This design comes from an exercise in tuning for small area and a short achievable clock period on the open sky130 flow, not from production work. Where RTL was checked, it was by simulation tests only, not by an equivalence proof against the original. The series may have gaps, and a smaller design here may also do less where the tests do not look. Only the layout flow was run in run 3; the RTL was not checked for function there.

==> flow/design.v <==
package fpu_defs_fmac;
   parameter C_RM            = 2;
   parameter C_RM_NEAREST    = 2'h0;
   parameter C_RM_TRUNC      = 2'h1;
   parameter C_RM_PLUSINF    = 2'h2;
   parameter C_RM_MINUSINF   = 2'h3;
   parameter C_OP            = 32;
   parameter C_MANT          = 23;
   parameter C_EXP           = 8;
   parameter C_BIAS          = 127;
endpackage : fpu_defs_fmac
module mul_add (
  input  logic [23:0] mb,
  input  logic [12:0] x1, x2, ng,
  input  logic [75:0] madd,
  output logic [75:0] s0,
  output logic [75:0] s1,
  output logic [75:0] tx,
  output logic [75:0] ty
);
  wire pp1 = (((x1[0] & mb[0])) ^ ng[0]);
  wire pp2 = (((x1[0] & mb[1]) | (x2[0] & mb[0])) ^ ng[0]);
  wire pp3 = (((x1[0] & mb[2]) | (x2[0] & mb[1])) ^ ng[0]);
  wire pp4 = (((x1[0] & mb[3]) | (x2[0] & mb[2])) ^ ng[0]);
  wire pp5 = (((x1[0] & mb[4]) | (x2[0] & mb[3])) ^ ng[0]);
  wire pp6 = (((x1[0] & mb[5]) | (x2[0] & mb[4])) ^ ng[0]);
  wire pp7 = (((x1[0] & mb[6]) | (x2[0] & mb[5])) ^ ng[0]);
  wire pp8 = (((x1[0] & mb[7]) | (x2[0] & mb[6])) ^ ng[0]);
  wire pp9 = (((x1[0] & mb[8]) | (x2[0] & mb[7])) ^ ng[0]);
  wire pp10 = (((x1[0] & mb[9]) | (x2[0] & mb[8])) ^ ng[0]);
  wire pp11 = (((x1[0] & mb[10]) | (x2[0] & mb[9])) ^ ng[0]);
  wire pp12 = (((x1[0] & mb[11]) | (x2[0] & mb[10])) ^ ng[0]);
  wire pp13 = (((x1[0] & mb[12]) | (x2[0] & mb[11])) ^ ng[0]);
  wire pp14 = (((x1[0] & mb[13]) | (x2[0] & mb[12])) ^ ng[0]);
  wire pp15 = (((x1[0] & mb[14]) | (x2[0] & mb[13])) ^ ng[0]);
  wire pp16 = (((x1[0] & mb[15]) | (x2[0] & mb[14])) ^ ng[0]);
  wire pp17 = (((x1[0] & mb[16]) | (x2[0] & mb[15])) ^ ng[0]);
  wire pp18 = (((x1[0] & mb[17]) | (x2[0] & mb[16])) ^ ng[0]);
  wire pp19 = (((x1[0] & mb[18]) | (x2[0] & mb[17])) ^ ng[0]);
  wire pp20 = (((x1[0] & mb[19]) | (x2[0] & mb[18])) ^ ng[0]);
  wire pp21 = (((x1[0] & mb[20]) | (x2[0] & mb[19])) ^ ng[0]);
  wire pp22 = (((x1[0] & mb[21]) | (x2[0] & mb[20])) ^ ng[0]);
  wire pp23 = (((x1[0] & mb[22]) | (x2[0] & mb[21])) ^ ng[0]);
  wire pp24 = (((x1[0] & mb[23]) | (x2[0] & mb[22])) ^ ng[0]);
  wire pp25 = (((x2[0] & mb[23])) ^ ng[0]);
  wire pp26 = (((x1[1] & mb[0])) ^ ng[1]);
  wire pp27 = (((x1[1] & mb[1]) | (x2[1] & mb[0])) ^ ng[1]);
  wire pp28 = (((x1[1] & mb[2]) | (x2[1] & mb[1])) ^ ng[1]);
  wire pp29 = (((x1[1] & mb[3]) | (x2[1] & mb[2])) ^ ng[1]);
  wire pp30 = (((x1[1] & mb[4]) | (x2[1] & mb[3])) ^ ng[1]);
  wire pp31 = (((x1[1] & mb[5]) | (x2[1] & mb[4])) ^ ng[1]);
  wire pp32 = (((x1[1] & mb[6]) | (x2[1] & mb[5])) ^ ng[1]);
  wire pp33 = (((x1[1] & mb[7]) | (x2[1] & mb[6])) ^ ng[1]);
  wire pp34 = (((x1[1] & mb[8]) | (x2[1] & mb[7])) ^ ng[1]);
  wire pp35 = (((x1[1] & mb[9]) | (x2[1] & mb[8])) ^ ng[1]);
  wire pp36 = (((x1[1] & mb[10]) | (x2[1] & mb[9])) ^ ng[1]);
  wire pp37 = (((x1[1] & mb[11]) | (x2[1] & mb[10])) ^ ng[1]);
  wire pp38 = (((x1[1] & mb[12]) | (x2[1] & mb[11])) ^ ng[1]);
  wire pp39 = (((x1[1] & mb[13]) | (x2[1] & mb[12])) ^ ng[1]);
  wire pp40 = (((x1[1] & mb[14]) | (x2[1] & mb[13])) ^ ng[1]);
  wire pp41 = (((x1[1] & mb[15]) | (x2[1] & mb[14])) ^ ng[1]);
  wire pp42 = (((x1[1] & mb[16]) | (x2[1] & mb[15])) ^ ng[1]);
  wire pp43 = (((x1[1] & mb[17]) | (x2[1] & mb[16])) ^ ng[1]);
  wire pp44 = (((x1[1] & mb[18]) | (x2[1] & mb[17])) ^ ng[1]);
  wire pp45 = (((x1[1] & mb[19]) | (x2[1] & mb[18])) ^ ng[1]);
  wire pp46 = (((x1[1] & mb[20]) | (x2[1] & mb[19])) ^ ng[1]);
  wire pp47 = (((x1[1] & mb[21]) | (x2[1] & mb[20])) ^ ng[1]);
  wire pp48 = (((x1[1] & mb[22]) | (x2[1] & mb[21])) ^ ng[1]);
  wire pp49 = (((x1[1] & mb[23]) | (x2[1] & mb[22])) ^ ng[1]);
  wire pp50 = (((x2[1] & mb[23])) ^ ng[1]);
  wire pp51 = (((x1[2] & mb[0])) ^ ng[2]);
  wire pp52 = (((x1[2] & mb[1]) | (x2[2] & mb[0])) ^ ng[2]);
  wire pp53 = (((x1[2] & mb[2]) | (x2[2] & mb[1])) ^ ng[2]);
  wire pp54 = (((x1[2] & mb[3]) | (x2[2] & mb[2])) ^ ng[2]);
  wire pp55 = (((x1[2] & mb[4]) | (x2[2] & mb[3])) ^ ng[2]);
  wire pp56 = (((x1[2] & mb[5]) | (x2[2] & mb[4])) ^ ng[2]);
  wire pp57 = (((x1[2] & mb[6]) | (x2[2] & mb[5])) ^ ng[2]);
  wire pp58 = (((x1[2] & mb[7]) | (x2[2] & mb[6])) ^ ng[2]);
  wire pp59 = (((x1[2] & mb[8]) | (x2[2] & mb[7])) ^ ng[2]);
  wire pp60 = (((x1[2] & mb[9]) | (x2[2] & mb[8])) ^ ng[2]);
  wire pp61 = (((x1[2] & mb[10]) | (x2[2] & mb[9])) ^ ng[2]);
  wire pp62 = (((x1[2] & mb[11]) | (x2[2] & mb[10])) ^ ng[2]);
  wire pp63 = (((x1[2] & mb[12]) | (x2[2] & mb[11])) ^ ng[2]);
  wire pp64 = (((x1[2] & mb[13]) | (x2[2] & mb[12])) ^ ng[2]);
  wire pp65 = (((x1[2] & mb[14]) | (x2[2] & mb[13])) ^ ng[2]);
  wire pp66 = (((x1[2] & mb[15]) | (x2[2] & mb[14])) ^ ng[2]);
  wire pp67 = (((x1[2] & mb[16]) | (x2[2] & mb[15])) ^ ng[2]);
  wire pp68 = (((x1[2] & mb[17]) | (x2[2] & mb[16])) ^ ng[2]);
  wire pp69 = (((x1[2] & mb[18]) | (x2[2] & mb[17])) ^ ng[2]);
  wire pp70 = (((x1[2] & mb[19]) | (x2[2] & mb[18])) ^ ng[2]);
  wire pp71 = (((x1[2] & mb[20]) | (x2[2] & mb[19])) ^ ng[2]);
  wire pp72 = (((x1[2] & mb[21]) | (x2[2] & mb[20])) ^ ng[2]);
  wire pp73 = (((x1[2] & mb[22]) | (x2[2] & mb[21])) ^ ng[2]);
  wire pp74 = (((x1[2] & mb[23]) | (x2[2] & mb[22])) ^ ng[2]);
  wire pp75 = (((x2[2] & mb[23])) ^ ng[2]);
  wire pp76 = (((x1[3] & mb[0])) ^ ng[3]);
  wire pp77 = (((x1[3] & mb[1]) | (x2[3] & mb[0])) ^ ng[3]);
  wire pp78 = (((x1[3] & mb[2]) | (x2[3] & mb[1])) ^ ng[3]);
  wire pp79 = (((x1[3] & mb[3]) | (x2[3] & mb[2])) ^ ng[3]);
  wire pp80 = (((x1[3] & mb[4]) | (x2[3] & mb[3])) ^ ng[3]);
  wire pp81 = (((x1[3] & mb[5]) | (x2[3] & mb[4])) ^ ng[3]);
  wire pp82 = (((x1[3] & mb[6]) | (x2[3] & mb[5])) ^ ng[3]);
  wire pp83 = (((x1[3] & mb[7]) | (x2[3] & mb[6])) ^ ng[3]);
  wire pp84 = (((x1[3] & mb[8]) | (x2[3] & mb[7])) ^ ng[3]);
  wire pp85 = (((x1[3] & mb[9]) | (x2[3] & mb[8])) ^ ng[3]);
  wire pp86 = (((x1[3] & mb[10]) | (x2[3] & mb[9])) ^ ng[3]);
  wire pp87 = (((x1[3] & mb[11]) | (x2[3] & mb[10])) ^ ng[3]);
  wire pp88 = (((x1[3] & mb[12]) | (x2[3] & mb[11])) ^ ng[3]);
  wire pp89 = (((x1[3] & mb[13]) | (x2[3] & mb[12])) ^ ng[3]);
  wire pp90 = (((x1[3] & mb[14]) | (x2[3] & mb[13])) ^ ng[3]);
  wire pp91 = (((x1[3] & mb[15]) | (x2[3] & mb[14])) ^ ng[3]);
  wire pp92 = (((x1[3] & mb[16]) | (x2[3] & mb[15])) ^ ng[3]);
  wire pp93 = (((x1[3] & mb[17]) | (x2[3] & mb[16])) ^ ng[3]);
  wire pp94 = (((x1[3] & mb[18]) | (x2[3] & mb[17])) ^ ng[3]);
  wire pp95 = (((x1[3] & mb[19]) | (x2[3] & mb[18])) ^ ng[3]);
  wire pp96 = (((x1[3] & mb[20]) | (x2[3] & mb[19])) ^ ng[3]);
  wire pp97 = (((x1[3] & mb[21]) | (x2[3] & mb[20])) ^ ng[3]);
  wire pp98 = (((x1[3] & mb[22]) | (x2[3] & mb[21])) ^ ng[3]);
  wire pp99 = (((x1[3] & mb[23]) | (x2[3] & mb[22])) ^ ng[3]);
  wire pp100 = (((x2[3] & mb[23])) ^ ng[3]);
  wire pp101 = (((x1[4] & mb[0])) ^ ng[4]);
  wire pp102 = (((x1[4] & mb[1]) | (x2[4] & mb[0])) ^ ng[4]);
  wire pp103 = (((x1[4] & mb[2]) | (x2[4] & mb[1])) ^ ng[4]);
  wire pp104 = (((x1[4] & mb[3]) | (x2[4] & mb[2])) ^ ng[4]);
  wire pp105 = (((x1[4] & mb[4]) | (x2[4] & mb[3])) ^ ng[4]);
  wire pp106 = (((x1[4] & mb[5]) | (x2[4] & mb[4])) ^ ng[4]);
  wire pp107 = (((x1[4] & mb[6]) | (x2[4] & mb[5])) ^ ng[4]);
  wire pp108 = (((x1[4] & mb[7]) | (x2[4] & mb[6])) ^ ng[4]);
  wire pp109 = (((x1[4] & mb[8]) | (x2[4] & mb[7])) ^ ng[4]);
  wire pp110 = (((x1[4] & mb[9]) | (x2[4] & mb[8])) ^ ng[4]);
  wire pp111 = (((x1[4] & mb[10]) | (x2[4] & mb[9])) ^ ng[4]);
  wire pp112 = (((x1[4] & mb[11]) | (x2[4] & mb[10])) ^ ng[4]);
  wire pp113 = (((x1[4] & mb[12]) | (x2[4] & mb[11])) ^ ng[4]);
  wire pp114 = (((x1[4] & mb[13]) | (x2[4] & mb[12])) ^ ng[4]);
  wire pp115 = (((x1[4] & mb[14]) | (x2[4] & mb[13])) ^ ng[4]);
  wire pp116 = (((x1[4] & mb[15]) | (x2[4] & mb[14])) ^ ng[4]);
  wire pp117 = (((x1[4] & mb[16]) | (x2[4] & mb[15])) ^ ng[4]);
  wire pp118 = (((x1[4] & mb[17]) | (x2[4] & mb[16])) ^ ng[4]);
  wire pp119 = (((x1[4] & mb[18]) | (x2[4] & mb[17])) ^ ng[4]);
  wire pp120 = (((x1[4] & mb[19]) | (x2[4] & mb[18])) ^ ng[4]);
  wire pp121 = (((x1[4] & mb[20]) | (x2[4] & mb[19])) ^ ng[4]);
  wire pp122 = (((x1[4] & mb[21]) | (x2[4] & mb[20])) ^ ng[4]);
  wire pp123 = (((x1[4] & mb[22]) | (x2[4] & mb[21])) ^ ng[4]);
  wire pp124 = (((x1[4] & mb[23]) | (x2[4] & mb[22])) ^ ng[4]);
  wire pp125 = (((x2[4] & mb[23])) ^ ng[4]);
  wire pp126 = (((x1[5] & mb[0])) ^ ng[5]);
  wire pp127 = (((x1[5] & mb[1]) | (x2[5] & mb[0])) ^ ng[5]);
  wire pp128 = (((x1[5] & mb[2]) | (x2[5] & mb[1])) ^ ng[5]);
  wire pp129 = (((x1[5] & mb[3]) | (x2[5] & mb[2])) ^ ng[5]);
  wire pp130 = (((x1[5] & mb[4]) | (x2[5] & mb[3])) ^ ng[5]);
  wire pp131 = (((x1[5] & mb[5]) | (x2[5] & mb[4])) ^ ng[5]);
  wire pp132 = (((x1[5] & mb[6]) | (x2[5] & mb[5])) ^ ng[5]);
  wire pp133 = (((x1[5] & mb[7]) | (x2[5] & mb[6])) ^ ng[5]);
  wire pp134 = (((x1[5] & mb[8]) | (x2[5] & mb[7])) ^ ng[5]);
  wire pp135 = (((x1[5] & mb[9]) | (x2[5] & mb[8])) ^ ng[5]);
  wire pp136 = (((x1[5] & mb[10]) | (x2[5] & mb[9])) ^ ng[5]);
  wire pp137 = (((x1[5] & mb[11]) | (x2[5] & mb[10])) ^ ng[5]);
  wire pp138 = (((x1[5] & mb[12]) | (x2[5] & mb[11])) ^ ng[5]);
  wire pp139 = (((x1[5] & mb[13]) | (x2[5] & mb[12])) ^ ng[5]);
  wire pp140 = (((x1[5] & mb[14]) | (x2[5] & mb[13])) ^ ng[5]);
  wire pp141 = (((x1[5] & mb[15]) | (x2[5] & mb[14])) ^ ng[5]);
  wire pp142 = (((x1[5] & mb[16]) | (x2[5] & mb[15])) ^ ng[5]);
  wire pp143 = (((x1[5] & mb[17]) | (x2[5] & mb[16])) ^ ng[5]);
  wire pp144 = (((x1[5] & mb[18]) | (x2[5] & mb[17])) ^ ng[5]);
  wire pp145 = (((x1[5] & mb[19]) | (x2[5] & mb[18])) ^ ng[5]);
  wire pp146 = (((x1[5] & mb[20]) | (x2[5] & mb[19])) ^ ng[5]);
  wire pp147 = (((x1[5] & mb[21]) | (x2[5] & mb[20])) ^ ng[5]);
  wire pp148 = (((x1[5] & mb[22]) | (x2[5] & mb[21])) ^ ng[5]);
  wire pp149 = (((x1[5] & mb[23]) | (x2[5] & mb[22])) ^ ng[5]);
  wire pp150 = (((x2[5] & mb[23])) ^ ng[5]);
  wire pp151 = (((x1[6] & mb[0])) ^ ng[6]);
  wire pp152 = (((x1[6] & mb[1]) | (x2[6] & mb[0])) ^ ng[6]);
  wire pp153 = (((x1[6] & mb[2]) | (x2[6] & mb[1])) ^ ng[6]);
  wire pp154 = (((x1[6] & mb[3]) | (x2[6] & mb[2])) ^ ng[6]);
  wire pp155 = (((x1[6] & mb[4]) | (x2[6] & mb[3])) ^ ng[6]);
  wire pp156 = (((x1[6] & mb[5]) | (x2[6] & mb[4])) ^ ng[6]);
  wire pp157 = (((x1[6] & mb[6]) | (x2[6] & mb[5])) ^ ng[6]);
  wire pp158 = (((x1[6] & mb[7]) | (x2[6] & mb[6])) ^ ng[6]);
  wire pp159 = (((x1[6] & mb[8]) | (x2[6] & mb[7])) ^ ng[6]);
  wire pp160 = (((x1[6] & mb[9]) | (x2[6] & mb[8])) ^ ng[6]);
  wire pp161 = (((x1[6] & mb[10]) | (x2[6] & mb[9])) ^ ng[6]);
  wire pp162 = (((x1[6] & mb[11]) | (x2[6] & mb[10])) ^ ng[6]);
  wire pp163 = (((x1[6] & mb[12]) | (x2[6] & mb[11])) ^ ng[6]);
  wire pp164 = (((x1[6] & mb[13]) | (x2[6] & mb[12])) ^ ng[6]);
  wire pp165 = (((x1[6] & mb[14]) | (x2[6] & mb[13])) ^ ng[6]);
  wire pp166 = (((x1[6] & mb[15]) | (x2[6] & mb[14])) ^ ng[6]);
  wire pp167 = (((x1[6] & mb[16]) | (x2[6] & mb[15])) ^ ng[6]);
  wire pp168 = (((x1[6] & mb[17]) | (x2[6] & mb[16])) ^ ng[6]);
  wire pp169 = (((x1[6] & mb[18]) | (x2[6] & mb[17])) ^ ng[6]);
  wire pp170 = (((x1[6] & mb[19]) | (x2[6] & mb[18])) ^ ng[6]);
  wire pp171 = (((x1[6] & mb[20]) | (x2[6] & mb[19])) ^ ng[6]);
  wire pp172 = (((x1[6] & mb[21]) | (x2[6] & mb[20])) ^ ng[6]);
  wire pp173 = (((x1[6] & mb[22]) | (x2[6] & mb[21])) ^ ng[6]);
  wire pp174 = (((x1[6] & mb[23]) | (x2[6] & mb[22])) ^ ng[6]);
  wire pp175 = (((x2[6] & mb[23])) ^ ng[6]);
  wire pp176 = (((x1[7] & mb[0])) ^ ng[7]);
  wire pp177 = (((x1[7] & mb[1]) | (x2[7] & mb[0])) ^ ng[7]);
  wire pp178 = (((x1[7] & mb[2]) | (x2[7] & mb[1])) ^ ng[7]);
  wire pp179 = (((x1[7] & mb[3]) | (x2[7] & mb[2])) ^ ng[7]);
  wire pp180 = (((x1[7] & mb[4]) | (x2[7] & mb[3])) ^ ng[7]);
  wire pp181 = (((x1[7] & mb[5]) | (x2[7] & mb[4])) ^ ng[7]);
  wire pp182 = (((x1[7] & mb[6]) | (x2[7] & mb[5])) ^ ng[7]);
  wire pp183 = (((x1[7] & mb[7]) | (x2[7] & mb[6])) ^ ng[7]);
  wire pp184 = (((x1[7] & mb[8]) | (x2[7] & mb[7])) ^ ng[7]);
  wire pp185 = (((x1[7] & mb[9]) | (x2[7] & mb[8])) ^ ng[7]);
  wire pp186 = (((x1[7] & mb[10]) | (x2[7] & mb[9])) ^ ng[7]);
  wire pp187 = (((x1[7] & mb[11]) | (x2[7] & mb[10])) ^ ng[7]);
  wire pp188 = (((x1[7] & mb[12]) | (x2[7] & mb[11])) ^ ng[7]);
  wire pp189 = (((x1[7] & mb[13]) | (x2[7] & mb[12])) ^ ng[7]);
  wire pp190 = (((x1[7] & mb[14]) | (x2[7] & mb[13])) ^ ng[7]);
  wire pp191 = (((x1[7] & mb[15]) | (x2[7] & mb[14])) ^ ng[7]);
  wire pp192 = (((x1[7] & mb[16]) | (x2[7] & mb[15])) ^ ng[7]);
  wire pp193 = (((x1[7] & mb[17]) | (x2[7] & mb[16])) ^ ng[7]);
  wire pp194 = (((x1[7] & mb[18]) | (x2[7] & mb[17])) ^ ng[7]);
  wire pp195 = (((x1[7] & mb[19]) | (x2[7] & mb[18])) ^ ng[7]);
  wire pp196 = (((x1[7] & mb[20]) | (x2[7] & mb[19])) ^ ng[7]);
  wire pp197 = (((x1[7] & mb[21]) | (x2[7] & mb[20])) ^ ng[7]);
  wire pp198 = (((x1[7] & mb[22]) | (x2[7] & mb[21])) ^ ng[7]);
  wire pp199 = (((x1[7] & mb[23]) | (x2[7] & mb[22])) ^ ng[7]);
  wire pp200 = (((x2[7] & mb[23])) ^ ng[7]);
  wire pp201 = (((x1[8] & mb[0])) ^ ng[8]);
  wire pp202 = (((x1[8] & mb[1]) | (x2[8] & mb[0])) ^ ng[8]);
  wire pp203 = (((x1[8] & mb[2]) | (x2[8] & mb[1])) ^ ng[8]);
  wire pp204 = (((x1[8] & mb[3]) | (x2[8] & mb[2])) ^ ng[8]);
  wire pp205 = (((x1[8] & mb[4]) | (x2[8] & mb[3])) ^ ng[8]);
  wire pp206 = (((x1[8] & mb[5]) | (x2[8] & mb[4])) ^ ng[8]);
  wire pp207 = (((x1[8] & mb[6]) | (x2[8] & mb[5])) ^ ng[8]);
  wire pp208 = (((x1[8] & mb[7]) | (x2[8] & mb[6])) ^ ng[8]);
  wire pp209 = (((x1[8] & mb[8]) | (x2[8] & mb[7])) ^ ng[8]);
  wire pp210 = (((x1[8] & mb[9]) | (x2[8] & mb[8])) ^ ng[8]);
  wire pp211 = (((x1[8] & mb[10]) | (x2[8] & mb[9])) ^ ng[8]);
  wire pp212 = (((x1[8] & mb[11]) | (x2[8] & mb[10])) ^ ng[8]);
  wire pp213 = (((x1[8] & mb[12]) | (x2[8] & mb[11])) ^ ng[8]);
  wire pp214 = (((x1[8] & mb[13]) | (x2[8] & mb[12])) ^ ng[8]);
  wire pp215 = (((x1[8] & mb[14]) | (x2[8] & mb[13])) ^ ng[8]);
  wire pp216 = (((x1[8] & mb[15]) | (x2[8] & mb[14])) ^ ng[8]);
  wire pp217 = (((x1[8] & mb[16]) | (x2[8] & mb[15])) ^ ng[8]);
  wire pp218 = (((x1[8] & mb[17]) | (x2[8] & mb[16])) ^ ng[8]);
  wire pp219 = (((x1[8] & mb[18]) | (x2[8] & mb[17])) ^ ng[8]);
  wire pp220 = (((x1[8] & mb[19]) | (x2[8] & mb[18])) ^ ng[8]);
  wire pp221 = (((x1[8] & mb[20]) | (x2[8] & mb[19])) ^ ng[8]);
  wire pp222 = (((x1[8] & mb[21]) | (x2[8] & mb[20])) ^ ng[8]);
  wire pp223 = (((x1[8] & mb[22]) | (x2[8] & mb[21])) ^ ng[8]);
  wire pp224 = (((x1[8] & mb[23]) | (x2[8] & mb[22])) ^ ng[8]);
  wire pp225 = (((x2[8] & mb[23])) ^ ng[8]);
  wire pp226 = (((x1[9] & mb[0])) ^ ng[9]);
  wire pp227 = (((x1[9] & mb[1]) | (x2[9] & mb[0])) ^ ng[9]);
  wire pp228 = (((x1[9] & mb[2]) | (x2[9] & mb[1])) ^ ng[9]);
  wire pp229 = (((x1[9] & mb[3]) | (x2[9] & mb[2])) ^ ng[9]);
  wire pp230 = (((x1[9] & mb[4]) | (x2[9] & mb[3])) ^ ng[9]);
  wire pp231 = (((x1[9] & mb[5]) | (x2[9] & mb[4])) ^ ng[9]);
  wire pp232 = (((x1[9] & mb[6]) | (x2[9] & mb[5])) ^ ng[9]);
  wire pp233 = (((x1[9] & mb[7]) | (x2[9] & mb[6])) ^ ng[9]);
  wire pp234 = (((x1[9] & mb[8]) | (x2[9] & mb[7])) ^ ng[9]);
  wire pp235 = (((x1[9] & mb[9]) | (x2[9] & mb[8])) ^ ng[9]);
  wire pp236 = (((x1[9] & mb[10]) | (x2[9] & mb[9])) ^ ng[9]);
  wire pp237 = (((x1[9] & mb[11]) | (x2[9] & mb[10])) ^ ng[9]);
  wire pp238 = (((x1[9] & mb[12]) | (x2[9] & mb[11])) ^ ng[9]);
  wire pp239 = (((x1[9] & mb[13]) | (x2[9] & mb[12])) ^ ng[9]);
  wire pp240 = (((x1[9] & mb[14]) | (x2[9] & mb[13])) ^ ng[9]);
  wire pp241 = (((x1[9] & mb[15]) | (x2[9] & mb[14])) ^ ng[9]);
  wire pp242 = (((x1[9] & mb[16]) | (x2[9] & mb[15])) ^ ng[9]);
  wire pp243 = (((x1[9] & mb[17]) | (x2[9] & mb[16])) ^ ng[9]);
  wire pp244 = (((x1[9] & mb[18]) | (x2[9] & mb[17])) ^ ng[9]);
  wire pp245 = (((x1[9] & mb[19]) | (x2[9] & mb[18])) ^ ng[9]);
  wire pp246 = (((x1[9] & mb[20]) | (x2[9] & mb[19])) ^ ng[9]);
  wire pp247 = (((x1[9] & mb[21]) | (x2[9] & mb[20])) ^ ng[9]);
  wire pp248 = (((x1[9] & mb[22]) | (x2[9] & mb[21])) ^ ng[9]);
  wire pp249 = (((x1[9] & mb[23]) | (x2[9] & mb[22])) ^ ng[9]);
  wire pp250 = (((x2[9] & mb[23])) ^ ng[9]);
  wire pp251 = (((x1[10] & mb[0])) ^ ng[10]);
  wire pp252 = (((x1[10] & mb[1]) | (x2[10] & mb[0])) ^ ng[10]);
  wire pp253 = (((x1[10] & mb[2]) | (x2[10] & mb[1])) ^ ng[10]);
  wire pp254 = (((x1[10] & mb[3]) | (x2[10] & mb[2])) ^ ng[10]);
  wire pp255 = (((x1[10] & mb[4]) | (x2[10] & mb[3])) ^ ng[10]);
  wire pp256 = (((x1[10] & mb[5]) | (x2[10] & mb[4])) ^ ng[10]);
  wire pp257 = (((x1[10] & mb[6]) | (x2[10] & mb[5])) ^ ng[10]);
  wire pp258 = (((x1[10] & mb[7]) | (x2[10] & mb[6])) ^ ng[10]);
  wire pp259 = (((x1[10] & mb[8]) | (x2[10] & mb[7])) ^ ng[10]);
  wire pp260 = (((x1[10] & mb[9]) | (x2[10] & mb[8])) ^ ng[10]);
  wire pp261 = (((x1[10] & mb[10]) | (x2[10] & mb[9])) ^ ng[10]);
  wire pp262 = (((x1[10] & mb[11]) | (x2[10] & mb[10])) ^ ng[10]);
  wire pp263 = (((x1[10] & mb[12]) | (x2[10] & mb[11])) ^ ng[10]);
  wire pp264 = (((x1[10] & mb[13]) | (x2[10] & mb[12])) ^ ng[10]);
  wire pp265 = (((x1[10] & mb[14]) | (x2[10] & mb[13])) ^ ng[10]);
  wire pp266 = (((x1[10] & mb[15]) | (x2[10] & mb[14])) ^ ng[10]);
  wire pp267 = (((x1[10] & mb[16]) | (x2[10] & mb[15])) ^ ng[10]);
  wire pp268 = (((x1[10] & mb[17]) | (x2[10] & mb[16])) ^ ng[10]);
  wire pp269 = (((x1[10] & mb[18]) | (x2[10] & mb[17])) ^ ng[10]);
  wire pp270 = (((x1[10] & mb[19]) | (x2[10] & mb[18])) ^ ng[10]);
  wire pp271 = (((x1[10] & mb[20]) | (x2[10] & mb[19])) ^ ng[10]);
  wire pp272 = (((x1[10] & mb[21]) | (x2[10] & mb[20])) ^ ng[10]);
  wire pp273 = (((x1[10] & mb[22]) | (x2[10] & mb[21])) ^ ng[10]);
  wire pp274 = (((x1[10] & mb[23]) | (x2[10] & mb[22])) ^ ng[10]);
  wire pp275 = (((x2[10] & mb[23])) ^ ng[10]);
  wire pp276 = (((x1[11] & mb[0])) ^ ng[11]);
  wire pp277 = (((x1[11] & mb[1]) | (x2[11] & mb[0])) ^ ng[11]);
  wire pp278 = (((x1[11] & mb[2]) | (x2[11] & mb[1])) ^ ng[11]);
  wire pp279 = (((x1[11] & mb[3]) | (x2[11] & mb[2])) ^ ng[11]);
  wire pp280 = (((x1[11] & mb[4]) | (x2[11] & mb[3])) ^ ng[11]);
  wire pp281 = (((x1[11] & mb[5]) | (x2[11] & mb[4])) ^ ng[11]);
  wire pp282 = (((x1[11] & mb[6]) | (x2[11] & mb[5])) ^ ng[11]);
  wire pp283 = (((x1[11] & mb[7]) | (x2[11] & mb[6])) ^ ng[11]);
  wire pp284 = (((x1[11] & mb[8]) | (x2[11] & mb[7])) ^ ng[11]);
  wire pp285 = (((x1[11] & mb[9]) | (x2[11] & mb[8])) ^ ng[11]);
  wire pp286 = (((x1[11] & mb[10]) | (x2[11] & mb[9])) ^ ng[11]);
  wire pp287 = (((x1[11] & mb[11]) | (x2[11] & mb[10])) ^ ng[11]);
  wire pp288 = (((x1[11] & mb[12]) | (x2[11] & mb[11])) ^ ng[11]);
  wire pp289 = (((x1[11] & mb[13]) | (x2[11] & mb[12])) ^ ng[11]);
  wire pp290 = (((x1[11] & mb[14]) | (x2[11] & mb[13])) ^ ng[11]);
  wire pp291 = (((x1[11] & mb[15]) | (x2[11] & mb[14])) ^ ng[11]);
  wire pp292 = (((x1[11] & mb[16]) | (x2[11] & mb[15])) ^ ng[11]);
  wire pp293 = (((x1[11] & mb[17]) | (x2[11] & mb[16])) ^ ng[11]);
  wire pp294 = (((x1[11] & mb[18]) | (x2[11] & mb[17])) ^ ng[11]);
  wire pp295 = (((x1[11] & mb[19]) | (x2[11] & mb[18])) ^ ng[11]);
  wire pp296 = (((x1[11] & mb[20]) | (x2[11] & mb[19])) ^ ng[11]);
  wire pp297 = (((x1[11] & mb[21]) | (x2[11] & mb[20])) ^ ng[11]);
  wire pp298 = (((x1[11] & mb[22]) | (x2[11] & mb[21])) ^ ng[11]);
  wire pp299 = (((x1[11] & mb[23]) | (x2[11] & mb[22])) ^ ng[11]);
  wire pp300 = (((x2[11] & mb[23])) ^ ng[11]);
  wire pp301 = (x1[12] & mb[0]);
  wire pp302 = (x1[12] & mb[1]);
  wire pp303 = (x1[12] & mb[2]);
  wire pp304 = (x1[12] & mb[3]);
  wire pp305 = (x1[12] & mb[4]);
  wire pp306 = (x1[12] & mb[5]);
  wire pp307 = (x1[12] & mb[6]);
  wire pp308 = (x1[12] & mb[7]);
  wire pp309 = (x1[12] & mb[8]);
  wire pp310 = (x1[12] & mb[9]);
  wire pp311 = (x1[12] & mb[10]);
  wire pp312 = (x1[12] & mb[11]);
  wire pp313 = (x1[12] & mb[12]);
  wire pp314 = (x1[12] & mb[13]);
  wire pp315 = (x1[12] & mb[14]);
  wire pp316 = (x1[12] & mb[15]);
  wire pp317 = (x1[12] & mb[16]);
  wire pp318 = (x1[12] & mb[17]);
  wire pp319 = (x1[12] & mb[18]);
  wire pp320 = (x1[12] & mb[19]);
  wire pp321 = (x1[12] & mb[20]);
  wire pp322 = (x1[12] & mb[21]);
  wire pp323 = (x1[12] & mb[22]);
  wire pp324 = (x1[12] & mb[23]);
  wire hs325, hc326;
  wire hs327, hc328;
  wire fs329, fc330;
  wire fs331, fc332;
  wire hs333, hc334;
  wire fs335, fc336;
  wire hs337, hc338;
  wire fs339, fc340;
  wire hs341, hc342;
  wire hs343, hc344;
  wire hs345, hc346;
  wire fs347, fc348;
  wire hs349, hc350;
  wire fs351, fc352;
  wire hs353, hc354;
  wire fs355, fc356;
  wire fs357, fc358;
  wire hs359, hc360;
  wire fs361, fc362;
  wire fs363, fc364;
  wire hs365, hc366;
  wire fs367, fc368;
  wire fs369, fc370;
  wire fs371, fc372;
  wire hs373, hc374;
  wire fs375, fc376;
  wire fs377, fc378;
  wire fs379, fc380;
  wire hs381, hc382;
  wire fs383, fc384;
  wire fs385, fc386;
  wire fs387, fc388;
  wire fs389, fc390;
  wire fs391, fc392;
  wire fs393, fc394;
  wire fs395, fc396;
  wire fs397, fc398;
  wire fs399, fc400;
  wire fs401, fc402;
  wire fs403, fc404;
  wire fs405, fc406;
  wire fs407, fc408;
  wire fs409, fc410;
  wire fs411, fc412;
  wire fs413, fc414;
  wire fs415, fc416;
  wire fs417, fc418;
  wire fs419, fc420;
  wire fs421, fc422;
  wire fs423, fc424;
  wire fs425, fc426;
  wire fs427, fc428;
  wire fs429, fc430;
  wire fs431, fc432;
  wire fs433, fc434;
  wire fs435, fc436;
  wire fs437, fc438;
  wire fs439, fc440;
  wire fs441, fc442;
  wire fs443, fc444;
  wire fs445, fc446;
  wire fs447, fc448;
  wire fs449, fc450;
  wire fs451, fc452;
  wire hs453, hc454;
  wire fs455, fc456;
  wire fs457, fc458;
  wire fs459, fc460;
  wire fs461, fc462;
  wire fs463, fc464;
  wire hs465, hc466;
  wire fs467, fc468;
  wire fs469, fc470;
  wire fs471, fc472;
  wire hs473, hc474;
  wire fs475, fc476;
  wire hs477, hc478;
  wire hs479, hc480;
  wire hs481, hc482;
  wire fs483, fc484;
  wire hs485, hc486;
  wire fs487, fc488;
  wire hs489, hc490;
  wire fs491, fc492;
  wire fs493, fc494;
  wire hs495, hc496;
  wire fs497, fc498;
  wire fs499, fc500;
  wire hs501, hc502;
  wire fs503, fc504;
  wire fs505, fc506;
  wire fs507, fc508;
  wire fs509, fc510;
  wire fs511, fc512;
  wire fs513, fc514;
  wire fs515, fc516;
  wire fs517, fc518;
  wire fs519, fc520;
  wire fs521, fc522;
  wire fs523, fc524;
  wire fs525, fc526;
  wire fs527, fc528;
  wire fs529, fc530;
  wire fs531, fc532;
  wire fs533, fc534;
  wire fs535, fc536;
  wire fs537, fc538;
  wire fs539, fc540;
  wire fs541, fc542;
  wire fs543, fc544;
  wire fs545, fc546;
  wire fs547, fc548;
  wire fs549, fc550;
  wire fs551, fc552;
  wire fs553, fc554;
  wire fs555, fc556;
  wire fs557, fc558;
  wire fs559, fc560;
  wire fs561, fc562;
  wire fs563, fc564;
  wire fs565, fc566;
  wire fs567, fc568;
  wire fs569, fc570;
  wire fs571, fc572;
  wire fs573, fc574;
  wire fs575, fc576;
  wire fs577, fc578;
  wire fs579, fc580;
  wire fs581, fc582;
  wire fs583, fc584;
  wire fs585, fc586;
  wire fs587, fc588;
  wire fs589, fc590;
  wire fs591, fc592;
  wire fs593, fc594;
  wire fs595, fc596;
  wire fs597, fc598;
  wire fs599, fc600;
  wire fs601, fc602;
  wire fs603, fc604;
  wire fs605, fc606;
  wire fs607, fc608;
  wire fs609, fc610;
  wire fs611, fc612;
  wire fs613, fc614;
  wire fs615, fc616;
  wire fs617, fc618;
  wire fs619, fc620;
  wire fs621, fc622;
  wire fs623, fc624;
  wire fs625, fc626;
  wire fs627, fc628;
  wire fs629, fc630;
  wire fs631, fc632;
  wire fs633, fc634;
  wire fs635, fc636;
  wire fs637, fc638;
  wire fs639, fc640;
  wire fs641, fc642;
  wire fs643, fc644;
  wire fs645, fc646;
  wire fs647, fc648;
  wire fs649, fc650;
  wire hs651, hc652;
  wire fs653, fc654;
  wire fs655, fc656;
  wire fs657, fc658;
  wire hs659, hc660;
  wire fs661, fc662;
  wire hs663, hc664;
  wire hs665, hc666;
  wire hs667, hc668;
  wire fs669, fc670;
  wire hs671, hc672;
  wire fs673, fc674;
  wire hs675, hc676;
  wire fs677, fc678;
  wire fs679, fc680;
  wire fs681, fc682;
  wire fs683, fc684;
  wire fs685, fc686;
  wire fs687, fc688;
  wire fs689, fc690;
  wire fs691, fc692;
  wire fs693, fc694;
  wire fs695, fc696;
  wire fs697, fc698;
  wire fs699, fc700;
  wire fs701, fc702;
  wire fs703, fc704;
  wire fs705, fc706;
  wire fs707, fc708;
  wire fs709, fc710;
  wire fs711, fc712;
  wire fs713, fc714;
  wire fs715, fc716;
  wire fs717, fc718;
  wire fs719, fc720;
  wire fs721, fc722;
  wire fs723, fc724;
  wire fs725, fc726;
  wire fs727, fc728;
  wire fs729, fc730;
  wire fs731, fc732;
  wire fs733, fc734;
  wire fs735, fc736;
  wire fs737, fc738;
  wire fs739, fc740;
  wire fs741, fc742;
  wire fs743, fc744;
  wire fs745, fc746;
  wire fs747, fc748;
  wire fs749, fc750;
  wire fs751, fc752;
  wire fs753, fc754;
  wire fs755, fc756;
  wire fs757, fc758;
  wire fs759, fc760;
  wire fs761, fc762;
  wire fs763, fc764;
  wire fs765, fc766;
  wire fs767, fc768;
  wire fs769, fc770;
  wire fs771, fc772;
  wire fs773, fc774;
  wire fs775, fc776;
  wire fs777, fc778;
  wire fs779, fc780;
  wire fs781, fc782;
  wire fs783, fc784;
  wire fs785, fc786;
  wire fs787, fc788;
  wire fs789, fc790;
  wire fs791, fc792;
  wire fs793, fc794;
  wire fs795, fc796;
  wire fs797, fc798;
  wire fs799, fc800;
  wire fs801, fc802;
  wire fs803, fc804;
  wire fs805, fc806;
  wire fs807, fc808;
  wire fs809, fc810;
  wire fs811, fc812;
  wire fs813, fc814;
  wire fs815, fc816;
  wire fs817, fc818;
  wire fs819, fc820;
  wire fs821, fc822;
  wire hs823, hc824;
  wire fs825, fc826;
  wire hs827, hc828;
  wire hs829, hc830;
  wire hs831, hc832;
  wire fs833, fc834;
  wire fs835, fc836;
  wire fs837, fc838;
  wire fs839, fc840;
  wire fs841, fc842;
  wire fs843, fc844;
  wire fs845, fc846;
  wire fs847, fc848;
  wire fs849, fc850;
  wire fs851, fc852;
  wire fs853, fc854;
  wire fs855, fc856;
  wire fs857, fc858;
  wire fs859, fc860;
  wire fs861, fc862;
  wire fs863, fc864;
  wire fs865, fc866;
  wire fs867, fc868;
  wire fs869, fc870;
  wire fs871, fc872;
  wire fs873, fc874;
  wire fs875, fc876;
  wire fs877, fc878;
  wire fs879, fc880;
  wire fs881, fc882;
  wire fs883, fc884;
  wire fs885, fc886;
  wire fs887, fc888;
  wire fs889, fc890;
  wire fs891, fc892;
  wire fs893, fc894;
  wire fs895, fc896;
  wire fs897, fc898;
  wire fs899, fc900;
  wire fs901, fc902;
  wire fs903, fc904;
  wire fs905, fc906;
  wire fs907, fc908;
  wire fs909, fc910;
  wire fs911, fc912;
  wire fs913, fc914;
  wire fs915, fc916;
  wire fs917, fc918;
  wire fs919, fc920;
  wire fs921, fc922;
  wire hs923, hc924;
  wire fs925, fc926;
  wire fs927, fc928;
  wire fs929, fc930;
  wire fs931, fc932;
  wire fs933, fc934;
  wire fs935, fc936;
  wire fs937, fc938;
  wire fs939, fc940;
  wire fs941, fc942;
  wire fs943, fc944;
  wire fs945, fc946;
  wire fs947, fc948;
  wire fs949, fc950;
  wire fs951, fc952;
  wire fs953, fc954;
  wire fs955, fc956;
  wire fs957, fc958;
  wire fs959, fc960;
  wire fs961, fc962;
  wire fs963, fc964;
  wire fs965, fc966;
  wire fs967, fc968;
  wire fs969, fc970;
  wire fs971, fc972;
  wire fs973, fc974;
  wire fs975, fc976;
  wire fs977, fc978;
  wire fs979, fc980;
  wire fs981, fc982;
  wire fs983, fc984;
  wire fs985, fc986;
  wire fs987, fc988;
  wire fs989, fc990;
  wire fs991, fc992;
  wire fs993, fc994;
  wire fs995, fc996;
  wire fs997, fc998;
  wire fs999, fc1000;
  wire fs1001, fc1002;
  wire fs1003, fc1004;
  wire fs1005, fc1006;
  wire fs1007, fc1008;
  wire fs1009, fc1010;
  wire fs1011, fc1012;
  wire fs1013, fc1014;
  wire fs1015, fc1016;
  wire hs1017, hc1018;
  assign hs325 = ng[11] ^ pp23;
  assign hc326 = ng[11] & pp23;
  assign hs327 = pp24 ^ pp47;
  assign hc328 = pp24 & pp47;
  assign fs329 = pp25 ^ pp48 ^ pp71;
  assign fc330 = (pp25 & pp48) | (pp25 & pp71) | (pp48 & pp71);
  assign fs331 = 1'b1 ^ ~ng[0] ^ pp49;
  assign fc332 = (1'b1 & ~ng[0]) | (1'b1 & pp49) | (~ng[0] & pp49);
  assign hs333 = pp72 ^ pp95;
  assign hc334 = pp72 & pp95;
  assign fs335 = 1'b1 ^ pp50 ^ pp73;
  assign fc336 = (1'b1 & pp50) | (1'b1 & pp73) | (pp50 & pp73);
  assign hs337 = pp96 ^ pp119;
  assign hc338 = pp96 & pp119;
  assign fs339 = ~ng[1] ^ pp74 ^ pp97;
  assign fc340 = (~ng[1] & pp74) | (~ng[1] & pp97) | (pp74 & pp97);
  assign hs341 = 1'b1 ^ pp75;
  assign hc342 = 1'b1 & pp75;
  assign hs343 = ng[7] ^ pp15;
  assign hc344 = ng[7] & pp15;
  assign hs345 = pp16 ^ pp39;
  assign hc346 = pp16 & pp39;
  assign fs347 = ng[8] ^ pp17 ^ pp40;
  assign fc348 = (ng[8] & pp17) | (ng[8] & pp40) | (pp17 & pp40);
  assign hs349 = pp63 ^ pp86;
  assign hc350 = pp63 & pp86;
  assign fs351 = pp18 ^ pp41 ^ pp64;
  assign fc352 = (pp18 & pp41) | (pp18 & pp64) | (pp41 & pp64);
  assign hs353 = pp87 ^ pp110;
  assign hc354 = pp87 & pp110;
  assign fs355 = ng[9] ^ pp19 ^ pp42;
  assign fc356 = (ng[9] & pp19) | (ng[9] & pp42) | (pp19 & pp42);
  assign fs357 = pp65 ^ pp88 ^ pp111;
  assign fc358 = (pp65 & pp88) | (pp65 & pp111) | (pp88 & pp111);
  assign hs359 = pp134 ^ pp157;
  assign hc360 = pp134 & pp157;
  assign fs361 = pp20 ^ pp43 ^ pp66;
  assign fc362 = (pp20 & pp43) | (pp20 & pp66) | (pp43 & pp66);
  assign fs363 = pp89 ^ pp112 ^ pp135;
  assign fc364 = (pp89 & pp112) | (pp89 & pp135) | (pp112 & pp135);
  assign hs365 = pp158 ^ pp181;
  assign hc366 = pp158 & pp181;
  assign fs367 = ng[10] ^ pp21 ^ pp44;
  assign fc368 = (ng[10] & pp21) | (ng[10] & pp44) | (pp21 & pp44);
  assign fs369 = pp67 ^ pp90 ^ pp113;
  assign fc370 = (pp67 & pp90) | (pp67 & pp113) | (pp90 & pp113);
  assign fs371 = pp136 ^ pp159 ^ pp182;
  assign fc372 = (pp136 & pp159) | (pp136 & pp182) | (pp159 & pp182);
  assign hs373 = pp205 ^ pp228;
  assign hc374 = pp205 & pp228;
  assign fs375 = pp22 ^ pp45 ^ pp68;
  assign fc376 = (pp22 & pp45) | (pp22 & pp68) | (pp45 & pp68);
  assign fs377 = pp91 ^ pp114 ^ pp137;
  assign fc378 = (pp91 & pp114) | (pp91 & pp137) | (pp114 & pp137);
  assign fs379 = pp160 ^ pp183 ^ pp206;
  assign fc380 = (pp160 & pp183) | (pp160 & pp206) | (pp183 & pp206);
  assign hs381 = pp229 ^ pp252;
  assign hc382 = pp229 & pp252;
  assign fs383 = pp46 ^ pp69 ^ pp92;
  assign fc384 = (pp46 & pp69) | (pp46 & pp92) | (pp69 & pp92);
  assign fs385 = pp115 ^ pp138 ^ pp161;
  assign fc386 = (pp115 & pp138) | (pp115 & pp161) | (pp138 & pp161);
  assign fs387 = pp184 ^ pp207 ^ pp230;
  assign fc388 = (pp184 & pp207) | (pp184 & pp230) | (pp207 & pp230);
  assign fs389 = pp253 ^ pp276 ^ hs325;
  assign fc390 = (pp253 & pp276) | (pp253 & hs325) | (pp276 & hs325);
  assign fs391 = pp70 ^ pp93 ^ pp116;
  assign fc392 = (pp70 & pp93) | (pp70 & pp116) | (pp93 & pp116);
  assign fs393 = pp139 ^ pp162 ^ pp185;
  assign fc394 = (pp139 & pp162) | (pp139 & pp185) | (pp162 & pp185);
  assign fs395 = pp208 ^ pp231 ^ pp254;
  assign fc396 = (pp208 & pp231) | (pp208 & pp254) | (pp231 & pp254);
  assign fs397 = pp277 ^ hc326 ^ hs327;
  assign fc398 = (pp277 & hc326) | (pp277 & hs327) | (hc326 & hs327);
  assign fs399 = pp94 ^ pp117 ^ pp140;
  assign fc400 = (pp94 & pp117) | (pp94 & pp140) | (pp117 & pp140);
  assign fs401 = pp163 ^ pp186 ^ pp209;
  assign fc402 = (pp163 & pp186) | (pp163 & pp209) | (pp186 & pp209);
  assign fs403 = pp232 ^ pp255 ^ pp278;
  assign fc404 = (pp232 & pp255) | (pp232 & pp278) | (pp255 & pp278);
  assign fs405 = pp301 ^ hc328 ^ fs329;
  assign fc406 = (pp301 & hc328) | (pp301 & fs329) | (hc328 & fs329);
  assign fs407 = pp118 ^ pp141 ^ pp164;
  assign fc408 = (pp118 & pp141) | (pp118 & pp164) | (pp141 & pp164);
  assign fs409 = pp187 ^ pp210 ^ pp233;
  assign fc410 = (pp187 & pp210) | (pp187 & pp233) | (pp210 & pp233);
  assign fs411 = pp256 ^ pp279 ^ pp302;
  assign fc412 = (pp256 & pp279) | (pp256 & pp302) | (pp279 & pp302);
  assign fs413 = hs333 ^ fc330 ^ fs331;
  assign fc414 = (hs333 & fc330) | (hs333 & fs331) | (fc330 & fs331);
  assign fs415 = pp142 ^ pp165 ^ pp188;
  assign fc416 = (pp142 & pp165) | (pp142 & pp188) | (pp165 & pp188);
  assign fs417 = pp211 ^ pp234 ^ pp257;
  assign fc418 = (pp211 & pp234) | (pp211 & pp257) | (pp234 & pp257);
  assign fs419 = pp280 ^ pp303 ^ hc334;
  assign fc420 = (pp280 & pp303) | (pp280 & hc334) | (pp303 & hc334);
  assign fs421 = hs337 ^ fc332 ^ fs335;
  assign fc422 = (hs337 & fc332) | (hs337 & fs335) | (fc332 & fs335);
  assign fs423 = pp120 ^ pp143 ^ pp166;
  assign fc424 = (pp120 & pp143) | (pp120 & pp166) | (pp143 & pp166);
  assign fs425 = pp189 ^ pp212 ^ pp235;
  assign fc426 = (pp189 & pp212) | (pp189 & pp235) | (pp212 & pp235);
  assign fs427 = pp258 ^ pp281 ^ pp304;
  assign fc428 = (pp258 & pp281) | (pp258 & pp304) | (pp281 & pp304);
  assign fs429 = hc338 ^ fc336 ^ fs339;
  assign fc430 = (hc338 & fc336) | (hc338 & fs339) | (fc336 & fs339);
  assign fs431 = pp98 ^ pp121 ^ pp144;
  assign fc432 = (pp98 & pp121) | (pp98 & pp144) | (pp121 & pp144);
  assign fs433 = pp167 ^ pp190 ^ pp213;
  assign fc434 = (pp167 & pp190) | (pp167 & pp213) | (pp190 & pp213);
  assign fs435 = pp236 ^ pp259 ^ pp282;
  assign fc436 = (pp236 & pp259) | (pp236 & pp282) | (pp259 & pp282);
  assign fs437 = pp305 ^ hs341 ^ fc340;
  assign fc438 = (pp305 & hs341) | (pp305 & fc340) | (hs341 & fc340);
  assign fs439 = ~ng[2] ^ pp99 ^ pp122;
  assign fc440 = (~ng[2] & pp99) | (~ng[2] & pp122) | (pp99 & pp122);
  assign fs441 = pp145 ^ pp168 ^ pp191;
  assign fc442 = (pp145 & pp168) | (pp145 & pp191) | (pp168 & pp191);
  assign fs443 = pp214 ^ pp237 ^ pp260;
  assign fc444 = (pp214 & pp237) | (pp214 & pp260) | (pp237 & pp260);
  assign fs445 = pp283 ^ pp306 ^ hc342;
  assign fc446 = (pp283 & pp306) | (pp283 & hc342) | (pp306 & hc342);
  assign fs447 = 1'b1 ^ pp100 ^ pp123;
  assign fc448 = (1'b1 & pp100) | (1'b1 & pp123) | (pp100 & pp123);
  assign fs449 = pp146 ^ pp169 ^ pp192;
  assign fc450 = (pp146 & pp169) | (pp146 & pp192) | (pp169 & pp192);
  assign fs451 = pp215 ^ pp238 ^ pp261;
  assign fc452 = (pp215 & pp238) | (pp215 & pp261) | (pp238 & pp261);
  assign hs453 = pp284 ^ pp307;
  assign hc454 = pp284 & pp307;
  assign fs455 = ~ng[3] ^ pp124 ^ pp147;
  assign fc456 = (~ng[3] & pp124) | (~ng[3] & pp147) | (pp124 & pp147);
  assign fs457 = pp170 ^ pp193 ^ pp216;
  assign fc458 = (pp170 & pp193) | (pp170 & pp216) | (pp193 & pp216);
  assign fs459 = pp239 ^ pp262 ^ pp285;
  assign fc460 = (pp239 & pp262) | (pp239 & pp285) | (pp262 & pp285);
  assign fs461 = 1'b1 ^ pp125 ^ pp148;
  assign fc462 = (1'b1 & pp125) | (1'b1 & pp148) | (pp125 & pp148);
  assign fs463 = pp171 ^ pp194 ^ pp217;
  assign fc464 = (pp171 & pp194) | (pp171 & pp217) | (pp194 & pp217);
  assign hs465 = pp240 ^ pp263;
  assign hc466 = pp240 & pp263;
  assign fs467 = ~ng[4] ^ pp149 ^ pp172;
  assign fc468 = (~ng[4] & pp149) | (~ng[4] & pp172) | (pp149 & pp172);
  assign fs469 = pp195 ^ pp218 ^ pp241;
  assign fc470 = (pp195 & pp218) | (pp195 & pp241) | (pp218 & pp241);
  assign fs471 = 1'b1 ^ pp150 ^ pp173;
  assign fc472 = (1'b1 & pp150) | (1'b1 & pp173) | (pp150 & pp173);
  assign hs473 = pp196 ^ pp219;
  assign hc474 = pp196 & pp219;
  assign fs475 = ~ng[5] ^ pp174 ^ pp197;
  assign fc476 = (~ng[5] & pp174) | (~ng[5] & pp197) | (pp174 & pp197);
  assign hs477 = 1'b1 ^ pp175;
  assign hc478 = 1'b1 & pp175;
  assign hs479 = ng[4] ^ pp9;
  assign hc480 = ng[4] & pp9;
  assign hs481 = pp10 ^ pp33;
  assign hc482 = pp10 & pp33;
  assign fs483 = ng[5] ^ pp11 ^ pp34;
  assign fc484 = (ng[5] & pp11) | (ng[5] & pp34) | (pp11 & pp34);
  assign hs485 = pp57 ^ pp80;
  assign hc486 = pp57 & pp80;
  assign fs487 = pp12 ^ pp35 ^ pp58;
  assign fc488 = (pp12 & pp35) | (pp12 & pp58) | (pp35 & pp58);
  assign hs489 = pp81 ^ pp104;
  assign hc490 = pp81 & pp104;
  assign fs491 = ng[6] ^ pp13 ^ pp36;
  assign fc492 = (ng[6] & pp13) | (ng[6] & pp36) | (pp13 & pp36);
  assign fs493 = pp59 ^ pp82 ^ pp105;
  assign fc494 = (pp59 & pp82) | (pp59 & pp105) | (pp82 & pp105);
  assign hs495 = pp128 ^ pp151;
  assign hc496 = pp128 & pp151;
  assign fs497 = pp14 ^ pp37 ^ pp60;
  assign fc498 = (pp14 & pp37) | (pp14 & pp60) | (pp37 & pp60);
  assign fs499 = pp83 ^ pp106 ^ pp129;
  assign fc500 = (pp83 & pp106) | (pp83 & pp129) | (pp106 & pp129);
  assign hs501 = pp152 ^ madd[13];
  assign hc502 = pp152 & madd[13];
  assign fs503 = pp38 ^ pp61 ^ pp84;
  assign fc504 = (pp38 & pp61) | (pp38 & pp84) | (pp61 & pp84);
  assign fs505 = pp107 ^ pp130 ^ pp153;
  assign fc506 = (pp107 & pp130) | (pp107 & pp153) | (pp130 & pp153);
  assign fs507 = pp176 ^ hs343 ^ madd[14];
  assign fc508 = (pp176 & hs343) | (pp176 & madd[14]) | (hs343 & madd[14]);
  assign fs509 = pp62 ^ pp85 ^ pp108;
  assign fc510 = (pp62 & pp85) | (pp62 & pp108) | (pp85 & pp108);
  assign fs511 = pp131 ^ pp154 ^ pp177;
  assign fc512 = (pp131 & pp154) | (pp131 & pp177) | (pp154 & pp177);
  assign fs513 = hc344 ^ hs345 ^ madd[15];
  assign fc514 = (hc344 & hs345) | (hc344 & madd[15]) | (hs345 & madd[15]);
  assign fs515 = pp109 ^ pp132 ^ pp155;
  assign fc516 = (pp109 & pp132) | (pp109 & pp155) | (pp132 & pp155);
  assign fs517 = pp178 ^ pp201 ^ hc346;
  assign fc518 = (pp178 & pp201) | (pp178 & hc346) | (pp201 & hc346);
  assign fs519 = hs349 ^ fs347 ^ madd[16];
  assign fc520 = (hs349 & fs347) | (hs349 & madd[16]) | (fs347 & madd[16]);
  assign fs521 = pp133 ^ pp156 ^ pp179;
  assign fc522 = (pp133 & pp156) | (pp133 & pp179) | (pp156 & pp179);
  assign fs523 = pp202 ^ hc350 ^ hs353;
  assign fc524 = (pp202 & hc350) | (pp202 & hs353) | (hc350 & hs353);
  assign fs525 = fc348 ^ fs351 ^ madd[17];
  assign fc526 = (fc348 & fs351) | (fc348 & madd[17]) | (fs351 & madd[17]);
  assign fs527 = pp180 ^ pp203 ^ pp226;
  assign fc528 = (pp180 & pp203) | (pp180 & pp226) | (pp203 & pp226);
  assign fs529 = hc354 ^ hs359 ^ fc352;
  assign fc530 = (hc354 & hs359) | (hc354 & fc352) | (hs359 & fc352);
  assign fs531 = fs355 ^ fs357 ^ madd[18];
  assign fc532 = (fs355 & fs357) | (fs355 & madd[18]) | (fs357 & madd[18]);
  assign fs533 = pp204 ^ pp227 ^ hc360;
  assign fc534 = (pp204 & pp227) | (pp204 & hc360) | (pp227 & hc360);
  assign fs535 = hs365 ^ fc356 ^ fc358;
  assign fc536 = (hs365 & fc356) | (hs365 & fc358) | (fc356 & fc358);
  assign fs537 = fs361 ^ fs363 ^ madd[19];
  assign fc538 = (fs361 & fs363) | (fs361 & madd[19]) | (fs363 & madd[19]);
  assign fs539 = pp251 ^ hc366 ^ hs373;
  assign fc540 = (pp251 & hc366) | (pp251 & hs373) | (hc366 & hs373);
  assign fs541 = fc362 ^ fc364 ^ fs367;
  assign fc542 = (fc362 & fc364) | (fc362 & fs367) | (fc364 & fs367);
  assign fs543 = fs369 ^ fs371 ^ madd[20];
  assign fc544 = (fs369 & fs371) | (fs369 & madd[20]) | (fs371 & madd[20]);
  assign fs545 = hc374 ^ hs381 ^ fc368;
  assign fc546 = (hc374 & hs381) | (hc374 & fc368) | (hs381 & fc368);
  assign fs547 = fc370 ^ fc372 ^ fs375;
  assign fc548 = (fc370 & fc372) | (fc370 & fs375) | (fc372 & fs375);
  assign fs549 = fs377 ^ fs379 ^ madd[21];
  assign fc550 = (fs377 & fs379) | (fs377 & madd[21]) | (fs379 & madd[21]);
  assign fs551 = hc382 ^ fc376 ^ fc378;
  assign fc552 = (hc382 & fc376) | (hc382 & fc378) | (fc376 & fc378);
  assign fs553 = fc380 ^ fs383 ^ fs385;
  assign fc554 = (fc380 & fs383) | (fc380 & fs385) | (fs383 & fs385);
  assign fs555 = fs387 ^ fs389 ^ madd[22];
  assign fc556 = (fs387 & fs389) | (fs387 & madd[22]) | (fs389 & madd[22]);
  assign fs557 = fc384 ^ fc386 ^ fc388;
  assign fc558 = (fc384 & fc386) | (fc384 & fc388) | (fc386 & fc388);
  assign fs559 = fs391 ^ fs393 ^ fs395;
  assign fc560 = (fs391 & fs393) | (fs391 & fs395) | (fs393 & fs395);
  assign fs561 = fc390 ^ fs397 ^ madd[23];
  assign fc562 = (fc390 & fs397) | (fc390 & madd[23]) | (fs397 & madd[23]);
  assign fs563 = fc392 ^ fc394 ^ fc396;
  assign fc564 = (fc392 & fc394) | (fc392 & fc396) | (fc394 & fc396);
  assign fs565 = fs399 ^ fs401 ^ fs403;
  assign fc566 = (fs399 & fs401) | (fs399 & fs403) | (fs401 & fs403);
  assign fs567 = fc398 ^ fs405 ^ madd[24];
  assign fc568 = (fc398 & fs405) | (fc398 & madd[24]) | (fs405 & madd[24]);
  assign fs569 = fc400 ^ fc402 ^ fc404;
  assign fc570 = (fc400 & fc402) | (fc400 & fc404) | (fc402 & fc404);
  assign fs571 = fs407 ^ fs409 ^ fs411;
  assign fc572 = (fs407 & fs409) | (fs407 & fs411) | (fs409 & fs411);
  assign fs573 = fc406 ^ fs413 ^ madd[25];
  assign fc574 = (fc406 & fs413) | (fc406 & madd[25]) | (fs413 & madd[25]);
  assign fs575 = fc408 ^ fc410 ^ fc412;
  assign fc576 = (fc408 & fc410) | (fc408 & fc412) | (fc410 & fc412);
  assign fs577 = fs415 ^ fs417 ^ fs419;
  assign fc578 = (fs415 & fs417) | (fs415 & fs419) | (fs417 & fs419);
  assign fs579 = fc414 ^ fs421 ^ madd[26];
  assign fc580 = (fc414 & fs421) | (fc414 & madd[26]) | (fs421 & madd[26]);
  assign fs581 = fc416 ^ fc418 ^ fs423;
  assign fc582 = (fc416 & fc418) | (fc416 & fs423) | (fc418 & fs423);
  assign fs583 = fs425 ^ fs427 ^ fc420;
  assign fc584 = (fs425 & fs427) | (fs425 & fc420) | (fs427 & fc420);
  assign fs585 = fc422 ^ fs429 ^ madd[27];
  assign fc586 = (fc422 & fs429) | (fc422 & madd[27]) | (fs429 & madd[27]);
  assign fs587 = fc424 ^ fc426 ^ fc428;
  assign fc588 = (fc424 & fc426) | (fc424 & fc428) | (fc426 & fc428);
  assign fs589 = fs431 ^ fs433 ^ fs435;
  assign fc590 = (fs431 & fs433) | (fs431 & fs435) | (fs433 & fs435);
  assign fs591 = fs437 ^ fc430 ^ madd[28];
  assign fc592 = (fs437 & fc430) | (fs437 & madd[28]) | (fc430 & madd[28]);
  assign fs593 = fc432 ^ fc434 ^ fc436;
  assign fc594 = (fc432 & fc434) | (fc432 & fc436) | (fc434 & fc436);
  assign fs595 = fs439 ^ fs441 ^ fs443;
  assign fc596 = (fs439 & fs441) | (fs439 & fs443) | (fs441 & fs443);
  assign fs597 = fs445 ^ fc438 ^ madd[29];
  assign fc598 = (fs445 & fc438) | (fs445 & madd[29]) | (fc438 & madd[29]);
  assign fs599 = hs453 ^ fc440 ^ fc442;
  assign fc600 = (hs453 & fc440) | (hs453 & fc442) | (fc440 & fc442);
  assign fs601 = fc444 ^ fs447 ^ fs449;
  assign fc602 = (fc444 & fs447) | (fc444 & fs449) | (fs447 & fs449);
  assign fs603 = fs451 ^ fc446 ^ madd[30];
  assign fc604 = (fs451 & fc446) | (fs451 & madd[30]) | (fc446 & madd[30]);
  assign fs605 = pp308 ^ hc454 ^ fc448;
  assign fc606 = (pp308 & hc454) | (pp308 & fc448) | (hc454 & fc448);
  assign fs607 = fc450 ^ fc452 ^ fs455;
  assign fc608 = (fc450 & fc452) | (fc450 & fs455) | (fc452 & fs455);
  assign fs609 = fs457 ^ fs459 ^ madd[31];
  assign fc610 = (fs457 & fs459) | (fs457 & madd[31]) | (fs459 & madd[31]);
  assign fs611 = pp286 ^ pp309 ^ hs465;
  assign fc612 = (pp286 & pp309) | (pp286 & hs465) | (pp309 & hs465);
  assign fs613 = fc456 ^ fc458 ^ fc460;
  assign fc614 = (fc456 & fc458) | (fc456 & fc460) | (fc458 & fc460);
  assign fs615 = fs461 ^ fs463 ^ madd[32];
  assign fc616 = (fs461 & fs463) | (fs461 & madd[32]) | (fs463 & madd[32]);
  assign fs617 = pp264 ^ pp287 ^ pp310;
  assign fc618 = (pp264 & pp287) | (pp264 & pp310) | (pp287 & pp310);
  assign fs619 = hc466 ^ fc462 ^ fc464;
  assign fc620 = (hc466 & fc462) | (hc466 & fc464) | (fc462 & fc464);
  assign fs621 = fs467 ^ fs469 ^ madd[33];
  assign fc622 = (fs467 & fs469) | (fs467 & madd[33]) | (fs469 & madd[33]);
  assign fs623 = pp242 ^ pp265 ^ pp288;
  assign fc624 = (pp242 & pp265) | (pp242 & pp288) | (pp265 & pp288);
  assign fs625 = pp311 ^ hs473 ^ fc468;
  assign fc626 = (pp311 & hs473) | (pp311 & fc468) | (hs473 & fc468);
  assign fs627 = fc470 ^ fs471 ^ madd[34];
  assign fc628 = (fc470 & fs471) | (fc470 & madd[34]) | (fs471 & madd[34]);
  assign fs629 = pp220 ^ pp243 ^ pp266;
  assign fc630 = (pp220 & pp243) | (pp220 & pp266) | (pp243 & pp266);
  assign fs631 = pp289 ^ pp312 ^ hc474;
  assign fc632 = (pp289 & pp312) | (pp289 & hc474) | (pp312 & hc474);
  assign fs633 = fc472 ^ fs475 ^ madd[35];
  assign fc634 = (fc472 & fs475) | (fc472 & madd[35]) | (fs475 & madd[35]);
  assign fs635 = pp198 ^ pp221 ^ pp244;
  assign fc636 = (pp198 & pp221) | (pp198 & pp244) | (pp221 & pp244);
  assign fs637 = pp267 ^ pp290 ^ pp313;
  assign fc638 = (pp267 & pp290) | (pp267 & pp313) | (pp290 & pp313);
  assign fs639 = hs477 ^ fc476 ^ madd[36];
  assign fc640 = (hs477 & fc476) | (hs477 & madd[36]) | (fc476 & madd[36]);
  assign fs641 = ~ng[6] ^ pp199 ^ pp222;
  assign fc642 = (~ng[6] & pp199) | (~ng[6] & pp222) | (pp199 & pp222);
  assign fs643 = pp245 ^ pp268 ^ pp291;
  assign fc644 = (pp245 & pp268) | (pp245 & pp291) | (pp268 & pp291);
  assign fs645 = pp314 ^ hc478 ^ madd[37];
  assign fc646 = (pp314 & hc478) | (pp314 & madd[37]) | (hc478 & madd[37]);
  assign fs647 = 1'b1 ^ pp200 ^ pp223;
  assign fc648 = (1'b1 & pp200) | (1'b1 & pp223) | (pp200 & pp223);
  assign fs649 = pp246 ^ pp269 ^ pp292;
  assign fc650 = (pp246 & pp269) | (pp246 & pp292) | (pp269 & pp292);
  assign hs651 = pp315 ^ madd[38];
  assign hc652 = pp315 & madd[38];
  assign fs653 = ~ng[7] ^ pp224 ^ pp247;
  assign fc654 = (~ng[7] & pp224) | (~ng[7] & pp247) | (pp224 & pp247);
  assign fs655 = pp270 ^ pp293 ^ pp316;
  assign fc656 = (pp270 & pp293) | (pp270 & pp316) | (pp293 & pp316);
  assign fs657 = 1'b1 ^ pp225 ^ pp248;
  assign fc658 = (1'b1 & pp225) | (1'b1 & pp248) | (pp225 & pp248);
  assign hs659 = pp271 ^ pp294;
  assign hc660 = pp271 & pp294;
  assign fs661 = ~ng[8] ^ pp249 ^ pp272;
  assign fc662 = (~ng[8] & pp249) | (~ng[8] & pp272) | (pp249 & pp272);
  assign hs663 = 1'b1 ^ pp250;
  assign hc664 = 1'b1 & pp250;
  assign hs665 = ng[2] ^ pp5;
  assign hc666 = ng[2] & pp5;
  assign hs667 = pp6 ^ pp29;
  assign hc668 = pp6 & pp29;
  assign fs669 = ng[3] ^ pp7 ^ pp30;
  assign fc670 = (ng[3] & pp7) | (ng[3] & pp30) | (pp7 & pp30);
  assign hs671 = pp53 ^ pp76;
  assign hc672 = pp53 & pp76;
  assign fs673 = pp8 ^ pp31 ^ pp54;
  assign fc674 = (pp8 & pp31) | (pp8 & pp54) | (pp31 & pp54);
  assign hs675 = pp77 ^ madd[7];
  assign hc676 = pp77 & madd[7];
  assign fs677 = pp32 ^ pp55 ^ pp78;
  assign fc678 = (pp32 & pp55) | (pp32 & pp78) | (pp55 & pp78);
  assign fs679 = pp101 ^ hs479 ^ madd[8];
  assign fc680 = (pp101 & hs479) | (pp101 & madd[8]) | (hs479 & madd[8]);
  assign fs681 = pp56 ^ pp79 ^ pp102;
  assign fc682 = (pp56 & pp79) | (pp56 & pp102) | (pp79 & pp102);
  assign fs683 = hc480 ^ hs481 ^ madd[9];
  assign fc684 = (hc480 & hs481) | (hc480 & madd[9]) | (hs481 & madd[9]);
  assign fs685 = pp103 ^ pp126 ^ hc482;
  assign fc686 = (pp103 & pp126) | (pp103 & hc482) | (pp126 & hc482);
  assign fs687 = hs485 ^ fs483 ^ madd[10];
  assign fc688 = (hs485 & fs483) | (hs485 & madd[10]) | (fs483 & madd[10]);
  assign fs689 = pp127 ^ hc486 ^ hs489;
  assign fc690 = (pp127 & hc486) | (pp127 & hs489) | (hc486 & hs489);
  assign fs691 = fc484 ^ fs487 ^ madd[11];
  assign fc692 = (fc484 & fs487) | (fc484 & madd[11]) | (fs487 & madd[11]);
  assign fs693 = hc490 ^ hs495 ^ fc488;
  assign fc694 = (hc490 & hs495) | (hc490 & fc488) | (hs495 & fc488);
  assign fs695 = fs491 ^ fs493 ^ madd[12];
  assign fc696 = (fs491 & fs493) | (fs491 & madd[12]) | (fs493 & madd[12]);
  assign fs697 = hc496 ^ fc492 ^ fc494;
  assign fc698 = (hc496 & fc492) | (hc496 & fc494) | (fc492 & fc494);
  assign fs699 = fs497 ^ fs499 ^ hs501;
  assign fc700 = (fs497 & fs499) | (fs497 & hs501) | (fs499 & hs501);
  assign fs701 = fc498 ^ fc500 ^ fs503;
  assign fc702 = (fc498 & fc500) | (fc498 & fs503) | (fc500 & fs503);
  assign fs703 = fs505 ^ hc502 ^ fs507;
  assign fc704 = (fs505 & hc502) | (fs505 & fs507) | (hc502 & fs507);
  assign fs705 = fc504 ^ fc506 ^ fs509;
  assign fc706 = (fc504 & fc506) | (fc504 & fs509) | (fc506 & fs509);
  assign fs707 = fs511 ^ fc508 ^ fs513;
  assign fc708 = (fs511 & fc508) | (fs511 & fs513) | (fc508 & fs513);
  assign fs709 = fc510 ^ fc512 ^ fs515;
  assign fc710 = (fc510 & fc512) | (fc510 & fs515) | (fc512 & fs515);
  assign fs711 = fs517 ^ fc514 ^ fs519;
  assign fc712 = (fs517 & fc514) | (fs517 & fs519) | (fc514 & fs519);
  assign fs713 = fc516 ^ fs521 ^ fc518;
  assign fc714 = (fc516 & fs521) | (fc516 & fc518) | (fs521 & fc518);
  assign fs715 = fs523 ^ fc520 ^ fs525;
  assign fc716 = (fs523 & fc520) | (fs523 & fs525) | (fc520 & fs525);
  assign fs717 = fc522 ^ fs527 ^ fc524;
  assign fc718 = (fc522 & fs527) | (fc522 & fc524) | (fs527 & fc524);
  assign fs719 = fs529 ^ fc526 ^ fs531;
  assign fc720 = (fs529 & fc526) | (fs529 & fs531) | (fc526 & fs531);
  assign fs721 = fc528 ^ fs533 ^ fc530;
  assign fc722 = (fc528 & fs533) | (fc528 & fc530) | (fs533 & fc530);
  assign fs723 = fs535 ^ fc532 ^ fs537;
  assign fc724 = (fs535 & fc532) | (fs535 & fs537) | (fc532 & fs537);
  assign fs725 = fc534 ^ fc536 ^ fs539;
  assign fc726 = (fc534 & fc536) | (fc534 & fs539) | (fc536 & fs539);
  assign fs727 = fs541 ^ fc538 ^ fs543;
  assign fc728 = (fs541 & fc538) | (fs541 & fs543) | (fc538 & fs543);
  assign fs729 = fc540 ^ fs545 ^ fc542;
  assign fc730 = (fc540 & fs545) | (fc540 & fc542) | (fs545 & fc542);
  assign fs731 = fs547 ^ fc544 ^ fs549;
  assign fc732 = (fs547 & fc544) | (fs547 & fs549) | (fc544 & fs549);
  assign fs733 = fc546 ^ fs551 ^ fc548;
  assign fc734 = (fc546 & fs551) | (fc546 & fc548) | (fs551 & fc548);
  assign fs735 = fs553 ^ fc550 ^ fs555;
  assign fc736 = (fs553 & fc550) | (fs553 & fs555) | (fc550 & fs555);
  assign fs737 = fc552 ^ fs557 ^ fc554;
  assign fc738 = (fc552 & fs557) | (fc552 & fc554) | (fs557 & fc554);
  assign fs739 = fs559 ^ fc556 ^ fs561;
  assign fc740 = (fs559 & fc556) | (fs559 & fs561) | (fc556 & fs561);
  assign fs741 = fc558 ^ fs563 ^ fc560;
  assign fc742 = (fc558 & fs563) | (fc558 & fc560) | (fs563 & fc560);
  assign fs743 = fs565 ^ fc562 ^ fs567;
  assign fc744 = (fs565 & fc562) | (fs565 & fs567) | (fc562 & fs567);
  assign fs745 = fc564 ^ fs569 ^ fc566;
  assign fc746 = (fc564 & fs569) | (fc564 & fc566) | (fs569 & fc566);
  assign fs747 = fs571 ^ fc568 ^ fs573;
  assign fc748 = (fs571 & fc568) | (fs571 & fs573) | (fc568 & fs573);
  assign fs749 = fc570 ^ fs575 ^ fc572;
  assign fc750 = (fc570 & fs575) | (fc570 & fc572) | (fs575 & fc572);
  assign fs751 = fs577 ^ fc574 ^ fs579;
  assign fc752 = (fs577 & fc574) | (fs577 & fs579) | (fc574 & fs579);
  assign fs753 = fc576 ^ fs581 ^ fs583;
  assign fc754 = (fc576 & fs581) | (fc576 & fs583) | (fs581 & fs583);
  assign fs755 = fc578 ^ fc580 ^ fs585;
  assign fc756 = (fc578 & fc580) | (fc578 & fs585) | (fc580 & fs585);
  assign fs757 = fs587 ^ fc582 ^ fs589;
  assign fc758 = (fs587 & fc582) | (fs587 & fs589) | (fc582 & fs589);
  assign fs759 = fc584 ^ fc586 ^ fs591;
  assign fc760 = (fc584 & fc586) | (fc584 & fs591) | (fc586 & fs591);
  assign fs761 = fc588 ^ fs593 ^ fc590;
  assign fc762 = (fc588 & fs593) | (fc588 & fc590) | (fs593 & fc590);
  assign fs763 = fs595 ^ fc592 ^ fs597;
  assign fc764 = (fs595 & fc592) | (fs595 & fs597) | (fc592 & fs597);
  assign fs765 = fc594 ^ fs599 ^ fc596;
  assign fc766 = (fc594 & fs599) | (fc594 & fc596) | (fs599 & fc596);
  assign fs767 = fs601 ^ fc598 ^ fs603;
  assign fc768 = (fs601 & fc598) | (fs601 & fs603) | (fc598 & fs603);
  assign fs769 = fc600 ^ fs605 ^ fc602;
  assign fc770 = (fc600 & fs605) | (fc600 & fc602) | (fs605 & fc602);
  assign fs771 = fs607 ^ fc604 ^ fs609;
  assign fc772 = (fs607 & fc604) | (fs607 & fs609) | (fc604 & fs609);
  assign fs773 = fc606 ^ fs611 ^ fs613;
  assign fc774 = (fc606 & fs611) | (fc606 & fs613) | (fs611 & fs613);
  assign fs775 = fc608 ^ fc610 ^ fs615;
  assign fc776 = (fc608 & fc610) | (fc608 & fs615) | (fc610 & fs615);
  assign fs777 = fs617 ^ fc612 ^ fc614;
  assign fc778 = (fs617 & fc612) | (fs617 & fc614) | (fc612 & fc614);
  assign fs779 = fs619 ^ fc616 ^ fs621;
  assign fc780 = (fs619 & fc616) | (fs619 & fs621) | (fc616 & fs621);
  assign fs781 = fc618 ^ fs623 ^ fc620;
  assign fc782 = (fc618 & fs623) | (fc618 & fc620) | (fs623 & fc620);
  assign fs783 = fs625 ^ fc622 ^ fs627;
  assign fc784 = (fs625 & fc622) | (fs625 & fs627) | (fc622 & fs627);
  assign fs785 = fc624 ^ fs629 ^ fs631;
  assign fc786 = (fc624 & fs629) | (fc624 & fs631) | (fs629 & fs631);
  assign fs787 = fc626 ^ fc628 ^ fs633;
  assign fc788 = (fc626 & fc628) | (fc626 & fs633) | (fc628 & fs633);
  assign fs789 = fc630 ^ fs635 ^ fs637;
  assign fc790 = (fc630 & fs635) | (fc630 & fs637) | (fs635 & fs637);
  assign fs791 = fc632 ^ fc634 ^ fs639;
  assign fc792 = (fc632 & fc634) | (fc632 & fs639) | (fc634 & fs639);
  assign fs793 = fc636 ^ fc638 ^ fs641;
  assign fc794 = (fc636 & fc638) | (fc636 & fs641) | (fc638 & fs641);
  assign fs795 = fs643 ^ fc640 ^ fs645;
  assign fc796 = (fs643 & fc640) | (fs643 & fs645) | (fc640 & fs645);
  assign fs797 = fc642 ^ fc644 ^ fs647;
  assign fc798 = (fc642 & fc644) | (fc642 & fs647) | (fc644 & fs647);
  assign fs799 = fs649 ^ hs651 ^ fc646;
  assign fc800 = (fs649 & hs651) | (fs649 & fc646) | (hs651 & fc646);
  assign fs801 = fc648 ^ fc650 ^ fs653;
  assign fc802 = (fc648 & fc650) | (fc648 & fs653) | (fc650 & fs653);
  assign fs803 = fs655 ^ madd[39] ^ hc652;
  assign fc804 = (fs655 & madd[39]) | (fs655 & hc652) | (madd[39] & hc652);
  assign fs805 = pp317 ^ hs659 ^ fc654;
  assign fc806 = (pp317 & hs659) | (pp317 & fc654) | (hs659 & fc654);
  assign fs807 = fc656 ^ fs657 ^ madd[40];
  assign fc808 = (fc656 & fs657) | (fc656 & madd[40]) | (fs657 & madd[40]);
  assign fs809 = pp295 ^ pp318 ^ hc660;
  assign fc810 = (pp295 & pp318) | (pp295 & hc660) | (pp318 & hc660);
  assign fs811 = fc658 ^ fs661 ^ madd[41];
  assign fc812 = (fc658 & fs661) | (fc658 & madd[41]) | (fs661 & madd[41]);
  assign fs813 = pp273 ^ pp296 ^ pp319;
  assign fc814 = (pp273 & pp296) | (pp273 & pp319) | (pp296 & pp319);
  assign fs815 = hs663 ^ fc662 ^ madd[42];
  assign fc816 = (hs663 & fc662) | (hs663 & madd[42]) | (fc662 & madd[42]);
  assign fs817 = ~ng[9] ^ pp274 ^ pp297;
  assign fc818 = (~ng[9] & pp274) | (~ng[9] & pp297) | (pp274 & pp297);
  assign fs819 = pp320 ^ hc664 ^ madd[43];
  assign fc820 = (pp320 & hc664) | (pp320 & madd[43]) | (hc664 & madd[43]);
  assign fs821 = 1'b1 ^ pp275 ^ pp298;
  assign fc822 = (1'b1 & pp275) | (1'b1 & pp298) | (pp275 & pp298);
  assign hs823 = pp321 ^ madd[44];
  assign hc824 = pp321 & madd[44];
  assign fs825 = ~ng[10] ^ pp299 ^ pp322;
  assign fc826 = (~ng[10] & pp299) | (~ng[10] & pp322) | (pp299 & pp322);
  assign hs827 = 1'b1 ^ pp300;
  assign hc828 = 1'b1 & pp300;
  assign hs829 = ng[1] ^ pp3;
  assign hc830 = ng[1] & pp3;
  assign hs831 = pp4 ^ pp27;
  assign hc832 = pp4 & pp27;
  assign fs833 = pp28 ^ pp51 ^ hs665;
  assign fc834 = (pp28 & pp51) | (pp28 & hs665) | (pp51 & hs665);
  assign fs835 = pp52 ^ hc666 ^ hs667;
  assign fc836 = (pp52 & hc666) | (pp52 & hs667) | (hc666 & hs667);
  assign fs837 = hc668 ^ hs671 ^ fs669;
  assign fc838 = (hc668 & hs671) | (hc668 & fs669) | (hs671 & fs669);
  assign fs839 = hc672 ^ fc670 ^ fs673;
  assign fc840 = (hc672 & fc670) | (hc672 & fs673) | (fc670 & fs673);
  assign fs841 = fc674 ^ fs677 ^ hc676;
  assign fc842 = (fc674 & fs677) | (fc674 & hc676) | (fs677 & hc676);
  assign fs843 = fc678 ^ fs681 ^ fc680;
  assign fc844 = (fc678 & fs681) | (fc678 & fc680) | (fs681 & fc680);
  assign fs845 = fc682 ^ fs685 ^ fc684;
  assign fc846 = (fc682 & fs685) | (fc682 & fc684) | (fs685 & fc684);
  assign fs847 = fc686 ^ fs689 ^ fc688;
  assign fc848 = (fc686 & fs689) | (fc686 & fc688) | (fs689 & fc688);
  assign fs849 = fc690 ^ fs693 ^ fc692;
  assign fc850 = (fc690 & fs693) | (fc690 & fc692) | (fs693 & fc692);
  assign fs851 = fc694 ^ fs697 ^ fc696;
  assign fc852 = (fc694 & fs697) | (fc694 & fc696) | (fs697 & fc696);
  assign fs853 = fc698 ^ fs701 ^ fc700;
  assign fc854 = (fc698 & fs701) | (fc698 & fc700) | (fs701 & fc700);
  assign fs855 = fc702 ^ fs705 ^ fc704;
  assign fc856 = (fc702 & fs705) | (fc702 & fc704) | (fs705 & fc704);
  assign fs857 = fc706 ^ fs709 ^ fc708;
  assign fc858 = (fc706 & fs709) | (fc706 & fc708) | (fs709 & fc708);
  assign fs859 = fc710 ^ fs713 ^ fc712;
  assign fc860 = (fc710 & fs713) | (fc710 & fc712) | (fs713 & fc712);
  assign fs861 = fc714 ^ fs717 ^ fc716;
  assign fc862 = (fc714 & fs717) | (fc714 & fc716) | (fs717 & fc716);
  assign fs863 = fc718 ^ fs721 ^ fc720;
  assign fc864 = (fc718 & fs721) | (fc718 & fc720) | (fs721 & fc720);
  assign fs865 = fc722 ^ fs725 ^ fc724;
  assign fc866 = (fc722 & fs725) | (fc722 & fc724) | (fs725 & fc724);
  assign fs867 = fc726 ^ fs729 ^ fc728;
  assign fc868 = (fc726 & fs729) | (fc726 & fc728) | (fs729 & fc728);
  assign fs869 = fc730 ^ fs733 ^ fc732;
  assign fc870 = (fc730 & fs733) | (fc730 & fc732) | (fs733 & fc732);
  assign fs871 = fc734 ^ fs737 ^ fc736;
  assign fc872 = (fc734 & fs737) | (fc734 & fc736) | (fs737 & fc736);
  assign fs873 = fc738 ^ fs741 ^ fc740;
  assign fc874 = (fc738 & fs741) | (fc738 & fc740) | (fs741 & fc740);
  assign fs875 = fc742 ^ fs745 ^ fc744;
  assign fc876 = (fc742 & fs745) | (fc742 & fc744) | (fs745 & fc744);
  assign fs877 = fc746 ^ fs749 ^ fc748;
  assign fc878 = (fc746 & fs749) | (fc746 & fc748) | (fs749 & fc748);
  assign fs879 = fc750 ^ fs753 ^ fc752;
  assign fc880 = (fc750 & fs753) | (fc750 & fc752) | (fs753 & fc752);
  assign fs881 = fs757 ^ fc754 ^ fc756;
  assign fc882 = (fs757 & fc754) | (fs757 & fc756) | (fc754 & fc756);
  assign fs883 = fc758 ^ fs761 ^ fc760;
  assign fc884 = (fc758 & fs761) | (fc758 & fc760) | (fs761 & fc760);
  assign fs885 = fc762 ^ fs765 ^ fc764;
  assign fc886 = (fc762 & fs765) | (fc762 & fc764) | (fs765 & fc764);
  assign fs887 = fc766 ^ fs769 ^ fc768;
  assign fc888 = (fc766 & fs769) | (fc766 & fc768) | (fs769 & fc768);
  assign fs889 = fc770 ^ fs773 ^ fc772;
  assign fc890 = (fc770 & fs773) | (fc770 & fc772) | (fs773 & fc772);
  assign fs891 = fs777 ^ fc774 ^ fc776;
  assign fc892 = (fs777 & fc774) | (fs777 & fc776) | (fc774 & fc776);
  assign fs893 = fc778 ^ fs781 ^ fc780;
  assign fc894 = (fc778 & fs781) | (fc778 & fc780) | (fs781 & fc780);
  assign fs895 = fs785 ^ fc782 ^ fc784;
  assign fc896 = (fs785 & fc782) | (fs785 & fc784) | (fc782 & fc784);
  assign fs897 = fs789 ^ fc786 ^ fc788;
  assign fc898 = (fs789 & fc786) | (fs789 & fc788) | (fc786 & fc788);
  assign fs899 = fc790 ^ fs793 ^ fc792;
  assign fc900 = (fc790 & fs793) | (fc790 & fc792) | (fs793 & fc792);
  assign fs901 = fc794 ^ fs797 ^ fc796;
  assign fc902 = (fc794 & fs797) | (fc794 & fc796) | (fs797 & fc796);
  assign fs903 = fc798 ^ fs801 ^ fs803;
  assign fc904 = (fc798 & fs801) | (fc798 & fs803) | (fs801 & fs803);
  assign fs905 = fs805 ^ fc802 ^ fs807;
  assign fc906 = (fs805 & fc802) | (fs805 & fs807) | (fc802 & fs807);
  assign fs907 = fs809 ^ fc806 ^ fc808;
  assign fc908 = (fs809 & fc806) | (fs809 & fc808) | (fc806 & fc808);
  assign fs909 = fs813 ^ fc810 ^ fc812;
  assign fc910 = (fs813 & fc810) | (fs813 & fc812) | (fc810 & fc812);
  assign fs911 = fc814 ^ fs817 ^ fc816;
  assign fc912 = (fc814 & fs817) | (fc814 & fc816) | (fs817 & fc816);
  assign fs913 = fc818 ^ fs821 ^ hs823;
  assign fc914 = (fc818 & fs821) | (fc818 & hs823) | (fs821 & hs823);
  assign fs915 = fc822 ^ fs825 ^ madd[45];
  assign fc916 = (fc822 & fs825) | (fc822 & madd[45]) | (fs825 & madd[45]);
  assign fs917 = pp323 ^ hs827 ^ fc826;
  assign fc918 = (pp323 & hs827) | (pp323 & fc826) | (hs827 & fc826);
  assign fs919 = ~ng[11] ^ pp324 ^ hc828;
  assign fc920 = (~ng[11] & pp324) | (~ng[11] & hc828) | (pp324 & hc828);
  assign fs921 = ng[0] ^ pp1 ^ madd[0];
  assign fc922 = (ng[0] & pp1) | (ng[0] & madd[0]) | (pp1 & madd[0]);
  assign hs923 = pp2 ^ madd[1];
  assign hc924 = pp2 & madd[1];
  assign fs925 = pp26 ^ hs829 ^ madd[2];
  assign fc926 = (pp26 & hs829) | (pp26 & madd[2]) | (hs829 & madd[2]);
  assign fs927 = hc830 ^ hs831 ^ madd[3];
  assign fc928 = (hc830 & hs831) | (hc830 & madd[3]) | (hs831 & madd[3]);
  assign fs929 = hc832 ^ fs833 ^ madd[4];
  assign fc930 = (hc832 & fs833) | (hc832 & madd[4]) | (fs833 & madd[4]);
  assign fs931 = fc834 ^ fs835 ^ madd[5];
  assign fc932 = (fc834 & fs835) | (fc834 & madd[5]) | (fs835 & madd[5]);
  assign fs933 = fc836 ^ fs837 ^ madd[6];
  assign fc934 = (fc836 & fs837) | (fc836 & madd[6]) | (fs837 & madd[6]);
  assign fs935 = fc838 ^ fs839 ^ hs675;
  assign fc936 = (fc838 & fs839) | (fc838 & hs675) | (fs839 & hs675);
  assign fs937 = fc840 ^ fs679 ^ fs841;
  assign fc938 = (fc840 & fs679) | (fc840 & fs841) | (fs679 & fs841);
  assign fs939 = fs683 ^ fc842 ^ fs843;
  assign fc940 = (fs683 & fc842) | (fs683 & fs843) | (fc842 & fs843);
  assign fs941 = fs687 ^ fc844 ^ fs845;
  assign fc942 = (fs687 & fc844) | (fs687 & fs845) | (fc844 & fs845);
  assign fs943 = fs691 ^ fc846 ^ fs847;
  assign fc944 = (fs691 & fc846) | (fs691 & fs847) | (fc846 & fs847);
  assign fs945 = fs695 ^ fc848 ^ fs849;
  assign fc946 = (fs695 & fc848) | (fs695 & fs849) | (fc848 & fs849);
  assign fs947 = fc850 ^ fs699 ^ fs851;
  assign fc948 = (fc850 & fs699) | (fc850 & fs851) | (fs699 & fs851);
  assign fs949 = fc852 ^ fs703 ^ fs853;
  assign fc950 = (fc852 & fs703) | (fc852 & fs853) | (fs703 & fs853);
  assign fs951 = fs707 ^ fc854 ^ fs855;
  assign fc952 = (fs707 & fc854) | (fs707 & fs855) | (fc854 & fs855);
  assign fs953 = fs711 ^ fc856 ^ fs857;
  assign fc954 = (fs711 & fc856) | (fs711 & fs857) | (fc856 & fs857);
  assign fs955 = fs715 ^ fc858 ^ fs859;
  assign fc956 = (fs715 & fc858) | (fs715 & fs859) | (fc858 & fs859);
  assign fs957 = fs719 ^ fc860 ^ fs861;
  assign fc958 = (fs719 & fc860) | (fs719 & fs861) | (fc860 & fs861);
  assign fs959 = fs723 ^ fc862 ^ fs863;
  assign fc960 = (fs723 & fc862) | (fs723 & fs863) | (fc862 & fs863);
  assign fs961 = fs727 ^ fc864 ^ fs865;
  assign fc962 = (fs727 & fc864) | (fs727 & fs865) | (fc864 & fs865);
  assign fs963 = fs731 ^ fc866 ^ fs867;
  assign fc964 = (fs731 & fc866) | (fs731 & fs867) | (fc866 & fs867);
  assign fs965 = fs735 ^ fc868 ^ fs869;
  assign fc966 = (fs735 & fc868) | (fs735 & fs869) | (fc868 & fs869);
  assign fs967 = fs739 ^ fc870 ^ fs871;
  assign fc968 = (fs739 & fc870) | (fs739 & fs871) | (fc870 & fs871);
  assign fs969 = fs743 ^ fc872 ^ fs873;
  assign fc970 = (fs743 & fc872) | (fs743 & fs873) | (fc872 & fs873);
  assign fs971 = fs747 ^ fc874 ^ fs875;
  assign fc972 = (fs747 & fc874) | (fs747 & fs875) | (fc874 & fs875);
  assign fs973 = fs751 ^ fc876 ^ fs877;
  assign fc974 = (fs751 & fc876) | (fs751 & fs877) | (fc876 & fs877);
  assign fs975 = fs755 ^ fc878 ^ fs879;
  assign fc976 = (fs755 & fc878) | (fs755 & fs879) | (fc878 & fs879);
  assign fs977 = fs759 ^ fc880 ^ fs881;
  assign fc978 = (fs759 & fc880) | (fs759 & fs881) | (fc880 & fs881);
  assign fs979 = fs763 ^ fc882 ^ fs883;
  assign fc980 = (fs763 & fc882) | (fs763 & fs883) | (fc882 & fs883);
  assign fs981 = fs767 ^ fc884 ^ fs885;
  assign fc982 = (fs767 & fc884) | (fs767 & fs885) | (fc884 & fs885);
  assign fs983 = fs771 ^ fc886 ^ fs887;
  assign fc984 = (fs771 & fc886) | (fs771 & fs887) | (fc886 & fs887);
  assign fs985 = fs775 ^ fc888 ^ fs889;
  assign fc986 = (fs775 & fc888) | (fs775 & fs889) | (fc888 & fs889);
  assign fs987 = fs779 ^ fc890 ^ fs891;
  assign fc988 = (fs779 & fc890) | (fs779 & fs891) | (fc890 & fs891);
  assign fs989 = fs783 ^ fc892 ^ fs893;
  assign fc990 = (fs783 & fc892) | (fs783 & fs893) | (fc892 & fs893);
  assign fs991 = fs787 ^ fc894 ^ fs895;
  assign fc992 = (fs787 & fc894) | (fs787 & fs895) | (fc894 & fs895);
  assign fs993 = fs791 ^ fc896 ^ fs897;
  assign fc994 = (fs791 & fc896) | (fs791 & fs897) | (fc896 & fs897);
  assign fs995 = fs795 ^ fc898 ^ fs899;
  assign fc996 = (fs795 & fc898) | (fs795 & fs899) | (fc898 & fs899);
  assign fs997 = fs799 ^ fc900 ^ fs901;
  assign fc998 = (fs799 & fc900) | (fs799 & fs901) | (fc900 & fs901);
  assign fs999 = fc800 ^ fs903 ^ fc902;
  assign fc1000 = (fc800 & fs903) | (fc800 & fc902) | (fs903 & fc902);
  assign fs1001 = fc804 ^ fs905 ^ fc904;
  assign fc1002 = (fc804 & fs905) | (fc804 & fc904) | (fs905 & fc904);
  assign fs1003 = fs811 ^ fc906 ^ fs907;
  assign fc1004 = (fs811 & fc906) | (fs811 & fs907) | (fc906 & fs907);
  assign fs1005 = fs815 ^ fc908 ^ fs909;
  assign fc1006 = (fs815 & fc908) | (fs815 & fs909) | (fc908 & fs909);
  assign fs1007 = fs819 ^ fc910 ^ fs911;
  assign fc1008 = (fs819 & fc910) | (fs819 & fs911) | (fc910 & fs911);
  assign fs1009 = fc820 ^ fc912 ^ fs913;
  assign fc1010 = (fc820 & fc912) | (fc820 & fs913) | (fc912 & fs913);
  assign fs1011 = hc824 ^ fs915 ^ fc914;
  assign fc1012 = (hc824 & fs915) | (hc824 & fc914) | (fs915 & fc914);
  assign fs1013 = fs917 ^ madd[46] ^ fc916;
  assign fc1014 = (fs917 & madd[46]) | (fs917 & fc916) | (madd[46] & fc916);
  assign fs1015 = fs919 ^ fc918 ^ madd[47];
  assign fc1016 = (fs919 & fc918) | (fs919 & madd[47]) | (fc918 & madd[47]);
  assign hs1017 = fc920 ^ madd[48];
  assign hc1018 = fc920 & madd[48];
  assign tx[0] = fs921; assign ty[0] = 1'b0;
  assign tx[1] = hs923; assign ty[1] = fc922;
  assign tx[2] = fs925; assign ty[2] = hc924;
  assign tx[3] = fs927; assign ty[3] = fc926;
  assign tx[4] = fs929; assign ty[4] = fc928;
  assign tx[5] = fs931; assign ty[5] = fc930;
  assign tx[6] = fs933; assign ty[6] = fc932;
  assign tx[7] = fs935; assign ty[7] = fc934;
  assign tx[8] = fs937; assign ty[8] = fc936;
  assign tx[9] = fs939; assign ty[9] = fc938;
  assign tx[10] = fs941; assign ty[10] = fc940;
  assign tx[11] = fs943; assign ty[11] = fc942;
  assign tx[12] = fs945; assign ty[12] = fc944;
  assign tx[13] = fs947; assign ty[13] = fc946;
  assign tx[14] = fs949; assign ty[14] = fc948;
  assign tx[15] = fs951; assign ty[15] = fc950;
  assign tx[16] = fs953; assign ty[16] = fc952;
  assign tx[17] = fs955; assign ty[17] = fc954;
  assign tx[18] = fs957; assign ty[18] = fc956;
  assign tx[19] = fs959; assign ty[19] = fc958;
  assign tx[20] = fs961; assign ty[20] = fc960;
  assign tx[21] = fs963; assign ty[21] = fc962;
  assign tx[22] = fs965; assign ty[22] = fc964;
  assign tx[23] = fs967; assign ty[23] = fc966;
  assign tx[24] = fs969; assign ty[24] = fc968;
  assign tx[25] = fs971; assign ty[25] = fc970;
  assign tx[26] = fs973; assign ty[26] = fc972;
  assign tx[27] = fs975; assign ty[27] = fc974;
  assign tx[28] = fs977; assign ty[28] = fc976;
  assign tx[29] = fs979; assign ty[29] = fc978;
  assign tx[30] = fs981; assign ty[30] = fc980;
  assign tx[31] = fs983; assign ty[31] = fc982;
  assign tx[32] = fs985; assign ty[32] = fc984;
  assign tx[33] = fs987; assign ty[33] = fc986;
  assign tx[34] = fs989; assign ty[34] = fc988;
  assign tx[35] = fs991; assign ty[35] = fc990;
  assign tx[36] = fs993; assign ty[36] = fc992;
  assign tx[37] = fs995; assign ty[37] = fc994;
  assign tx[38] = fs997; assign ty[38] = fc996;
  assign tx[39] = fs999; assign ty[39] = fc998;
  assign tx[40] = fs1001; assign ty[40] = fc1000;
  assign tx[41] = fs1003; assign ty[41] = fc1002;
  assign tx[42] = fs1005; assign ty[42] = fc1004;
  assign tx[43] = fs1007; assign ty[43] = fc1006;
  assign tx[44] = fs1009; assign ty[44] = fc1008;
  assign tx[45] = fs1011; assign ty[45] = fc1010;
  assign tx[46] = fs1013; assign ty[46] = fc1012;
  assign tx[47] = fs1015; assign ty[47] = fc1014;
  assign tx[48] = hs1017; assign ty[48] = fc1016;
  assign tx[49] = madd[49]; assign ty[49] = hc1018;
  assign tx[50] = madd[50]; assign ty[50] = 1'b0;
  assign tx[51] = madd[51]; assign ty[51] = 1'b0;
  assign tx[52] = madd[52]; assign ty[52] = 1'b0;
  assign tx[53] = madd[53]; assign ty[53] = 1'b0;
  assign tx[54] = madd[54]; assign ty[54] = 1'b0;
  assign tx[55] = madd[55]; assign ty[55] = 1'b0;
  assign tx[56] = madd[56]; assign ty[56] = 1'b0;
  assign tx[57] = madd[57]; assign ty[57] = 1'b0;
  assign tx[58] = madd[58]; assign ty[58] = 1'b0;
  assign tx[59] = madd[59]; assign ty[59] = 1'b0;
  assign tx[60] = madd[60]; assign ty[60] = 1'b0;
  assign tx[61] = madd[61]; assign ty[61] = 1'b0;
  assign tx[62] = madd[62]; assign ty[62] = 1'b0;
  assign tx[63] = madd[63]; assign ty[63] = 1'b0;
  assign tx[64] = madd[64]; assign ty[64] = 1'b0;
  assign tx[65] = madd[65]; assign ty[65] = 1'b0;
  assign tx[66] = madd[66]; assign ty[66] = 1'b0;
  assign tx[67] = madd[67]; assign ty[67] = 1'b0;
  assign tx[68] = madd[68]; assign ty[68] = 1'b0;
  assign tx[69] = madd[69]; assign ty[69] = 1'b0;
  assign tx[70] = madd[70]; assign ty[70] = 1'b0;
  assign tx[71] = madd[71]; assign ty[71] = 1'b0;
  assign tx[72] = madd[72]; assign ty[72] = 1'b0;
  assign tx[73] = madd[73]; assign ty[73] = 1'b0;
  assign tx[74] = madd[74]; assign ty[74] = 1'b0;
  assign tx[75] = madd[75]; assign ty[75] = 1'b0;
  wire [75:0] g0 = tx & ty;
  wire [75:0] p0 = tx ^ ty;
  wire [75:0] t0 = tx | ty;
  wire pg1_1 = g0[1] | (t0[1] & g0[0]);
  wire pp1_1 = t0[1] & t0[0];
  wire pg1_3 = g0[3] | (t0[3] & g0[2]);
  wire pp1_3 = t0[3] & t0[2];
  wire pg1_5 = g0[5] | (t0[5] & g0[4]);
  wire pp1_5 = t0[5] & t0[4];
  wire pg1_7 = g0[7] | (t0[7] & g0[6]);
  wire pp1_7 = t0[7] & t0[6];
  wire pg1_9 = g0[9] | (t0[9] & g0[8]);
  wire pp1_9 = t0[9] & t0[8];
  wire pg1_11 = g0[11] | (t0[11] & g0[10]);
  wire pp1_11 = t0[11] & t0[10];
  wire pg1_13 = g0[13] | (t0[13] & g0[12]);
  wire pp1_13 = t0[13] & t0[12];
  wire pg1_15 = g0[15] | (t0[15] & g0[14]);
  wire pp1_15 = t0[15] & t0[14];
  wire pg1_17 = g0[17] | (t0[17] & g0[16]);
  wire pp1_17 = t0[17] & t0[16];
  wire pg1_19 = g0[19] | (t0[19] & g0[18]);
  wire pp1_19 = t0[19] & t0[18];
  wire pg1_21 = g0[21] | (t0[21] & g0[20]);
  wire pp1_21 = t0[21] & t0[20];
  wire pg1_23 = g0[23] | (t0[23] & g0[22]);
  wire pp1_23 = t0[23] & t0[22];
  wire pg1_25 = g0[25] | (t0[25] & g0[24]);
  wire pp1_25 = t0[25] & t0[24];
  wire pg1_27 = g0[27] | (t0[27] & g0[26]);
  wire pp1_27 = t0[27] & t0[26];
  wire pg1_29 = g0[29] | (t0[29] & g0[28]);
  wire pp1_29 = t0[29] & t0[28];
  wire pg1_31 = g0[31] | (t0[31] & g0[30]);
  wire pp1_31 = t0[31] & t0[30];
  wire pg1_33 = g0[33] | (t0[33] & g0[32]);
  wire pp1_33 = t0[33] & t0[32];
  wire pg1_35 = g0[35] | (t0[35] & g0[34]);
  wire pp1_35 = t0[35] & t0[34];
  wire pg1_37 = g0[37] | (t0[37] & g0[36]);
  wire pp1_37 = t0[37] & t0[36];
  wire pg1_39 = g0[39] | (t0[39] & g0[38]);
  wire pp1_39 = t0[39] & t0[38];
  wire pg1_41 = g0[41] | (t0[41] & g0[40]);
  wire pp1_41 = t0[41] & t0[40];
  wire pg1_43 = g0[43] | (t0[43] & g0[42]);
  wire pp1_43 = t0[43] & t0[42];
  wire pg1_45 = g0[45] | (t0[45] & g0[44]);
  wire pp1_45 = t0[45] & t0[44];
  wire pg1_47 = g0[47] | (t0[47] & g0[46]);
  wire pp1_47 = t0[47] & t0[46];
  wire pg1_49 = g0[49] | (t0[49] & g0[48]);
  wire pp1_49 = t0[49] & t0[48];
  wire pg1_51 = g0[51] | (t0[51] & g0[50]);
  wire pp1_51 = t0[51] & t0[50];
  wire pg1_53 = g0[53] | (t0[53] & g0[52]);
  wire pp1_53 = t0[53] & t0[52];
  wire pg1_55 = g0[55] | (t0[55] & g0[54]);
  wire pp1_55 = t0[55] & t0[54];
  wire pg1_57 = g0[57] | (t0[57] & g0[56]);
  wire pp1_57 = t0[57] & t0[56];
  wire pg1_59 = g0[59] | (t0[59] & g0[58]);
  wire pp1_59 = t0[59] & t0[58];
  wire pg1_61 = g0[61] | (t0[61] & g0[60]);
  wire pp1_61 = t0[61] & t0[60];
  wire pg1_63 = g0[63] | (t0[63] & g0[62]);
  wire pp1_63 = t0[63] & t0[62];
  wire pg1_65 = g0[65] | (t0[65] & g0[64]);
  wire pp1_65 = t0[65] & t0[64];
  wire pg1_67 = g0[67] | (t0[67] & g0[66]);
  wire pp1_67 = t0[67] & t0[66];
  wire pg1_69 = g0[69] | (t0[69] & g0[68]);
  wire pp1_69 = t0[69] & t0[68];
  wire pg1_71 = g0[71] | (t0[71] & g0[70]);
  wire pp1_71 = t0[71] & t0[70];
  wire pg1_73 = g0[73] | (t0[73] & g0[72]);
  wire pp1_73 = t0[73] & t0[72];
  wire pg1_75 = g0[75] | (t0[75] & g0[74]);
  wire pp1_75 = t0[75] & t0[74];
  wire pg2_2 = g0[2] | (t0[2] & pg1_1);
  wire pp2_2 = t0[2] & pp1_1;
  wire pg2_3 = pg1_3 | (pp1_3 & pg1_1);
  wire pp2_3 = pp1_3 & pp1_1;
  wire pg2_6 = g0[6] | (t0[6] & pg1_5);
  wire pp2_6 = t0[6] & pp1_5;
  wire pg2_7 = pg1_7 | (pp1_7 & pg1_5);
  wire pp2_7 = pp1_7 & pp1_5;
  wire pg2_10 = g0[10] | (t0[10] & pg1_9);
  wire pp2_10 = t0[10] & pp1_9;
  wire pg2_11 = pg1_11 | (pp1_11 & pg1_9);
  wire pp2_11 = pp1_11 & pp1_9;
  wire pg2_14 = g0[14] | (t0[14] & pg1_13);
  wire pp2_14 = t0[14] & pp1_13;
  wire pg2_15 = pg1_15 | (pp1_15 & pg1_13);
  wire pp2_15 = pp1_15 & pp1_13;
  wire pg2_18 = g0[18] | (t0[18] & pg1_17);
  wire pp2_18 = t0[18] & pp1_17;
  wire pg2_19 = pg1_19 | (pp1_19 & pg1_17);
  wire pp2_19 = pp1_19 & pp1_17;
  wire pg2_22 = g0[22] | (t0[22] & pg1_21);
  wire pp2_22 = t0[22] & pp1_21;
  wire pg2_23 = pg1_23 | (pp1_23 & pg1_21);
  wire pp2_23 = pp1_23 & pp1_21;
  wire pg2_26 = g0[26] | (t0[26] & pg1_25);
  wire pp2_26 = t0[26] & pp1_25;
  wire pg2_27 = pg1_27 | (pp1_27 & pg1_25);
  wire pp2_27 = pp1_27 & pp1_25;
  wire pg2_30 = g0[30] | (t0[30] & pg1_29);
  wire pp2_30 = t0[30] & pp1_29;
  wire pg2_31 = pg1_31 | (pp1_31 & pg1_29);
  wire pp2_31 = pp1_31 & pp1_29;
  wire pg2_34 = g0[34] | (t0[34] & pg1_33);
  wire pp2_34 = t0[34] & pp1_33;
  wire pg2_35 = pg1_35 | (pp1_35 & pg1_33);
  wire pp2_35 = pp1_35 & pp1_33;
  wire pg2_38 = g0[38] | (t0[38] & pg1_37);
  wire pp2_38 = t0[38] & pp1_37;
  wire pg2_39 = pg1_39 | (pp1_39 & pg1_37);
  wire pp2_39 = pp1_39 & pp1_37;
  wire pg2_42 = g0[42] | (t0[42] & pg1_41);
  wire pp2_42 = t0[42] & pp1_41;
  wire pg2_43 = pg1_43 | (pp1_43 & pg1_41);
  wire pp2_43 = pp1_43 & pp1_41;
  wire pg2_46 = g0[46] | (t0[46] & pg1_45);
  wire pp2_46 = t0[46] & pp1_45;
  wire pg2_47 = pg1_47 | (pp1_47 & pg1_45);
  wire pp2_47 = pp1_47 & pp1_45;
  wire pg2_50 = g0[50] | (t0[50] & pg1_49);
  wire pp2_50 = t0[50] & pp1_49;
  wire pg2_51 = pg1_51 | (pp1_51 & pg1_49);
  wire pp2_51 = pp1_51 & pp1_49;
  wire pg2_54 = g0[54] | (t0[54] & pg1_53);
  wire pp2_54 = t0[54] & pp1_53;
  wire pg2_55 = pg1_55 | (pp1_55 & pg1_53);
  wire pp2_55 = pp1_55 & pp1_53;
  wire pg2_58 = g0[58] | (t0[58] & pg1_57);
  wire pp2_58 = t0[58] & pp1_57;
  wire pg2_59 = pg1_59 | (pp1_59 & pg1_57);
  wire pp2_59 = pp1_59 & pp1_57;
  wire pg2_62 = g0[62] | (t0[62] & pg1_61);
  wire pp2_62 = t0[62] & pp1_61;
  wire pg2_63 = pg1_63 | (pp1_63 & pg1_61);
  wire pp2_63 = pp1_63 & pp1_61;
  wire pg2_66 = g0[66] | (t0[66] & pg1_65);
  wire pp2_66 = t0[66] & pp1_65;
  wire pg2_67 = pg1_67 | (pp1_67 & pg1_65);
  wire pp2_67 = pp1_67 & pp1_65;
  wire pg2_70 = g0[70] | (t0[70] & pg1_69);
  wire pp2_70 = t0[70] & pp1_69;
  wire pg2_71 = pg1_71 | (pp1_71 & pg1_69);
  wire pp2_71 = pp1_71 & pp1_69;
  wire pg2_74 = g0[74] | (t0[74] & pg1_73);
  wire pp2_74 = t0[74] & pp1_73;
  wire pg2_75 = pg1_75 | (pp1_75 & pg1_73);
  wire pp2_75 = pp1_75 & pp1_73;
  wire pg3_4 = g0[4] | (t0[4] & pg2_3);
  wire pp3_4 = t0[4] & pp2_3;
  wire pg3_5 = pg1_5 | (pp1_5 & pg2_3);
  wire pp3_5 = pp1_5 & pp2_3;
  wire pg3_6 = pg2_6 | (pp2_6 & pg2_3);
  wire pp3_6 = pp2_6 & pp2_3;
  wire pg3_7 = pg2_7 | (pp2_7 & pg2_3);
  wire pp3_7 = pp2_7 & pp2_3;
  wire pg3_12 = g0[12] | (t0[12] & pg2_11);
  wire pp3_12 = t0[12] & pp2_11;
  wire pg3_13 = pg1_13 | (pp1_13 & pg2_11);
  wire pp3_13 = pp1_13 & pp2_11;
  wire pg3_14 = pg2_14 | (pp2_14 & pg2_11);
  wire pp3_14 = pp2_14 & pp2_11;
  wire pg3_15 = pg2_15 | (pp2_15 & pg2_11);
  wire pp3_15 = pp2_15 & pp2_11;
  wire pg3_20 = g0[20] | (t0[20] & pg2_19);
  wire pp3_20 = t0[20] & pp2_19;
  wire pg3_21 = pg1_21 | (pp1_21 & pg2_19);
  wire pp3_21 = pp1_21 & pp2_19;
  wire pg3_22 = pg2_22 | (pp2_22 & pg2_19);
  wire pp3_22 = pp2_22 & pp2_19;
  wire pg3_23 = pg2_23 | (pp2_23 & pg2_19);
  wire pp3_23 = pp2_23 & pp2_19;
  wire pg3_28 = g0[28] | (t0[28] & pg2_27);
  wire pp3_28 = t0[28] & pp2_27;
  wire pg3_29 = pg1_29 | (pp1_29 & pg2_27);
  wire pp3_29 = pp1_29 & pp2_27;
  wire pg3_30 = pg2_30 | (pp2_30 & pg2_27);
  wire pp3_30 = pp2_30 & pp2_27;
  wire pg3_31 = pg2_31 | (pp2_31 & pg2_27);
  wire pp3_31 = pp2_31 & pp2_27;
  wire pg3_36 = g0[36] | (t0[36] & pg2_35);
  wire pp3_36 = t0[36] & pp2_35;
  wire pg3_37 = pg1_37 | (pp1_37 & pg2_35);
  wire pp3_37 = pp1_37 & pp2_35;
  wire pg3_38 = pg2_38 | (pp2_38 & pg2_35);
  wire pp3_38 = pp2_38 & pp2_35;
  wire pg3_39 = pg2_39 | (pp2_39 & pg2_35);
  wire pp3_39 = pp2_39 & pp2_35;
  wire pg3_44 = g0[44] | (t0[44] & pg2_43);
  wire pp3_44 = t0[44] & pp2_43;
  wire pg3_45 = pg1_45 | (pp1_45 & pg2_43);
  wire pp3_45 = pp1_45 & pp2_43;
  wire pg3_46 = pg2_46 | (pp2_46 & pg2_43);
  wire pp3_46 = pp2_46 & pp2_43;
  wire pg3_47 = pg2_47 | (pp2_47 & pg2_43);
  wire pp3_47 = pp2_47 & pp2_43;
  wire pg3_52 = g0[52] | (t0[52] & pg2_51);
  wire pp3_52 = t0[52] & pp2_51;
  wire pg3_53 = pg1_53 | (pp1_53 & pg2_51);
  wire pp3_53 = pp1_53 & pp2_51;
  wire pg3_54 = pg2_54 | (pp2_54 & pg2_51);
  wire pp3_54 = pp2_54 & pp2_51;
  wire pg3_55 = pg2_55 | (pp2_55 & pg2_51);
  wire pp3_55 = pp2_55 & pp2_51;
  wire pg3_60 = g0[60] | (t0[60] & pg2_59);
  wire pp3_60 = t0[60] & pp2_59;
  wire pg3_61 = pg1_61 | (pp1_61 & pg2_59);
  wire pp3_61 = pp1_61 & pp2_59;
  wire pg3_62 = pg2_62 | (pp2_62 & pg2_59);
  wire pp3_62 = pp2_62 & pp2_59;
  wire pg3_63 = pg2_63 | (pp2_63 & pg2_59);
  wire pp3_63 = pp2_63 & pp2_59;
  wire pg3_68 = g0[68] | (t0[68] & pg2_67);
  wire pp3_68 = t0[68] & pp2_67;
  wire pg3_69 = pg1_69 | (pp1_69 & pg2_67);
  wire pp3_69 = pp1_69 & pp2_67;
  wire pg3_70 = pg2_70 | (pp2_70 & pg2_67);
  wire pp3_70 = pp2_70 & pp2_67;
  wire pg3_71 = pg2_71 | (pp2_71 & pg2_67);
  wire pp3_71 = pp2_71 & pp2_67;
  wire pg4_8 = g0[8] | (t0[8] & pg3_7);
  wire pp4_8 = t0[8] & pp3_7;
  wire pg4_9 = pg1_9 | (pp1_9 & pg3_7);
  wire pp4_9 = pp1_9 & pp3_7;
  wire pg4_10 = pg2_10 | (pp2_10 & pg3_7);
  wire pp4_10 = pp2_10 & pp3_7;
  wire pg4_11 = pg2_11 | (pp2_11 & pg3_7);
  wire pp4_11 = pp2_11 & pp3_7;
  wire pg4_12 = pg3_12 | (pp3_12 & pg3_7);
  wire pp4_12 = pp3_12 & pp3_7;
  wire pg4_13 = pg3_13 | (pp3_13 & pg3_7);
  wire pp4_13 = pp3_13 & pp3_7;
  wire pg4_14 = pg3_14 | (pp3_14 & pg3_7);
  wire pp4_14 = pp3_14 & pp3_7;
  wire pg4_15 = pg3_15 | (pp3_15 & pg3_7);
  wire pp4_15 = pp3_15 & pp3_7;
  wire pg4_24 = g0[24] | (t0[24] & pg3_23);
  wire pp4_24 = t0[24] & pp3_23;
  wire pg4_25 = pg1_25 | (pp1_25 & pg3_23);
  wire pp4_25 = pp1_25 & pp3_23;
  wire pg4_26 = pg2_26 | (pp2_26 & pg3_23);
  wire pp4_26 = pp2_26 & pp3_23;
  wire pg4_27 = pg2_27 | (pp2_27 & pg3_23);
  wire pp4_27 = pp2_27 & pp3_23;
  wire pg4_28 = pg3_28 | (pp3_28 & pg3_23);
  wire pp4_28 = pp3_28 & pp3_23;
  wire pg4_29 = pg3_29 | (pp3_29 & pg3_23);
  wire pp4_29 = pp3_29 & pp3_23;
  wire pg4_30 = pg3_30 | (pp3_30 & pg3_23);
  wire pp4_30 = pp3_30 & pp3_23;
  wire pg4_31 = pg3_31 | (pp3_31 & pg3_23);
  wire pp4_31 = pp3_31 & pp3_23;
  wire pg4_40 = g0[40] | (t0[40] & pg3_39);
  wire pp4_40 = t0[40] & pp3_39;
  wire pg4_41 = pg1_41 | (pp1_41 & pg3_39);
  wire pp4_41 = pp1_41 & pp3_39;
  wire pg4_42 = pg2_42 | (pp2_42 & pg3_39);
  wire pp4_42 = pp2_42 & pp3_39;
  wire pg4_43 = pg2_43 | (pp2_43 & pg3_39);
  wire pp4_43 = pp2_43 & pp3_39;
  wire pg4_44 = pg3_44 | (pp3_44 & pg3_39);
  wire pp4_44 = pp3_44 & pp3_39;
  wire pg4_45 = pg3_45 | (pp3_45 & pg3_39);
  wire pp4_45 = pp3_45 & pp3_39;
  wire pg4_46 = pg3_46 | (pp3_46 & pg3_39);
  wire pp4_46 = pp3_46 & pp3_39;
  wire pg4_47 = pg3_47 | (pp3_47 & pg3_39);
  wire pp4_47 = pp3_47 & pp3_39;
  wire pg4_56 = g0[56] | (t0[56] & pg3_55);
  wire pp4_56 = t0[56] & pp3_55;
  wire pg4_57 = pg1_57 | (pp1_57 & pg3_55);
  wire pp4_57 = pp1_57 & pp3_55;
  wire pg4_58 = pg2_58 | (pp2_58 & pg3_55);
  wire pp4_58 = pp2_58 & pp3_55;
  wire pg4_59 = pg2_59 | (pp2_59 & pg3_55);
  wire pp4_59 = pp2_59 & pp3_55;
  wire pg4_60 = pg3_60 | (pp3_60 & pg3_55);
  wire pp4_60 = pp3_60 & pp3_55;
  wire pg4_61 = pg3_61 | (pp3_61 & pg3_55);
  wire pp4_61 = pp3_61 & pp3_55;
  wire pg4_62 = pg3_62 | (pp3_62 & pg3_55);
  wire pp4_62 = pp3_62 & pp3_55;
  wire pg4_63 = pg3_63 | (pp3_63 & pg3_55);
  wire pp4_63 = pp3_63 & pp3_55;
  wire pg4_72 = g0[72] | (t0[72] & pg3_71);
  wire pp4_72 = t0[72] & pp3_71;
  wire pg4_73 = pg1_73 | (pp1_73 & pg3_71);
  wire pp4_73 = pp1_73 & pp3_71;
  wire pg4_74 = pg2_74 | (pp2_74 & pg3_71);
  wire pp4_74 = pp2_74 & pp3_71;
  wire pg4_75 = pg2_75 | (pp2_75 & pg3_71);
  wire pp4_75 = pp2_75 & pp3_71;
  wire pg5_16 = g0[16] | (t0[16] & pg4_15);
  wire pp5_16 = t0[16] & pp4_15;
  wire pg5_17 = pg1_17 | (pp1_17 & pg4_15);
  wire pp5_17 = pp1_17 & pp4_15;
  wire pg5_18 = pg2_18 | (pp2_18 & pg4_15);
  wire pp5_18 = pp2_18 & pp4_15;
  wire pg5_19 = pg2_19 | (pp2_19 & pg4_15);
  wire pp5_19 = pp2_19 & pp4_15;
  wire pg5_20 = pg3_20 | (pp3_20 & pg4_15);
  wire pp5_20 = pp3_20 & pp4_15;
  wire pg5_21 = pg3_21 | (pp3_21 & pg4_15);
  wire pp5_21 = pp3_21 & pp4_15;
  wire pg5_22 = pg3_22 | (pp3_22 & pg4_15);
  wire pp5_22 = pp3_22 & pp4_15;
  wire pg5_23 = pg3_23 | (pp3_23 & pg4_15);
  wire pp5_23 = pp3_23 & pp4_15;
  wire pg5_24 = pg4_24 | (pp4_24 & pg4_15);
  wire pp5_24 = pp4_24 & pp4_15;
  wire pg5_25 = pg4_25 | (pp4_25 & pg4_15);
  wire pp5_25 = pp4_25 & pp4_15;
  wire pg5_26 = pg4_26 | (pp4_26 & pg4_15);
  wire pp5_26 = pp4_26 & pp4_15;
  wire pg5_27 = pg4_27 | (pp4_27 & pg4_15);
  wire pp5_27 = pp4_27 & pp4_15;
  wire pg5_28 = pg4_28 | (pp4_28 & pg4_15);
  wire pp5_28 = pp4_28 & pp4_15;
  wire pg5_29 = pg4_29 | (pp4_29 & pg4_15);
  wire pp5_29 = pp4_29 & pp4_15;
  wire pg5_30 = pg4_30 | (pp4_30 & pg4_15);
  wire pp5_30 = pp4_30 & pp4_15;
  wire pg5_31 = pg4_31 | (pp4_31 & pg4_15);
  wire pp5_31 = pp4_31 & pp4_15;
  wire pg5_48 = g0[48] | (t0[48] & pg4_47);
  wire pp5_48 = t0[48] & pp4_47;
  wire pg5_49 = pg1_49 | (pp1_49 & pg4_47);
  wire pp5_49 = pp1_49 & pp4_47;
  wire pg5_50 = pg2_50 | (pp2_50 & pg4_47);
  wire pp5_50 = pp2_50 & pp4_47;
  wire pg5_51 = pg2_51 | (pp2_51 & pg4_47);
  wire pp5_51 = pp2_51 & pp4_47;
  wire pg5_52 = pg3_52 | (pp3_52 & pg4_47);
  wire pp5_52 = pp3_52 & pp4_47;
  wire pg5_53 = pg3_53 | (pp3_53 & pg4_47);
  wire pp5_53 = pp3_53 & pp4_47;
  wire pg5_54 = pg3_54 | (pp3_54 & pg4_47);
  wire pp5_54 = pp3_54 & pp4_47;
  wire pg5_55 = pg3_55 | (pp3_55 & pg4_47);
  wire pp5_55 = pp3_55 & pp4_47;
  wire pg5_56 = pg4_56 | (pp4_56 & pg4_47);
  wire pp5_56 = pp4_56 & pp4_47;
  wire pg5_57 = pg4_57 | (pp4_57 & pg4_47);
  wire pp5_57 = pp4_57 & pp4_47;
  wire pg5_58 = pg4_58 | (pp4_58 & pg4_47);
  wire pp5_58 = pp4_58 & pp4_47;
  wire pg5_59 = pg4_59 | (pp4_59 & pg4_47);
  wire pp5_59 = pp4_59 & pp4_47;
  wire pg5_60 = pg4_60 | (pp4_60 & pg4_47);
  wire pp5_60 = pp4_60 & pp4_47;
  wire pg5_61 = pg4_61 | (pp4_61 & pg4_47);
  wire pp5_61 = pp4_61 & pp4_47;
  wire pg5_62 = pg4_62 | (pp4_62 & pg4_47);
  wire pp5_62 = pp4_62 & pp4_47;
  wire pg5_63 = pg4_63 | (pp4_63 & pg4_47);
  wire pp5_63 = pp4_63 & pp4_47;
  wire pg6_32 = g0[32] | (t0[32] & pg5_31);
  wire pp6_32 = t0[32] & pp5_31;
  wire pg6_33 = pg1_33 | (pp1_33 & pg5_31);
  wire pp6_33 = pp1_33 & pp5_31;
  wire pg6_34 = pg2_34 | (pp2_34 & pg5_31);
  wire pp6_34 = pp2_34 & pp5_31;
  wire pg6_35 = pg2_35 | (pp2_35 & pg5_31);
  wire pp6_35 = pp2_35 & pp5_31;
  wire pg6_36 = pg3_36 | (pp3_36 & pg5_31);
  wire pp6_36 = pp3_36 & pp5_31;
  wire pg6_37 = pg3_37 | (pp3_37 & pg5_31);
  wire pp6_37 = pp3_37 & pp5_31;
  wire pg6_38 = pg3_38 | (pp3_38 & pg5_31);
  wire pp6_38 = pp3_38 & pp5_31;
  wire pg6_39 = pg3_39 | (pp3_39 & pg5_31);
  wire pp6_39 = pp3_39 & pp5_31;
  wire pg6_40 = pg4_40 | (pp4_40 & pg5_31);
  wire pp6_40 = pp4_40 & pp5_31;
  wire pg6_41 = pg4_41 | (pp4_41 & pg5_31);
  wire pp6_41 = pp4_41 & pp5_31;
  wire pg6_42 = pg4_42 | (pp4_42 & pg5_31);
  wire pp6_42 = pp4_42 & pp5_31;
  wire pg6_43 = pg4_43 | (pp4_43 & pg5_31);
  wire pp6_43 = pp4_43 & pp5_31;
  wire pg6_44 = pg4_44 | (pp4_44 & pg5_31);
  wire pp6_44 = pp4_44 & pp5_31;
  wire pg6_45 = pg4_45 | (pp4_45 & pg5_31);
  wire pp6_45 = pp4_45 & pp5_31;
  wire pg6_46 = pg4_46 | (pp4_46 & pg5_31);
  wire pp6_46 = pp4_46 & pp5_31;
  wire pg6_47 = pg4_47 | (pp4_47 & pg5_31);
  wire pp6_47 = pp4_47 & pp5_31;
  wire pg6_48 = pg5_48 | (pp5_48 & pg5_31);
  wire pp6_48 = pp5_48 & pp5_31;
  wire pg6_49 = pg5_49 | (pp5_49 & pg5_31);
  wire pp6_49 = pp5_49 & pp5_31;
  wire pg6_50 = pg5_50 | (pp5_50 & pg5_31);
  wire pp6_50 = pp5_50 & pp5_31;
  wire pg6_51 = pg5_51 | (pp5_51 & pg5_31);
  wire pp6_51 = pp5_51 & pp5_31;
  wire pg6_52 = pg5_52 | (pp5_52 & pg5_31);
  wire pp6_52 = pp5_52 & pp5_31;
  wire pg6_53 = pg5_53 | (pp5_53 & pg5_31);
  wire pp6_53 = pp5_53 & pp5_31;
  wire pg6_54 = pg5_54 | (pp5_54 & pg5_31);
  wire pp6_54 = pp5_54 & pp5_31;
  wire pg6_55 = pg5_55 | (pp5_55 & pg5_31);
  wire pp6_55 = pp5_55 & pp5_31;
  wire pg6_56 = pg5_56 | (pp5_56 & pg5_31);
  wire pp6_56 = pp5_56 & pp5_31;
  wire pg6_57 = pg5_57 | (pp5_57 & pg5_31);
  wire pp6_57 = pp5_57 & pp5_31;
  wire pg6_58 = pg5_58 | (pp5_58 & pg5_31);
  wire pp6_58 = pp5_58 & pp5_31;
  wire pg6_59 = pg5_59 | (pp5_59 & pg5_31);
  wire pp6_59 = pp5_59 & pp5_31;
  wire pg6_60 = pg5_60 | (pp5_60 & pg5_31);
  wire pp6_60 = pp5_60 & pp5_31;
  wire pg6_61 = pg5_61 | (pp5_61 & pg5_31);
  wire pp6_61 = pp5_61 & pp5_31;
  wire pg6_62 = pg5_62 | (pp5_62 & pg5_31);
  wire pp6_62 = pp5_62 & pp5_31;
  wire pg6_63 = pg5_63 | (pp5_63 & pg5_31);
  wire pp6_63 = pp5_63 & pp5_31;
  wire pg7_64 = g0[64] | (t0[64] & pg6_63);
  wire pp7_64 = t0[64] & pp6_63;
  wire pg7_65 = pg1_65 | (pp1_65 & pg6_63);
  wire pp7_65 = pp1_65 & pp6_63;
  wire pg7_66 = pg2_66 | (pp2_66 & pg6_63);
  wire pp7_66 = pp2_66 & pp6_63;
  wire pg7_67 = pg2_67 | (pp2_67 & pg6_63);
  wire pp7_67 = pp2_67 & pp6_63;
  wire pg7_68 = pg3_68 | (pp3_68 & pg6_63);
  wire pp7_68 = pp3_68 & pp6_63;
  wire pg7_69 = pg3_69 | (pp3_69 & pg6_63);
  wire pp7_69 = pp3_69 & pp6_63;
  wire pg7_70 = pg3_70 | (pp3_70 & pg6_63);
  wire pp7_70 = pp3_70 & pp6_63;
  wire pg7_71 = pg3_71 | (pp3_71 & pg6_63);
  wire pp7_71 = pp3_71 & pp6_63;
  wire pg7_72 = pg4_72 | (pp4_72 & pg6_63);
  wire pp7_72 = pp4_72 & pp6_63;
  wire pg7_73 = pg4_73 | (pp4_73 & pg6_63);
  wire pp7_73 = pp4_73 & pp6_63;
  wire pg7_74 = pg4_74 | (pp4_74 & pg6_63);
  wire pp7_74 = pp4_74 & pp6_63;
  wire pg7_75 = pg4_75 | (pp4_75 & pg6_63);
  wire pp7_75 = pp4_75 & pp6_63;
  assign s0[0] = p0[0];
  assign s1[0] = ~p0[0];
  assign s0[1] = p0[1] ^ g0[0];
  assign s1[1] = p0[1] ^ (g0[0] | t0[0]);
  assign s0[2] = p0[2] ^ pg1_1;
  assign s1[2] = p0[2] ^ (pg1_1 | pp1_1);
  assign s0[3] = p0[3] ^ pg2_2;
  assign s1[3] = p0[3] ^ (pg2_2 | pp2_2);
  assign s0[4] = p0[4] ^ pg2_3;
  assign s1[4] = p0[4] ^ (pg2_3 | pp2_3);
  assign s0[5] = p0[5] ^ pg3_4;
  assign s1[5] = p0[5] ^ (pg3_4 | pp3_4);
  assign s0[6] = p0[6] ^ pg3_5;
  assign s1[6] = p0[6] ^ (pg3_5 | pp3_5);
  assign s0[7] = p0[7] ^ pg3_6;
  assign s1[7] = p0[7] ^ (pg3_6 | pp3_6);
  assign s0[8] = p0[8] ^ pg3_7;
  assign s1[8] = p0[8] ^ (pg3_7 | pp3_7);
  assign s0[9] = p0[9] ^ pg4_8;
  assign s1[9] = p0[9] ^ (pg4_8 | pp4_8);
  assign s0[10] = p0[10] ^ pg4_9;
  assign s1[10] = p0[10] ^ (pg4_9 | pp4_9);
  assign s0[11] = p0[11] ^ pg4_10;
  assign s1[11] = p0[11] ^ (pg4_10 | pp4_10);
  assign s0[12] = p0[12] ^ pg4_11;
  assign s1[12] = p0[12] ^ (pg4_11 | pp4_11);
  assign s0[13] = p0[13] ^ pg4_12;
  assign s1[13] = p0[13] ^ (pg4_12 | pp4_12);
  assign s0[14] = p0[14] ^ pg4_13;
  assign s1[14] = p0[14] ^ (pg4_13 | pp4_13);
  assign s0[15] = p0[15] ^ pg4_14;
  assign s1[15] = p0[15] ^ (pg4_14 | pp4_14);
  assign s0[16] = p0[16] ^ pg4_15;
  assign s1[16] = p0[16] ^ (pg4_15 | pp4_15);
  assign s0[17] = p0[17] ^ pg5_16;
  assign s1[17] = p0[17] ^ (pg5_16 | pp5_16);
  assign s0[18] = p0[18] ^ pg5_17;
  assign s1[18] = p0[18] ^ (pg5_17 | pp5_17);
  assign s0[19] = p0[19] ^ pg5_18;
  assign s1[19] = p0[19] ^ (pg5_18 | pp5_18);
  assign s0[20] = p0[20] ^ pg5_19;
  assign s1[20] = p0[20] ^ (pg5_19 | pp5_19);
  assign s0[21] = p0[21] ^ pg5_20;
  assign s1[21] = p0[21] ^ (pg5_20 | pp5_20);
  assign s0[22] = p0[22] ^ pg5_21;
  assign s1[22] = p0[22] ^ (pg5_21 | pp5_21);
  assign s0[23] = p0[23] ^ pg5_22;
  assign s1[23] = p0[23] ^ (pg5_22 | pp5_22);
  assign s0[24] = p0[24] ^ pg5_23;
  assign s1[24] = p0[24] ^ (pg5_23 | pp5_23);
  assign s0[25] = p0[25] ^ pg5_24;
  assign s1[25] = p0[25] ^ (pg5_24 | pp5_24);
  assign s0[26] = p0[26] ^ pg5_25;
  assign s1[26] = p0[26] ^ (pg5_25 | pp5_25);
  assign s0[27] = p0[27] ^ pg5_26;
  assign s1[27] = p0[27] ^ (pg5_26 | pp5_26);
  assign s0[28] = p0[28] ^ pg5_27;
  assign s1[28] = p0[28] ^ (pg5_27 | pp5_27);
  assign s0[29] = p0[29] ^ pg5_28;
  assign s1[29] = p0[29] ^ (pg5_28 | pp5_28);
  assign s0[30] = p0[30] ^ pg5_29;
  assign s1[30] = p0[30] ^ (pg5_29 | pp5_29);
  assign s0[31] = p0[31] ^ pg5_30;
  assign s1[31] = p0[31] ^ (pg5_30 | pp5_30);
  assign s0[32] = p0[32] ^ pg5_31;
  assign s1[32] = p0[32] ^ (pg5_31 | pp5_31);
  assign s0[33] = p0[33] ^ pg6_32;
  assign s1[33] = p0[33] ^ (pg6_32 | pp6_32);
  assign s0[34] = p0[34] ^ pg6_33;
  assign s1[34] = p0[34] ^ (pg6_33 | pp6_33);
  assign s0[35] = p0[35] ^ pg6_34;
  assign s1[35] = p0[35] ^ (pg6_34 | pp6_34);
  assign s0[36] = p0[36] ^ pg6_35;
  assign s1[36] = p0[36] ^ (pg6_35 | pp6_35);
  assign s0[37] = p0[37] ^ pg6_36;
  assign s1[37] = p0[37] ^ (pg6_36 | pp6_36);
  assign s0[38] = p0[38] ^ pg6_37;
  assign s1[38] = p0[38] ^ (pg6_37 | pp6_37);
  assign s0[39] = p0[39] ^ pg6_38;
  assign s1[39] = p0[39] ^ (pg6_38 | pp6_38);
  assign s0[40] = p0[40] ^ pg6_39;
  assign s1[40] = p0[40] ^ (pg6_39 | pp6_39);
  assign s0[41] = p0[41] ^ pg6_40;
  assign s1[41] = p0[41] ^ (pg6_40 | pp6_40);
  assign s0[42] = p0[42] ^ pg6_41;
  assign s1[42] = p0[42] ^ (pg6_41 | pp6_41);
  assign s0[43] = p0[43] ^ pg6_42;
  assign s1[43] = p0[43] ^ (pg6_42 | pp6_42);
  assign s0[44] = p0[44] ^ pg6_43;
  assign s1[44] = p0[44] ^ (pg6_43 | pp6_43);
  assign s0[45] = p0[45] ^ pg6_44;
  assign s1[45] = p0[45] ^ (pg6_44 | pp6_44);
  assign s0[46] = p0[46] ^ pg6_45;
  assign s1[46] = p0[46] ^ (pg6_45 | pp6_45);
  assign s0[47] = p0[47] ^ pg6_46;
  assign s1[47] = p0[47] ^ (pg6_46 | pp6_46);
  assign s0[48] = p0[48] ^ pg6_47;
  assign s1[48] = p0[48] ^ (pg6_47 | pp6_47);
  assign s0[49] = p0[49] ^ pg6_48;
  assign s1[49] = p0[49] ^ (pg6_48 | pp6_48);
  assign s0[50] = p0[50] ^ pg6_49;
  assign s1[50] = p0[50] ^ (pg6_49 | pp6_49);
  assign s0[51] = p0[51] ^ pg6_50;
  assign s1[51] = p0[51] ^ (pg6_50 | pp6_50);
  assign s0[52] = p0[52] ^ pg6_51;
  assign s1[52] = p0[52] ^ (pg6_51 | pp6_51);
  assign s0[53] = p0[53] ^ pg6_52;
  assign s1[53] = p0[53] ^ (pg6_52 | pp6_52);
  assign s0[54] = p0[54] ^ pg6_53;
  assign s1[54] = p0[54] ^ (pg6_53 | pp6_53);
  assign s0[55] = p0[55] ^ pg6_54;
  assign s1[55] = p0[55] ^ (pg6_54 | pp6_54);
  assign s0[56] = p0[56] ^ pg6_55;
  assign s1[56] = p0[56] ^ (pg6_55 | pp6_55);
  assign s0[57] = p0[57] ^ pg6_56;
  assign s1[57] = p0[57] ^ (pg6_56 | pp6_56);
  assign s0[58] = p0[58] ^ pg6_57;
  assign s1[58] = p0[58] ^ (pg6_57 | pp6_57);
  assign s0[59] = p0[59] ^ pg6_58;
  assign s1[59] = p0[59] ^ (pg6_58 | pp6_58);
  assign s0[60] = p0[60] ^ pg6_59;
  assign s1[60] = p0[60] ^ (pg6_59 | pp6_59);
  assign s0[61] = p0[61] ^ pg6_60;
  assign s1[61] = p0[61] ^ (pg6_60 | pp6_60);
  assign s0[62] = p0[62] ^ pg6_61;
  assign s1[62] = p0[62] ^ (pg6_61 | pp6_61);
  assign s0[63] = p0[63] ^ pg6_62;
  assign s1[63] = p0[63] ^ (pg6_62 | pp6_62);
  assign s0[64] = p0[64] ^ pg6_63;
  assign s1[64] = p0[64] ^ (pg6_63 | pp6_63);
  assign s0[65] = p0[65] ^ pg7_64;
  assign s1[65] = p0[65] ^ (pg7_64 | pp7_64);
  assign s0[66] = p0[66] ^ pg7_65;
  assign s1[66] = p0[66] ^ (pg7_65 | pp7_65);
  assign s0[67] = p0[67] ^ pg7_66;
  assign s1[67] = p0[67] ^ (pg7_66 | pp7_66);
  assign s0[68] = p0[68] ^ pg7_67;
  assign s1[68] = p0[68] ^ (pg7_67 | pp7_67);
  assign s0[69] = p0[69] ^ pg7_68;
  assign s1[69] = p0[69] ^ (pg7_68 | pp7_68);
  assign s0[70] = p0[70] ^ pg7_69;
  assign s1[70] = p0[70] ^ (pg7_69 | pp7_69);
  assign s0[71] = p0[71] ^ pg7_70;
  assign s1[71] = p0[71] ^ (pg7_70 | pp7_70);
  assign s0[72] = p0[72] ^ pg7_71;
  assign s1[72] = p0[72] ^ (pg7_71 | pp7_71);
  assign s0[73] = p0[73] ^ pg7_72;
  assign s1[73] = p0[73] ^ (pg7_72 | pp7_72);
  assign s0[74] = p0[74] ^ pg7_73;
  assign s1[74] = p0[74] ^ (pg7_73 | pp7_73);
  assign s0[75] = p0[75] ^ pg7_74;
  assign s1[75] = p0[75] ^ (pg7_74 | pp7_74);
endmodule
module lzc128 (
  input  logic [127:0] d,
  output logic [6:0]   cnt,
  output logic         any
);
  logic [63:0] v1; logic [63:0][0:0] c1;
  logic [31:0] v2; logic [31:0][1:0] c2;
  logic [15:0] v3; logic [15:0][2:0] c3;
  logic [7:0]  v4; logic [7:0][3:0]  c4;
  logic [3:0]  v5; logic [3:0][4:0]  c5;
  logic [1:0]  v6; logic [1:0][5:0]  c6;
  always_comb begin
    for (int i = 0; i < 64; i++) begin
      v1[i] = d[2*i+1] | d[2*i];
      c1[i] = !d[2*i+1];
    end
    for (int i = 0; i < 32; i++) begin
      v2[i] = v1[2*i+1] | v1[2*i];
      c2[i] = v1[2*i+1] ? {1'b0, c1[2*i+1]} : {1'b1, c1[2*i]};
    end
    for (int i = 0; i < 16; i++) begin
      v3[i] = v2[2*i+1] | v2[2*i];
      c3[i] = v2[2*i+1] ? {1'b0, c2[2*i+1]} : {1'b1, c2[2*i]};
    end
    for (int i = 0; i < 8; i++) begin
      v4[i] = v3[2*i+1] | v3[2*i];
      c4[i] = v3[2*i+1] ? {1'b0, c3[2*i+1]} : {1'b1, c3[2*i]};
    end
    for (int i = 0; i < 4; i++) begin
      v5[i] = v4[2*i+1] | v4[2*i];
      c5[i] = v4[2*i+1] ? {1'b0, c4[2*i+1]} : {1'b1, c4[2*i]};
    end
    for (int i = 0; i < 2; i++) begin
      v6[i] = v5[2*i+1] | v5[2*i];
      c6[i] = v5[2*i+1] ? {1'b0, c5[2*i+1]} : {1'b1, c5[2*i]};
    end
    any = v6[1] | v6[0];
    cnt = v6[1] ? {1'b0, c6[1]} : {1'b1, c6[0]};
  end
endmodule
module fmac_pre (
  input  logic [31:0] a, b, c,
  input  logic [1:0]  rm,
  output logic [23:0] ma, mb,
  output logic [12:0] x1, x2, ng,
  output logic [6:0]  sft,      
  output logic        neg,      
  output logic        stop,     
  output logic        sub,
  output logic [8:0]  e,        
  output logic [7:0]  aexp,
  output logic        dna, sa, sbc, inv, inf, nzp,
  output logic [1:0]  rmo
);
  logic hba, hbb, hbc, fza, fzb, fzc, e1a, e1b, e1c;
  assign hba = |a[30:23]; assign hbb = |b[30:23]; assign hbc = |c[30:23];
  assign fza = a[22:0] == 23'd0; assign fzb = b[22:0] == 23'd0; assign fzc = c[22:0] == 23'd0;
  assign e1a = &a[30:23]; assign e1b = &b[30:23]; assign e1c = &c[30:23];
  logic zb, zc, ia, ib, ic, na, nb, nc;
  assign zb = !hbb & fzb; assign zc = !hbc & fzc;
  assign ia = e1a & fza;  assign ib = e1b & fzb;  assign ic = e1c & fzc;
  assign na = e1a & !fza; assign nb = e1b & !fzb; assign nc = e1c & !fzc;
  assign dna = !hba & !fza;
  logic [7:0] ea, eb, ec;
  assign ea = {a[30:24], a[23] | (!hba & !fza)};
  assign eb = {b[30:24], b[23] | (!hbb & !fzb)};
  assign ec = {c[30:24], c[23] | (!hbc & !fzc)};
  logic [23:0] mc;
  assign ma = {hba, a[22:0]}; assign mb = {hbb, b[22:0]}; assign mc = {hbc, c[22:0]};
  logic [9:0] sa10, e10;
  assign e10  = {2'b0, eb} + {2'b0, ec} - 10'd100;
  assign sa10 = e10 - {2'b0, ea};
  assign neg  = sa10[9];
  assign stop = !neg && (sa10[8:0] >= 9'd74);
  assign sft  = stop ? 7'h7f : sa10[6:0];
  assign e    = e10[8:0];
  assign sa   = a[31];
  assign sbc  = b[31] ^ c[31];
  assign sub  = a[31] ^ b[31] ^ c[31];
  assign aexp = a[30:23];
  assign inv  = na | nb | nc | (zb & ic) | (zc & ib) | (sub & ia & (ib | ic));
  assign inf  = ia | ib | ic;
  assign nzp  = !(ib | ic | zb | zc | nb | nc);
  assign rmo  = rm;
  logic [26:0] y;
  assign y = {2'b00, mc, 1'b0};
  always_comb
    for (int i = 0; i < 13; i++) begin
      x1[i] = y[2*i+1] ^ y[2*i];
      x2[i] = (y[2*i+2] & !y[2*i+1] & !y[2*i]) | (!y[2*i+2] & y[2*i+1] & y[2*i]);
      ng[i] = y[2*i+2];
    end
endmodule
module fmac_mid (
  input  logic [23:0] ma, mb,
  input  logic [12:0] x1, x2, ng,
  input  logic [6:0]  sft,
  input  logic        neg, stop, sub,
  input  logic [8:0]  e,
  input  logic [7:0]  aexp,
  input  logic        dna, sa, sbc, inv, inf, nzp,
  output logic        s,
  output logic [7:0]  ex,
  output logic [23:0] up,
  output logic [1:0]  lo,
  output logic        st,
  output logic        of,
  output logic        uf
);
  logic [97:0] shd;
  assign shd = {ma, 74'b0} >> sft;
  logic sso;
  assign sso = stop ? (|ma) : (|shd[23:0]);
  logic inv_en;
  assign inv_en = sub & !stop;
  logic [75:0] madd;
  assign madd[47:0]  = inv_en ? ~shd[71:24] : shd[71:24];
  assign madd[75:48] = (inv_en ? ~{2'b00, shd[97:72]} : {2'b00, shd[97:72]}) - 28'd1;
  logic [75:0] s0, s1, tx, ty;
  mul_add u_mul_add (.mb(mb), .x1(x1), .x2(x2), .ng(ng), .madd(madd),
                     .s0(s0), .s1(s1), .tx(tx), .ty(ty));
  logic tneg;
  assign tneg = inv_en & s1[75];
  logic [73:0] am;        
  assign am = tneg ? ~s0[73:0] : (sub ? s1[73:0] : s0[73:0]);
  logic sg;
  assign sg = neg ? sa : (tneg ^ sbc);
  logic [75:0] lt, lg, lz, f;
  assign lt = tx ^ ty; assign lg = tx & ty; assign lz = ~(tx | ty);
  always_comb begin
    f[75] = 1'b0;
    for (int j = 2; j < 75; j++)
      f[j] = (lt[j+1] & ((lg[j] & ~lz[j-1]) | (lz[j] & ~lg[j-1]))) |
             (~lt[j+1] & ((lz[j] & ~lz[j-1]) | (lg[j] & ~lg[j-1])));
  end
  logic [1:0] fn, fp;
  logic t0p, g0p, z0p;
  assign t0p = tx[0] ^ sub; assign g0p = tx[0] & sub; assign z0p = ~(tx[0] | sub);
  assign fn[1] = (lt[2] & ((lg[1] & ~lz[0]) | (lz[1] & ~lg[0]))) | (~lt[2] & ((lz[1] & ~lz[0]) | (lg[1] & ~lg[0])));
  assign fn[0] = (lt[1] & lz[0]) | (~lt[1] & (lt[0] | lg[0]));
  assign fp[1] = (lt[2] & ((lg[1] & ~z0p) | (lz[1] & ~g0p))) | (~lt[2] & ((lz[1] & ~z0p) | (lg[1] & ~g0p)));
  assign fp[0] = (lt[1] & z0p) | (~lt[1] & (t0p | g0p));
  logic [73:0] fa;
  assign fa = {f[73] | f[74] | f[75], f[72:2], tneg ? fn : fp};
  logic [73:0] lim;
  always_comb begin
    lim = '0;
    for (int i = 0; i < 74; i++)
      if ({1'b0, e} == 10'(74 - i)) lim[i] = 1'b1;
  end
  logic [6:0] zq;
  logic       anyz;
  lzc128 u_lzc (.d({fa | lim, 54'b0}), .cnt(zq), .any(anyz));
  logic [8:0] em1;
  assign em1 = e - 9'd1;
  logic hit;
  assign hit = {2'b0, zq} == em1;
  logic [73:0] m6, m5, m4, m3, m2, m1, ma1, mp;
  assign m6 = zq[6] ? {am[9:0], 64'b0} : am;
  assign m5 = zq[5] ? {m6[41:0], 32'b0} : m6;
  assign m4 = zq[4] ? {m5[57:0], 16'b0} : m5;
  assign m3 = zq[3] ? {m4[65:0], 8'b0} : m4;
  assign m2 = zq[2] ? {m3[69:0], 4'b0} : m3;
  assign m1 = zq[1] ? {m2[71:0], 2'b0} : m2;
  assign ma1 = zq[0] ? {m1[72:0], 1'b0} : m1;
  logic corr;
  assign corr = !ma1[73] & !hit;
  assign mp = corr ? {ma1[72:0], 1'b0} : ma1;
  logic [75:0] zv;
  assign zv = lt ^ {tx[74:0] | ty[74:0], sub};
  logic amz;
  assign amz = zv == 76'd0;
  logic [6:0] tzc;
  logic       anyt;
  logic [127:0] zrev;
  always_comb begin
    zrev = '0;
    for (int i = 0; i < 74; i++) zrev[127 - i] = zv[i];
  end
  lzc128 u_tzc (.d(zrev), .cnt(tzc), .any(anyt));
  logic [7:0] tzs;
  assign tzs = {1'b0, tzc} + {1'b0, zq};
  logic st_n, st_d;
  assign st_n = corr ? (tzs <= 8'd46) : (tzs <= 8'd47);
  assign st_d = corr ? (tzs <= 8'd45) : (tzs <= 8'd46);
  logic e0, den;
  assign e0  = e == 9'd0;
  assign den = !mp[73] | e0;
  logic [9:0] ez0, ez1;
  assign ez0 = {1'b0, e} - {3'b0, zq};
  assign ez1 = ez0 - 10'd1;
  logic ovf_eq, ovf_gt;
  assign ovf_eq = corr ? (ez0 == 10'd256) : (ez0 == 10'd255);
  assign ovf_gt = corr ? (ez0 > 10'd256) : (ez0 > 10'd255);
  always_comb begin
    of = 1'b0; uf = 1'b0;
    s  = sg;
    ex = corr ? ez1[7:0] : ez0[7:0]; up = mp[73:50]; lo = mp[49:48]; st = st_n | sso;
    if (inv) begin
      s = 1'b0; ex = 8'hff; up = 24'h400000; lo = 2'b00; st = 1'b0;
    end else if (inf) begin
      ex = 8'hff; up = 24'h0; lo = 2'b00; st = 1'b0; of = 1'b1;
    end else if (neg) begin
      ex = aexp; up = ma; lo = 2'b00; st = nzp; uf = dna;
    end else if (amz) begin
      ex = 8'h00; up = 24'h0; lo = 2'b00; st = 1'b0;
    end else if (den) begin
      ex = 8'h00; uf = 1'b1;
      if (e0) begin up = 24'h0; lo = 2'b00; st = sso; end
      else    begin up = mp[73:50]; lo = mp[49:48]; st = st_d | sso; end
    end else if (ovf_eq) begin
      ex = 8'hff; up = 24'h400000; lo = 2'b00; st = 1'b0; of = (zq == 7'd0) & !corr; if (zq != 7'd0 || corr) s = 1'b0;
    end else if (ovf_gt) begin
      ex = 8'hff; up = 24'h0; lo = 2'b00; st = 1'b0; of = 1'b1;
    end
  end
endmodule
module fmac_post (
  input  logic        s,
  input  logic [7:0]  ex,
  input  logic [23:0] up,
  input  logic [1:0]  lo,
  input  logic        st,
  input  logic [1:0]  rm,
  output logic [31:0] result,
  output logic        nx
);
  logic rnd;
  assign nx = (|lo) | st;
  always_comb
    case (rm)
      2'd0:    rnd = lo[1] & (lo[0] | st | up[0]);
      2'd1:    rnd = 1'b0;
      2'd2:    rnd = nx & !s;
      default: rnd = nx & s;
    endcase
  logic [24:0] upr;
  assign upr = {1'b0, up} + {24'b0, rnd};
  assign result = {s, ex + {7'b0, upr[24]}, upr[24] ? upr[23:1] : upr[22:0]};
endmodule
module fmac_top
  (
   input  logic        clk,
   input  logic [31:0] a,
   input  logic [31:0] b,
   input  logic [31:0] c,
   input  logic [1:0]  rm,
   output logic [31:0] result,
   output logic        of,
   output logic        uf,
   output logic        nx,
   output logic        iv
   );
   logic [23:0] ma_d, mb_d;
   logic [12:0] x1_d, x2_d, ng_d;
   logic [6:0]  sft_d;
   logic        neg_d, stop_d, sub_d;
   logic [8:0]  e_d;
   logic [7:0]  aexp_d;
   logic        dna_d, sa_d, sbc_d, inv_d, inf_d, nzp_d;
   logic [1:0]  rm_d;
   fmac_pre u_pre
     (.a(a), .b(b), .c(c), .rm(rm),
      .ma(ma_d), .mb(mb_d), .x1(x1_d), .x2(x2_d), .ng(ng_d), .sft(sft_d),
      .neg(neg_d), .stop(stop_d), .sub(sub_d), .e(e_d), .aexp(aexp_d),
      .dna(dna_d), .sa(sa_d), .sbc(sbc_d), .inv(inv_d), .inf(inf_d), .nzp(nzp_d),
      .rmo(rm_d));
   logic [23:0] ma_q, mb_q;
   logic [12:0] x1_q, x2_q, ng_q;
   logic [6:0]  sft_q;
   logic        neg_q, stop_q, sub_q;
   logic [8:0]  e_q;
   logic [7:0]  aexp_q;
   logic        dna_q, sa_q, sbc_q, inv_q, inf_q, nzp_q;
   logic [1:0]  rm_q;
   always_ff @(posedge clk) begin
      ma_q   <= ma_d;   mb_q   <= mb_d;
      x1_q   <= x1_d;   x2_q   <= x2_d;   ng_q <= ng_d;
      sft_q  <= sft_d;  neg_q  <= neg_d;  stop_q <= stop_d; sub_q <= sub_d;
      e_q    <= e_d;    aexp_q <= aexp_d;
      dna_q  <= dna_d;  sa_q   <= sa_d;   sbc_q <= sbc_d;
      inv_q  <= inv_d;  inf_q  <= inf_d;  nzp_q <= nzp_d;
      rm_q   <= rm_d;
   end
   logic        s_d;
   logic [7:0]  ex_d;
   logic [23:0] up_d;
   logic [1:0]  lo_d;
   logic        st_d, of_d, uf_d;
   fmac_mid u_mid
     (.ma(ma_q), .mb(mb_q), .x1(x1_q), .x2(x2_q), .ng(ng_q), .sft(sft_q),
      .neg(neg_q), .stop(stop_q), .sub(sub_q), .e(e_q), .aexp(aexp_q),
      .dna(dna_q), .sa(sa_q), .sbc(sbc_q), .inv(inv_q), .inf(inf_q), .nzp(nzp_q),
      .s(s_d), .ex(ex_d), .up(up_d), .lo(lo_d), .st(st_d), .of(of_d), .uf(uf_d));
   logic        s_q;
   logic [7:0]  ex_q;
   logic [23:0] up_q;
   logic [1:0]  lo_q;
   logic        st_q;
   logic [1:0]  rm2_q;
   always_ff @(posedge clk) begin
      s_q   <= s_d;   ex_q <= ex_d;  up_q <= up_d;
      lo_q  <= lo_d;  st_q <= st_d;  rm2_q <= rm_q;
      of    <= of_d;  uf   <= uf_d;  iv   <= inv_q;
   end
   fmac_post u_post
     (.s(s_q), .ex(ex_q), .up(up_q), .lo(lo_q), .st(st_q), .rm(rm2_q),
      .result(result), .nx(nx));
endmodule
==> flow/flow/run.sh <==
#!/bin/bash
# Standard synthesis and layout (standard.sh), with timing repair asked to
# leave a setup margin so that the design is sized for a short achieved period.
# The SDC (clock period, I/O delays) is the standard flow's, unchanged.
set -euo pipefail
MARGIN=$(cat flow/margin.txt)
bash standard.sh synth > synth.log 2>&1
bash standard.sh SETUP_SLACK_MARGIN=$MARGIN finish > layout.log 2>&1
==> flow/flow/margin.txt <==
16
==> flow/standard.sh <==
#!/bin/bash
# synth_recipe.tcl (not shown) runs the flow's synth.tcl, then flattens the netlist and writes it again
# the make line also repeats each setting of config.mk as NAME=value (left out here)
make -C /OpenROAD-flow-scripts/flow DESIGN_CONFIG=/design/flow/config.mk WORK_HOME=/design/flow/orfs CLKGATE_MAP_FILE= SYNTH_SCRIPT=/design/flow/synth_recipe.tcl "${@:-finish}"
==> flow/config.mk <==
export PLATFORM = sky130hd
export DESIGN_NAME = fmac_top
export DESIGN_NICKNAME = fmac_top
export VERILOG_FILES = /design/flow/design.v
export SDC_FILE = /design/flow/constraint.sdc
export NUM_CORES = 4
export LEC_CHECK = 0
export ABC_AREA = 1
export CAP_MARGIN = 20
export CORE_MARGIN = 2
export CORE_UTILIZATION = 40
export SLEW_MARGIN = 20
==> flow/constraint.sdc <==
create_clock -name core_clock -period 26.0 [get_ports {clk}]
set_input_delay 5.2000 -clock core_clock [delete_from_list [all_inputs] [get_ports {clk}]]
set_output_delay 5.2000 -clock core_clock [all_outputs]
set_load 0.01 [all_outputs]
Fig. 1: run 1, clock tree after CTS
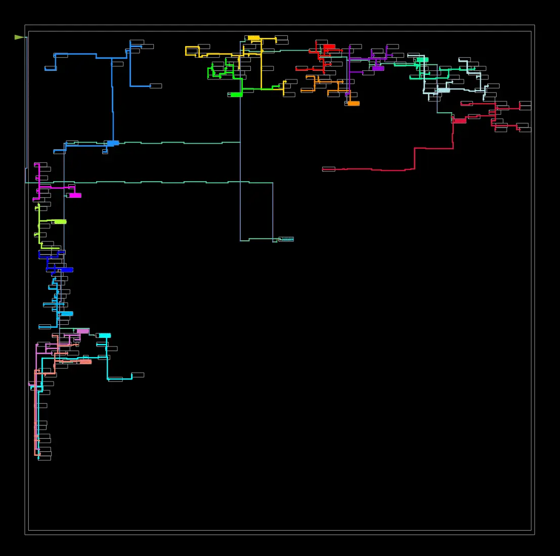
CTS sink cnt: 160
H-tree depth: 4
Seq Cell Count: 160
clock root cell: clkbuf_16

Fig. 2: run 1, cells by drive strength
Drawn at 1.5 px/µm.
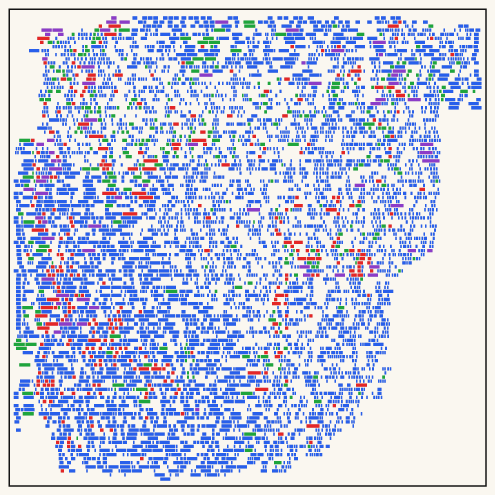
[_3 and _4 cells] red | cells: 313
[_6 and larger] purple | cells: 68
[_2 cells] green | cells: 325
[_0 and _1 cells] blue | cells: 5,433

==> summary.txt, run 1 <==
Status
  • Status: finished clean

STA
  • Slew Viols, Final: 0
  • Final WS setup: 16.28 ns
  • Achievable clock frequency: 102.9 MHz
  • Unrepaired setup endpoints after global routing: no
  • Final Hold Fails: 0
  • Tcrit/Tclk final: 37.40%
  • Worst clock skew: 0.02194 ns
  • Setup violations, final: 0
  • Rel. slew slack: 23.76%
  • Slew @ Worst Pin: 1.139 ns
  • Total Neg Setup Slack: 0 ns
  • Post-route minimum period: 9.723 ns

Finish
  • Ant. Diodes: 0
  • Area of the multi-input gates: 31,810 µm²
  • # clk buffers: 18
  • Sequential cell area share: 7.325%
  • Commonest cells after routing, fill and taps aside: nand2_1 (1,275), inv_1 (944), nand3_1 (461)
  • Buffering overhead: 7.365%
  • Fraction of area in multi-input gates: 71.19%
  • Top class by area: multi-input gates
  • Commonest non-fill, non-tap cell in the layout: nand2_1
  • Synthesis-to-finish area growth: 14.19%
  • Multi-In Gates: 4,562
  • Share of cells above drive strength 1: 11.50%
  • Clock network area share: 1.266%
  • Logic inverters: 1,041
  • Filler cells: 10.03k
  • Nets: 6,758
  • Area of all sequential standard cells: 3273 µm²
  • Bufs w/o clock: 344

Logic synthesis
  • Compound-Gate Fraction of Synth Area: 15.68%
  • Mux contribution to synthesized area: 0.2302%
  • Synth area leader: fa_1
  • Mapped Avg Cell Area: 6.502 µm²
  • Commonest cells in the netlist: nand2_1 (1,288), inv_1 (983), nand3_1 (468), xor2_1 (468), nor2_1 (370)
  • Sequential-to-total area share from yosys stat: 8.186%
  • Post-Synth Adder-Cell Area: 23.01%
  • Dominant synthesized flop cell: dfxtp_1
  • Count leader, synth: nand2_1
  • Synth warn: 5
  • Simple-gate area share of the yosys netlist: 28.69%
  • Largest family of logic cells by synthesized area: simple AND/OR/NAND/NOR gates
  • Synth Net Count: 6,650
  • Yosys cell types: 79
  • Cells after Synth: 6,018
  • Synthesized flop and latch total: 160
  • Share of the synthesized area in the top cell type: 15.91%
  • Post-Syn Area: 39,130 µm²
  • Async S/R FF share, synth: 0%
  • XOR/XNOR Fraction of Synth Area: 11.19%
  • Top cells by area, synth: fa_1 (16%), nand2_1 (12%), xor2_1 (10%)
  • EDFF count, synth: 0

Worst setup path
  • CP arrival: 10.15 ns
  • Critical-path top delay cell: clkdlybuf4s50_1
  • Worst path cell trace: clkdlybuf4s50_1 -> nor4_1 -> nand4_1 -> nand3b_1 -> buf_4 -> nand3_1 -> nand2_1 -> ha_1 -> inv_1 -> fa_1 -> o21ai_0 -> a21oi_1 -> o21bai_1 -> xor2_1 -> inv_1 -> nand3b_1 -> xnor2_1 -> ha_1 -> a21oi_1 -> nand2_1 -> xor2_1 -> a21oi_2 -> inv_1 -> nand2_1
  • Critical R2R Capture: ex_q[3]
  • Nature of the critical path endpoint: flip-flop
  • Crit path max fanout: 6
  • Critical path's largest stage delay: 0.66 ns
  • CP bufs+invs: 5
  • Critical Path Stages: 24
  • R2R depth: 51
  • Crit path from: c[5]
  • Critical path startpoint category: input port
  • Setup Crit Path Kind: in2reg
  • WP data required: 26.43 ns
  • Reg2reg start: mb_q[9]
  • CP top delay family: buffers and inverters
  • Setup slack, reg-to-reg: 16.33 ns
  • CP endpoint: sft_q[6]

Place
  • Number of I/O port buffers: 134
  • Final HPWL DP: 133,100 µm
  • Gp weighted congestion: 1.057
  • DP Worst Slack: 13.92 ns

Route
  • WL final: 172,800 µm
  • Drt initial violations: 5,301
  • Drt pass-1 iters: 8
  • WL/cell: 23.31 µm
  • Vias per std cell: 5.821
  • Remaining DRCs: 0
  • Vias: 43.16k
  • Remaining antenna violation count: 0

Die
  • Core area: 96,850 µm²
  • Row Count: 114
  • Initial Utilization: 40.40%
  • Die Y: 316.8 µm
  • # IOs: 135
  • Die W: 316.8 µm
  • Die Area: 100,300 µm²
  • Tapcell count: 1,276

Clock tree
  • CTS Buffer Depth: 2
  • Worst-path clk slew: 0.09 ns
  • CTS tree: yes
  • Worst-Skew Late Latency: 0.50 ns
  • Hold buffers post-CTS: 0
  • CTS Buf Count: 17

Global routing
  • Initial antenna violation count: 2
  • Gr usage total: 33.16%
  • Overflow after GRT: 0
  • Number of global-route vias before repair: 39.39k
  • First-pass GRT wire length: 249,500 µm
  • Largest net degree at the start of global routing: 71

Min path
  • Hold path endpoint: rm2_q[1]
  • Hold crit path type: reg2reg
  • Hold Crit Start: rm_q[1]
  • Hold path depth: 0

Run
  • Max-Cap Viols: 0
Fig. 3: run 1, track usage over the die
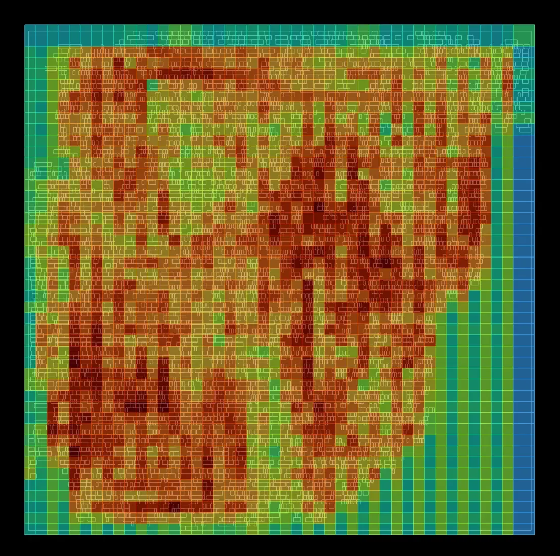
post-route core utilization: 46.13%
met1 Use GR: 45.80%
met2 usage: 48.67%
met3 usage in global routing: 6.854%
GR peak layer: met2

[run 1: sequential cells by signal, summed over array words and instances, names as in the netlist, 2 cells and up]
register  flops
ma_q         24
lo_q          2
ng_q         12
rm2_q         2
ex_q          8
mb_q         24
aexp_q        8
x1_q         12
rm_q          2
x2_q         12
sft_q         7
e_q           9
up_q         24
[run 1: timing repair]
action                     in CTS  in global routing
pin swaps                      10                 49
gates cloned                   23                 10
setup buffers                  76                 63
setup endpoints to repair      54                 51
resized for setup             134                226
[run 1: through the flow]
stage / hold WS [ns] / cells / instance area (µm²) / util [%]
floorplan: 0.3096 / 6018 / 39130 / -
global placement: 0.3172 / 7211 / 41310 / 42.65
detailed placement: 0.3161 / 7211 / 41310 / 42.65
CTS: 0.3430 / 7342 / 43170 / 44.57
global route: 0.3459 / 7415 / 44680 / 46.13
finish: 0.3380 / 7415 / 44680 / 46.13
[run 1: routing by layer]
metal  vias to the layer above  wire, µm  global-route usage (%)
met3                       522     18790                   6.854
met5                         -        82                  0.4735
li1                      19703         -                       -
met1                     20295     71670                   45.80
met2                      2635     71330                   48.67
met4                         6     10980                   17.01
--- run 2 (diff from run 1) ---
==> flow/flow/margin.txt (replaced) <==
19
Fig. 4: run 2, wiring by layer
Drawn at 1.5 px/µm.
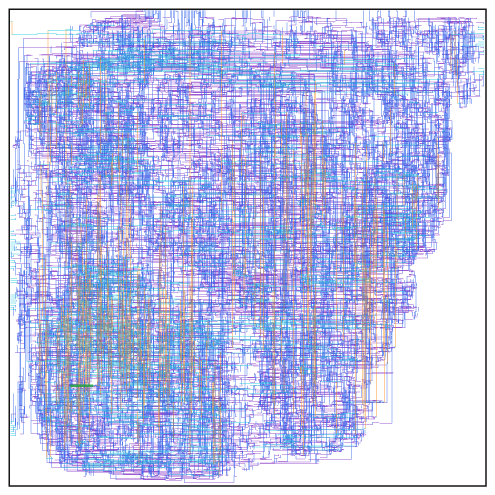
[metal 3] cyan | wire length: 21.0 mm
[metal 5] green | wire length: 13.8 µm
[metal 2] blue | wire length: 75.5 mm
[metal 4] orange | wire length: 12,300 µm
[metal 1] purple | wire length: 74.7 mm

==> run 2 against run 1 <==
Effect of this change: final cell count is 2.2% higher; clock skew shrank 0.0063 ns; utilization up 3.4 points; cell area rose by 7.4%; sequential cell count unchanged; clock-buffer cell count is 1 higher; sequential share of layout area fell by 0.39 points; critical path type is now reg2reg.
==> summary.txt, run 2 <==
Worst setup path
  • Setup Crit Path Kind: reg2reg
  • Critical Path Stages: 50 (+110%)
  • Critical path's largest stage delay: 0.53 ns (-0.13 ns)
  • CP endpoint: ex_q[6]
  • Critical path startpoint category: flip-flop
  • Nature of the critical path endpoint: flip-flop
  • Critical R2R Capture: ex_q[6]
  • Critical-path top delay cell: fa_1
  • CP top delay family: simple AND/OR/NAND/NOR gates
  • CP bufs+invs: 16 (+11)

Route
  • WL final: 183,500 µm (+6.2%)
  • Drt initial violations: 5,452 (+2.8%)
  • Remaining DRCs: 0 (unchanged)
  • Vias per std cell: 5.836 (+0.26%)
  • WL/cell: 24.22 µm (+3.9%)

Die
  • Die Y: 316.8 µm (unchanged)
  • Die W: 316.8 µm (unchanged)
  • Row Count: 114 (unchanged)
  • Die Area: 100,300 µm² (unchanged)

Logic synthesis
  • EDFF count, synth: 0 (unchanged)
  • Top cells by area, synth: fa_1 (16%), nand2_1 (12%), xor2_1 (10%)
  • Synth Net Count: 6,650 (unchanged)
  • Synthesized flop and latch total: 160 (unchanged)
  • Post-Synth Adder-Cell Area: 23.01% (unchanged)
  • Async S/R FF share, synth: 0% (unchanged)
  • Simple-gate area share of the yosys netlist: 28.69% (unchanged)
  • Yosys cell types: 79 (unchanged)
  • Commonest cells in the netlist: nand2_1 (1,288), inv_1 (983), nand3_1 (468), xor2_1 (468), nor2_1 (370)
  • Sequential-to-total area share from yosys stat: 8.186% (unchanged)
  • XOR/XNOR Fraction of Synth Area: 11.19% (unchanged)

Clock tree
  • CTS sink cnt: 160 (unchanged)
  • CTS tree: yes
  • Worst-Skew Late Latency: 0.49 ns (about the same)
  • CTS Buf Count: 17 (unchanged)
  • Worst-path clk slew: 0.08 ns (about the same)
  • Clock root cell: clkbuf_16
  • H-tree depth: 4 (unchanged)

Min path
  • Hold path depth: 0 (unchanged)
  • Hold Crit Start: rm_q[1]
  • Hold path endpoint: rm2_q[1]
  • Hold crit path type: reg2reg

STA
  • Unrepaired setup endpoints after global routing: yes
  • Worst hold margin: 0.3309 ns (-0.007133 ns)
  • Achievable clock frequency: 108.4 MHz (+5.4%)
  • Final Hold Fails: 0 (unchanged)
  • Setup violations, final: 0 (unchanged)
  • Worst clock skew: 0.01567 ns (-0.006269 ns)
  • Rel. slew slack: 34.03% (+10 points)

Status
  • Status: finished clean

Global routing
  • Number of global-route vias before repair: 41.37k (+5.0%)
  • First-pass GRT wire length: 267,500 µm (+7.2%)
  • Gr usage total: 35.71% (+2.5 points)

Place
  • Placed cell areas: 41,750 µm² (+1.1%)
  • Number of I/O port buffers: 134 (unchanged)
  • Gp weighted congestion: 1.017 (-3.8%)

Finish
  • Synthesis-to-finish area growth: 22.66%
  • Filler cells: 9,626 (-4.1%)
  • Commonest cells after routing, fill and taps aside: nand2_1 (1,240), inv_1 (916), xor2_1 (429)
  • Design area: 48,000 µm² (+7.4%)

Run
  • Max-Cap Viols: 0 (unchanged)
Fig. 5: run 2, routed clock nets over the placement
Drawn at 2 px/µm.
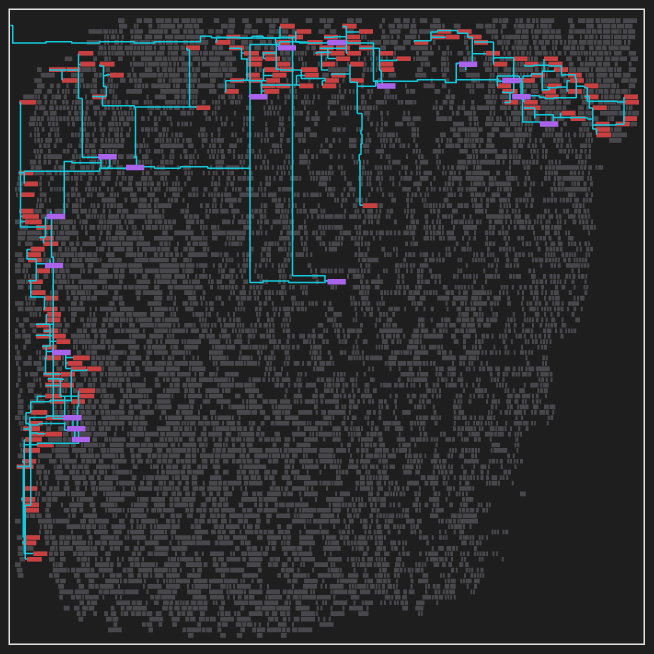
[flip-flops] red | count: 160
[clock wires] cyan | length: 2,840 µm
[clock drivers] purple | count: 17
routed clock nets: 18

-- run 2: cell type report --
| cell class | instances | area [µm²] | area share, % |
|---|---|---|---|
| multi-input combinational | 4565 | 33420 | 69.63 |
| timing repair buffer | 495 | 4653 | 9.695 |
| inverter | 1019 | 4168 | 8.683 |
| sequential | 160 | 3327 | 6.932 |
| tap | 1276 | 1597 | 3.326 |
| clock buffer | 19 | 452.9 | 0.9437 |
| timing repair inverter | 28 | 210.2 | 0.4379 |
| clock inverter | 13 | 168.9 | 0.3519 |
| antenna | 1 | 2.502 | 0.005214 |
-- run 2: logic make-up (layout without fill, tap and decap cells) --
group,after synthesis,count (layout)
simple gates,2506,2512
xor+xnor,497,497
other cells,0,1
mux,8,8
fa+ha+maj,533,533
compound gates,1015,1015
flops,160,160
buf+inv,1299,1574
-- run 2: layer usage --
layer / routed length [µm] / vias up / global-route usage (%)
li1: - / 20027 / -
met1: 74690 / 20913 / 47.93
met2: 75540 / 2685 / 52.09
met3: 20950 / 586 / 9.430
met4: 12270 / 2 / 19.46
met5: 13 / - / 0
-- run 2: repair_timing --
action,4_1_cts,5_1_grt
buffers inserted,242,50
gates cloned,39,3
endpoints found under the setup margin,87,86
gates resized for setup,689,280
pin swaps,132,132
--- run 3 (diff from run 2) ---
--- a/flow/design.v
+++ b/flow/design.v
@@ -2172,15 +2172,31 @@
   output logic        of,
   output logic        uf
 );
-  logic [97:0] shd;
-  assign shd = {ma, 74'b0} >> sft;
+  logic [73:0] g0, g1, g2, g3, g4, g5, m74;
+  assign g0  = sft[0] ? {1'b0,  ma, 49'b0} : {ma, 50'b0};
+  assign g1  = sft[1] ? {2'b0,  g0[73:2]}  : g0;
+  assign g2  = sft[2] ? {4'b0,  g1[73:4]}  : g1;
+  assign g3  = sft[3] ? {8'b0,  g2[73:8]}  : g2;
+  assign g4  = sft[4] ? {16'b0, g3[73:16]} : g3;
+  assign g5  = sft[5] ? {32'b0, g4[73:32]} : g4;
+  assign m74 = sft[6] ? {64'b0, g5[73:64]} : g5;
+  logic [22:0] mpo;       
+  always_comb begin
+    mpo[0] = ma[0];
+    for (int k = 1; k < 23; k++) mpo[k] = mpo[k-1] | ma[k];
+  end
   logic sso;
-  assign sso = stop ? (|ma) : (|shd[23:0]);
+  always_comb begin
+    sso = 1'b0;
+    for (int k = 0; k < 23; k++)
+      if (sft == 7'(51 + k)) sso = mpo[k];
+    if (stop) sso = |ma;
+  end
   logic inv_en;
   assign inv_en = sub & !stop;
   logic [75:0] madd;
-  assign madd[47:0]  = inv_en ? ~shd[71:24] : shd[71:24];
-  assign madd[75:48] = (inv_en ? ~{2'b00, shd[97:72]} : {2'b00, shd[97:72]}) - 28'd1;
+  assign madd[47:0]  = inv_en ? ~m74[47:0] : m74[47:0];
+  assign madd[75:48] = (inv_en ? ~{2'b00, m74[73:48]} : {2'b00, m74[73:48]}) - 28'd1;
   logic [75:0] s0, s1, tx, ty;
   mul_add u_mul_add (.mb(mb), .x1(x1), .x2(x2), .ng(ng), .madd(madd),
                      .s0(s0), .s1(s1), .tx(tx), .ty(ty));
@@ -2299,9 +2315,21 @@
       2'd2:    rnd = nx & !s;
       default: rnd = nx & s;
     endcase
-  logic [24:0] upr;
-  assign upr = {1'b0, up} + {24'b0, rnd};
-  assign result = {s, ex + {7'b0, upr[24]}, upr[24] ? upr[23:1] : upr[22:0]};
+  logic [24:0] aup;       
+  logic [8:0]  aex;       
+  always_comb begin
+    aup[0] = 1'b1;
+    for (int i = 1; i < 25; i++) aup[i] = aup[i-1] & up[i-1];
+    aex[0] = 1'b1;
+    for (int i = 1; i < 9; i++) aex[i] = aex[i-1] & ex[i-1];
+  end
+  logic [23:0] upr;
+  logic        cy;
+  assign upr = up ^ ({24{rnd}} & aup[23:0]);
+  assign cy  = rnd & aup[24];
+  logic [7:0] exr;
+  assign exr = ex ^ ({8{cy}} & aex[7:0]);
+  assign result = {s, exr, cy ? upr[23:1] : upr[22:0]};
 endmodule
 module fmac_top
   (
==> flow/flow/margin.txt (replaced) <==
17
Fig. 6: run 3, cell area per tile
Drawn at 1 px/µm. 32 x 32 tiles, from dark purple (low) to yellow (high), 0 to 100% covered.
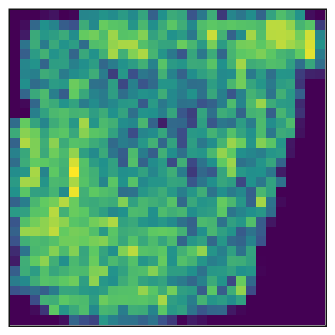
emptiest ninth of the die: bottom right
nearly empty tiles: 15%
fullest tile: 100%
tiles over 75% full: 11%

==> run 3 against run 2 <==
Effect of this change: synthesized cell count is 0.60% lower; clock-buffer cell count is 2 lower; register-to-register slack worse by 0.22 ns; wire length hardly changed; setup slack worse by 0.80 ns; final cell count is 0.70% higher; critical path type is now reg2out; critical endpoint is now result[30]; largest cell class unchanged.
==> summary.txt, run 3 <==
Finish
  • Bufs w/o clock: 608 (+23%)
  • Ant. Diodes: 0 (-1)
  • Design area: 48,320 µm² (+0.68%)
  • Clock network area share: 1.178% (-0.12 points)
  • Share of cells above drive strength 1: 19.38%
  • Post-route core utilization: 50.12%
  • Regs by FF count: ma_q: 24 flops, mb_q: 24 flops, up_q: 24 flops
  • Seq Cell Count: 160 (unchanged)
  • Logic inverters: 1,047 (unchanged)
  • Area of the multi-input gates: 32,940 µm² (-1.4%)
  • Synthesis-to-finish area growth: 24.52%
  • Commonest cells after routing, fill and taps aside: nand2_1 (1,186), inv_1 (919), nand3_1 (462)
  • Commonest non-fill, non-tap cell in the layout: nand2_1
  • Multi-In Gates: 4,506 (-1.3%)
  • Top class by area: multi-input gates
  • Sequential cell area share: 6.849% (-0.083 points)
  • Filler cells: 9,729 (+1.1%)
  • # clk buffers: 17 (-2)
  • Fraction of area in multi-input gates: 68.16% (-1.5 points)
  • Area of all sequential standard cells: 3309 µm² (-0.53%)
  • Buffering overhead: 11.80% (+2.1 points)
  • Nets: 6,970
  • Finished Layout Cells: 7,629

Logic synthesis
  • Mapped Avg Cell Area: 6.487 µm²
  • Synth Net Count: 6,612 (-0.57%)
  • Sequential-to-total area share from yosys stat: 8.254% (+0.068 points)
  • Count leader, synth: nand2_1
  • Synth area leader: fa_1
  • Commonest cells in the netlist: nand2_1 (1,249), inv_1 (991), nand3_1 (506)
  • Dominant synthesized flop cell: dfxtp_1
  • Yosys cell types: 81 (+2.5%)
  • Cells after Synth: 5,982
  • Post-Syn Area: 38,810 µm²
  • Async S/R FF share, synth: 0% (unchanged)
  • EDFF count, synth: 0 (unchanged)
  • Top cells by area, synth: fa_1 (16%), nand2_1 (12%), xor2_1 (11%)
  • Synthesized flop and latch total: 160 (unchanged)
  • Share of the synthesized area in the top cell type: 16.04%
  • Synth warn: 5

Worst setup path
  • Reg2reg start: mb_q[23]
  • Nature of the critical path endpoint: output pin
  • Critical path's largest stage delay: 0.36 ns (-0.17 ns)
  • Critical-path top delay cell: dfxtp_2
  • Crit path max fanout: 3
  • CP endpoint: result[30]
  • Setup Crit Path Kind: reg2out
  • CP arrival: 4.82 ns
  • Crit-path most repeated cell: nor2_2
  • Critical R2R Capture: st_q
  • Crit path from: lo_q[1]
  • Critical path startpoint category: flip-flop
  • WP data required: 20.80 ns
  • Setup slack, reg-to-reg: 16.56 ns
  • R2R depth: 61

STA
  • Final WS setup: 15.98 ns
  • Setup violations, final: 0 (unchanged)
  • Total Neg Setup Slack: 0 ns
  • Slew @ Worst Pin: 1.296 ns
  • Slew Viols, Final: 0
  • Unrepaired setup endpoints after global routing: yes
  • Worst clock skew: 0.01560 ns (-0.00006880 ns)
  • Achievable clock frequency: 99.83 MHz (-7.9%)
  • Final Hold Fails: 0 (unchanged)
  • Rel. slew slack: 12.70% (-21 points)
  • Post-route minimum period: 10.02 ns
  • Tcrit/Tclk final: 38.53%
  • Worst hold margin: 0.3269 ns (-0.003978 ns)

Place
  • Placed cell count: 7,176
  • DP Worst Slack: 13.83 ns
  • Gp weighted congestion: 1.024 (+0.66%)
  • Final HPWL DP: 134,000 µm
  • Placed cell areas: 41,110 µm² (-1.5%)
  • Number of I/O port buffers: 134 (unchanged)

Die
  • Die W: 315.5 µm (-0.41%)
  • Tapcell count: 1,276 (unchanged)
  • Row Count: 114 (unchanged)
  • Die Y: 315.5 µm (-0.41%)
  • Die Area: 99,520 µm² (-0.82%)
  • # IOs: 135
  • Initial Utilization: 40.25%
  • Core area: 96,420 µm²

Clock tree
  • H-tree depth: 4 (unchanged)
  • CTS sink cnt: 160 (unchanged)
  • Clock root cell: clkbuf_16
  • CTS Buf Count: 17 (unchanged)
  • Worst-Skew Late Latency: 0.50 ns (about the same)
  • Hold buffers post-CTS: 0
  • Worst-path clk slew: 0.08 ns (about the same)
  • CTS Buffer Depth: 2
  • CTS tree: yes

Route
  • Remaining antenna violation count: 0
  • WL/cell: 24.03 µm (-0.77%)
  • Vias: 44.64k
  • Remaining DRCs: 0 (unchanged)
  • Drt initial violations: 5,997 (+10%)
  • Vias per std cell: 5.852 (+0.27%)
  • WL final: 183,300 µm (about the same)
  • Drt pass-1 iters: 6

Status
  • Status: finished clean

Min path
  • Hold path endpoint: rm2_q[0]
  • Hold Crit Start: rm_q[0]
  • Hold path depth: 0 (unchanged)
  • Hold crit path type: reg2reg

Global routing
  • Initial antenna violation count: 1
  • Largest net degree at the start of global routing: 69
  • Number of global-route vias before repair: 41.68k (+0.76%)
  • First-pass GRT wire length: 266,000 µm (-0.56%)
  • Overflow after GRT: 0
  • Gr usage total: 35.64% (-0.069 points)

Run
  • Max-Cap Viols: 0 (unchanged)
Fig. 7: run 3, cells by drive strength
Drawn at 1.5 px/µm.
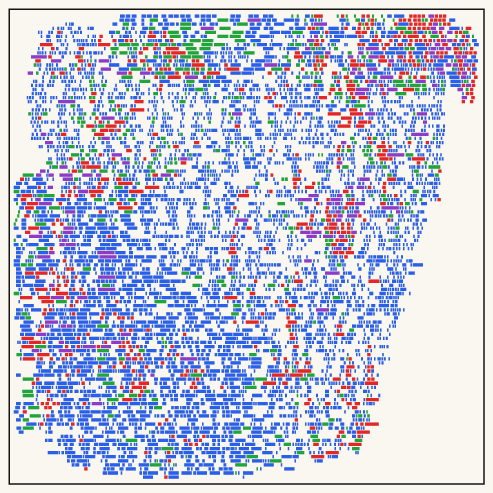
[_6 and larger] purple | cells: 149
[_3 and _4 cells] red | cells: 602
[_0 and _1 cells] blue | cells: 5,122
[_2 cells] green | cells: 480

## run 3: critical path, delay by kind of cell (launching register included)
kind | cells | cell delay [ns]
flops | 1 | 0.36
buf+inv | 8 | 0.64
xor+xnor | 1 | 0.14
compound gates | 2 | 0.37
simple gates | 24 | 2.80
## run 3: logic make-up (layout without fill, tap and decap cells)
family | Yosys count | after routing | synth area share [%]
mux | 10 | 10 | 0.2805
simple gates | 2425 | 2432 | 27.68
xor+xnor | 512 | 512 | 11.57
buf+inv | 1323 | 1687 | 13.38
flops | 160 | 160 | 8.254
fa+ha+maj | 531 | 531 | 23.14
compound gates | 1021 | 1021 | 15.69
## run 3: layer usage
layer	up-vias	share of wire, %	GRT usage (%)	wire (µm)
met3	641	12	9.950	22400
met2	2886	41	51.68	74940
met1	21031	40	47.47	73370
met4	2	6.9	20.08	12610
li1	20084	-	-	-
met5	-	0.0082	0	15
## run 3: what timing repair did
action                                  4_1_cts  5_1_grt
pin swaps                                   136      163
endpoints found under the setup margin       68       73
hold endpoints to repair                      0        0
gates cloned                                 34        2
gates resized for setup                     637      336
setup buffers                               304       81
--- run 4 (diff from run 3) ---
--- a/flow/design.v
+++ b/flow/design.v
@@ -2126,15 +2126,28 @@
   assign ia = e1a & fza;  assign ib = e1b & fzb;  assign ic = e1c & fzc;
   assign na = e1a & !fza; assign nb = e1b & !fzb; assign nc = e1c & !fzc;
   assign dna = !hba & !fza;
-  logic [7:0] ea, eb, ec;
-  assign ea = {a[30:24], a[23] | (!hba & !fza)};
-  assign eb = {b[30:24], b[23] | (!hbb & !fzb)};
-  assign ec = {c[30:24], c[23] | (!hbc & !fzc)};
   logic [23:0] mc;
   assign ma = {hba, a[22:0]}; assign mb = {hbb, b[22:0]}; assign mc = {hbc, c[22:0]};
   logic [9:0] sa10, e10;
-  assign e10  = {2'b0, eb} + {2'b0, ec} - 10'd100;
-  assign sa10 = e10 - {2'b0, ea};
+  logic dnb, dnc;
+  assign dnb = !hbb & !fzb; assign dnc = !hbc & !fzc;
+  logic [9:0] rb, rc, nra;
+  assign rb  = {2'b0, b[30:23]};
+  assign rc  = {2'b0, c[30:23]};
+  assign nra = {2'b11, ~a[30:23]};
+  logic [9:0] cs1, cc1, cs2, cc2, k100;
+  assign k100 = 10'd924;                      
+  assign cs1 = rb ^ rc ^ nra;
+  assign cc1 = {(rb[8:0] & rc[8:0]) | (rb[8:0] & nra[8:0]) | (rc[8:0] & nra[8:0]), 1'b0};
+  assign cs2 = cs1 ^ cc1 ^ k100;
+  assign cc2 = {(cs1[8:0] & cc1[8:0]) | (cs1[8:0] & k100[8:0]) | (cc1[8:0] & k100[8:0]), 1'b0};
+  logic [1:0] dsum;                           
+  assign dsum = {2'b0, dnb} + {1'b0, dnc} + {1'b0, !dna};
+  assign sa10 = cs2 + cc2 + {8'b0, dsum};
+  logic [9:0] es1, ec1;
+  assign es1 = rb ^ rc ^ k100;
+  assign ec1 = {(rb[8:0] & rc[8:0]) | (rb[8:0] & k100[8:0]) | (rc[8:0] & k100[8:0]), 1'b0};
+  assign e10 = es1 + ec1 + {8'b0, dnb} + {9'b0, dnc};
   assign neg  = sa10[9];
   assign stop = !neg && (sa10[8:0] >= 9'd74);
   assign sft  = stop ? 7'h7f : sa10[6:0];
@@ -2214,15 +2227,8 @@
       f[j] = (lt[j+1] & ((lg[j] & ~lz[j-1]) | (lz[j] & ~lg[j-1]))) |
              (~lt[j+1] & ((lz[j] & ~lz[j-1]) | (lg[j] & ~lg[j-1])));
   end
-  logic [1:0] fn, fp;
-  logic t0p, g0p, z0p;
-  assign t0p = tx[0] ^ sub; assign g0p = tx[0] & sub; assign z0p = ~(tx[0] | sub);
-  assign fn[1] = (lt[2] & ((lg[1] & ~lz[0]) | (lz[1] & ~lg[0]))) | (~lt[2] & ((lz[1] & ~lz[0]) | (lg[1] & ~lg[0])));
-  assign fn[0] = (lt[1] & lz[0]) | (~lt[1] & (lt[0] | lg[0]));
-  assign fp[1] = (lt[2] & ((lg[1] & ~z0p) | (lz[1] & ~g0p))) | (~lt[2] & ((lz[1] & ~z0p) | (lg[1] & ~g0p)));
-  assign fp[0] = (lt[1] & z0p) | (~lt[1] & (t0p | g0p));
-  logic [73:0] fa;
-  assign fa = {f[73] | f[74] | f[75], f[72:2], tneg ? fn : fp};
+  logic [73:2] fa;
+  assign fa = {f[73] | f[74] | f[75], f[72:2]};
   logic [73:0] lim;
   always_comb begin
     lim = '0;
@@ -2230,8 +2236,8 @@
       if ({1'b0, e} == 10'(74 - i)) lim[i] = 1'b1;
   end
   logic [6:0] zq;
-  logic       anyz;
-  lzc128 u_lzc (.d({fa | lim, 54'b0}), .cnt(zq), .any(anyz));
+  logic       anyh;
+  lzc128 u_lzc (.d({fa | lim[73:2], 1'b1, 55'b0}), .cnt(zq), .any(anyh));
   logic [8:0] em1;
   assign em1 = e - 9'd1;
   logic hit;
@@ -2318,10 +2324,8 @@
   logic [24:0] aup;       
   logic [8:0]  aex;       
   always_comb begin
-    aup[0] = 1'b1;
-    for (int i = 1; i < 25; i++) aup[i] = aup[i-1] & up[i-1];
-    aex[0] = 1'b1;
-    for (int i = 1; i < 9; i++) aex[i] = aex[i-1] & ex[i-1];
+    for (int i = 0; i < 25; i++) aup[i] = &(up | ~(24'hffffff >> (24 - i)));
+    for (int i = 0; i < 9; i++)  aex[i] = &(ex | ~(8'hff >> (8 - i)));
   end
   logic [23:0] upr;
   logic        cy;
==> flow/flow/margin.txt (replaced) <==
16
--- a/flow/config.mk
+++ b/flow/config.mk
@@ -5,7 +5,6 @@
 export SDC_FILE = /design/flow/constraint.sdc
 export NUM_CORES = 4
 export LEC_CHECK = 0
-export ABC_AREA = 1
 export CAP_MARGIN = 20
 export CORE_MARGIN = 2
 export CORE_UTILIZATION = 40
Fig. 8: run 4, wiring by layer
Drawn at 1.5 px/µm.
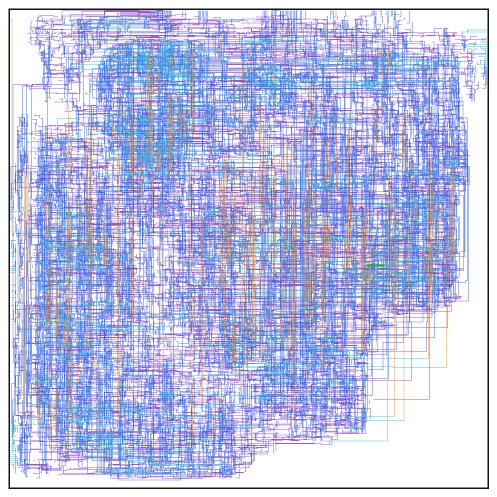
[metal 1] purple | wire length: 74.8 mm
[metal 2] blue | wire length: 78.5 mm
[metal 4] orange | wire length: 11,400 µm
[metal 3] cyan | wire length: 19,800 µm
[metal 5] green | wire length: 10.3 µm

==> run 4 against run 3 <==
Effect of this change: still clean; sequential cell count did not move; wire length rose by 0.66%; die area rose by 1.8%; utilization fell by 1.8 points; clock skew fell by 0.0017 ns; cell area fell by 2.0%; highest routed layer unchanged.
==> summary.txt, run 4 <==
Status
  • Status: finished clean

Clock tree
  • CTS sink cnt: 160 (unchanged)
  • Worst-path clk slew: 0.07 ns (about the same)
  • CTS tree: yes
  • Hold buffers post-CTS: 0 (unchanged)
  • Worst-Skew Late Latency: 0.49 ns (about the same)
  • CTS Buffer Depth: 2 (unchanged)
  • H-tree depth: 4 (unchanged)
  • Clock root cell: clkbuf_16

Place
  • Number of I/O port buffers: 134 (unchanged)
  • DP Worst Slack: 11.96 ns (-1.870 ns)
  • Placed cell areas: 42,020 µm² (+2.2%)
  • Placed cell count: 6,222 (-13%)
  • Gp weighted congestion: 1.060 (+3.5%)
  • Final HPWL DP: 140,000 µm (+4.5%)

Worst setup path
  • CP endpoint: up_q[5]
  • Nature of the critical path endpoint: flip-flop
  • Setup slack, reg-to-reg: 15.71 ns (-0.85 ns)
  • WP data required: 26.37 ns (+5.57 ns)
  • Crit path max fanout: 8 (+5)
  • Critical path's largest stage delay: 0.55 ns (+0.19 ns)
  • Crit-path most repeated cell: fa_1
  • Critical path startpoint category: flip-flop
  • Critical R2R Capture: up_q[5]
  • Reg2reg start: sft_q[0]
  • CP arrival: 10.65 ns (+5.83 ns)
  • Setup Crit Path Kind: reg2reg
  • Crit path from: sft_q[0]
  • Critical-path top delay cell: or4b_4
  • R2R depth: 45 (-26%)

Logic synthesis
  • Post-Synth Adder-Cell Area: 23.84% (+0.70 points)
  • Count leader, synth: inv_1
  • Mapped Avg Cell Area: 7.846 µm² (+21%)
  • Yosys cell types: 109 (+35%)
  • Async S/R FF share, synth: 0% (unchanged)
  • Sequential-to-total area share from yosys stat: 8.108% (-0.15 points)
  • Top cells by area, synth: fa_1 (16%), xnor2_1 (10%), dfxtp_1 (8.1%)
  • Share of the synthesized area in the top cell type: 16.27% (+0.22 points)
  • Synth Net Count: 5,694 (-14%)
  • Mux contribution to synthesized area: 8.146% (+7.9 points)
  • XOR/XNOR Fraction of Synth Area: 13.10% (+1.5 points)
  • Synth area leader: fa_1
  • Dominant synthesized flop cell: dfxtp_1
  • Post-Syn Area: 39,500 µm² (+1.8%)
  • Largest family of logic cells by synthesized area: adder cells
  • Cells after Synth: 5,035 (-16%)
  • Synthesized flop and latch total: 160 (unchanged)
  • EDFF count, synth: 0 (unchanged)
  • Synth warn: 5 (unchanged)
  • Commonest cells in the netlist: inv_1 (606), xnor2_1 (450), nand2_1 (333)
  • Simple-gate area share of the yosys netlist: 15.35% (-12 points)
  • Compound-Gate Fraction of Synth Area: 21.82% (+6.1 points)

Die
  • Die Area: 101,300 µm² (+1.8%)
  • Die W: 318.3 µm (+0.88%)
  • # IOs: 135 (unchanged)
  • Row Count: 115 (+0.88%)
  • Core area: 98,130 µm² (+1.8%)
  • Initial Utilization: 40.26% (about the same)
  • Die Y: 318.3 µm (+0.88%)

Finish
  • Commonest non-fill, non-tap cell in the layout: inv_1
  • Finished Layout Cells: 6,454 (-15%)
  • Synthesis-to-finish area growth: 19.92%
  • Design area: 47,370 µm² (-2.0%)
  • Nets: 5,817 (-17%)
  • Filler cells: 9,616 (-1.2%)
  • Regs by FF count: ma_q: 24 flops, mb_q: 24 flops, up_q: 24 flops
  • Area of all sequential standard cells: 3232 µm² (-2.3%)
  • Share of cells above drive strength 1: 17.96% (-1.4 points)
  • Area of the multi-input gates: 35,300 µm² (+7.2%)
  • Commonest cells after routing, fill and taps aside: inv_1 (600), xnor2_1 (406), nand2_1 (324)
  • Post-route core utilization: 48.27% (-1.8 points)
  • Ant. Diodes: 0 (unchanged)

STA
  • Worst hold margin: 0.3314 ns (+0.004498 ns)
  • Post-route minimum period: 10.29 ns (+0.2707 ns)
  • Unrepaired setup endpoints after global routing: yes
  • Slew @ Worst Pin: 1.187 ns (-0.1090 ns)
  • Worst clock skew: 0.01390 ns (-0.001700 ns)
  • Final WS setup: 15.71 ns (-0.2707 ns)
  • Final Hold Fails: 0 (unchanged)
  • Slew Viols, Final: 0 (unchanged)
  • Achievable clock frequency: 97.20 MHz (-2.6%)
  • Tcrit/Tclk final: 39.57% (+1.0 points)
  • Total Neg Setup Slack: 0 ns (unchanged)
  • Setup violations, final: 0 (unchanged)
  • Rel. slew slack: 20.71% (+8.0 points)

Route
  • DR top layer: met5
  • WL met1: 74,840 µm (+2.0%)
  • Drt pass-1 iters: 7 (+1)
  • Remaining antenna violation count: 0 (unchanged)
  • DR WL met3: 19,810 µm (-12%)
  • Vias per std cell: 6.305 (+7.7%)
  • Drt initial violations: 5,415 (-9.7%)
  • Remaining DRCs: 0 (unchanged)
  • WL/cell: 28.60 µm (+19%)
  • Met2 WL: 78,510 µm (+4.8%)
  • WL final: 184,600 µm (+0.66%)
  • Vias: 40.69k (-8.9%)

Global routing
  • Met2 usage: 53.65% (+2.0 points)
  • Gr usage total: 35.28% (-0.36 points)
  • First-pass GRT wire length: 267,100 µm (+0.43%)
  • Largest net degree at the start of global routing: 60 (-13%)
  • Met1 Use GR: 47.33% (-0.14 points)
  • Overflow after GRT: 0 (unchanged)
  • Met3 usage in global routing: 7.555% (-2.4 points)
  • Number of global-route vias before repair: 38.68k (-7.2%)
  • Initial antenna violation count: 2 (+1)
  • GR peak layer: met2

Min path
  • Hold path depth: 0 (unchanged)
  • Hold Crit Start: rm_q[1]
  • Hold crit path type: reg2reg
  • Hold path endpoint: rm2_q[1]

Run
  • Max-Cap Viols: 0 (unchanged)
Fig. 9: run 4, clock tree after CTS
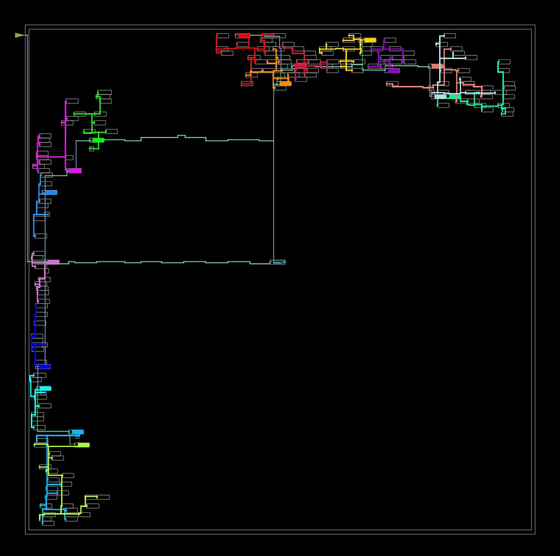
CTS Buf Count: 17

## run 4: cell count changes in the layout (fill, tap and decap cells not counted), moves of 293 or more
cell	change
a22oi_1	+309
inv_1	-319
nand2_1	-862
nand3_1	-383
o22ai_1	-293
xnor2_1	+372
xor2_1	-324
## run 4: worst max-delay path: cells and delay by family (launching register included)
family	cells	cell delay, ns
xor gates and xnor gates	2	0.63
muxes	3	1.02
and+or+nand+nor	13	2.39
buffers and inverters	6	0.70
DFF	1	0.42
AOI/OAI and AO/OA	15	2.72
adders and majority gates	6	2.26
## run 4: layout make-up
type / count / area share, %
multi-input cells: 3899 / 74.51
repair buffers: 456 / 9.070
flip-flops and latches: 160 / 6.822
inverters: 623 / 5.050
well taps: 1287 / 3.399
clock buffers: 19 / 0.9350
clock inverters: 9 / 0.1902
repair inverters: 1 / 0.01849
## run 4: what timing repair did
action | in CTS | in global routing
setup endpoints to repair | 44 | 45
pin swaps | 119 | 139
gates cloned | 18 | 0
gates resized for setup | 452 | 174
setup buffers | 139 | 47
--- run 5 (diff from run 4) ---
==> flow/flow/margin.txt (replaced) <==
17
--- a/flow/config.mk
+++ b/flow/config.mk
@@ -5,6 +5,7 @@
 export SDC_FILE = /design/flow/constraint.sdc
 export NUM_CORES = 4
 export LEC_CHECK = 0
+export ABC_AREA = 1
 export CAP_MARGIN = 20
 export CORE_MARGIN = 2
 export CORE_UTILIZATION = 40
Fig. 10: run 5, cell area per tile
Drawn at 1 px/µm. 32 x 32 tiles, from dark purple (low) to yellow (high), 0 to 100% covered.
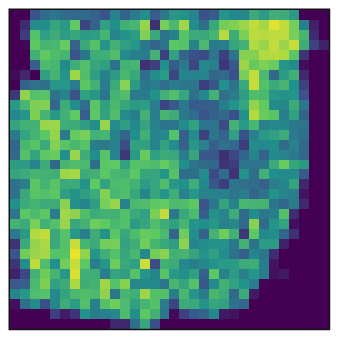
densest ninth of the die: left middle
emptiest ninth of the die: bottom right
fullest tile: 97%
nearly empty tiles: 14%
tiles over 75% full: 11%

==> run 5 against run 4 <==
Effect of this change: clock skew rose by 0.018 ns; non-clock buffer count is 63 higher; global-route usage rose by 1.2 points; critical endpoint is now result[3]; largest cell class unchanged.
==> summary.txt, run 5 <==
Status
  • Status: finished clean

Logic synthesis
  • Compound-Gate Fraction of Synth Area: 14.17% (-7.6 points)
  • Mux contribution to synthesized area: 0.1988% (-7.9 points)
  • Count leader, synth: nand2_1
  • XOR/XNOR Fraction of Synth Area: 11.33% (-1.8 points)
  • Synth area leader: fa_1
  • Sequential-to-total area share from yosys stat: 8.078% (-0.030 points)
  • Simple-gate area share of the yosys netlist: 29.24% (+14 points)
  • Largest family of logic cells by synthesized area: simple AND/OR/NAND/NOR gates
  • EDFF count, synth: 0 (unchanged)
  • Synthesized flop and latch total: 160 (unchanged)
  • Commonest cells in the netlist: nand2_1 (1,263), inv_1 (1,009), nand3_1 (620)
  • Post-Syn Area: 39,650 µm² (+0.37%)
  • Cells after Synth: 6,128 (+22%)
  • Dominant synthesized flop cell: dfxtp_1
  • Top cells by area, synth: fa_1 (16%), nand2_1 (12%), xor2_1 (11%)
  • Synth warn: 5 (unchanged)
  • Yosys cell types: 75 (-31%)
  • Share of the synthesized area in the top cell type: 16.21% (-0.060 points)
  • Mapped Avg Cell Area: 6.470 µm² (-18%)
  • Async S/R FF share, synth: 0% (unchanged)
  • Synth Net Count: 6,787 (+19%)
  • Post-Synth Adder-Cell Area: 23.75% (-0.088 points)

Route
  • DR WL met3: 22,130 µm (+12%)
  • WL/cell: 25.06 µm (-12%)
  • DR top layer: met5
  • Vias per std cell: 5.908 (-6.3%)
  • Met2 WL: 80,220 µm (+2.2%)
  • Remaining antenna violation count: 0 (unchanged)
  • Drt initial violations: 6,341 (+17%)
  • WL final: 193,200 µm (+4.7%)
  • Vias: 45.54k (+12%)
  • Remaining DRCs: 0 (unchanged)
  • Drt pass-1 iters: 8 (+1)
  • WL met1: 76,180 µm (+1.8%)

Min path
  • Hold crit path type: reg2reg
  • Hold path depth: 0 (unchanged)
  • Hold Crit Start: rm_q[0]

Global routing
  • Largest net degree at the start of global routing: 63 (+5.0%)
  • GR peak layer: met2
  • Initial antenna violation count: 5 (+3)
  • First-pass GRT wire length: 278,000 µm (+4.1%)
  • Overflow after GRT: 0 (unchanged)
  • Met1 Use GR: 48.04% (+0.71 points)
  • Gr usage total: 36.49% (+1.2 points)
  • Met3 usage in global routing: 8.852% (+1.3 points)
  • Number of global-route vias before repair: 42.06k (+8.7%)
  • Met2 usage: 54.00% (+0.35 points)

Finish
  • Ant. Diodes: 0 (unchanged)
  • Commonest cells after routing, fill and taps aside: nand2_1 (1,209), inv_1 (937), nand3_1 (580)
  • Synthesis-to-finish area growth: 22.50%
  • Seq Cell Count: 160 (unchanged)
  • Fraction of area in multi-input gates: 69.36% (-5.2 points)
  • Share of cells above drive strength 1: 17.28% (-0.68 points)
  • Area of all sequential standard cells: 3288 µm² (+1.7%)
  • Regs by FF count: ma_q: 24 flops, mb_q: 24 flops, up_q: 24 flops
  • Commonest non-fill, non-tap cell in the layout: nand2_1
  • Clock network area share: 1.267% (+0.14 points)
  • Bufs w/o clock: 519 (+14%)
  • Filler cells: 9,895 (+2.9%)
  • Area of the multi-input gates: 33,690 µm² (-4.6%)
  • Top class by area: multi-input gates
  • Nets: 7,068 (+22%)
  • Design area: 48,570 µm² (+2.5%)
  • Buffering overhead: 10.45% (+1.4 points)
  • Multi-In Gates: 4,643 (+19%)
  • Logic inverters: 1,068 (+71%)
  • Sequential cell area share: 6.770% (-0.053 points)
  • # clk buffers: 17 (-2)

Clock tree
  • CTS sink cnt: 160 (unchanged)
  • CTS Buffer Depth: 2 (unchanged)
  • CTS tree: yes
  • Clock root cell: clkbuf_16
  • CTS Buf Count: 17 (unchanged)
  • H-tree depth: 4 (unchanged)
  • Worst-path clk slew: 0.10 ns (+0.03 ns)
  • Hold buffers post-CTS: 0 (unchanged)
  • Worst-Skew Late Latency: 0.52 ns (+0.03 ns)

STA
  • Tcrit/Tclk final: 36.27% (-3.3 points)
  • Final Hold Fails: 0 (unchanged)
  • Rel. slew slack: 19.57% (-1.1 points)
  • Setup violations, final: 0 (unchanged)
  • Final WS setup: 16.57 ns (+0.8573 ns)
  • Slew @ Worst Pin: 1.202 ns (+0.01526 ns)
  • Worst hold margin: 0.3253 ns (-0.006108 ns)
  • Total Neg Setup Slack: 0 ns (unchanged)
  • Slew Viols, Final: 0 (unchanged)
  • Unrepaired setup endpoints after global routing: yes
  • Post-route minimum period: 9.431 ns (-0.8573 ns)
  • Worst clock skew: 0.03203 ns (+0.01813 ns)
  • Achievable clock frequency: 106.0 MHz (+9.1%)

Die
  • # IOs: 135 (unchanged)
  • Row Count: 115 (unchanged)
  • Die Area: 101,700 µm² (+0.37%)
  • Die Y: 318.8 µm (+0.18%)
  • Tapcell count: 1,287 (unchanged)
  • Initial Utilization: 40.35% (+0.090 points)
  • Die W: 318.8 µm (+0.18%)
  • Core area: 98,280 µm² (+0.15%)

Place
  • Number of I/O port buffers: 134 (unchanged)
  • Final HPWL DP: 142,900 µm (+2.0%)
  • DP Worst Slack: 13.21 ns (+1.252 ns)
  • Gp weighted congestion: 1.048 (-1.1%)
  • Placed cell areas: 41,920 µm² (-0.24%)

Worst setup path
  • Crit path from: st_q
  • Critical-path top delay cell: dfxtp_2
  • WP data required: 20.80 ns (-5.57 ns)
  • R2R depth: 43 (-4.4%)
  • Nature of the critical path endpoint: output pin
  • Setup slack, reg-to-reg: 16.68 ns (+0.97 ns)
  • Setup Crit Path Kind: reg2out
  • CP arrival: 4.23 ns (-6.42 ns)
  • Critical path's largest stage delay: 0.39 ns (-0.16 ns)
  • Crit-path most repeated cell: buf_4
  • Crit path max fanout: 3 (-5)
  • Reg2reg start: ng_q[7]
  • Critical path startpoint category: flip-flop

Run
  • Max-Cap Viols: 0 (unchanged)
Fig. 11: run 5, clock tree after CTS
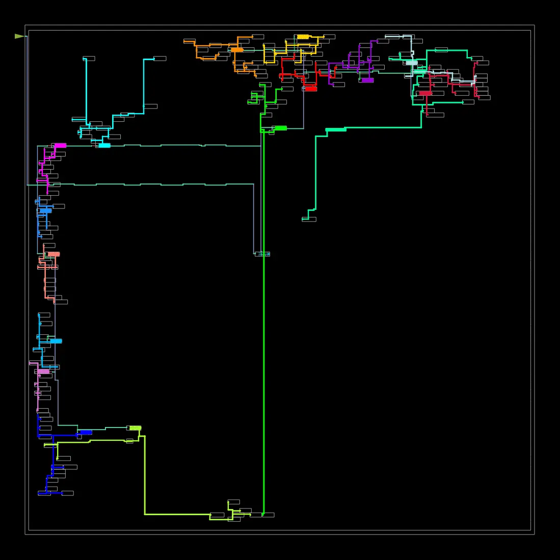

[run 5: final timing paths]
| path | end |
|---|---|
| worst max register to register | up_q[4] |
| worst min register to register | rm2_q[0] |
| worst max-delay path | result[3] |
| worst min-delay path | rm2_q[0] |
[run 5: what timing repair did]
action | in CTS | in global routing
setup endpoints to repair | 61 | 66
hold endpoints to repair | 0 | 0
gates cloned | 32 | 6
setup buffers | 230 | 69
pin swaps | 100 | 130
resized for setup | 536 | 357
[run 5: stage by stage]
stage                     instances  utilization (%)
final                          7709            49.42
after global routing           7709            49.42
after CTS                      7634            47.38
after floorplan                6128                -
after detailed placement       7340            42.66
after global placement         7340            42.66
[run 5: critical path, delay by kind of cell (launching register included)]
family	cells	cell delay [ns]
buffers and inverters	21	2.61
and+or+nand+nor	5	0.51
DFF	1	0.39
AOI/OAI and AO/OA	1	0.16
--- run 6 (diff from run 5) ---
==> flow/flow/margin.txt (replaced) <==
18
Fig. 12: run 6, clock tree after CTS
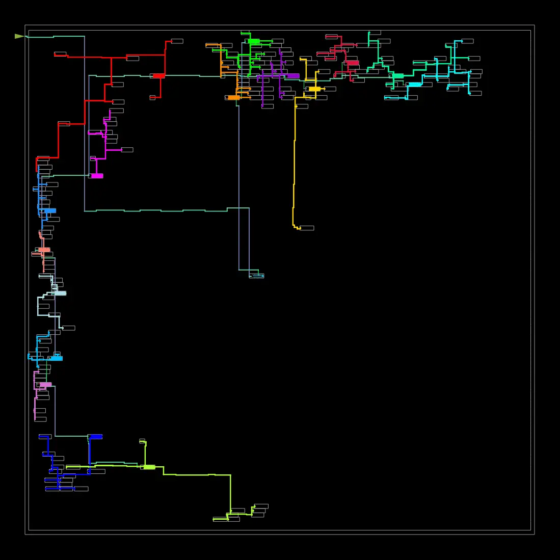

==> run 6 against run 5 <==
Effect of this change: non-clock buffer count up 91; utilization grew 1.8 points; synthesized area unchanged; via count is 2.1% higher; final cell count is 1.3% higher; first-iteration DRC count is 5.7% higher; setup slack better by 0.12 ns; register-to-register slack improved by 0.02 ns; die area unchanged; worst hold slack got worse by 0.0075 ns; highest routed layer unchanged.
==> summary.txt, run 6 <==
Die
  • Die W: 318.8 µm (unchanged)
  • Die Area: 101,700 µm² (unchanged)
  • Initial Utilization: 40.35% (unchanged)
  • Core area: 98,280 µm² (unchanged)
  • # IOs: 135 (unchanged)
  • Row Count: 115 (unchanged)
  • Die Y: 318.8 µm (unchanged)

Worst setup path
  • Critical path startpoint category: flip-flop
  • Critical-path top delay cell: dfxtp_2
  • Crit-path most repeated cell: nor2_4
  • Setup Crit Path Kind: reg2out
  • WP data required: 20.80 ns (about the same)
  • CP bufs+invs: 4 (-81%)
  • CP top delay family: simple AND/OR/NAND/NOR gates
  • Setup slack, reg-to-reg: 16.70 ns (+0.02 ns)
  • Crit path max fanout: 3 (unchanged)
  • CP arrival: 4.11 ns (-0.12 ns)

Route
  • Drt pass-1 iters: 9 (+1)
  • WL/cell: 25.47 µm (+1.7%)
  • Met2 WL: 82,970 µm (+3.4%)
  • Drt initial violations: 6,705 (+5.7%)
  • Remaining DRCs: 0 (unchanged)
  • Vias per std cell: 5.949 (+0.71%)
  • Remaining antenna violation count: 0 (unchanged)
  • DR WL met3: 23,860 µm (+7.8%)
  • Vias: 46.48k (+2.1%)
  • DR top layer: met5

Logic synthesis
  • Mapped Avg Cell Area: 6.470 µm² (unchanged)
  • Async S/R FF share, synth: 0% (unchanged)
  • Post-Syn Area: 39,650 µm² (unchanged)
  • Commonest cells in the netlist: nand2_1 (1,263), inv_1 (1,009), nand3_1 (620)
  • Post-Synth Adder-Cell Area: 23.75% (unchanged)
  • Simple-gate area share of the yosys netlist: 29.24% (unchanged)
  • Top cells by area, synth: fa_1 (16%), nand2_1 (12%), xor2_1 (11%)
  • Count leader, synth: nand2_1
  • Sequential-to-total area share from yosys stat: 8.078% (unchanged)
  • Largest family of logic cells by synthesized area: simple AND/OR/NAND/NOR gates
  • Share of the synthesized area in the top cell type: 16.21% (unchanged)
  • Compound-Gate Fraction of Synth Area: 14.17% (unchanged)
  • Synth Net Count: 6,787 (unchanged)
  • Synthesized flop and latch total: 160 (unchanged)
  • Dominant synthesized flop cell: dfxtp_1
  • Mux contribution to synthesized area: 0.1988% (unchanged)

Finish
  • Regs by FF count: ma_q: 24 flops, mb_q: 24 flops, up_q: 24 flops
  • Share of cells above drive strength 1: 21.28% (+4.0 points)
  • Commonest cells after routing, fill and taps aside: nand2_1 (1,177), inv_1 (915), nand3_1 (562)
  • Commonest non-fill, non-tap cell in the layout: nand2_1
  • Post-route core utilization: 51.23% (+1.8 points)
  • Synthesis-to-finish area growth: 26.96%
  • Finished Layout Cells: 7,813 (+1.3%)
  • Ant. Diodes: 0 (unchanged)
  • Design area: 50,340 µm² (+3.6%)

Place
  • Gp weighted congestion: 1.057 (+0.87%)
  • Placed cell count: 7,326 (-0.19%)
  • Placed cell areas: 42,100 µm² (+0.41%)

STA
  • Final Hold Fails: 0 (unchanged)
  • Tcrit/Tclk final: 35.82% (-0.45 points)
  • Setup violations, final: 0 (unchanged)
  • Achievable clock frequency: 107.4 MHz (+1.3%)
  • Slew @ Worst Pin: 1.199 ns (-0.003092 ns)
  • Total Neg Setup Slack: 0 ns (unchanged)
  • Post-route minimum period: 9.313 ns (-0.1177 ns)
  • Final WS setup: 16.69 ns (+0.1177 ns)
  • Unrepaired setup endpoints after global routing: yes
  • Worst clock skew: 0.02405 ns (-0.007977 ns)
  • Worst hold margin: 0.3178 ns (-0.007461 ns)
  • Rel. slew slack: 19.46% (-0.11 points)

Clock tree
  • Hold buffers post-CTS: 0 (unchanged)
  • Clock root cell: clkbuf_16
  • Worst-path clk slew: 0.08 ns (-0.02 ns)
  • Worst-Skew Late Latency: 0.53 ns (about the same)
  • CTS tree: yes
  • CTS Buf Count: 17 (unchanged)
  • H-tree depth: 4 (unchanged)
  • CTS Buffer Depth: 2 (unchanged)
  • CTS sink cnt: 160 (unchanged)

Global routing
  • Largest net degree at the start of global routing: 63 (unchanged)
  • First-pass GRT wire length: 283,800 µm (+2.1%)
  • Met2 usage: 55.68% (+1.7 points)
  • Number of global-route vias before repair: 43.12k (+2.5%)
  • GR peak layer: met2
  • Initial antenna violation count: 4 (-1)
  • Met1 Use GR: 47.93% (-0.11 points)
  • Gr usage total: 37.32% (+0.83 points)
  • Met3 usage in global routing: 9.659% (+0.81 points)
  • Overflow after GRT: 0 (unchanged)

Min path
  • Hold crit path type: reg2reg

Status
  • Status: finished clean

Run
  • Max-Cap Viols: 0 (unchanged)
Fig. 13: run 6, cells by drive strength
Drawn at 1.5 px/µm.
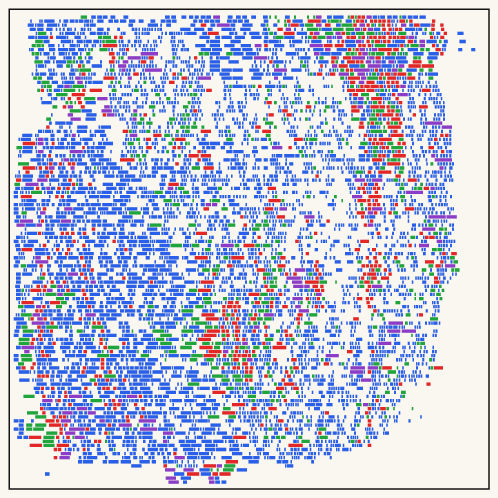
[_2 cells] green | cells: 596
[_3 and _4 cells] red | cells: 617
[_6 and larger] purple | cells: 176
[_0 and _1 cells] blue | cells: 5,137

==> run 6: logic make-up (layout without fill, tap and decap cells) <==
kind of cell             after synthesis  in the layout
AND/OR/NAND/NOR                     2612           2624
buffers and inverters               1333           1719
AO/OA/AOI/OAI                        944            944
adder cells (fa/ha/maj)              560            560
XOR/XNOR                             512            512
flip-flops                           160            160
multiplexers                           7              7
==> run 6: layout make-up <==
type / instances / area (µm²) / share of cell area [%]
well taps: 1287 / 1610 / 3.199
clock buffers: 19 / 452.9 / 0.8997
inverters: 1051 / 4214 / 8.371
multi-input cells: 4647 / 34520 / 68.56
repair inverters: 26 / 178.9 / 0.3554
clock inverters: 13 / 168.9 / 0.3355
repair buffers: 610 / 5906 / 11.73
flip-flops and latches: 160 / 3294 / 6.544
==> run 6: path summary, 6_finish.rpt <==
path	from	end	depth (start not counted)
setup reg to reg	mb_q[23]	up_q[18]	49
setup / recovery	rm2_q[1]	result[29]	27
hold reg to reg	rm_q[0]	rm2_q[0]	0
hold / removal	rm_q[0]	rm2_q[0]	0
--- run 7 (diff from run 6) ---
==> flow/flow/margin.txt (replaced) <==
17
--- a/flow/config.mk
+++ b/flow/config.mk
@@ -10,3 +10,4 @@
 export CORE_MARGIN = 2
 export CORE_UTILIZATION = 40
 export SLEW_MARGIN = 20
+export TNS_END_PERCENT = 0
Fig. 14: run 7, cell area per tile
Drawn at 1 px/µm. 32 x 32 tiles, from dark purple (low) to yellow (high), 0 to 100% covered.
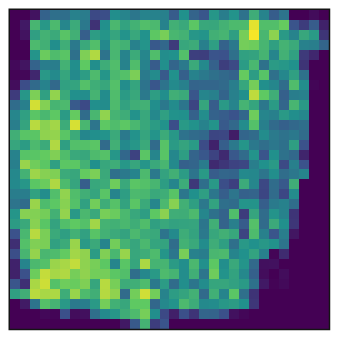
nearly empty tiles: 13%
tiles over 75% full: 10%
mean over tiles: 45%
emptiest ninth of the die: bottom right

==> run 7 against run 6 <==
Effect of this change: utilization shrank 2.6 points; critical path type unchanged; cell area down 5.1%; synthesized cell count is the same; first-iteration DRC count is 10% lower; critical path depth decreased by 1; sequential share of layout area grew 0.41 points; sequential cell count unchanged.
==> summary.txt, run 7 <==
Route
  • Remaining DRCs: 0 (unchanged)
  • Vias: 45.05k (-3.1%)
  • Vias per std cell: 5.886 (-1.1%)
  • Met2 WL: 79,140 µm (-4.6%)
  • WL/cell: 24.77 µm (-2.8%)
  • DR top layer: met5
  • Remaining antenna violation count: 0 (unchanged)

Finish
  • Synthesis-to-finish area growth: 20.51%
  • Commonest non-fill, non-tap cell in the layout: nand2_1
  • Regs by FF count: ma_q: 24 flops, mb_q: 24 flops, up_q: 24 flops
  • Design area: 47,780 µm² (-5.1%)
  • Share of cells above drive strength 1: 15.22% (-6.1 points)

STA
  • Final Hold Fails: 0 (unchanged)
  • Achievable clock frequency: 108.0 MHz (+0.59%)
  • Worst hold margin: 0.3299 ns (+0.01205 ns)
  • Slew @ Worst Pin: 1.228 ns (+0.02948 ns)
  • Worst clock skew: 0.02084 ns (-0.003215 ns)
  • Setup violations, final: 0 (unchanged)
  • Post-route minimum period: 9.258 ns (-0.05460 ns)
  • Tcrit/Tclk final: 35.61% (-0.21 points)
  • Unrepaired setup endpoints after global routing: yes
  • Final WS setup: 16.74 ns (+0.05460 ns)

Status
  • Status: finished clean

Global routing
  • Initial antenna violation count: 2 (-2)
  • GR peak layer: met2
  • Largest net degree at the start of global routing: 63 (unchanged)
  • Number of global-route vias before repair: 41.34k (-4.1%)
  • Met2 usage: 53.18% (-2.5 points)

Logic synthesis
  • Count leader, synth: nand2_1
  • Synthesized flop and latch total: 160 (unchanged)
  • Post-Syn Area: 39,650 µm² (unchanged)
  • Share of the synthesized area in the top cell type: 16.21% (unchanged)
  • Commonest cells in the netlist: nand2_1 (1,263), inv_1 (1,009), nand3_1 (620)
  • Dominant synthesized flop cell: dfxtp_1
  • Async S/R FF share, synth: 0% (unchanged)
  • Synth Net Count: 6,787 (unchanged)

Clock tree
  • Clock root cell: clkbuf_16
  • CTS tree: yes
  • Hold buffers post-CTS: 0 (unchanged)
  • H-tree depth: 4 (unchanged)

Worst setup path
  • CP top delay family: buffers and inverters
  • Reg2reg start: mb_q[23]
  • Crit path max fanout: 3 (unchanged)
  • CP arrival: 4.06 ns (-0.05 ns)
  • Critical Path Stages: 26 (-3.7%)
  • CP bufs+invs: 11 (+7)
  • WP data required: 20.80 ns (about the same)
  • Critical-path top delay cell: clkdlybuf4s50_1

Min path
  • Hold path endpoint: rm2_q[1]
  • Hold path depth: 0 (unchanged)
  • Hold Crit Start: rm_q[1]

Run
  • Max-Cap Viols: 0 (unchanged)

Place
  • Placed cell areas: 41,900 µm² (-0.45%)
  • Gp weighted congestion: 1.041 (-1.5%)

Die
  • # IOs: 135 (unchanged)
  • Die W: 318.8 µm (unchanged)
  • Die Y: 318.8 µm (unchanged)
  • Row Count: 115 (unchanged)
  • Die Area: 101,700 µm² (unchanged)
Fig. 15: run 7, track usage over the die
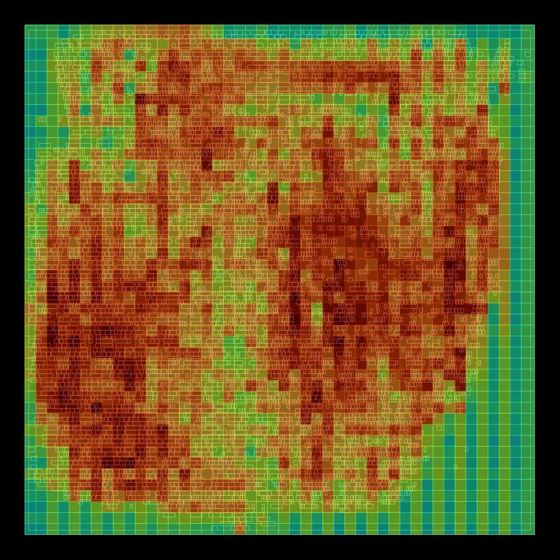
met1 Use GR: 46.23%
post-route core utilization: 48.62%
gr usage total: 35.52%
met3 usage in global routing: 8.935%

[run 7: logic make-up (layout without fill, tap and decap cells)]
family	count (synthesis)	in the layout	synth area share (%)
multiplexers	7	7	0.1988
AO/OA/AOI/OAI	944	944	14.17
XOR/XNOR	512	512	11.33
buffers and inverters	1333	1561	13.23
AND/OR/NAND/NOR	2612	2622	29.24
adder cells (fa/ha/maj)	560	560	23.75
flip-flops	160	160	8.078
other	0	1	0
[run 7: final cells by class]
| type | instances | area [µm²] |
|---|---|---|
| diodes | 1 | 2.502 |
| clock buffers | 19 | 442.9 |
| clock inverters | 13 | 183.9 |
| fillers | 10016 | 50490 |
| inverters | 1051 | 4213 |
| multi-input cells | 4645 | 33260 |
| flip-flops and latches | 160 | 3324 |
| well taps | 1287 | 1610 |
| repair buffers | 456 | 4583 |
| repair inverters | 22 | 160.2 |
--- run 8 (diff from run 7) ---
==> flow/flow/margin.txt (replaced) <==
16
Fig. 16: run 8, wiring by layer
Drawn at 1.5 px/µm.
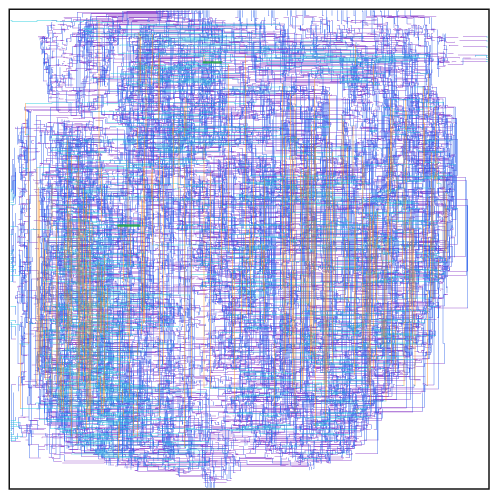
[metal 3] cyan | wire length: 19,700 µm
[metal 4] orange | wire length: 12,600 µm
[metal 1] purple | wire length: 74.2 mm
[metal 2] blue | wire length: 75.7 mm
[metal 5] green | wire length: 24.8 µm

==> run 8 against run 7 <==
Effect of this change: critical endpoint is now up_q[20]; synthesized cell count is the same; non-clock buffer count fell by 163; first-iteration DRC count is 5.5% lower; register-to-register slack worse by 0.79 ns; utilization fell by 3.6 points; setup slack got worse by 0.67 ns.
==> summary.txt, run 8 <==
Worst setup path
  • CP arrival: 10.33 ns (+6.27 ns)
  • Reg2reg start: mb_q[23]
  • CP bufs+invs: 13 (+2)
  • Crit path max fanout: 38 (+35)
  • Critical-path top delay cell: fa_1
  • CP top delay family: adder cells
  • Critical Path Stages: 47 (+81%)
  • WP data required: 26.40 ns (+5.60 ns)

Logic synthesis
  • Yosys cell types: 75
  • Count leader, synth: nand2_1
  • Share of the synthesized area in the top cell type: 16.21% (unchanged)
  • Dominant synthesized flop cell: dfxtp_1
  • Sequential-to-total area share from yosys stat: 8.078%
  • Commonest cells in the netlist: nand2_1 (1,263), inv_1 (1,009), nand3_1 (620)
  • Synth warn: 5
  • Top cells by area, synth: fa_1 (16%), nand2_1 (12%), xor2_1 (11%)
  • Async S/R FF share, synth: 0% (unchanged)
  • XOR/XNOR Fraction of Synth Area: 11.33% (unchanged)
  • Simple-gate area share of the yosys netlist: 29.24% (unchanged)
  • Synthesized flop and latch total: 160 (unchanged)
  • Mux contribution to synthesized area: 0.1988% (unchanged)
  • Post-Synth Adder-Cell Area: 23.75% (unchanged)
  • Synth Net Count: 6,787 (unchanged)
  • Largest family of logic cells by synthesized area: simple AND/OR/NAND/NOR gates
  • Post-Syn Area: 39,650 µm² (unchanged)
  • Compound-Gate Fraction of Synth Area: 14.17% (unchanged)

Finish
  • Multi-In Gates: 4,640 (-0.11%)
  • Sequential cell area share: 7.305% (+0.35 points)
  • Area of the multi-input gates: 31,790 µm² (-4.4%)
  • Bufs w/o clock: 293 (-36%)
  • Design area: 44,210 µm² (-7.5%)
  • # clk buffers: 17 (-2)
  • Ant. Diodes: 0 (-1)
  • Seq Cell Count: 160 (unchanged)
  • Regs by FF count: ma_q: 24 flops, mb_q: 24 flops, up_q: 24 flops
  • Area of all sequential standard cells: 3229 µm² (-2.9%)
  • Buffering overhead: 6.356% (-3.2 points)
  • Commonest cells after routing, fill and taps aside: nand2_1 (1,255), inv_1 (986), nand3_1 (615)
  • Post-route core utilization: 44.99% (-3.6 points)
  • Top class by area: multi-input gates
  • Filler cells: 10.38k (+3.6%)
  • Fraction of area in multi-input gates: 71.90% (+2.3 points)
  • Commonest non-fill, non-tap cell in the layout: nand2_1
  • Clock network area share: 1.356% (+0.044 points)
  • Logic inverters: 1,067 (-0.56%)
  • Synthesis-to-finish area growth: 11.50%

Route
  • WL met1: 74,210 µm
  • Vias: 43.67k (-3.1%)
  • Remaining DRCs: 0 (unchanged)
  • WL/cell: 24.38 µm (-1.6%)
  • DR top layer: met5
  • Vias per std cell: 5.839 (-0.79%)
  • Remaining antenna violation count: 0 (unchanged)

STA
  • Worst hold margin: 0.3320 ns (+0.002086 ns)
  • Final Hold Fails: 0 (unchanged)
  • Unrepaired setup endpoints after global routing: yes
  • Post-route minimum period: 9.926 ns (+0.6678 ns)
  • Tcrit/Tclk final: 38.18% (+2.6 points)
  • Setup violations, final: 0 (unchanged)
  • Final WS setup: 16.07 ns (-0.6678 ns)
  • Achievable clock frequency: 100.7 MHz (-6.7%)
  • Slew @ Worst Pin: 1.180 ns (-0.04842 ns)
  • Worst clock skew: 0.03517 ns (+0.01433 ns)

Clock tree
  • Hold buffers post-CTS: 0 (unchanged)
  • H-tree depth: 4 (unchanged)
  • Clock root cell: clkbuf_16
  • CTS tree: yes

Global routing
  • Met2 usage: 51.59% (-1.6 points)
  • Gr usage total: 34.38% (-1.1 points)
  • Initial antenna violation count: 2 (unchanged)
  • Met3 usage in global routing: 7.392% (-1.5 points)
  • Largest net degree at the start of global routing: 69 (+9.5%)
  • GR peak layer: met2
  • Met1 Use GR: 45.93% (-0.30 points)

Die
  • Die W: 318.8 µm (unchanged)
  • # IOs: 135 (unchanged)
  • Row Count: 115 (unchanged)
  • Tapcell count: 1,287 (unchanged)
  • Die Y: 318.8 µm (unchanged)

Place
  • Placed cell areas: 41,950 µm² (+0.12%)
  • Gp weighted congestion: 1.079 (+3.7%)

Min path
  • Hold crit path type: reg2reg

Status
  • Status: finished clean
Fig. 17: run 8, clock tree after CTS
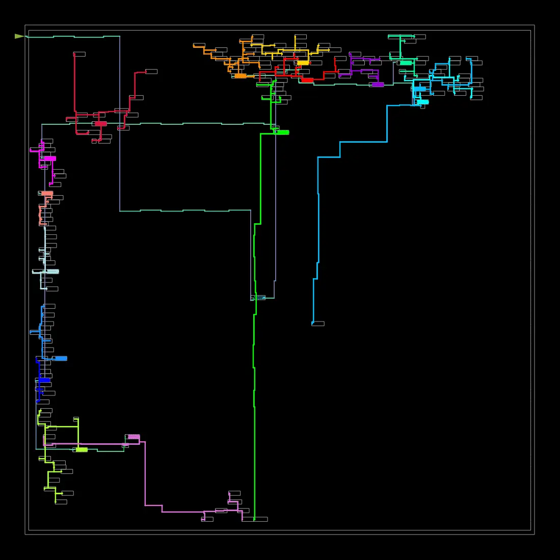

## run 8: cell counts after synthesis
Identical to the previous run, type by type.
## run 8: how the worst min path moves through the flow
stage          startpoint  endpoint  cells after the start
2_1_floorplan     rm_q[0]  rm2_q[0]                      0
3_3_place_gp      rm_q[0]  rm2_q[0]                      0
4_1_cts           rm_q[1]  rm2_q[1]                      0
3_5_place_dp      rm_q[1]  rm2_q[1]                      0
6_report          rm_q[1]  rm2_q[1]                      0
5_1_grt           rm_q[1]  rm2_q[1]                      0
## run 8: kinds of logic (layout without fill, tap and decap cells)
family | count (synthesis) | count (layout)
muxes | 7 | 7
AOI/OAI and AO/OA | 944 | 944
adders and majority gates | 560 | 560
xor gates and xnor gates | 512 | 512
buffers and inverters | 1333 | 1392
and+or+nand+nor | 2612 | 2617
DFF | 160 | 160
## run 8: worst register-to-register path, delay by kind of cell (launching register included)
kind	cells	cell delay, ns
XOR/XNOR	2	0.40
AO/OA/AOI/OAI	7	1.64
adder cells (fa/ha/maj)	7	3.08
AND/OR/NAND/NOR	18	2.14
flip-flops	1	0.34
buffers and inverters	13	2.20
--- run 9 (diff from run 8) ---
==> flow/flow/margin.txt (replaced) <==
15
Fig. 18: run 9, cells by drive strength
Drawn at 1.5 px/µm.
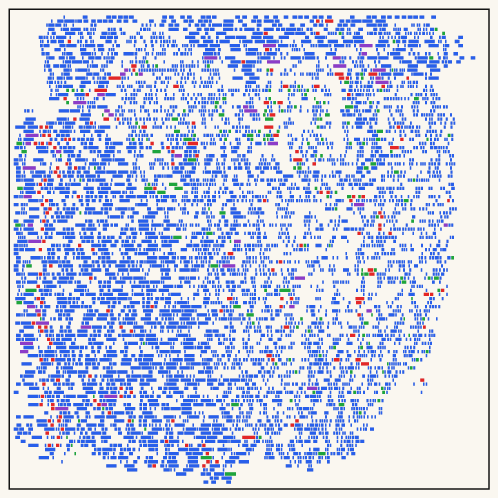
[_6 and larger] purple | cells: 45
[_0 and _1 cells] blue | cells: 5,740
[_2 cells] green | cells: 183
[_3 and _4 cells] red | cells: 170

==> run 9 against run 8 <==
Effect of this change: synthesized cell count unchanged; global-route usage decreased by 0.43 points; worst hold slack about the same; setup slack got worse by 0.61 ns; final cell count decreased by 0.70%; utilization decreased by 0.90 points; non-clock buffer count decreased by 46; via count decreased by 0.81%; synthesized area unchanged; critical path depth increased by 7; critical path type unchanged.
==> summary.txt, run 9 <==
Status
  • Status: finished clean

Route
  • DR WL met3: 19,400 µm
  • Drt pass-1 iters: 7
  • Remaining DRCs: 0 (unchanged)
  • DR top layer: met5
  • Vias per std cell: 5.832 (-0.12%)
  • WL/cell: 24.20 µm (-0.74%)
  • WL met1: 73,430 µm (-1.0%)
  • Vias: 43.32k (-0.81%)

Finish
  • Design area: 43,330 µm² (-2.0%)
  • Area of the multi-input gates: 31,500 µm² (-0.90%)
  • Filler cells: 10.45k (+0.69%)
  • Synthesis-to-finish area growth: 9.268%
  • Post-route core utilization: 44.09% (-0.90 points)
  • Regs by FF count: ma_q: 24 flops, mb_q: 24 flops, up_q: 24 flops
  • Finished Layout Cells: 7,427
  • Commonest cells after routing, fill and taps aside: nand2_1 (1,262), inv_1 (990), nand3_1 (620)
  • Commonest non-fill, non-tap cell in the layout: nand2_1
  • Area of all sequential standard cells: 3216 µm² (-0.43%)

Logic synthesis
  • Post-Syn Area: 39,650 µm² (unchanged)
  • Async S/R FF share, synth: 0% (unchanged)
  • Dominant synthesized flop cell: dfxtp_1
  • Share of the synthesized area in the top cell type: 16.21% (unchanged)
  • Count leader, synth: nand2_1
  • Sequential-to-total area share from yosys stat: 8.078% (unchanged)
  • Top cells by area, synth: fa_1 (16%), nand2_1 (12%), xor2_1 (11%)
  • XOR/XNOR Fraction of Synth Area: 11.33% (unchanged)
  • Synth Net Count: 6,787 (unchanged)
  • Commonest cells in the netlist: nand2_1 (1,263), inv_1 (1,009), nand3_1 (620)
  • Simple-gate area share of the yosys netlist: 29.24% (unchanged)
  • Synth area leader: fa_1
  • Largest family of logic cells by synthesized area: simple AND/OR/NAND/NOR gates
  • Synth warn: 5 (unchanged)
  • Compound-Gate Fraction of Synth Area: 14.17% (unchanged)
  • Yosys cell types: 75 (unchanged)
  • Post-Synth Adder-Cell Area: 23.75% (unchanged)
  • Synthesized flop and latch total: 160 (unchanged)

STA
  • Achievable clock frequency: 94.90 MHz (-5.8%)
  • Unrepaired setup endpoints after global routing: yes
  • Final WS setup: 15.46 ns (-0.6111 ns)
  • Worst clock skew: 0.03559 ns (+0.0004248 ns)
  • Tcrit/Tclk final: 40.53% (+2.4 points)
  • Setup violations, final: 0 (unchanged)
  • Slew @ Worst Pin: 1.137 ns (-0.04332 ns)
  • Final Hold Fails: 0 (unchanged)
  • Worst hold margin: 0.3319 ns (-0.00009300 ns)
  • Post-route minimum period: 10.54 ns (+0.6111 ns)

Worst setup path
  • Crit path max fanout: 32 (-16%)
  • WP data required: 26.44 ns (+0.04 ns)
  • CP arrival: 10.98 ns (+0.65 ns)
  • Critical-path top delay cell: fa_1

Global routing
  • Gr usage total: 33.94% (-0.43 points)
  • Met3 usage in global routing: 6.731% (-0.66 points)
  • Initial antenna violation count: 1 (-1)
  • Met2 usage: 51.21% (-0.38 points)
  • GR peak layer: met2
  • Met1 Use GR: 45.77% (-0.16 points)
  • Largest net degree at the start of global routing: 69 (unchanged)

Die
  • Row Count: 115 (unchanged)
  • Core area: 98,280 µm²
  • Die W: 318.8 µm (unchanged)
  • Die Y: 318.8 µm (unchanged)
  • # IOs: 135 (unchanged)

Clock tree
  • CTS tree: yes
  • Worst-path clk slew: 0.10 ns
  • Clock root cell: clkbuf_16
  • H-tree depth: 4 (unchanged)

Place
  • Placed cell areas: 41,950 µm² (unchanged)
  • Gp weighted congestion: 1.079 (unchanged)

Min path
  • Hold crit path type: reg2reg
Fig. 19: run 9, wiring by layer
Drawn at 1.5 px/µm.
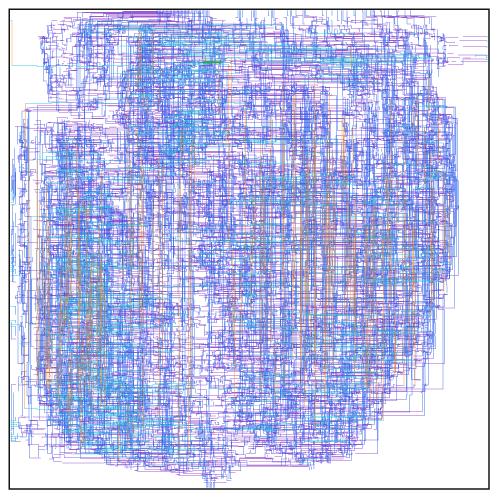
[metal 2] blue | wire length: 75.2 mm
[metal 5] green | wire length: 11.0 µm
[metal 4] orange | wire length: 11,700 µm
[metal 3] cyan | wire length: 19,400 µm
[metal 1] purple | wire length: 73.4 mm

run 9: critical path: cells and delay by family (launching register included):
kind            cells  cell delay, ns
xor+xnor            1            0.20
buf+inv            10            1.48
fa+ha+maj           5            2.10
simple gates       32            4.70
compound gates      6            1.56
flops               1            0.32
run 9: final cells by class:
cell class | instances | area share [%]
timing repair buffer | 247 | 5.250
multi-input combinational | 4637 | 72.71
antenna | 2 | 0.01155
inverter | 1051 | 9.366
timing repair inverter | 11 | 0.1444
clock inverter | 15 | 0.4014
sequential | 160 | 7.422
tap | 1287 | 3.717
clock buffer | 17 | 0.9819
run 9: timing repair:
action	in CTS	in global routing
pin swaps	0	3
cloned	1	12
buffers inserted	1	30
endpoints found under the setup margin	38	43
resized for setup	30	91
hold buffers	0	0
run 9: final timing paths:
check             startpoint       end  slack (ns)  cells past startpoint
setup / recovery    sft_q[1]      st_q       15.46                     54
setup reg to reg    sft_q[1]      st_q       15.46                     54
hold reg to reg      rm_q[1]  rm2_q[1]        0.33                      0
hold / removal       rm_q[1]  rm2_q[1]        0.33                      0
--- run 10 (diff from run 9) ---
==> flow/flow/margin.txt (replaced) <==
16
--- a/flow/config.mk
+++ b/flow/config.mk
@@ -10,4 +10,3 @@
 export CORE_MARGIN = 2
 export CORE_UTILIZATION = 40
 export SLEW_MARGIN = 20
-export TNS_END_PERCENT = 0
Fig. 20: run 10, wiring by layer
Drawn at 1.5 px/µm.
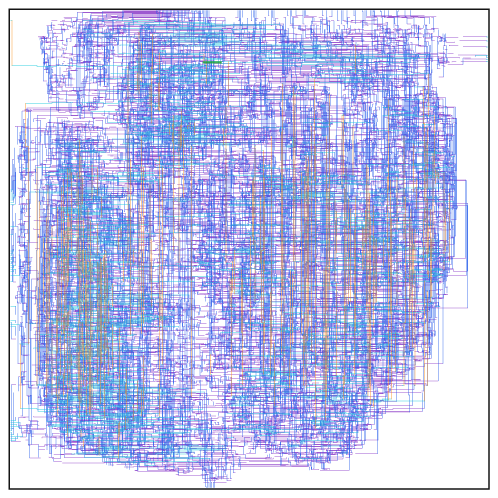
[metal 2] blue | wire length: 76.5 mm
[metal 1] purple | wire length: 73.7 mm
[metal 5] green | wire length: 11.0 µm
[metal 4] orange | wire length: 12,800 µm
[metal 3] cyan | wire length: 21.0 mm

==> run 10 against run 9 <==
Effect of this change: critical path type unchanged; worst hold slack barely moved; register-to-register slack improved by 0.90 ns; via count rose by 1.8%; clock skew barely moved; synthesized area did not move.
==> summary.txt, run 10 <==
STA
  • Slew Viols, Final: 0
  • Setup violations, final: 0 (unchanged)
  • Total Neg Setup Slack: 0 ns
  • Worst clock skew: 0.03579 ns (+0.0001964 ns)
  • Unrepaired setup endpoints after global routing: no
  • Post-route minimum period: 9.637 ns (-0.9003 ns)
  • Final Hold Fails: 0 (unchanged)
  • Achievable clock frequency: 103.8 MHz (+9.3%)
  • Rel. slew slack: 22.30%
  • Slew @ Worst Pin: 1.157 ns (+0.01987 ns)
  • Tcrit/Tclk final: 37.07% (-3.5 points)
  • Final WS setup: 16.36 ns (+0.9003 ns)
  • Worst hold margin: 0.3318 ns (-0.00004100 ns)

Finish
  • Synthesis-to-finish area growth: 13.33%
  • Area of the multi-input gates: 32,090 µm² (+1.9%)
  • Fraction of area in multi-input gates: 71.43% (-1.3 points)
  • Filler cells: 10.32k (-1.2%)
  • Share of cells above drive strength 1: 9.593%
  • Finished Layout Cells: 7,522 (+1.3%)
  • Ant. Diodes: 1 (-1)
  • Regs by FF count: ma_q: 24 flops, mb_q: 24 flops, up_q: 24 flops
  • Multi-In Gates: 4,640 (+0.065%)
  • Bufs w/o clock: 333 (+35%)
  • Post-route core utilization: 45.72% (+1.6 points)
  • Buffering overhead: 7.053% (+1.8 points)
  • Nets: 6,880
  • # clk buffers: 17 (unchanged)
  • Commonest non-fill, non-tap cell in the layout: nand2_1
  • Clock network area share: 1.334% (-0.050 points)
  • Top class by area: multi-input gates
  • Commonest cells after routing, fill and taps aside: nand2_1 (1,251), inv_1 (982), nand3_1 (614)
  • Logic inverters: 1,069 (+0.66%)
  • Seq Cell Count: 160 (unchanged)
  • Sequential cell area share: 7.217% (-0.20 points)
  • Area of all sequential standard cells: 3243 µm² (+0.86%)
  • Design area: 44,930 µm² (+3.7%)

Route
  • Drt pass-1 iters: 12 (+5)
  • Remaining antenna violation count: 0
  • Drt initial violations: 5,909
  • Vias per std cell: 5.865 (+0.56%)
  • Vias: 44.11k (+1.8%)
  • Remaining DRCs: 0 (unchanged)
  • WL/cell: 24.45 µm (+1.1%)

Clock tree
  • CTS sink cnt: 160
  • Clock root cell: clkbuf_16
  • CTS Buffer Depth: 2
  • H-tree depth: 4 (unchanged)
  • Hold buffers post-CTS: 0 (unchanged)
  • CTS tree: yes
  • Worst-Skew Late Latency: 0.53 ns
  • Worst-path clk slew: 0.11 ns (about the same)

Place
  • DP Worst Slack: 13.14 ns
  • Final HPWL DP: 142,600 µm
  • Placed cell areas: 41,950 µm² (unchanged)
  • Placed cell count: 7,349
  • Number of I/O port buffers: 134
  • Gp weighted congestion: 1.079 (unchanged)

Worst setup path
  • CP bufs+invs: 13 (+3)
  • Setup slack, reg-to-reg: 16.36 ns (+0.90 ns)
  • CP arrival: 10.07 ns (-0.91 ns)
  • CP top delay family: adder cells
  • Nature of the critical path endpoint: flip-flop
  • Crit path max fanout: 32 (unchanged)
  • Critical path's largest stage delay: 0.51 ns
  • WP data required: 26.43 ns (about the same)
  • Critical-path top delay cell: fa_1

Run
  • Max-Cap Viols: 0

Global routing
  • Gr usage total: 34.61% (+0.67 points)
  • Largest net degree at the start of global routing: 69 (unchanged)
  • Number of global-route vias before repair: 40.35k
  • First-pass GRT wire length: 264,300 µm
  • Initial antenna violation count: 3 (+2)
  • Overflow after GRT: 0

Die
  • Row Count: 115 (unchanged)
  • Initial Utilization: 40.35%
  • Tapcell count: 1,287 (unchanged)
  • Die Y: 318.8 µm (unchanged)
  • Die W: 318.8 µm (unchanged)
  • Core area: 98,280 µm² (unchanged)
  • # IOs: 135 (unchanged)
  • Die Area: 101,700 µm²

Logic synthesis
  • Cells after Synth: 6,128
  • Count leader, synth: nand2_1
  • Share of the synthesized area in the top cell type: 16.21% (unchanged)
  • Synthesized flop and latch total: 160 (unchanged)
  • Async S/R FF share, synth: 0% (unchanged)
  • Synth warn: 5 (unchanged)
  • Yosys cell types: 75 (unchanged)
  • Sequential-to-total area share from yosys stat: 8.078% (unchanged)
  • Synth area leader: fa_1
  • EDFF count, synth: 0
  • Synth Net Count: 6,787 (unchanged)
  • Top cells by area, synth: fa_1 (16%), nand2_1 (12%), xor2_1 (11%)
  • Commonest cells in the netlist: nand2_1 (1,263), inv_1 (1,009), nand3_1 (620)
  • Dominant synthesized flop cell: dfxtp_1
  • Post-Syn Area: 39,650 µm² (unchanged)

Status
  • Status: finished clean

Min path
  • Hold crit path type: reg2reg
Fig. 21: run 10, cell area per tile
Drawn at 1 px/µm. 32 x 32 tiles, from dark purple (low) to yellow (high), 0 to 100% covered.
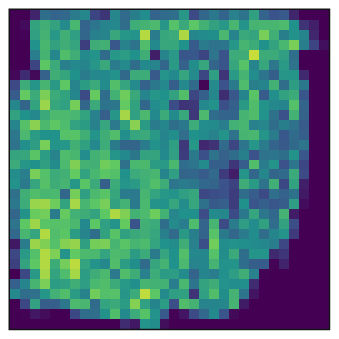
nearly empty tiles: 14%
tiles over 75% full: 5.4%
fullest tile: 91%

## run 10: what timing repair did
action | in CTS | in global routing
buffers inserted | 36 | 77
cloned | 16 | 11
resized for setup | 143 | 191
pin swaps | 11 | 42
setup endpoints to repair | 47 | 48
## run 10: metal layers
layer | routed length, µm | track usage [%]
met3 | 20990 | 7.443
met2 | 76470 | 52.00
met4 | 12810 | 19.00
met1 | 73670 | 46.10
met5 | 11 | 0
## run 10: cell families after synthesis
group,after synthesis,synth area share [%]
buffers and inverters,1333,13.23
AND/OR/NAND/NOR,2612,29.24
multiplexers,7,0.1988
adder cells (fa/ha/maj),560,23.75
flip-flops,160,8.078
AO/OA/AOI/OAI,944,14.17
XOR/XNOR,512,11.33
## run 10: worst paths after layout
| check | startpoint | to | cells after the start |
|---|---|---|---|
| worst max-delay path | mb_q[19] | st_q | 51 |
| worst min-delay path | rm_q[1] | rm2_q[1] | 0 |
| worst max register to register | mb_q[19] | st_q | 51 |
| worst min register to register | rm_q[1] | rm2_q[1] | 0 |

afterwards: timing with drivers on the ports:
The results above use ideal ports. As a check the final layouts listed here were re-extracted and re-timed, cells and wires unchanged.
Step 1 sets driving cells, clkbuf_16 on the clock port and buf_2 on the other inputs (assumed; they add their load-dependent delay and slew).
Step 2 moves the port delays by t, midway between the first and last clock arrival at a register: inputs arrive t later, outputs are due t later. That takes back most of the time a late clock gives input paths.
Slacks: no drivers / after step 1 / after step 2; pairs: no drivers / after step 1.
| run | t (ns) | setup WS [ns] | clock arrival spread, ns |
|---|---|---|---|
| run 1 | 0.562 | 16.277 / 16.220 / 15.761 | 0.025 / 0.025 |
| run 2 | 0.555 | 16.778 / 16.778 / 16.778 | 0.017 / 0.017 |
| run 3 | 0.562 | 15.983 / 15.912 / 16.474 | 0.016 / 0.016 |
| run 4 | 0.558 | 15.712 / 15.712 / 15.712 | 0.017 / 0.016 |
| run 5 | 0.572 | 16.569 / 16.502 / 16.617 | 0.032 / 0.032 |
| run 6 | 0.587 | 16.687 / 16.612 / 16.699 | 0.032 / 0.033 |
| run 7 | 0.585 | 16.742 / 16.669 / 16.317 | 0.021 / 0.021 |
| run 8 | 0.591 | 16.074 / 16.071 / 15.977 | 0.038 / 0.038 |
| run 9 | 0.590 | 15.463 / 15.463 / 15.463 | 0.040 / 0.040 |
| run 10 | 0.585 | 16.363 / 16.326 / 15.997 | 0.037 / 0.038 |
After both steps every run listed still meets setup and hold. The setup slack of run 1, which loses most, moves by -0.057 ns with the drivers and by -0.516 ns with both steps.
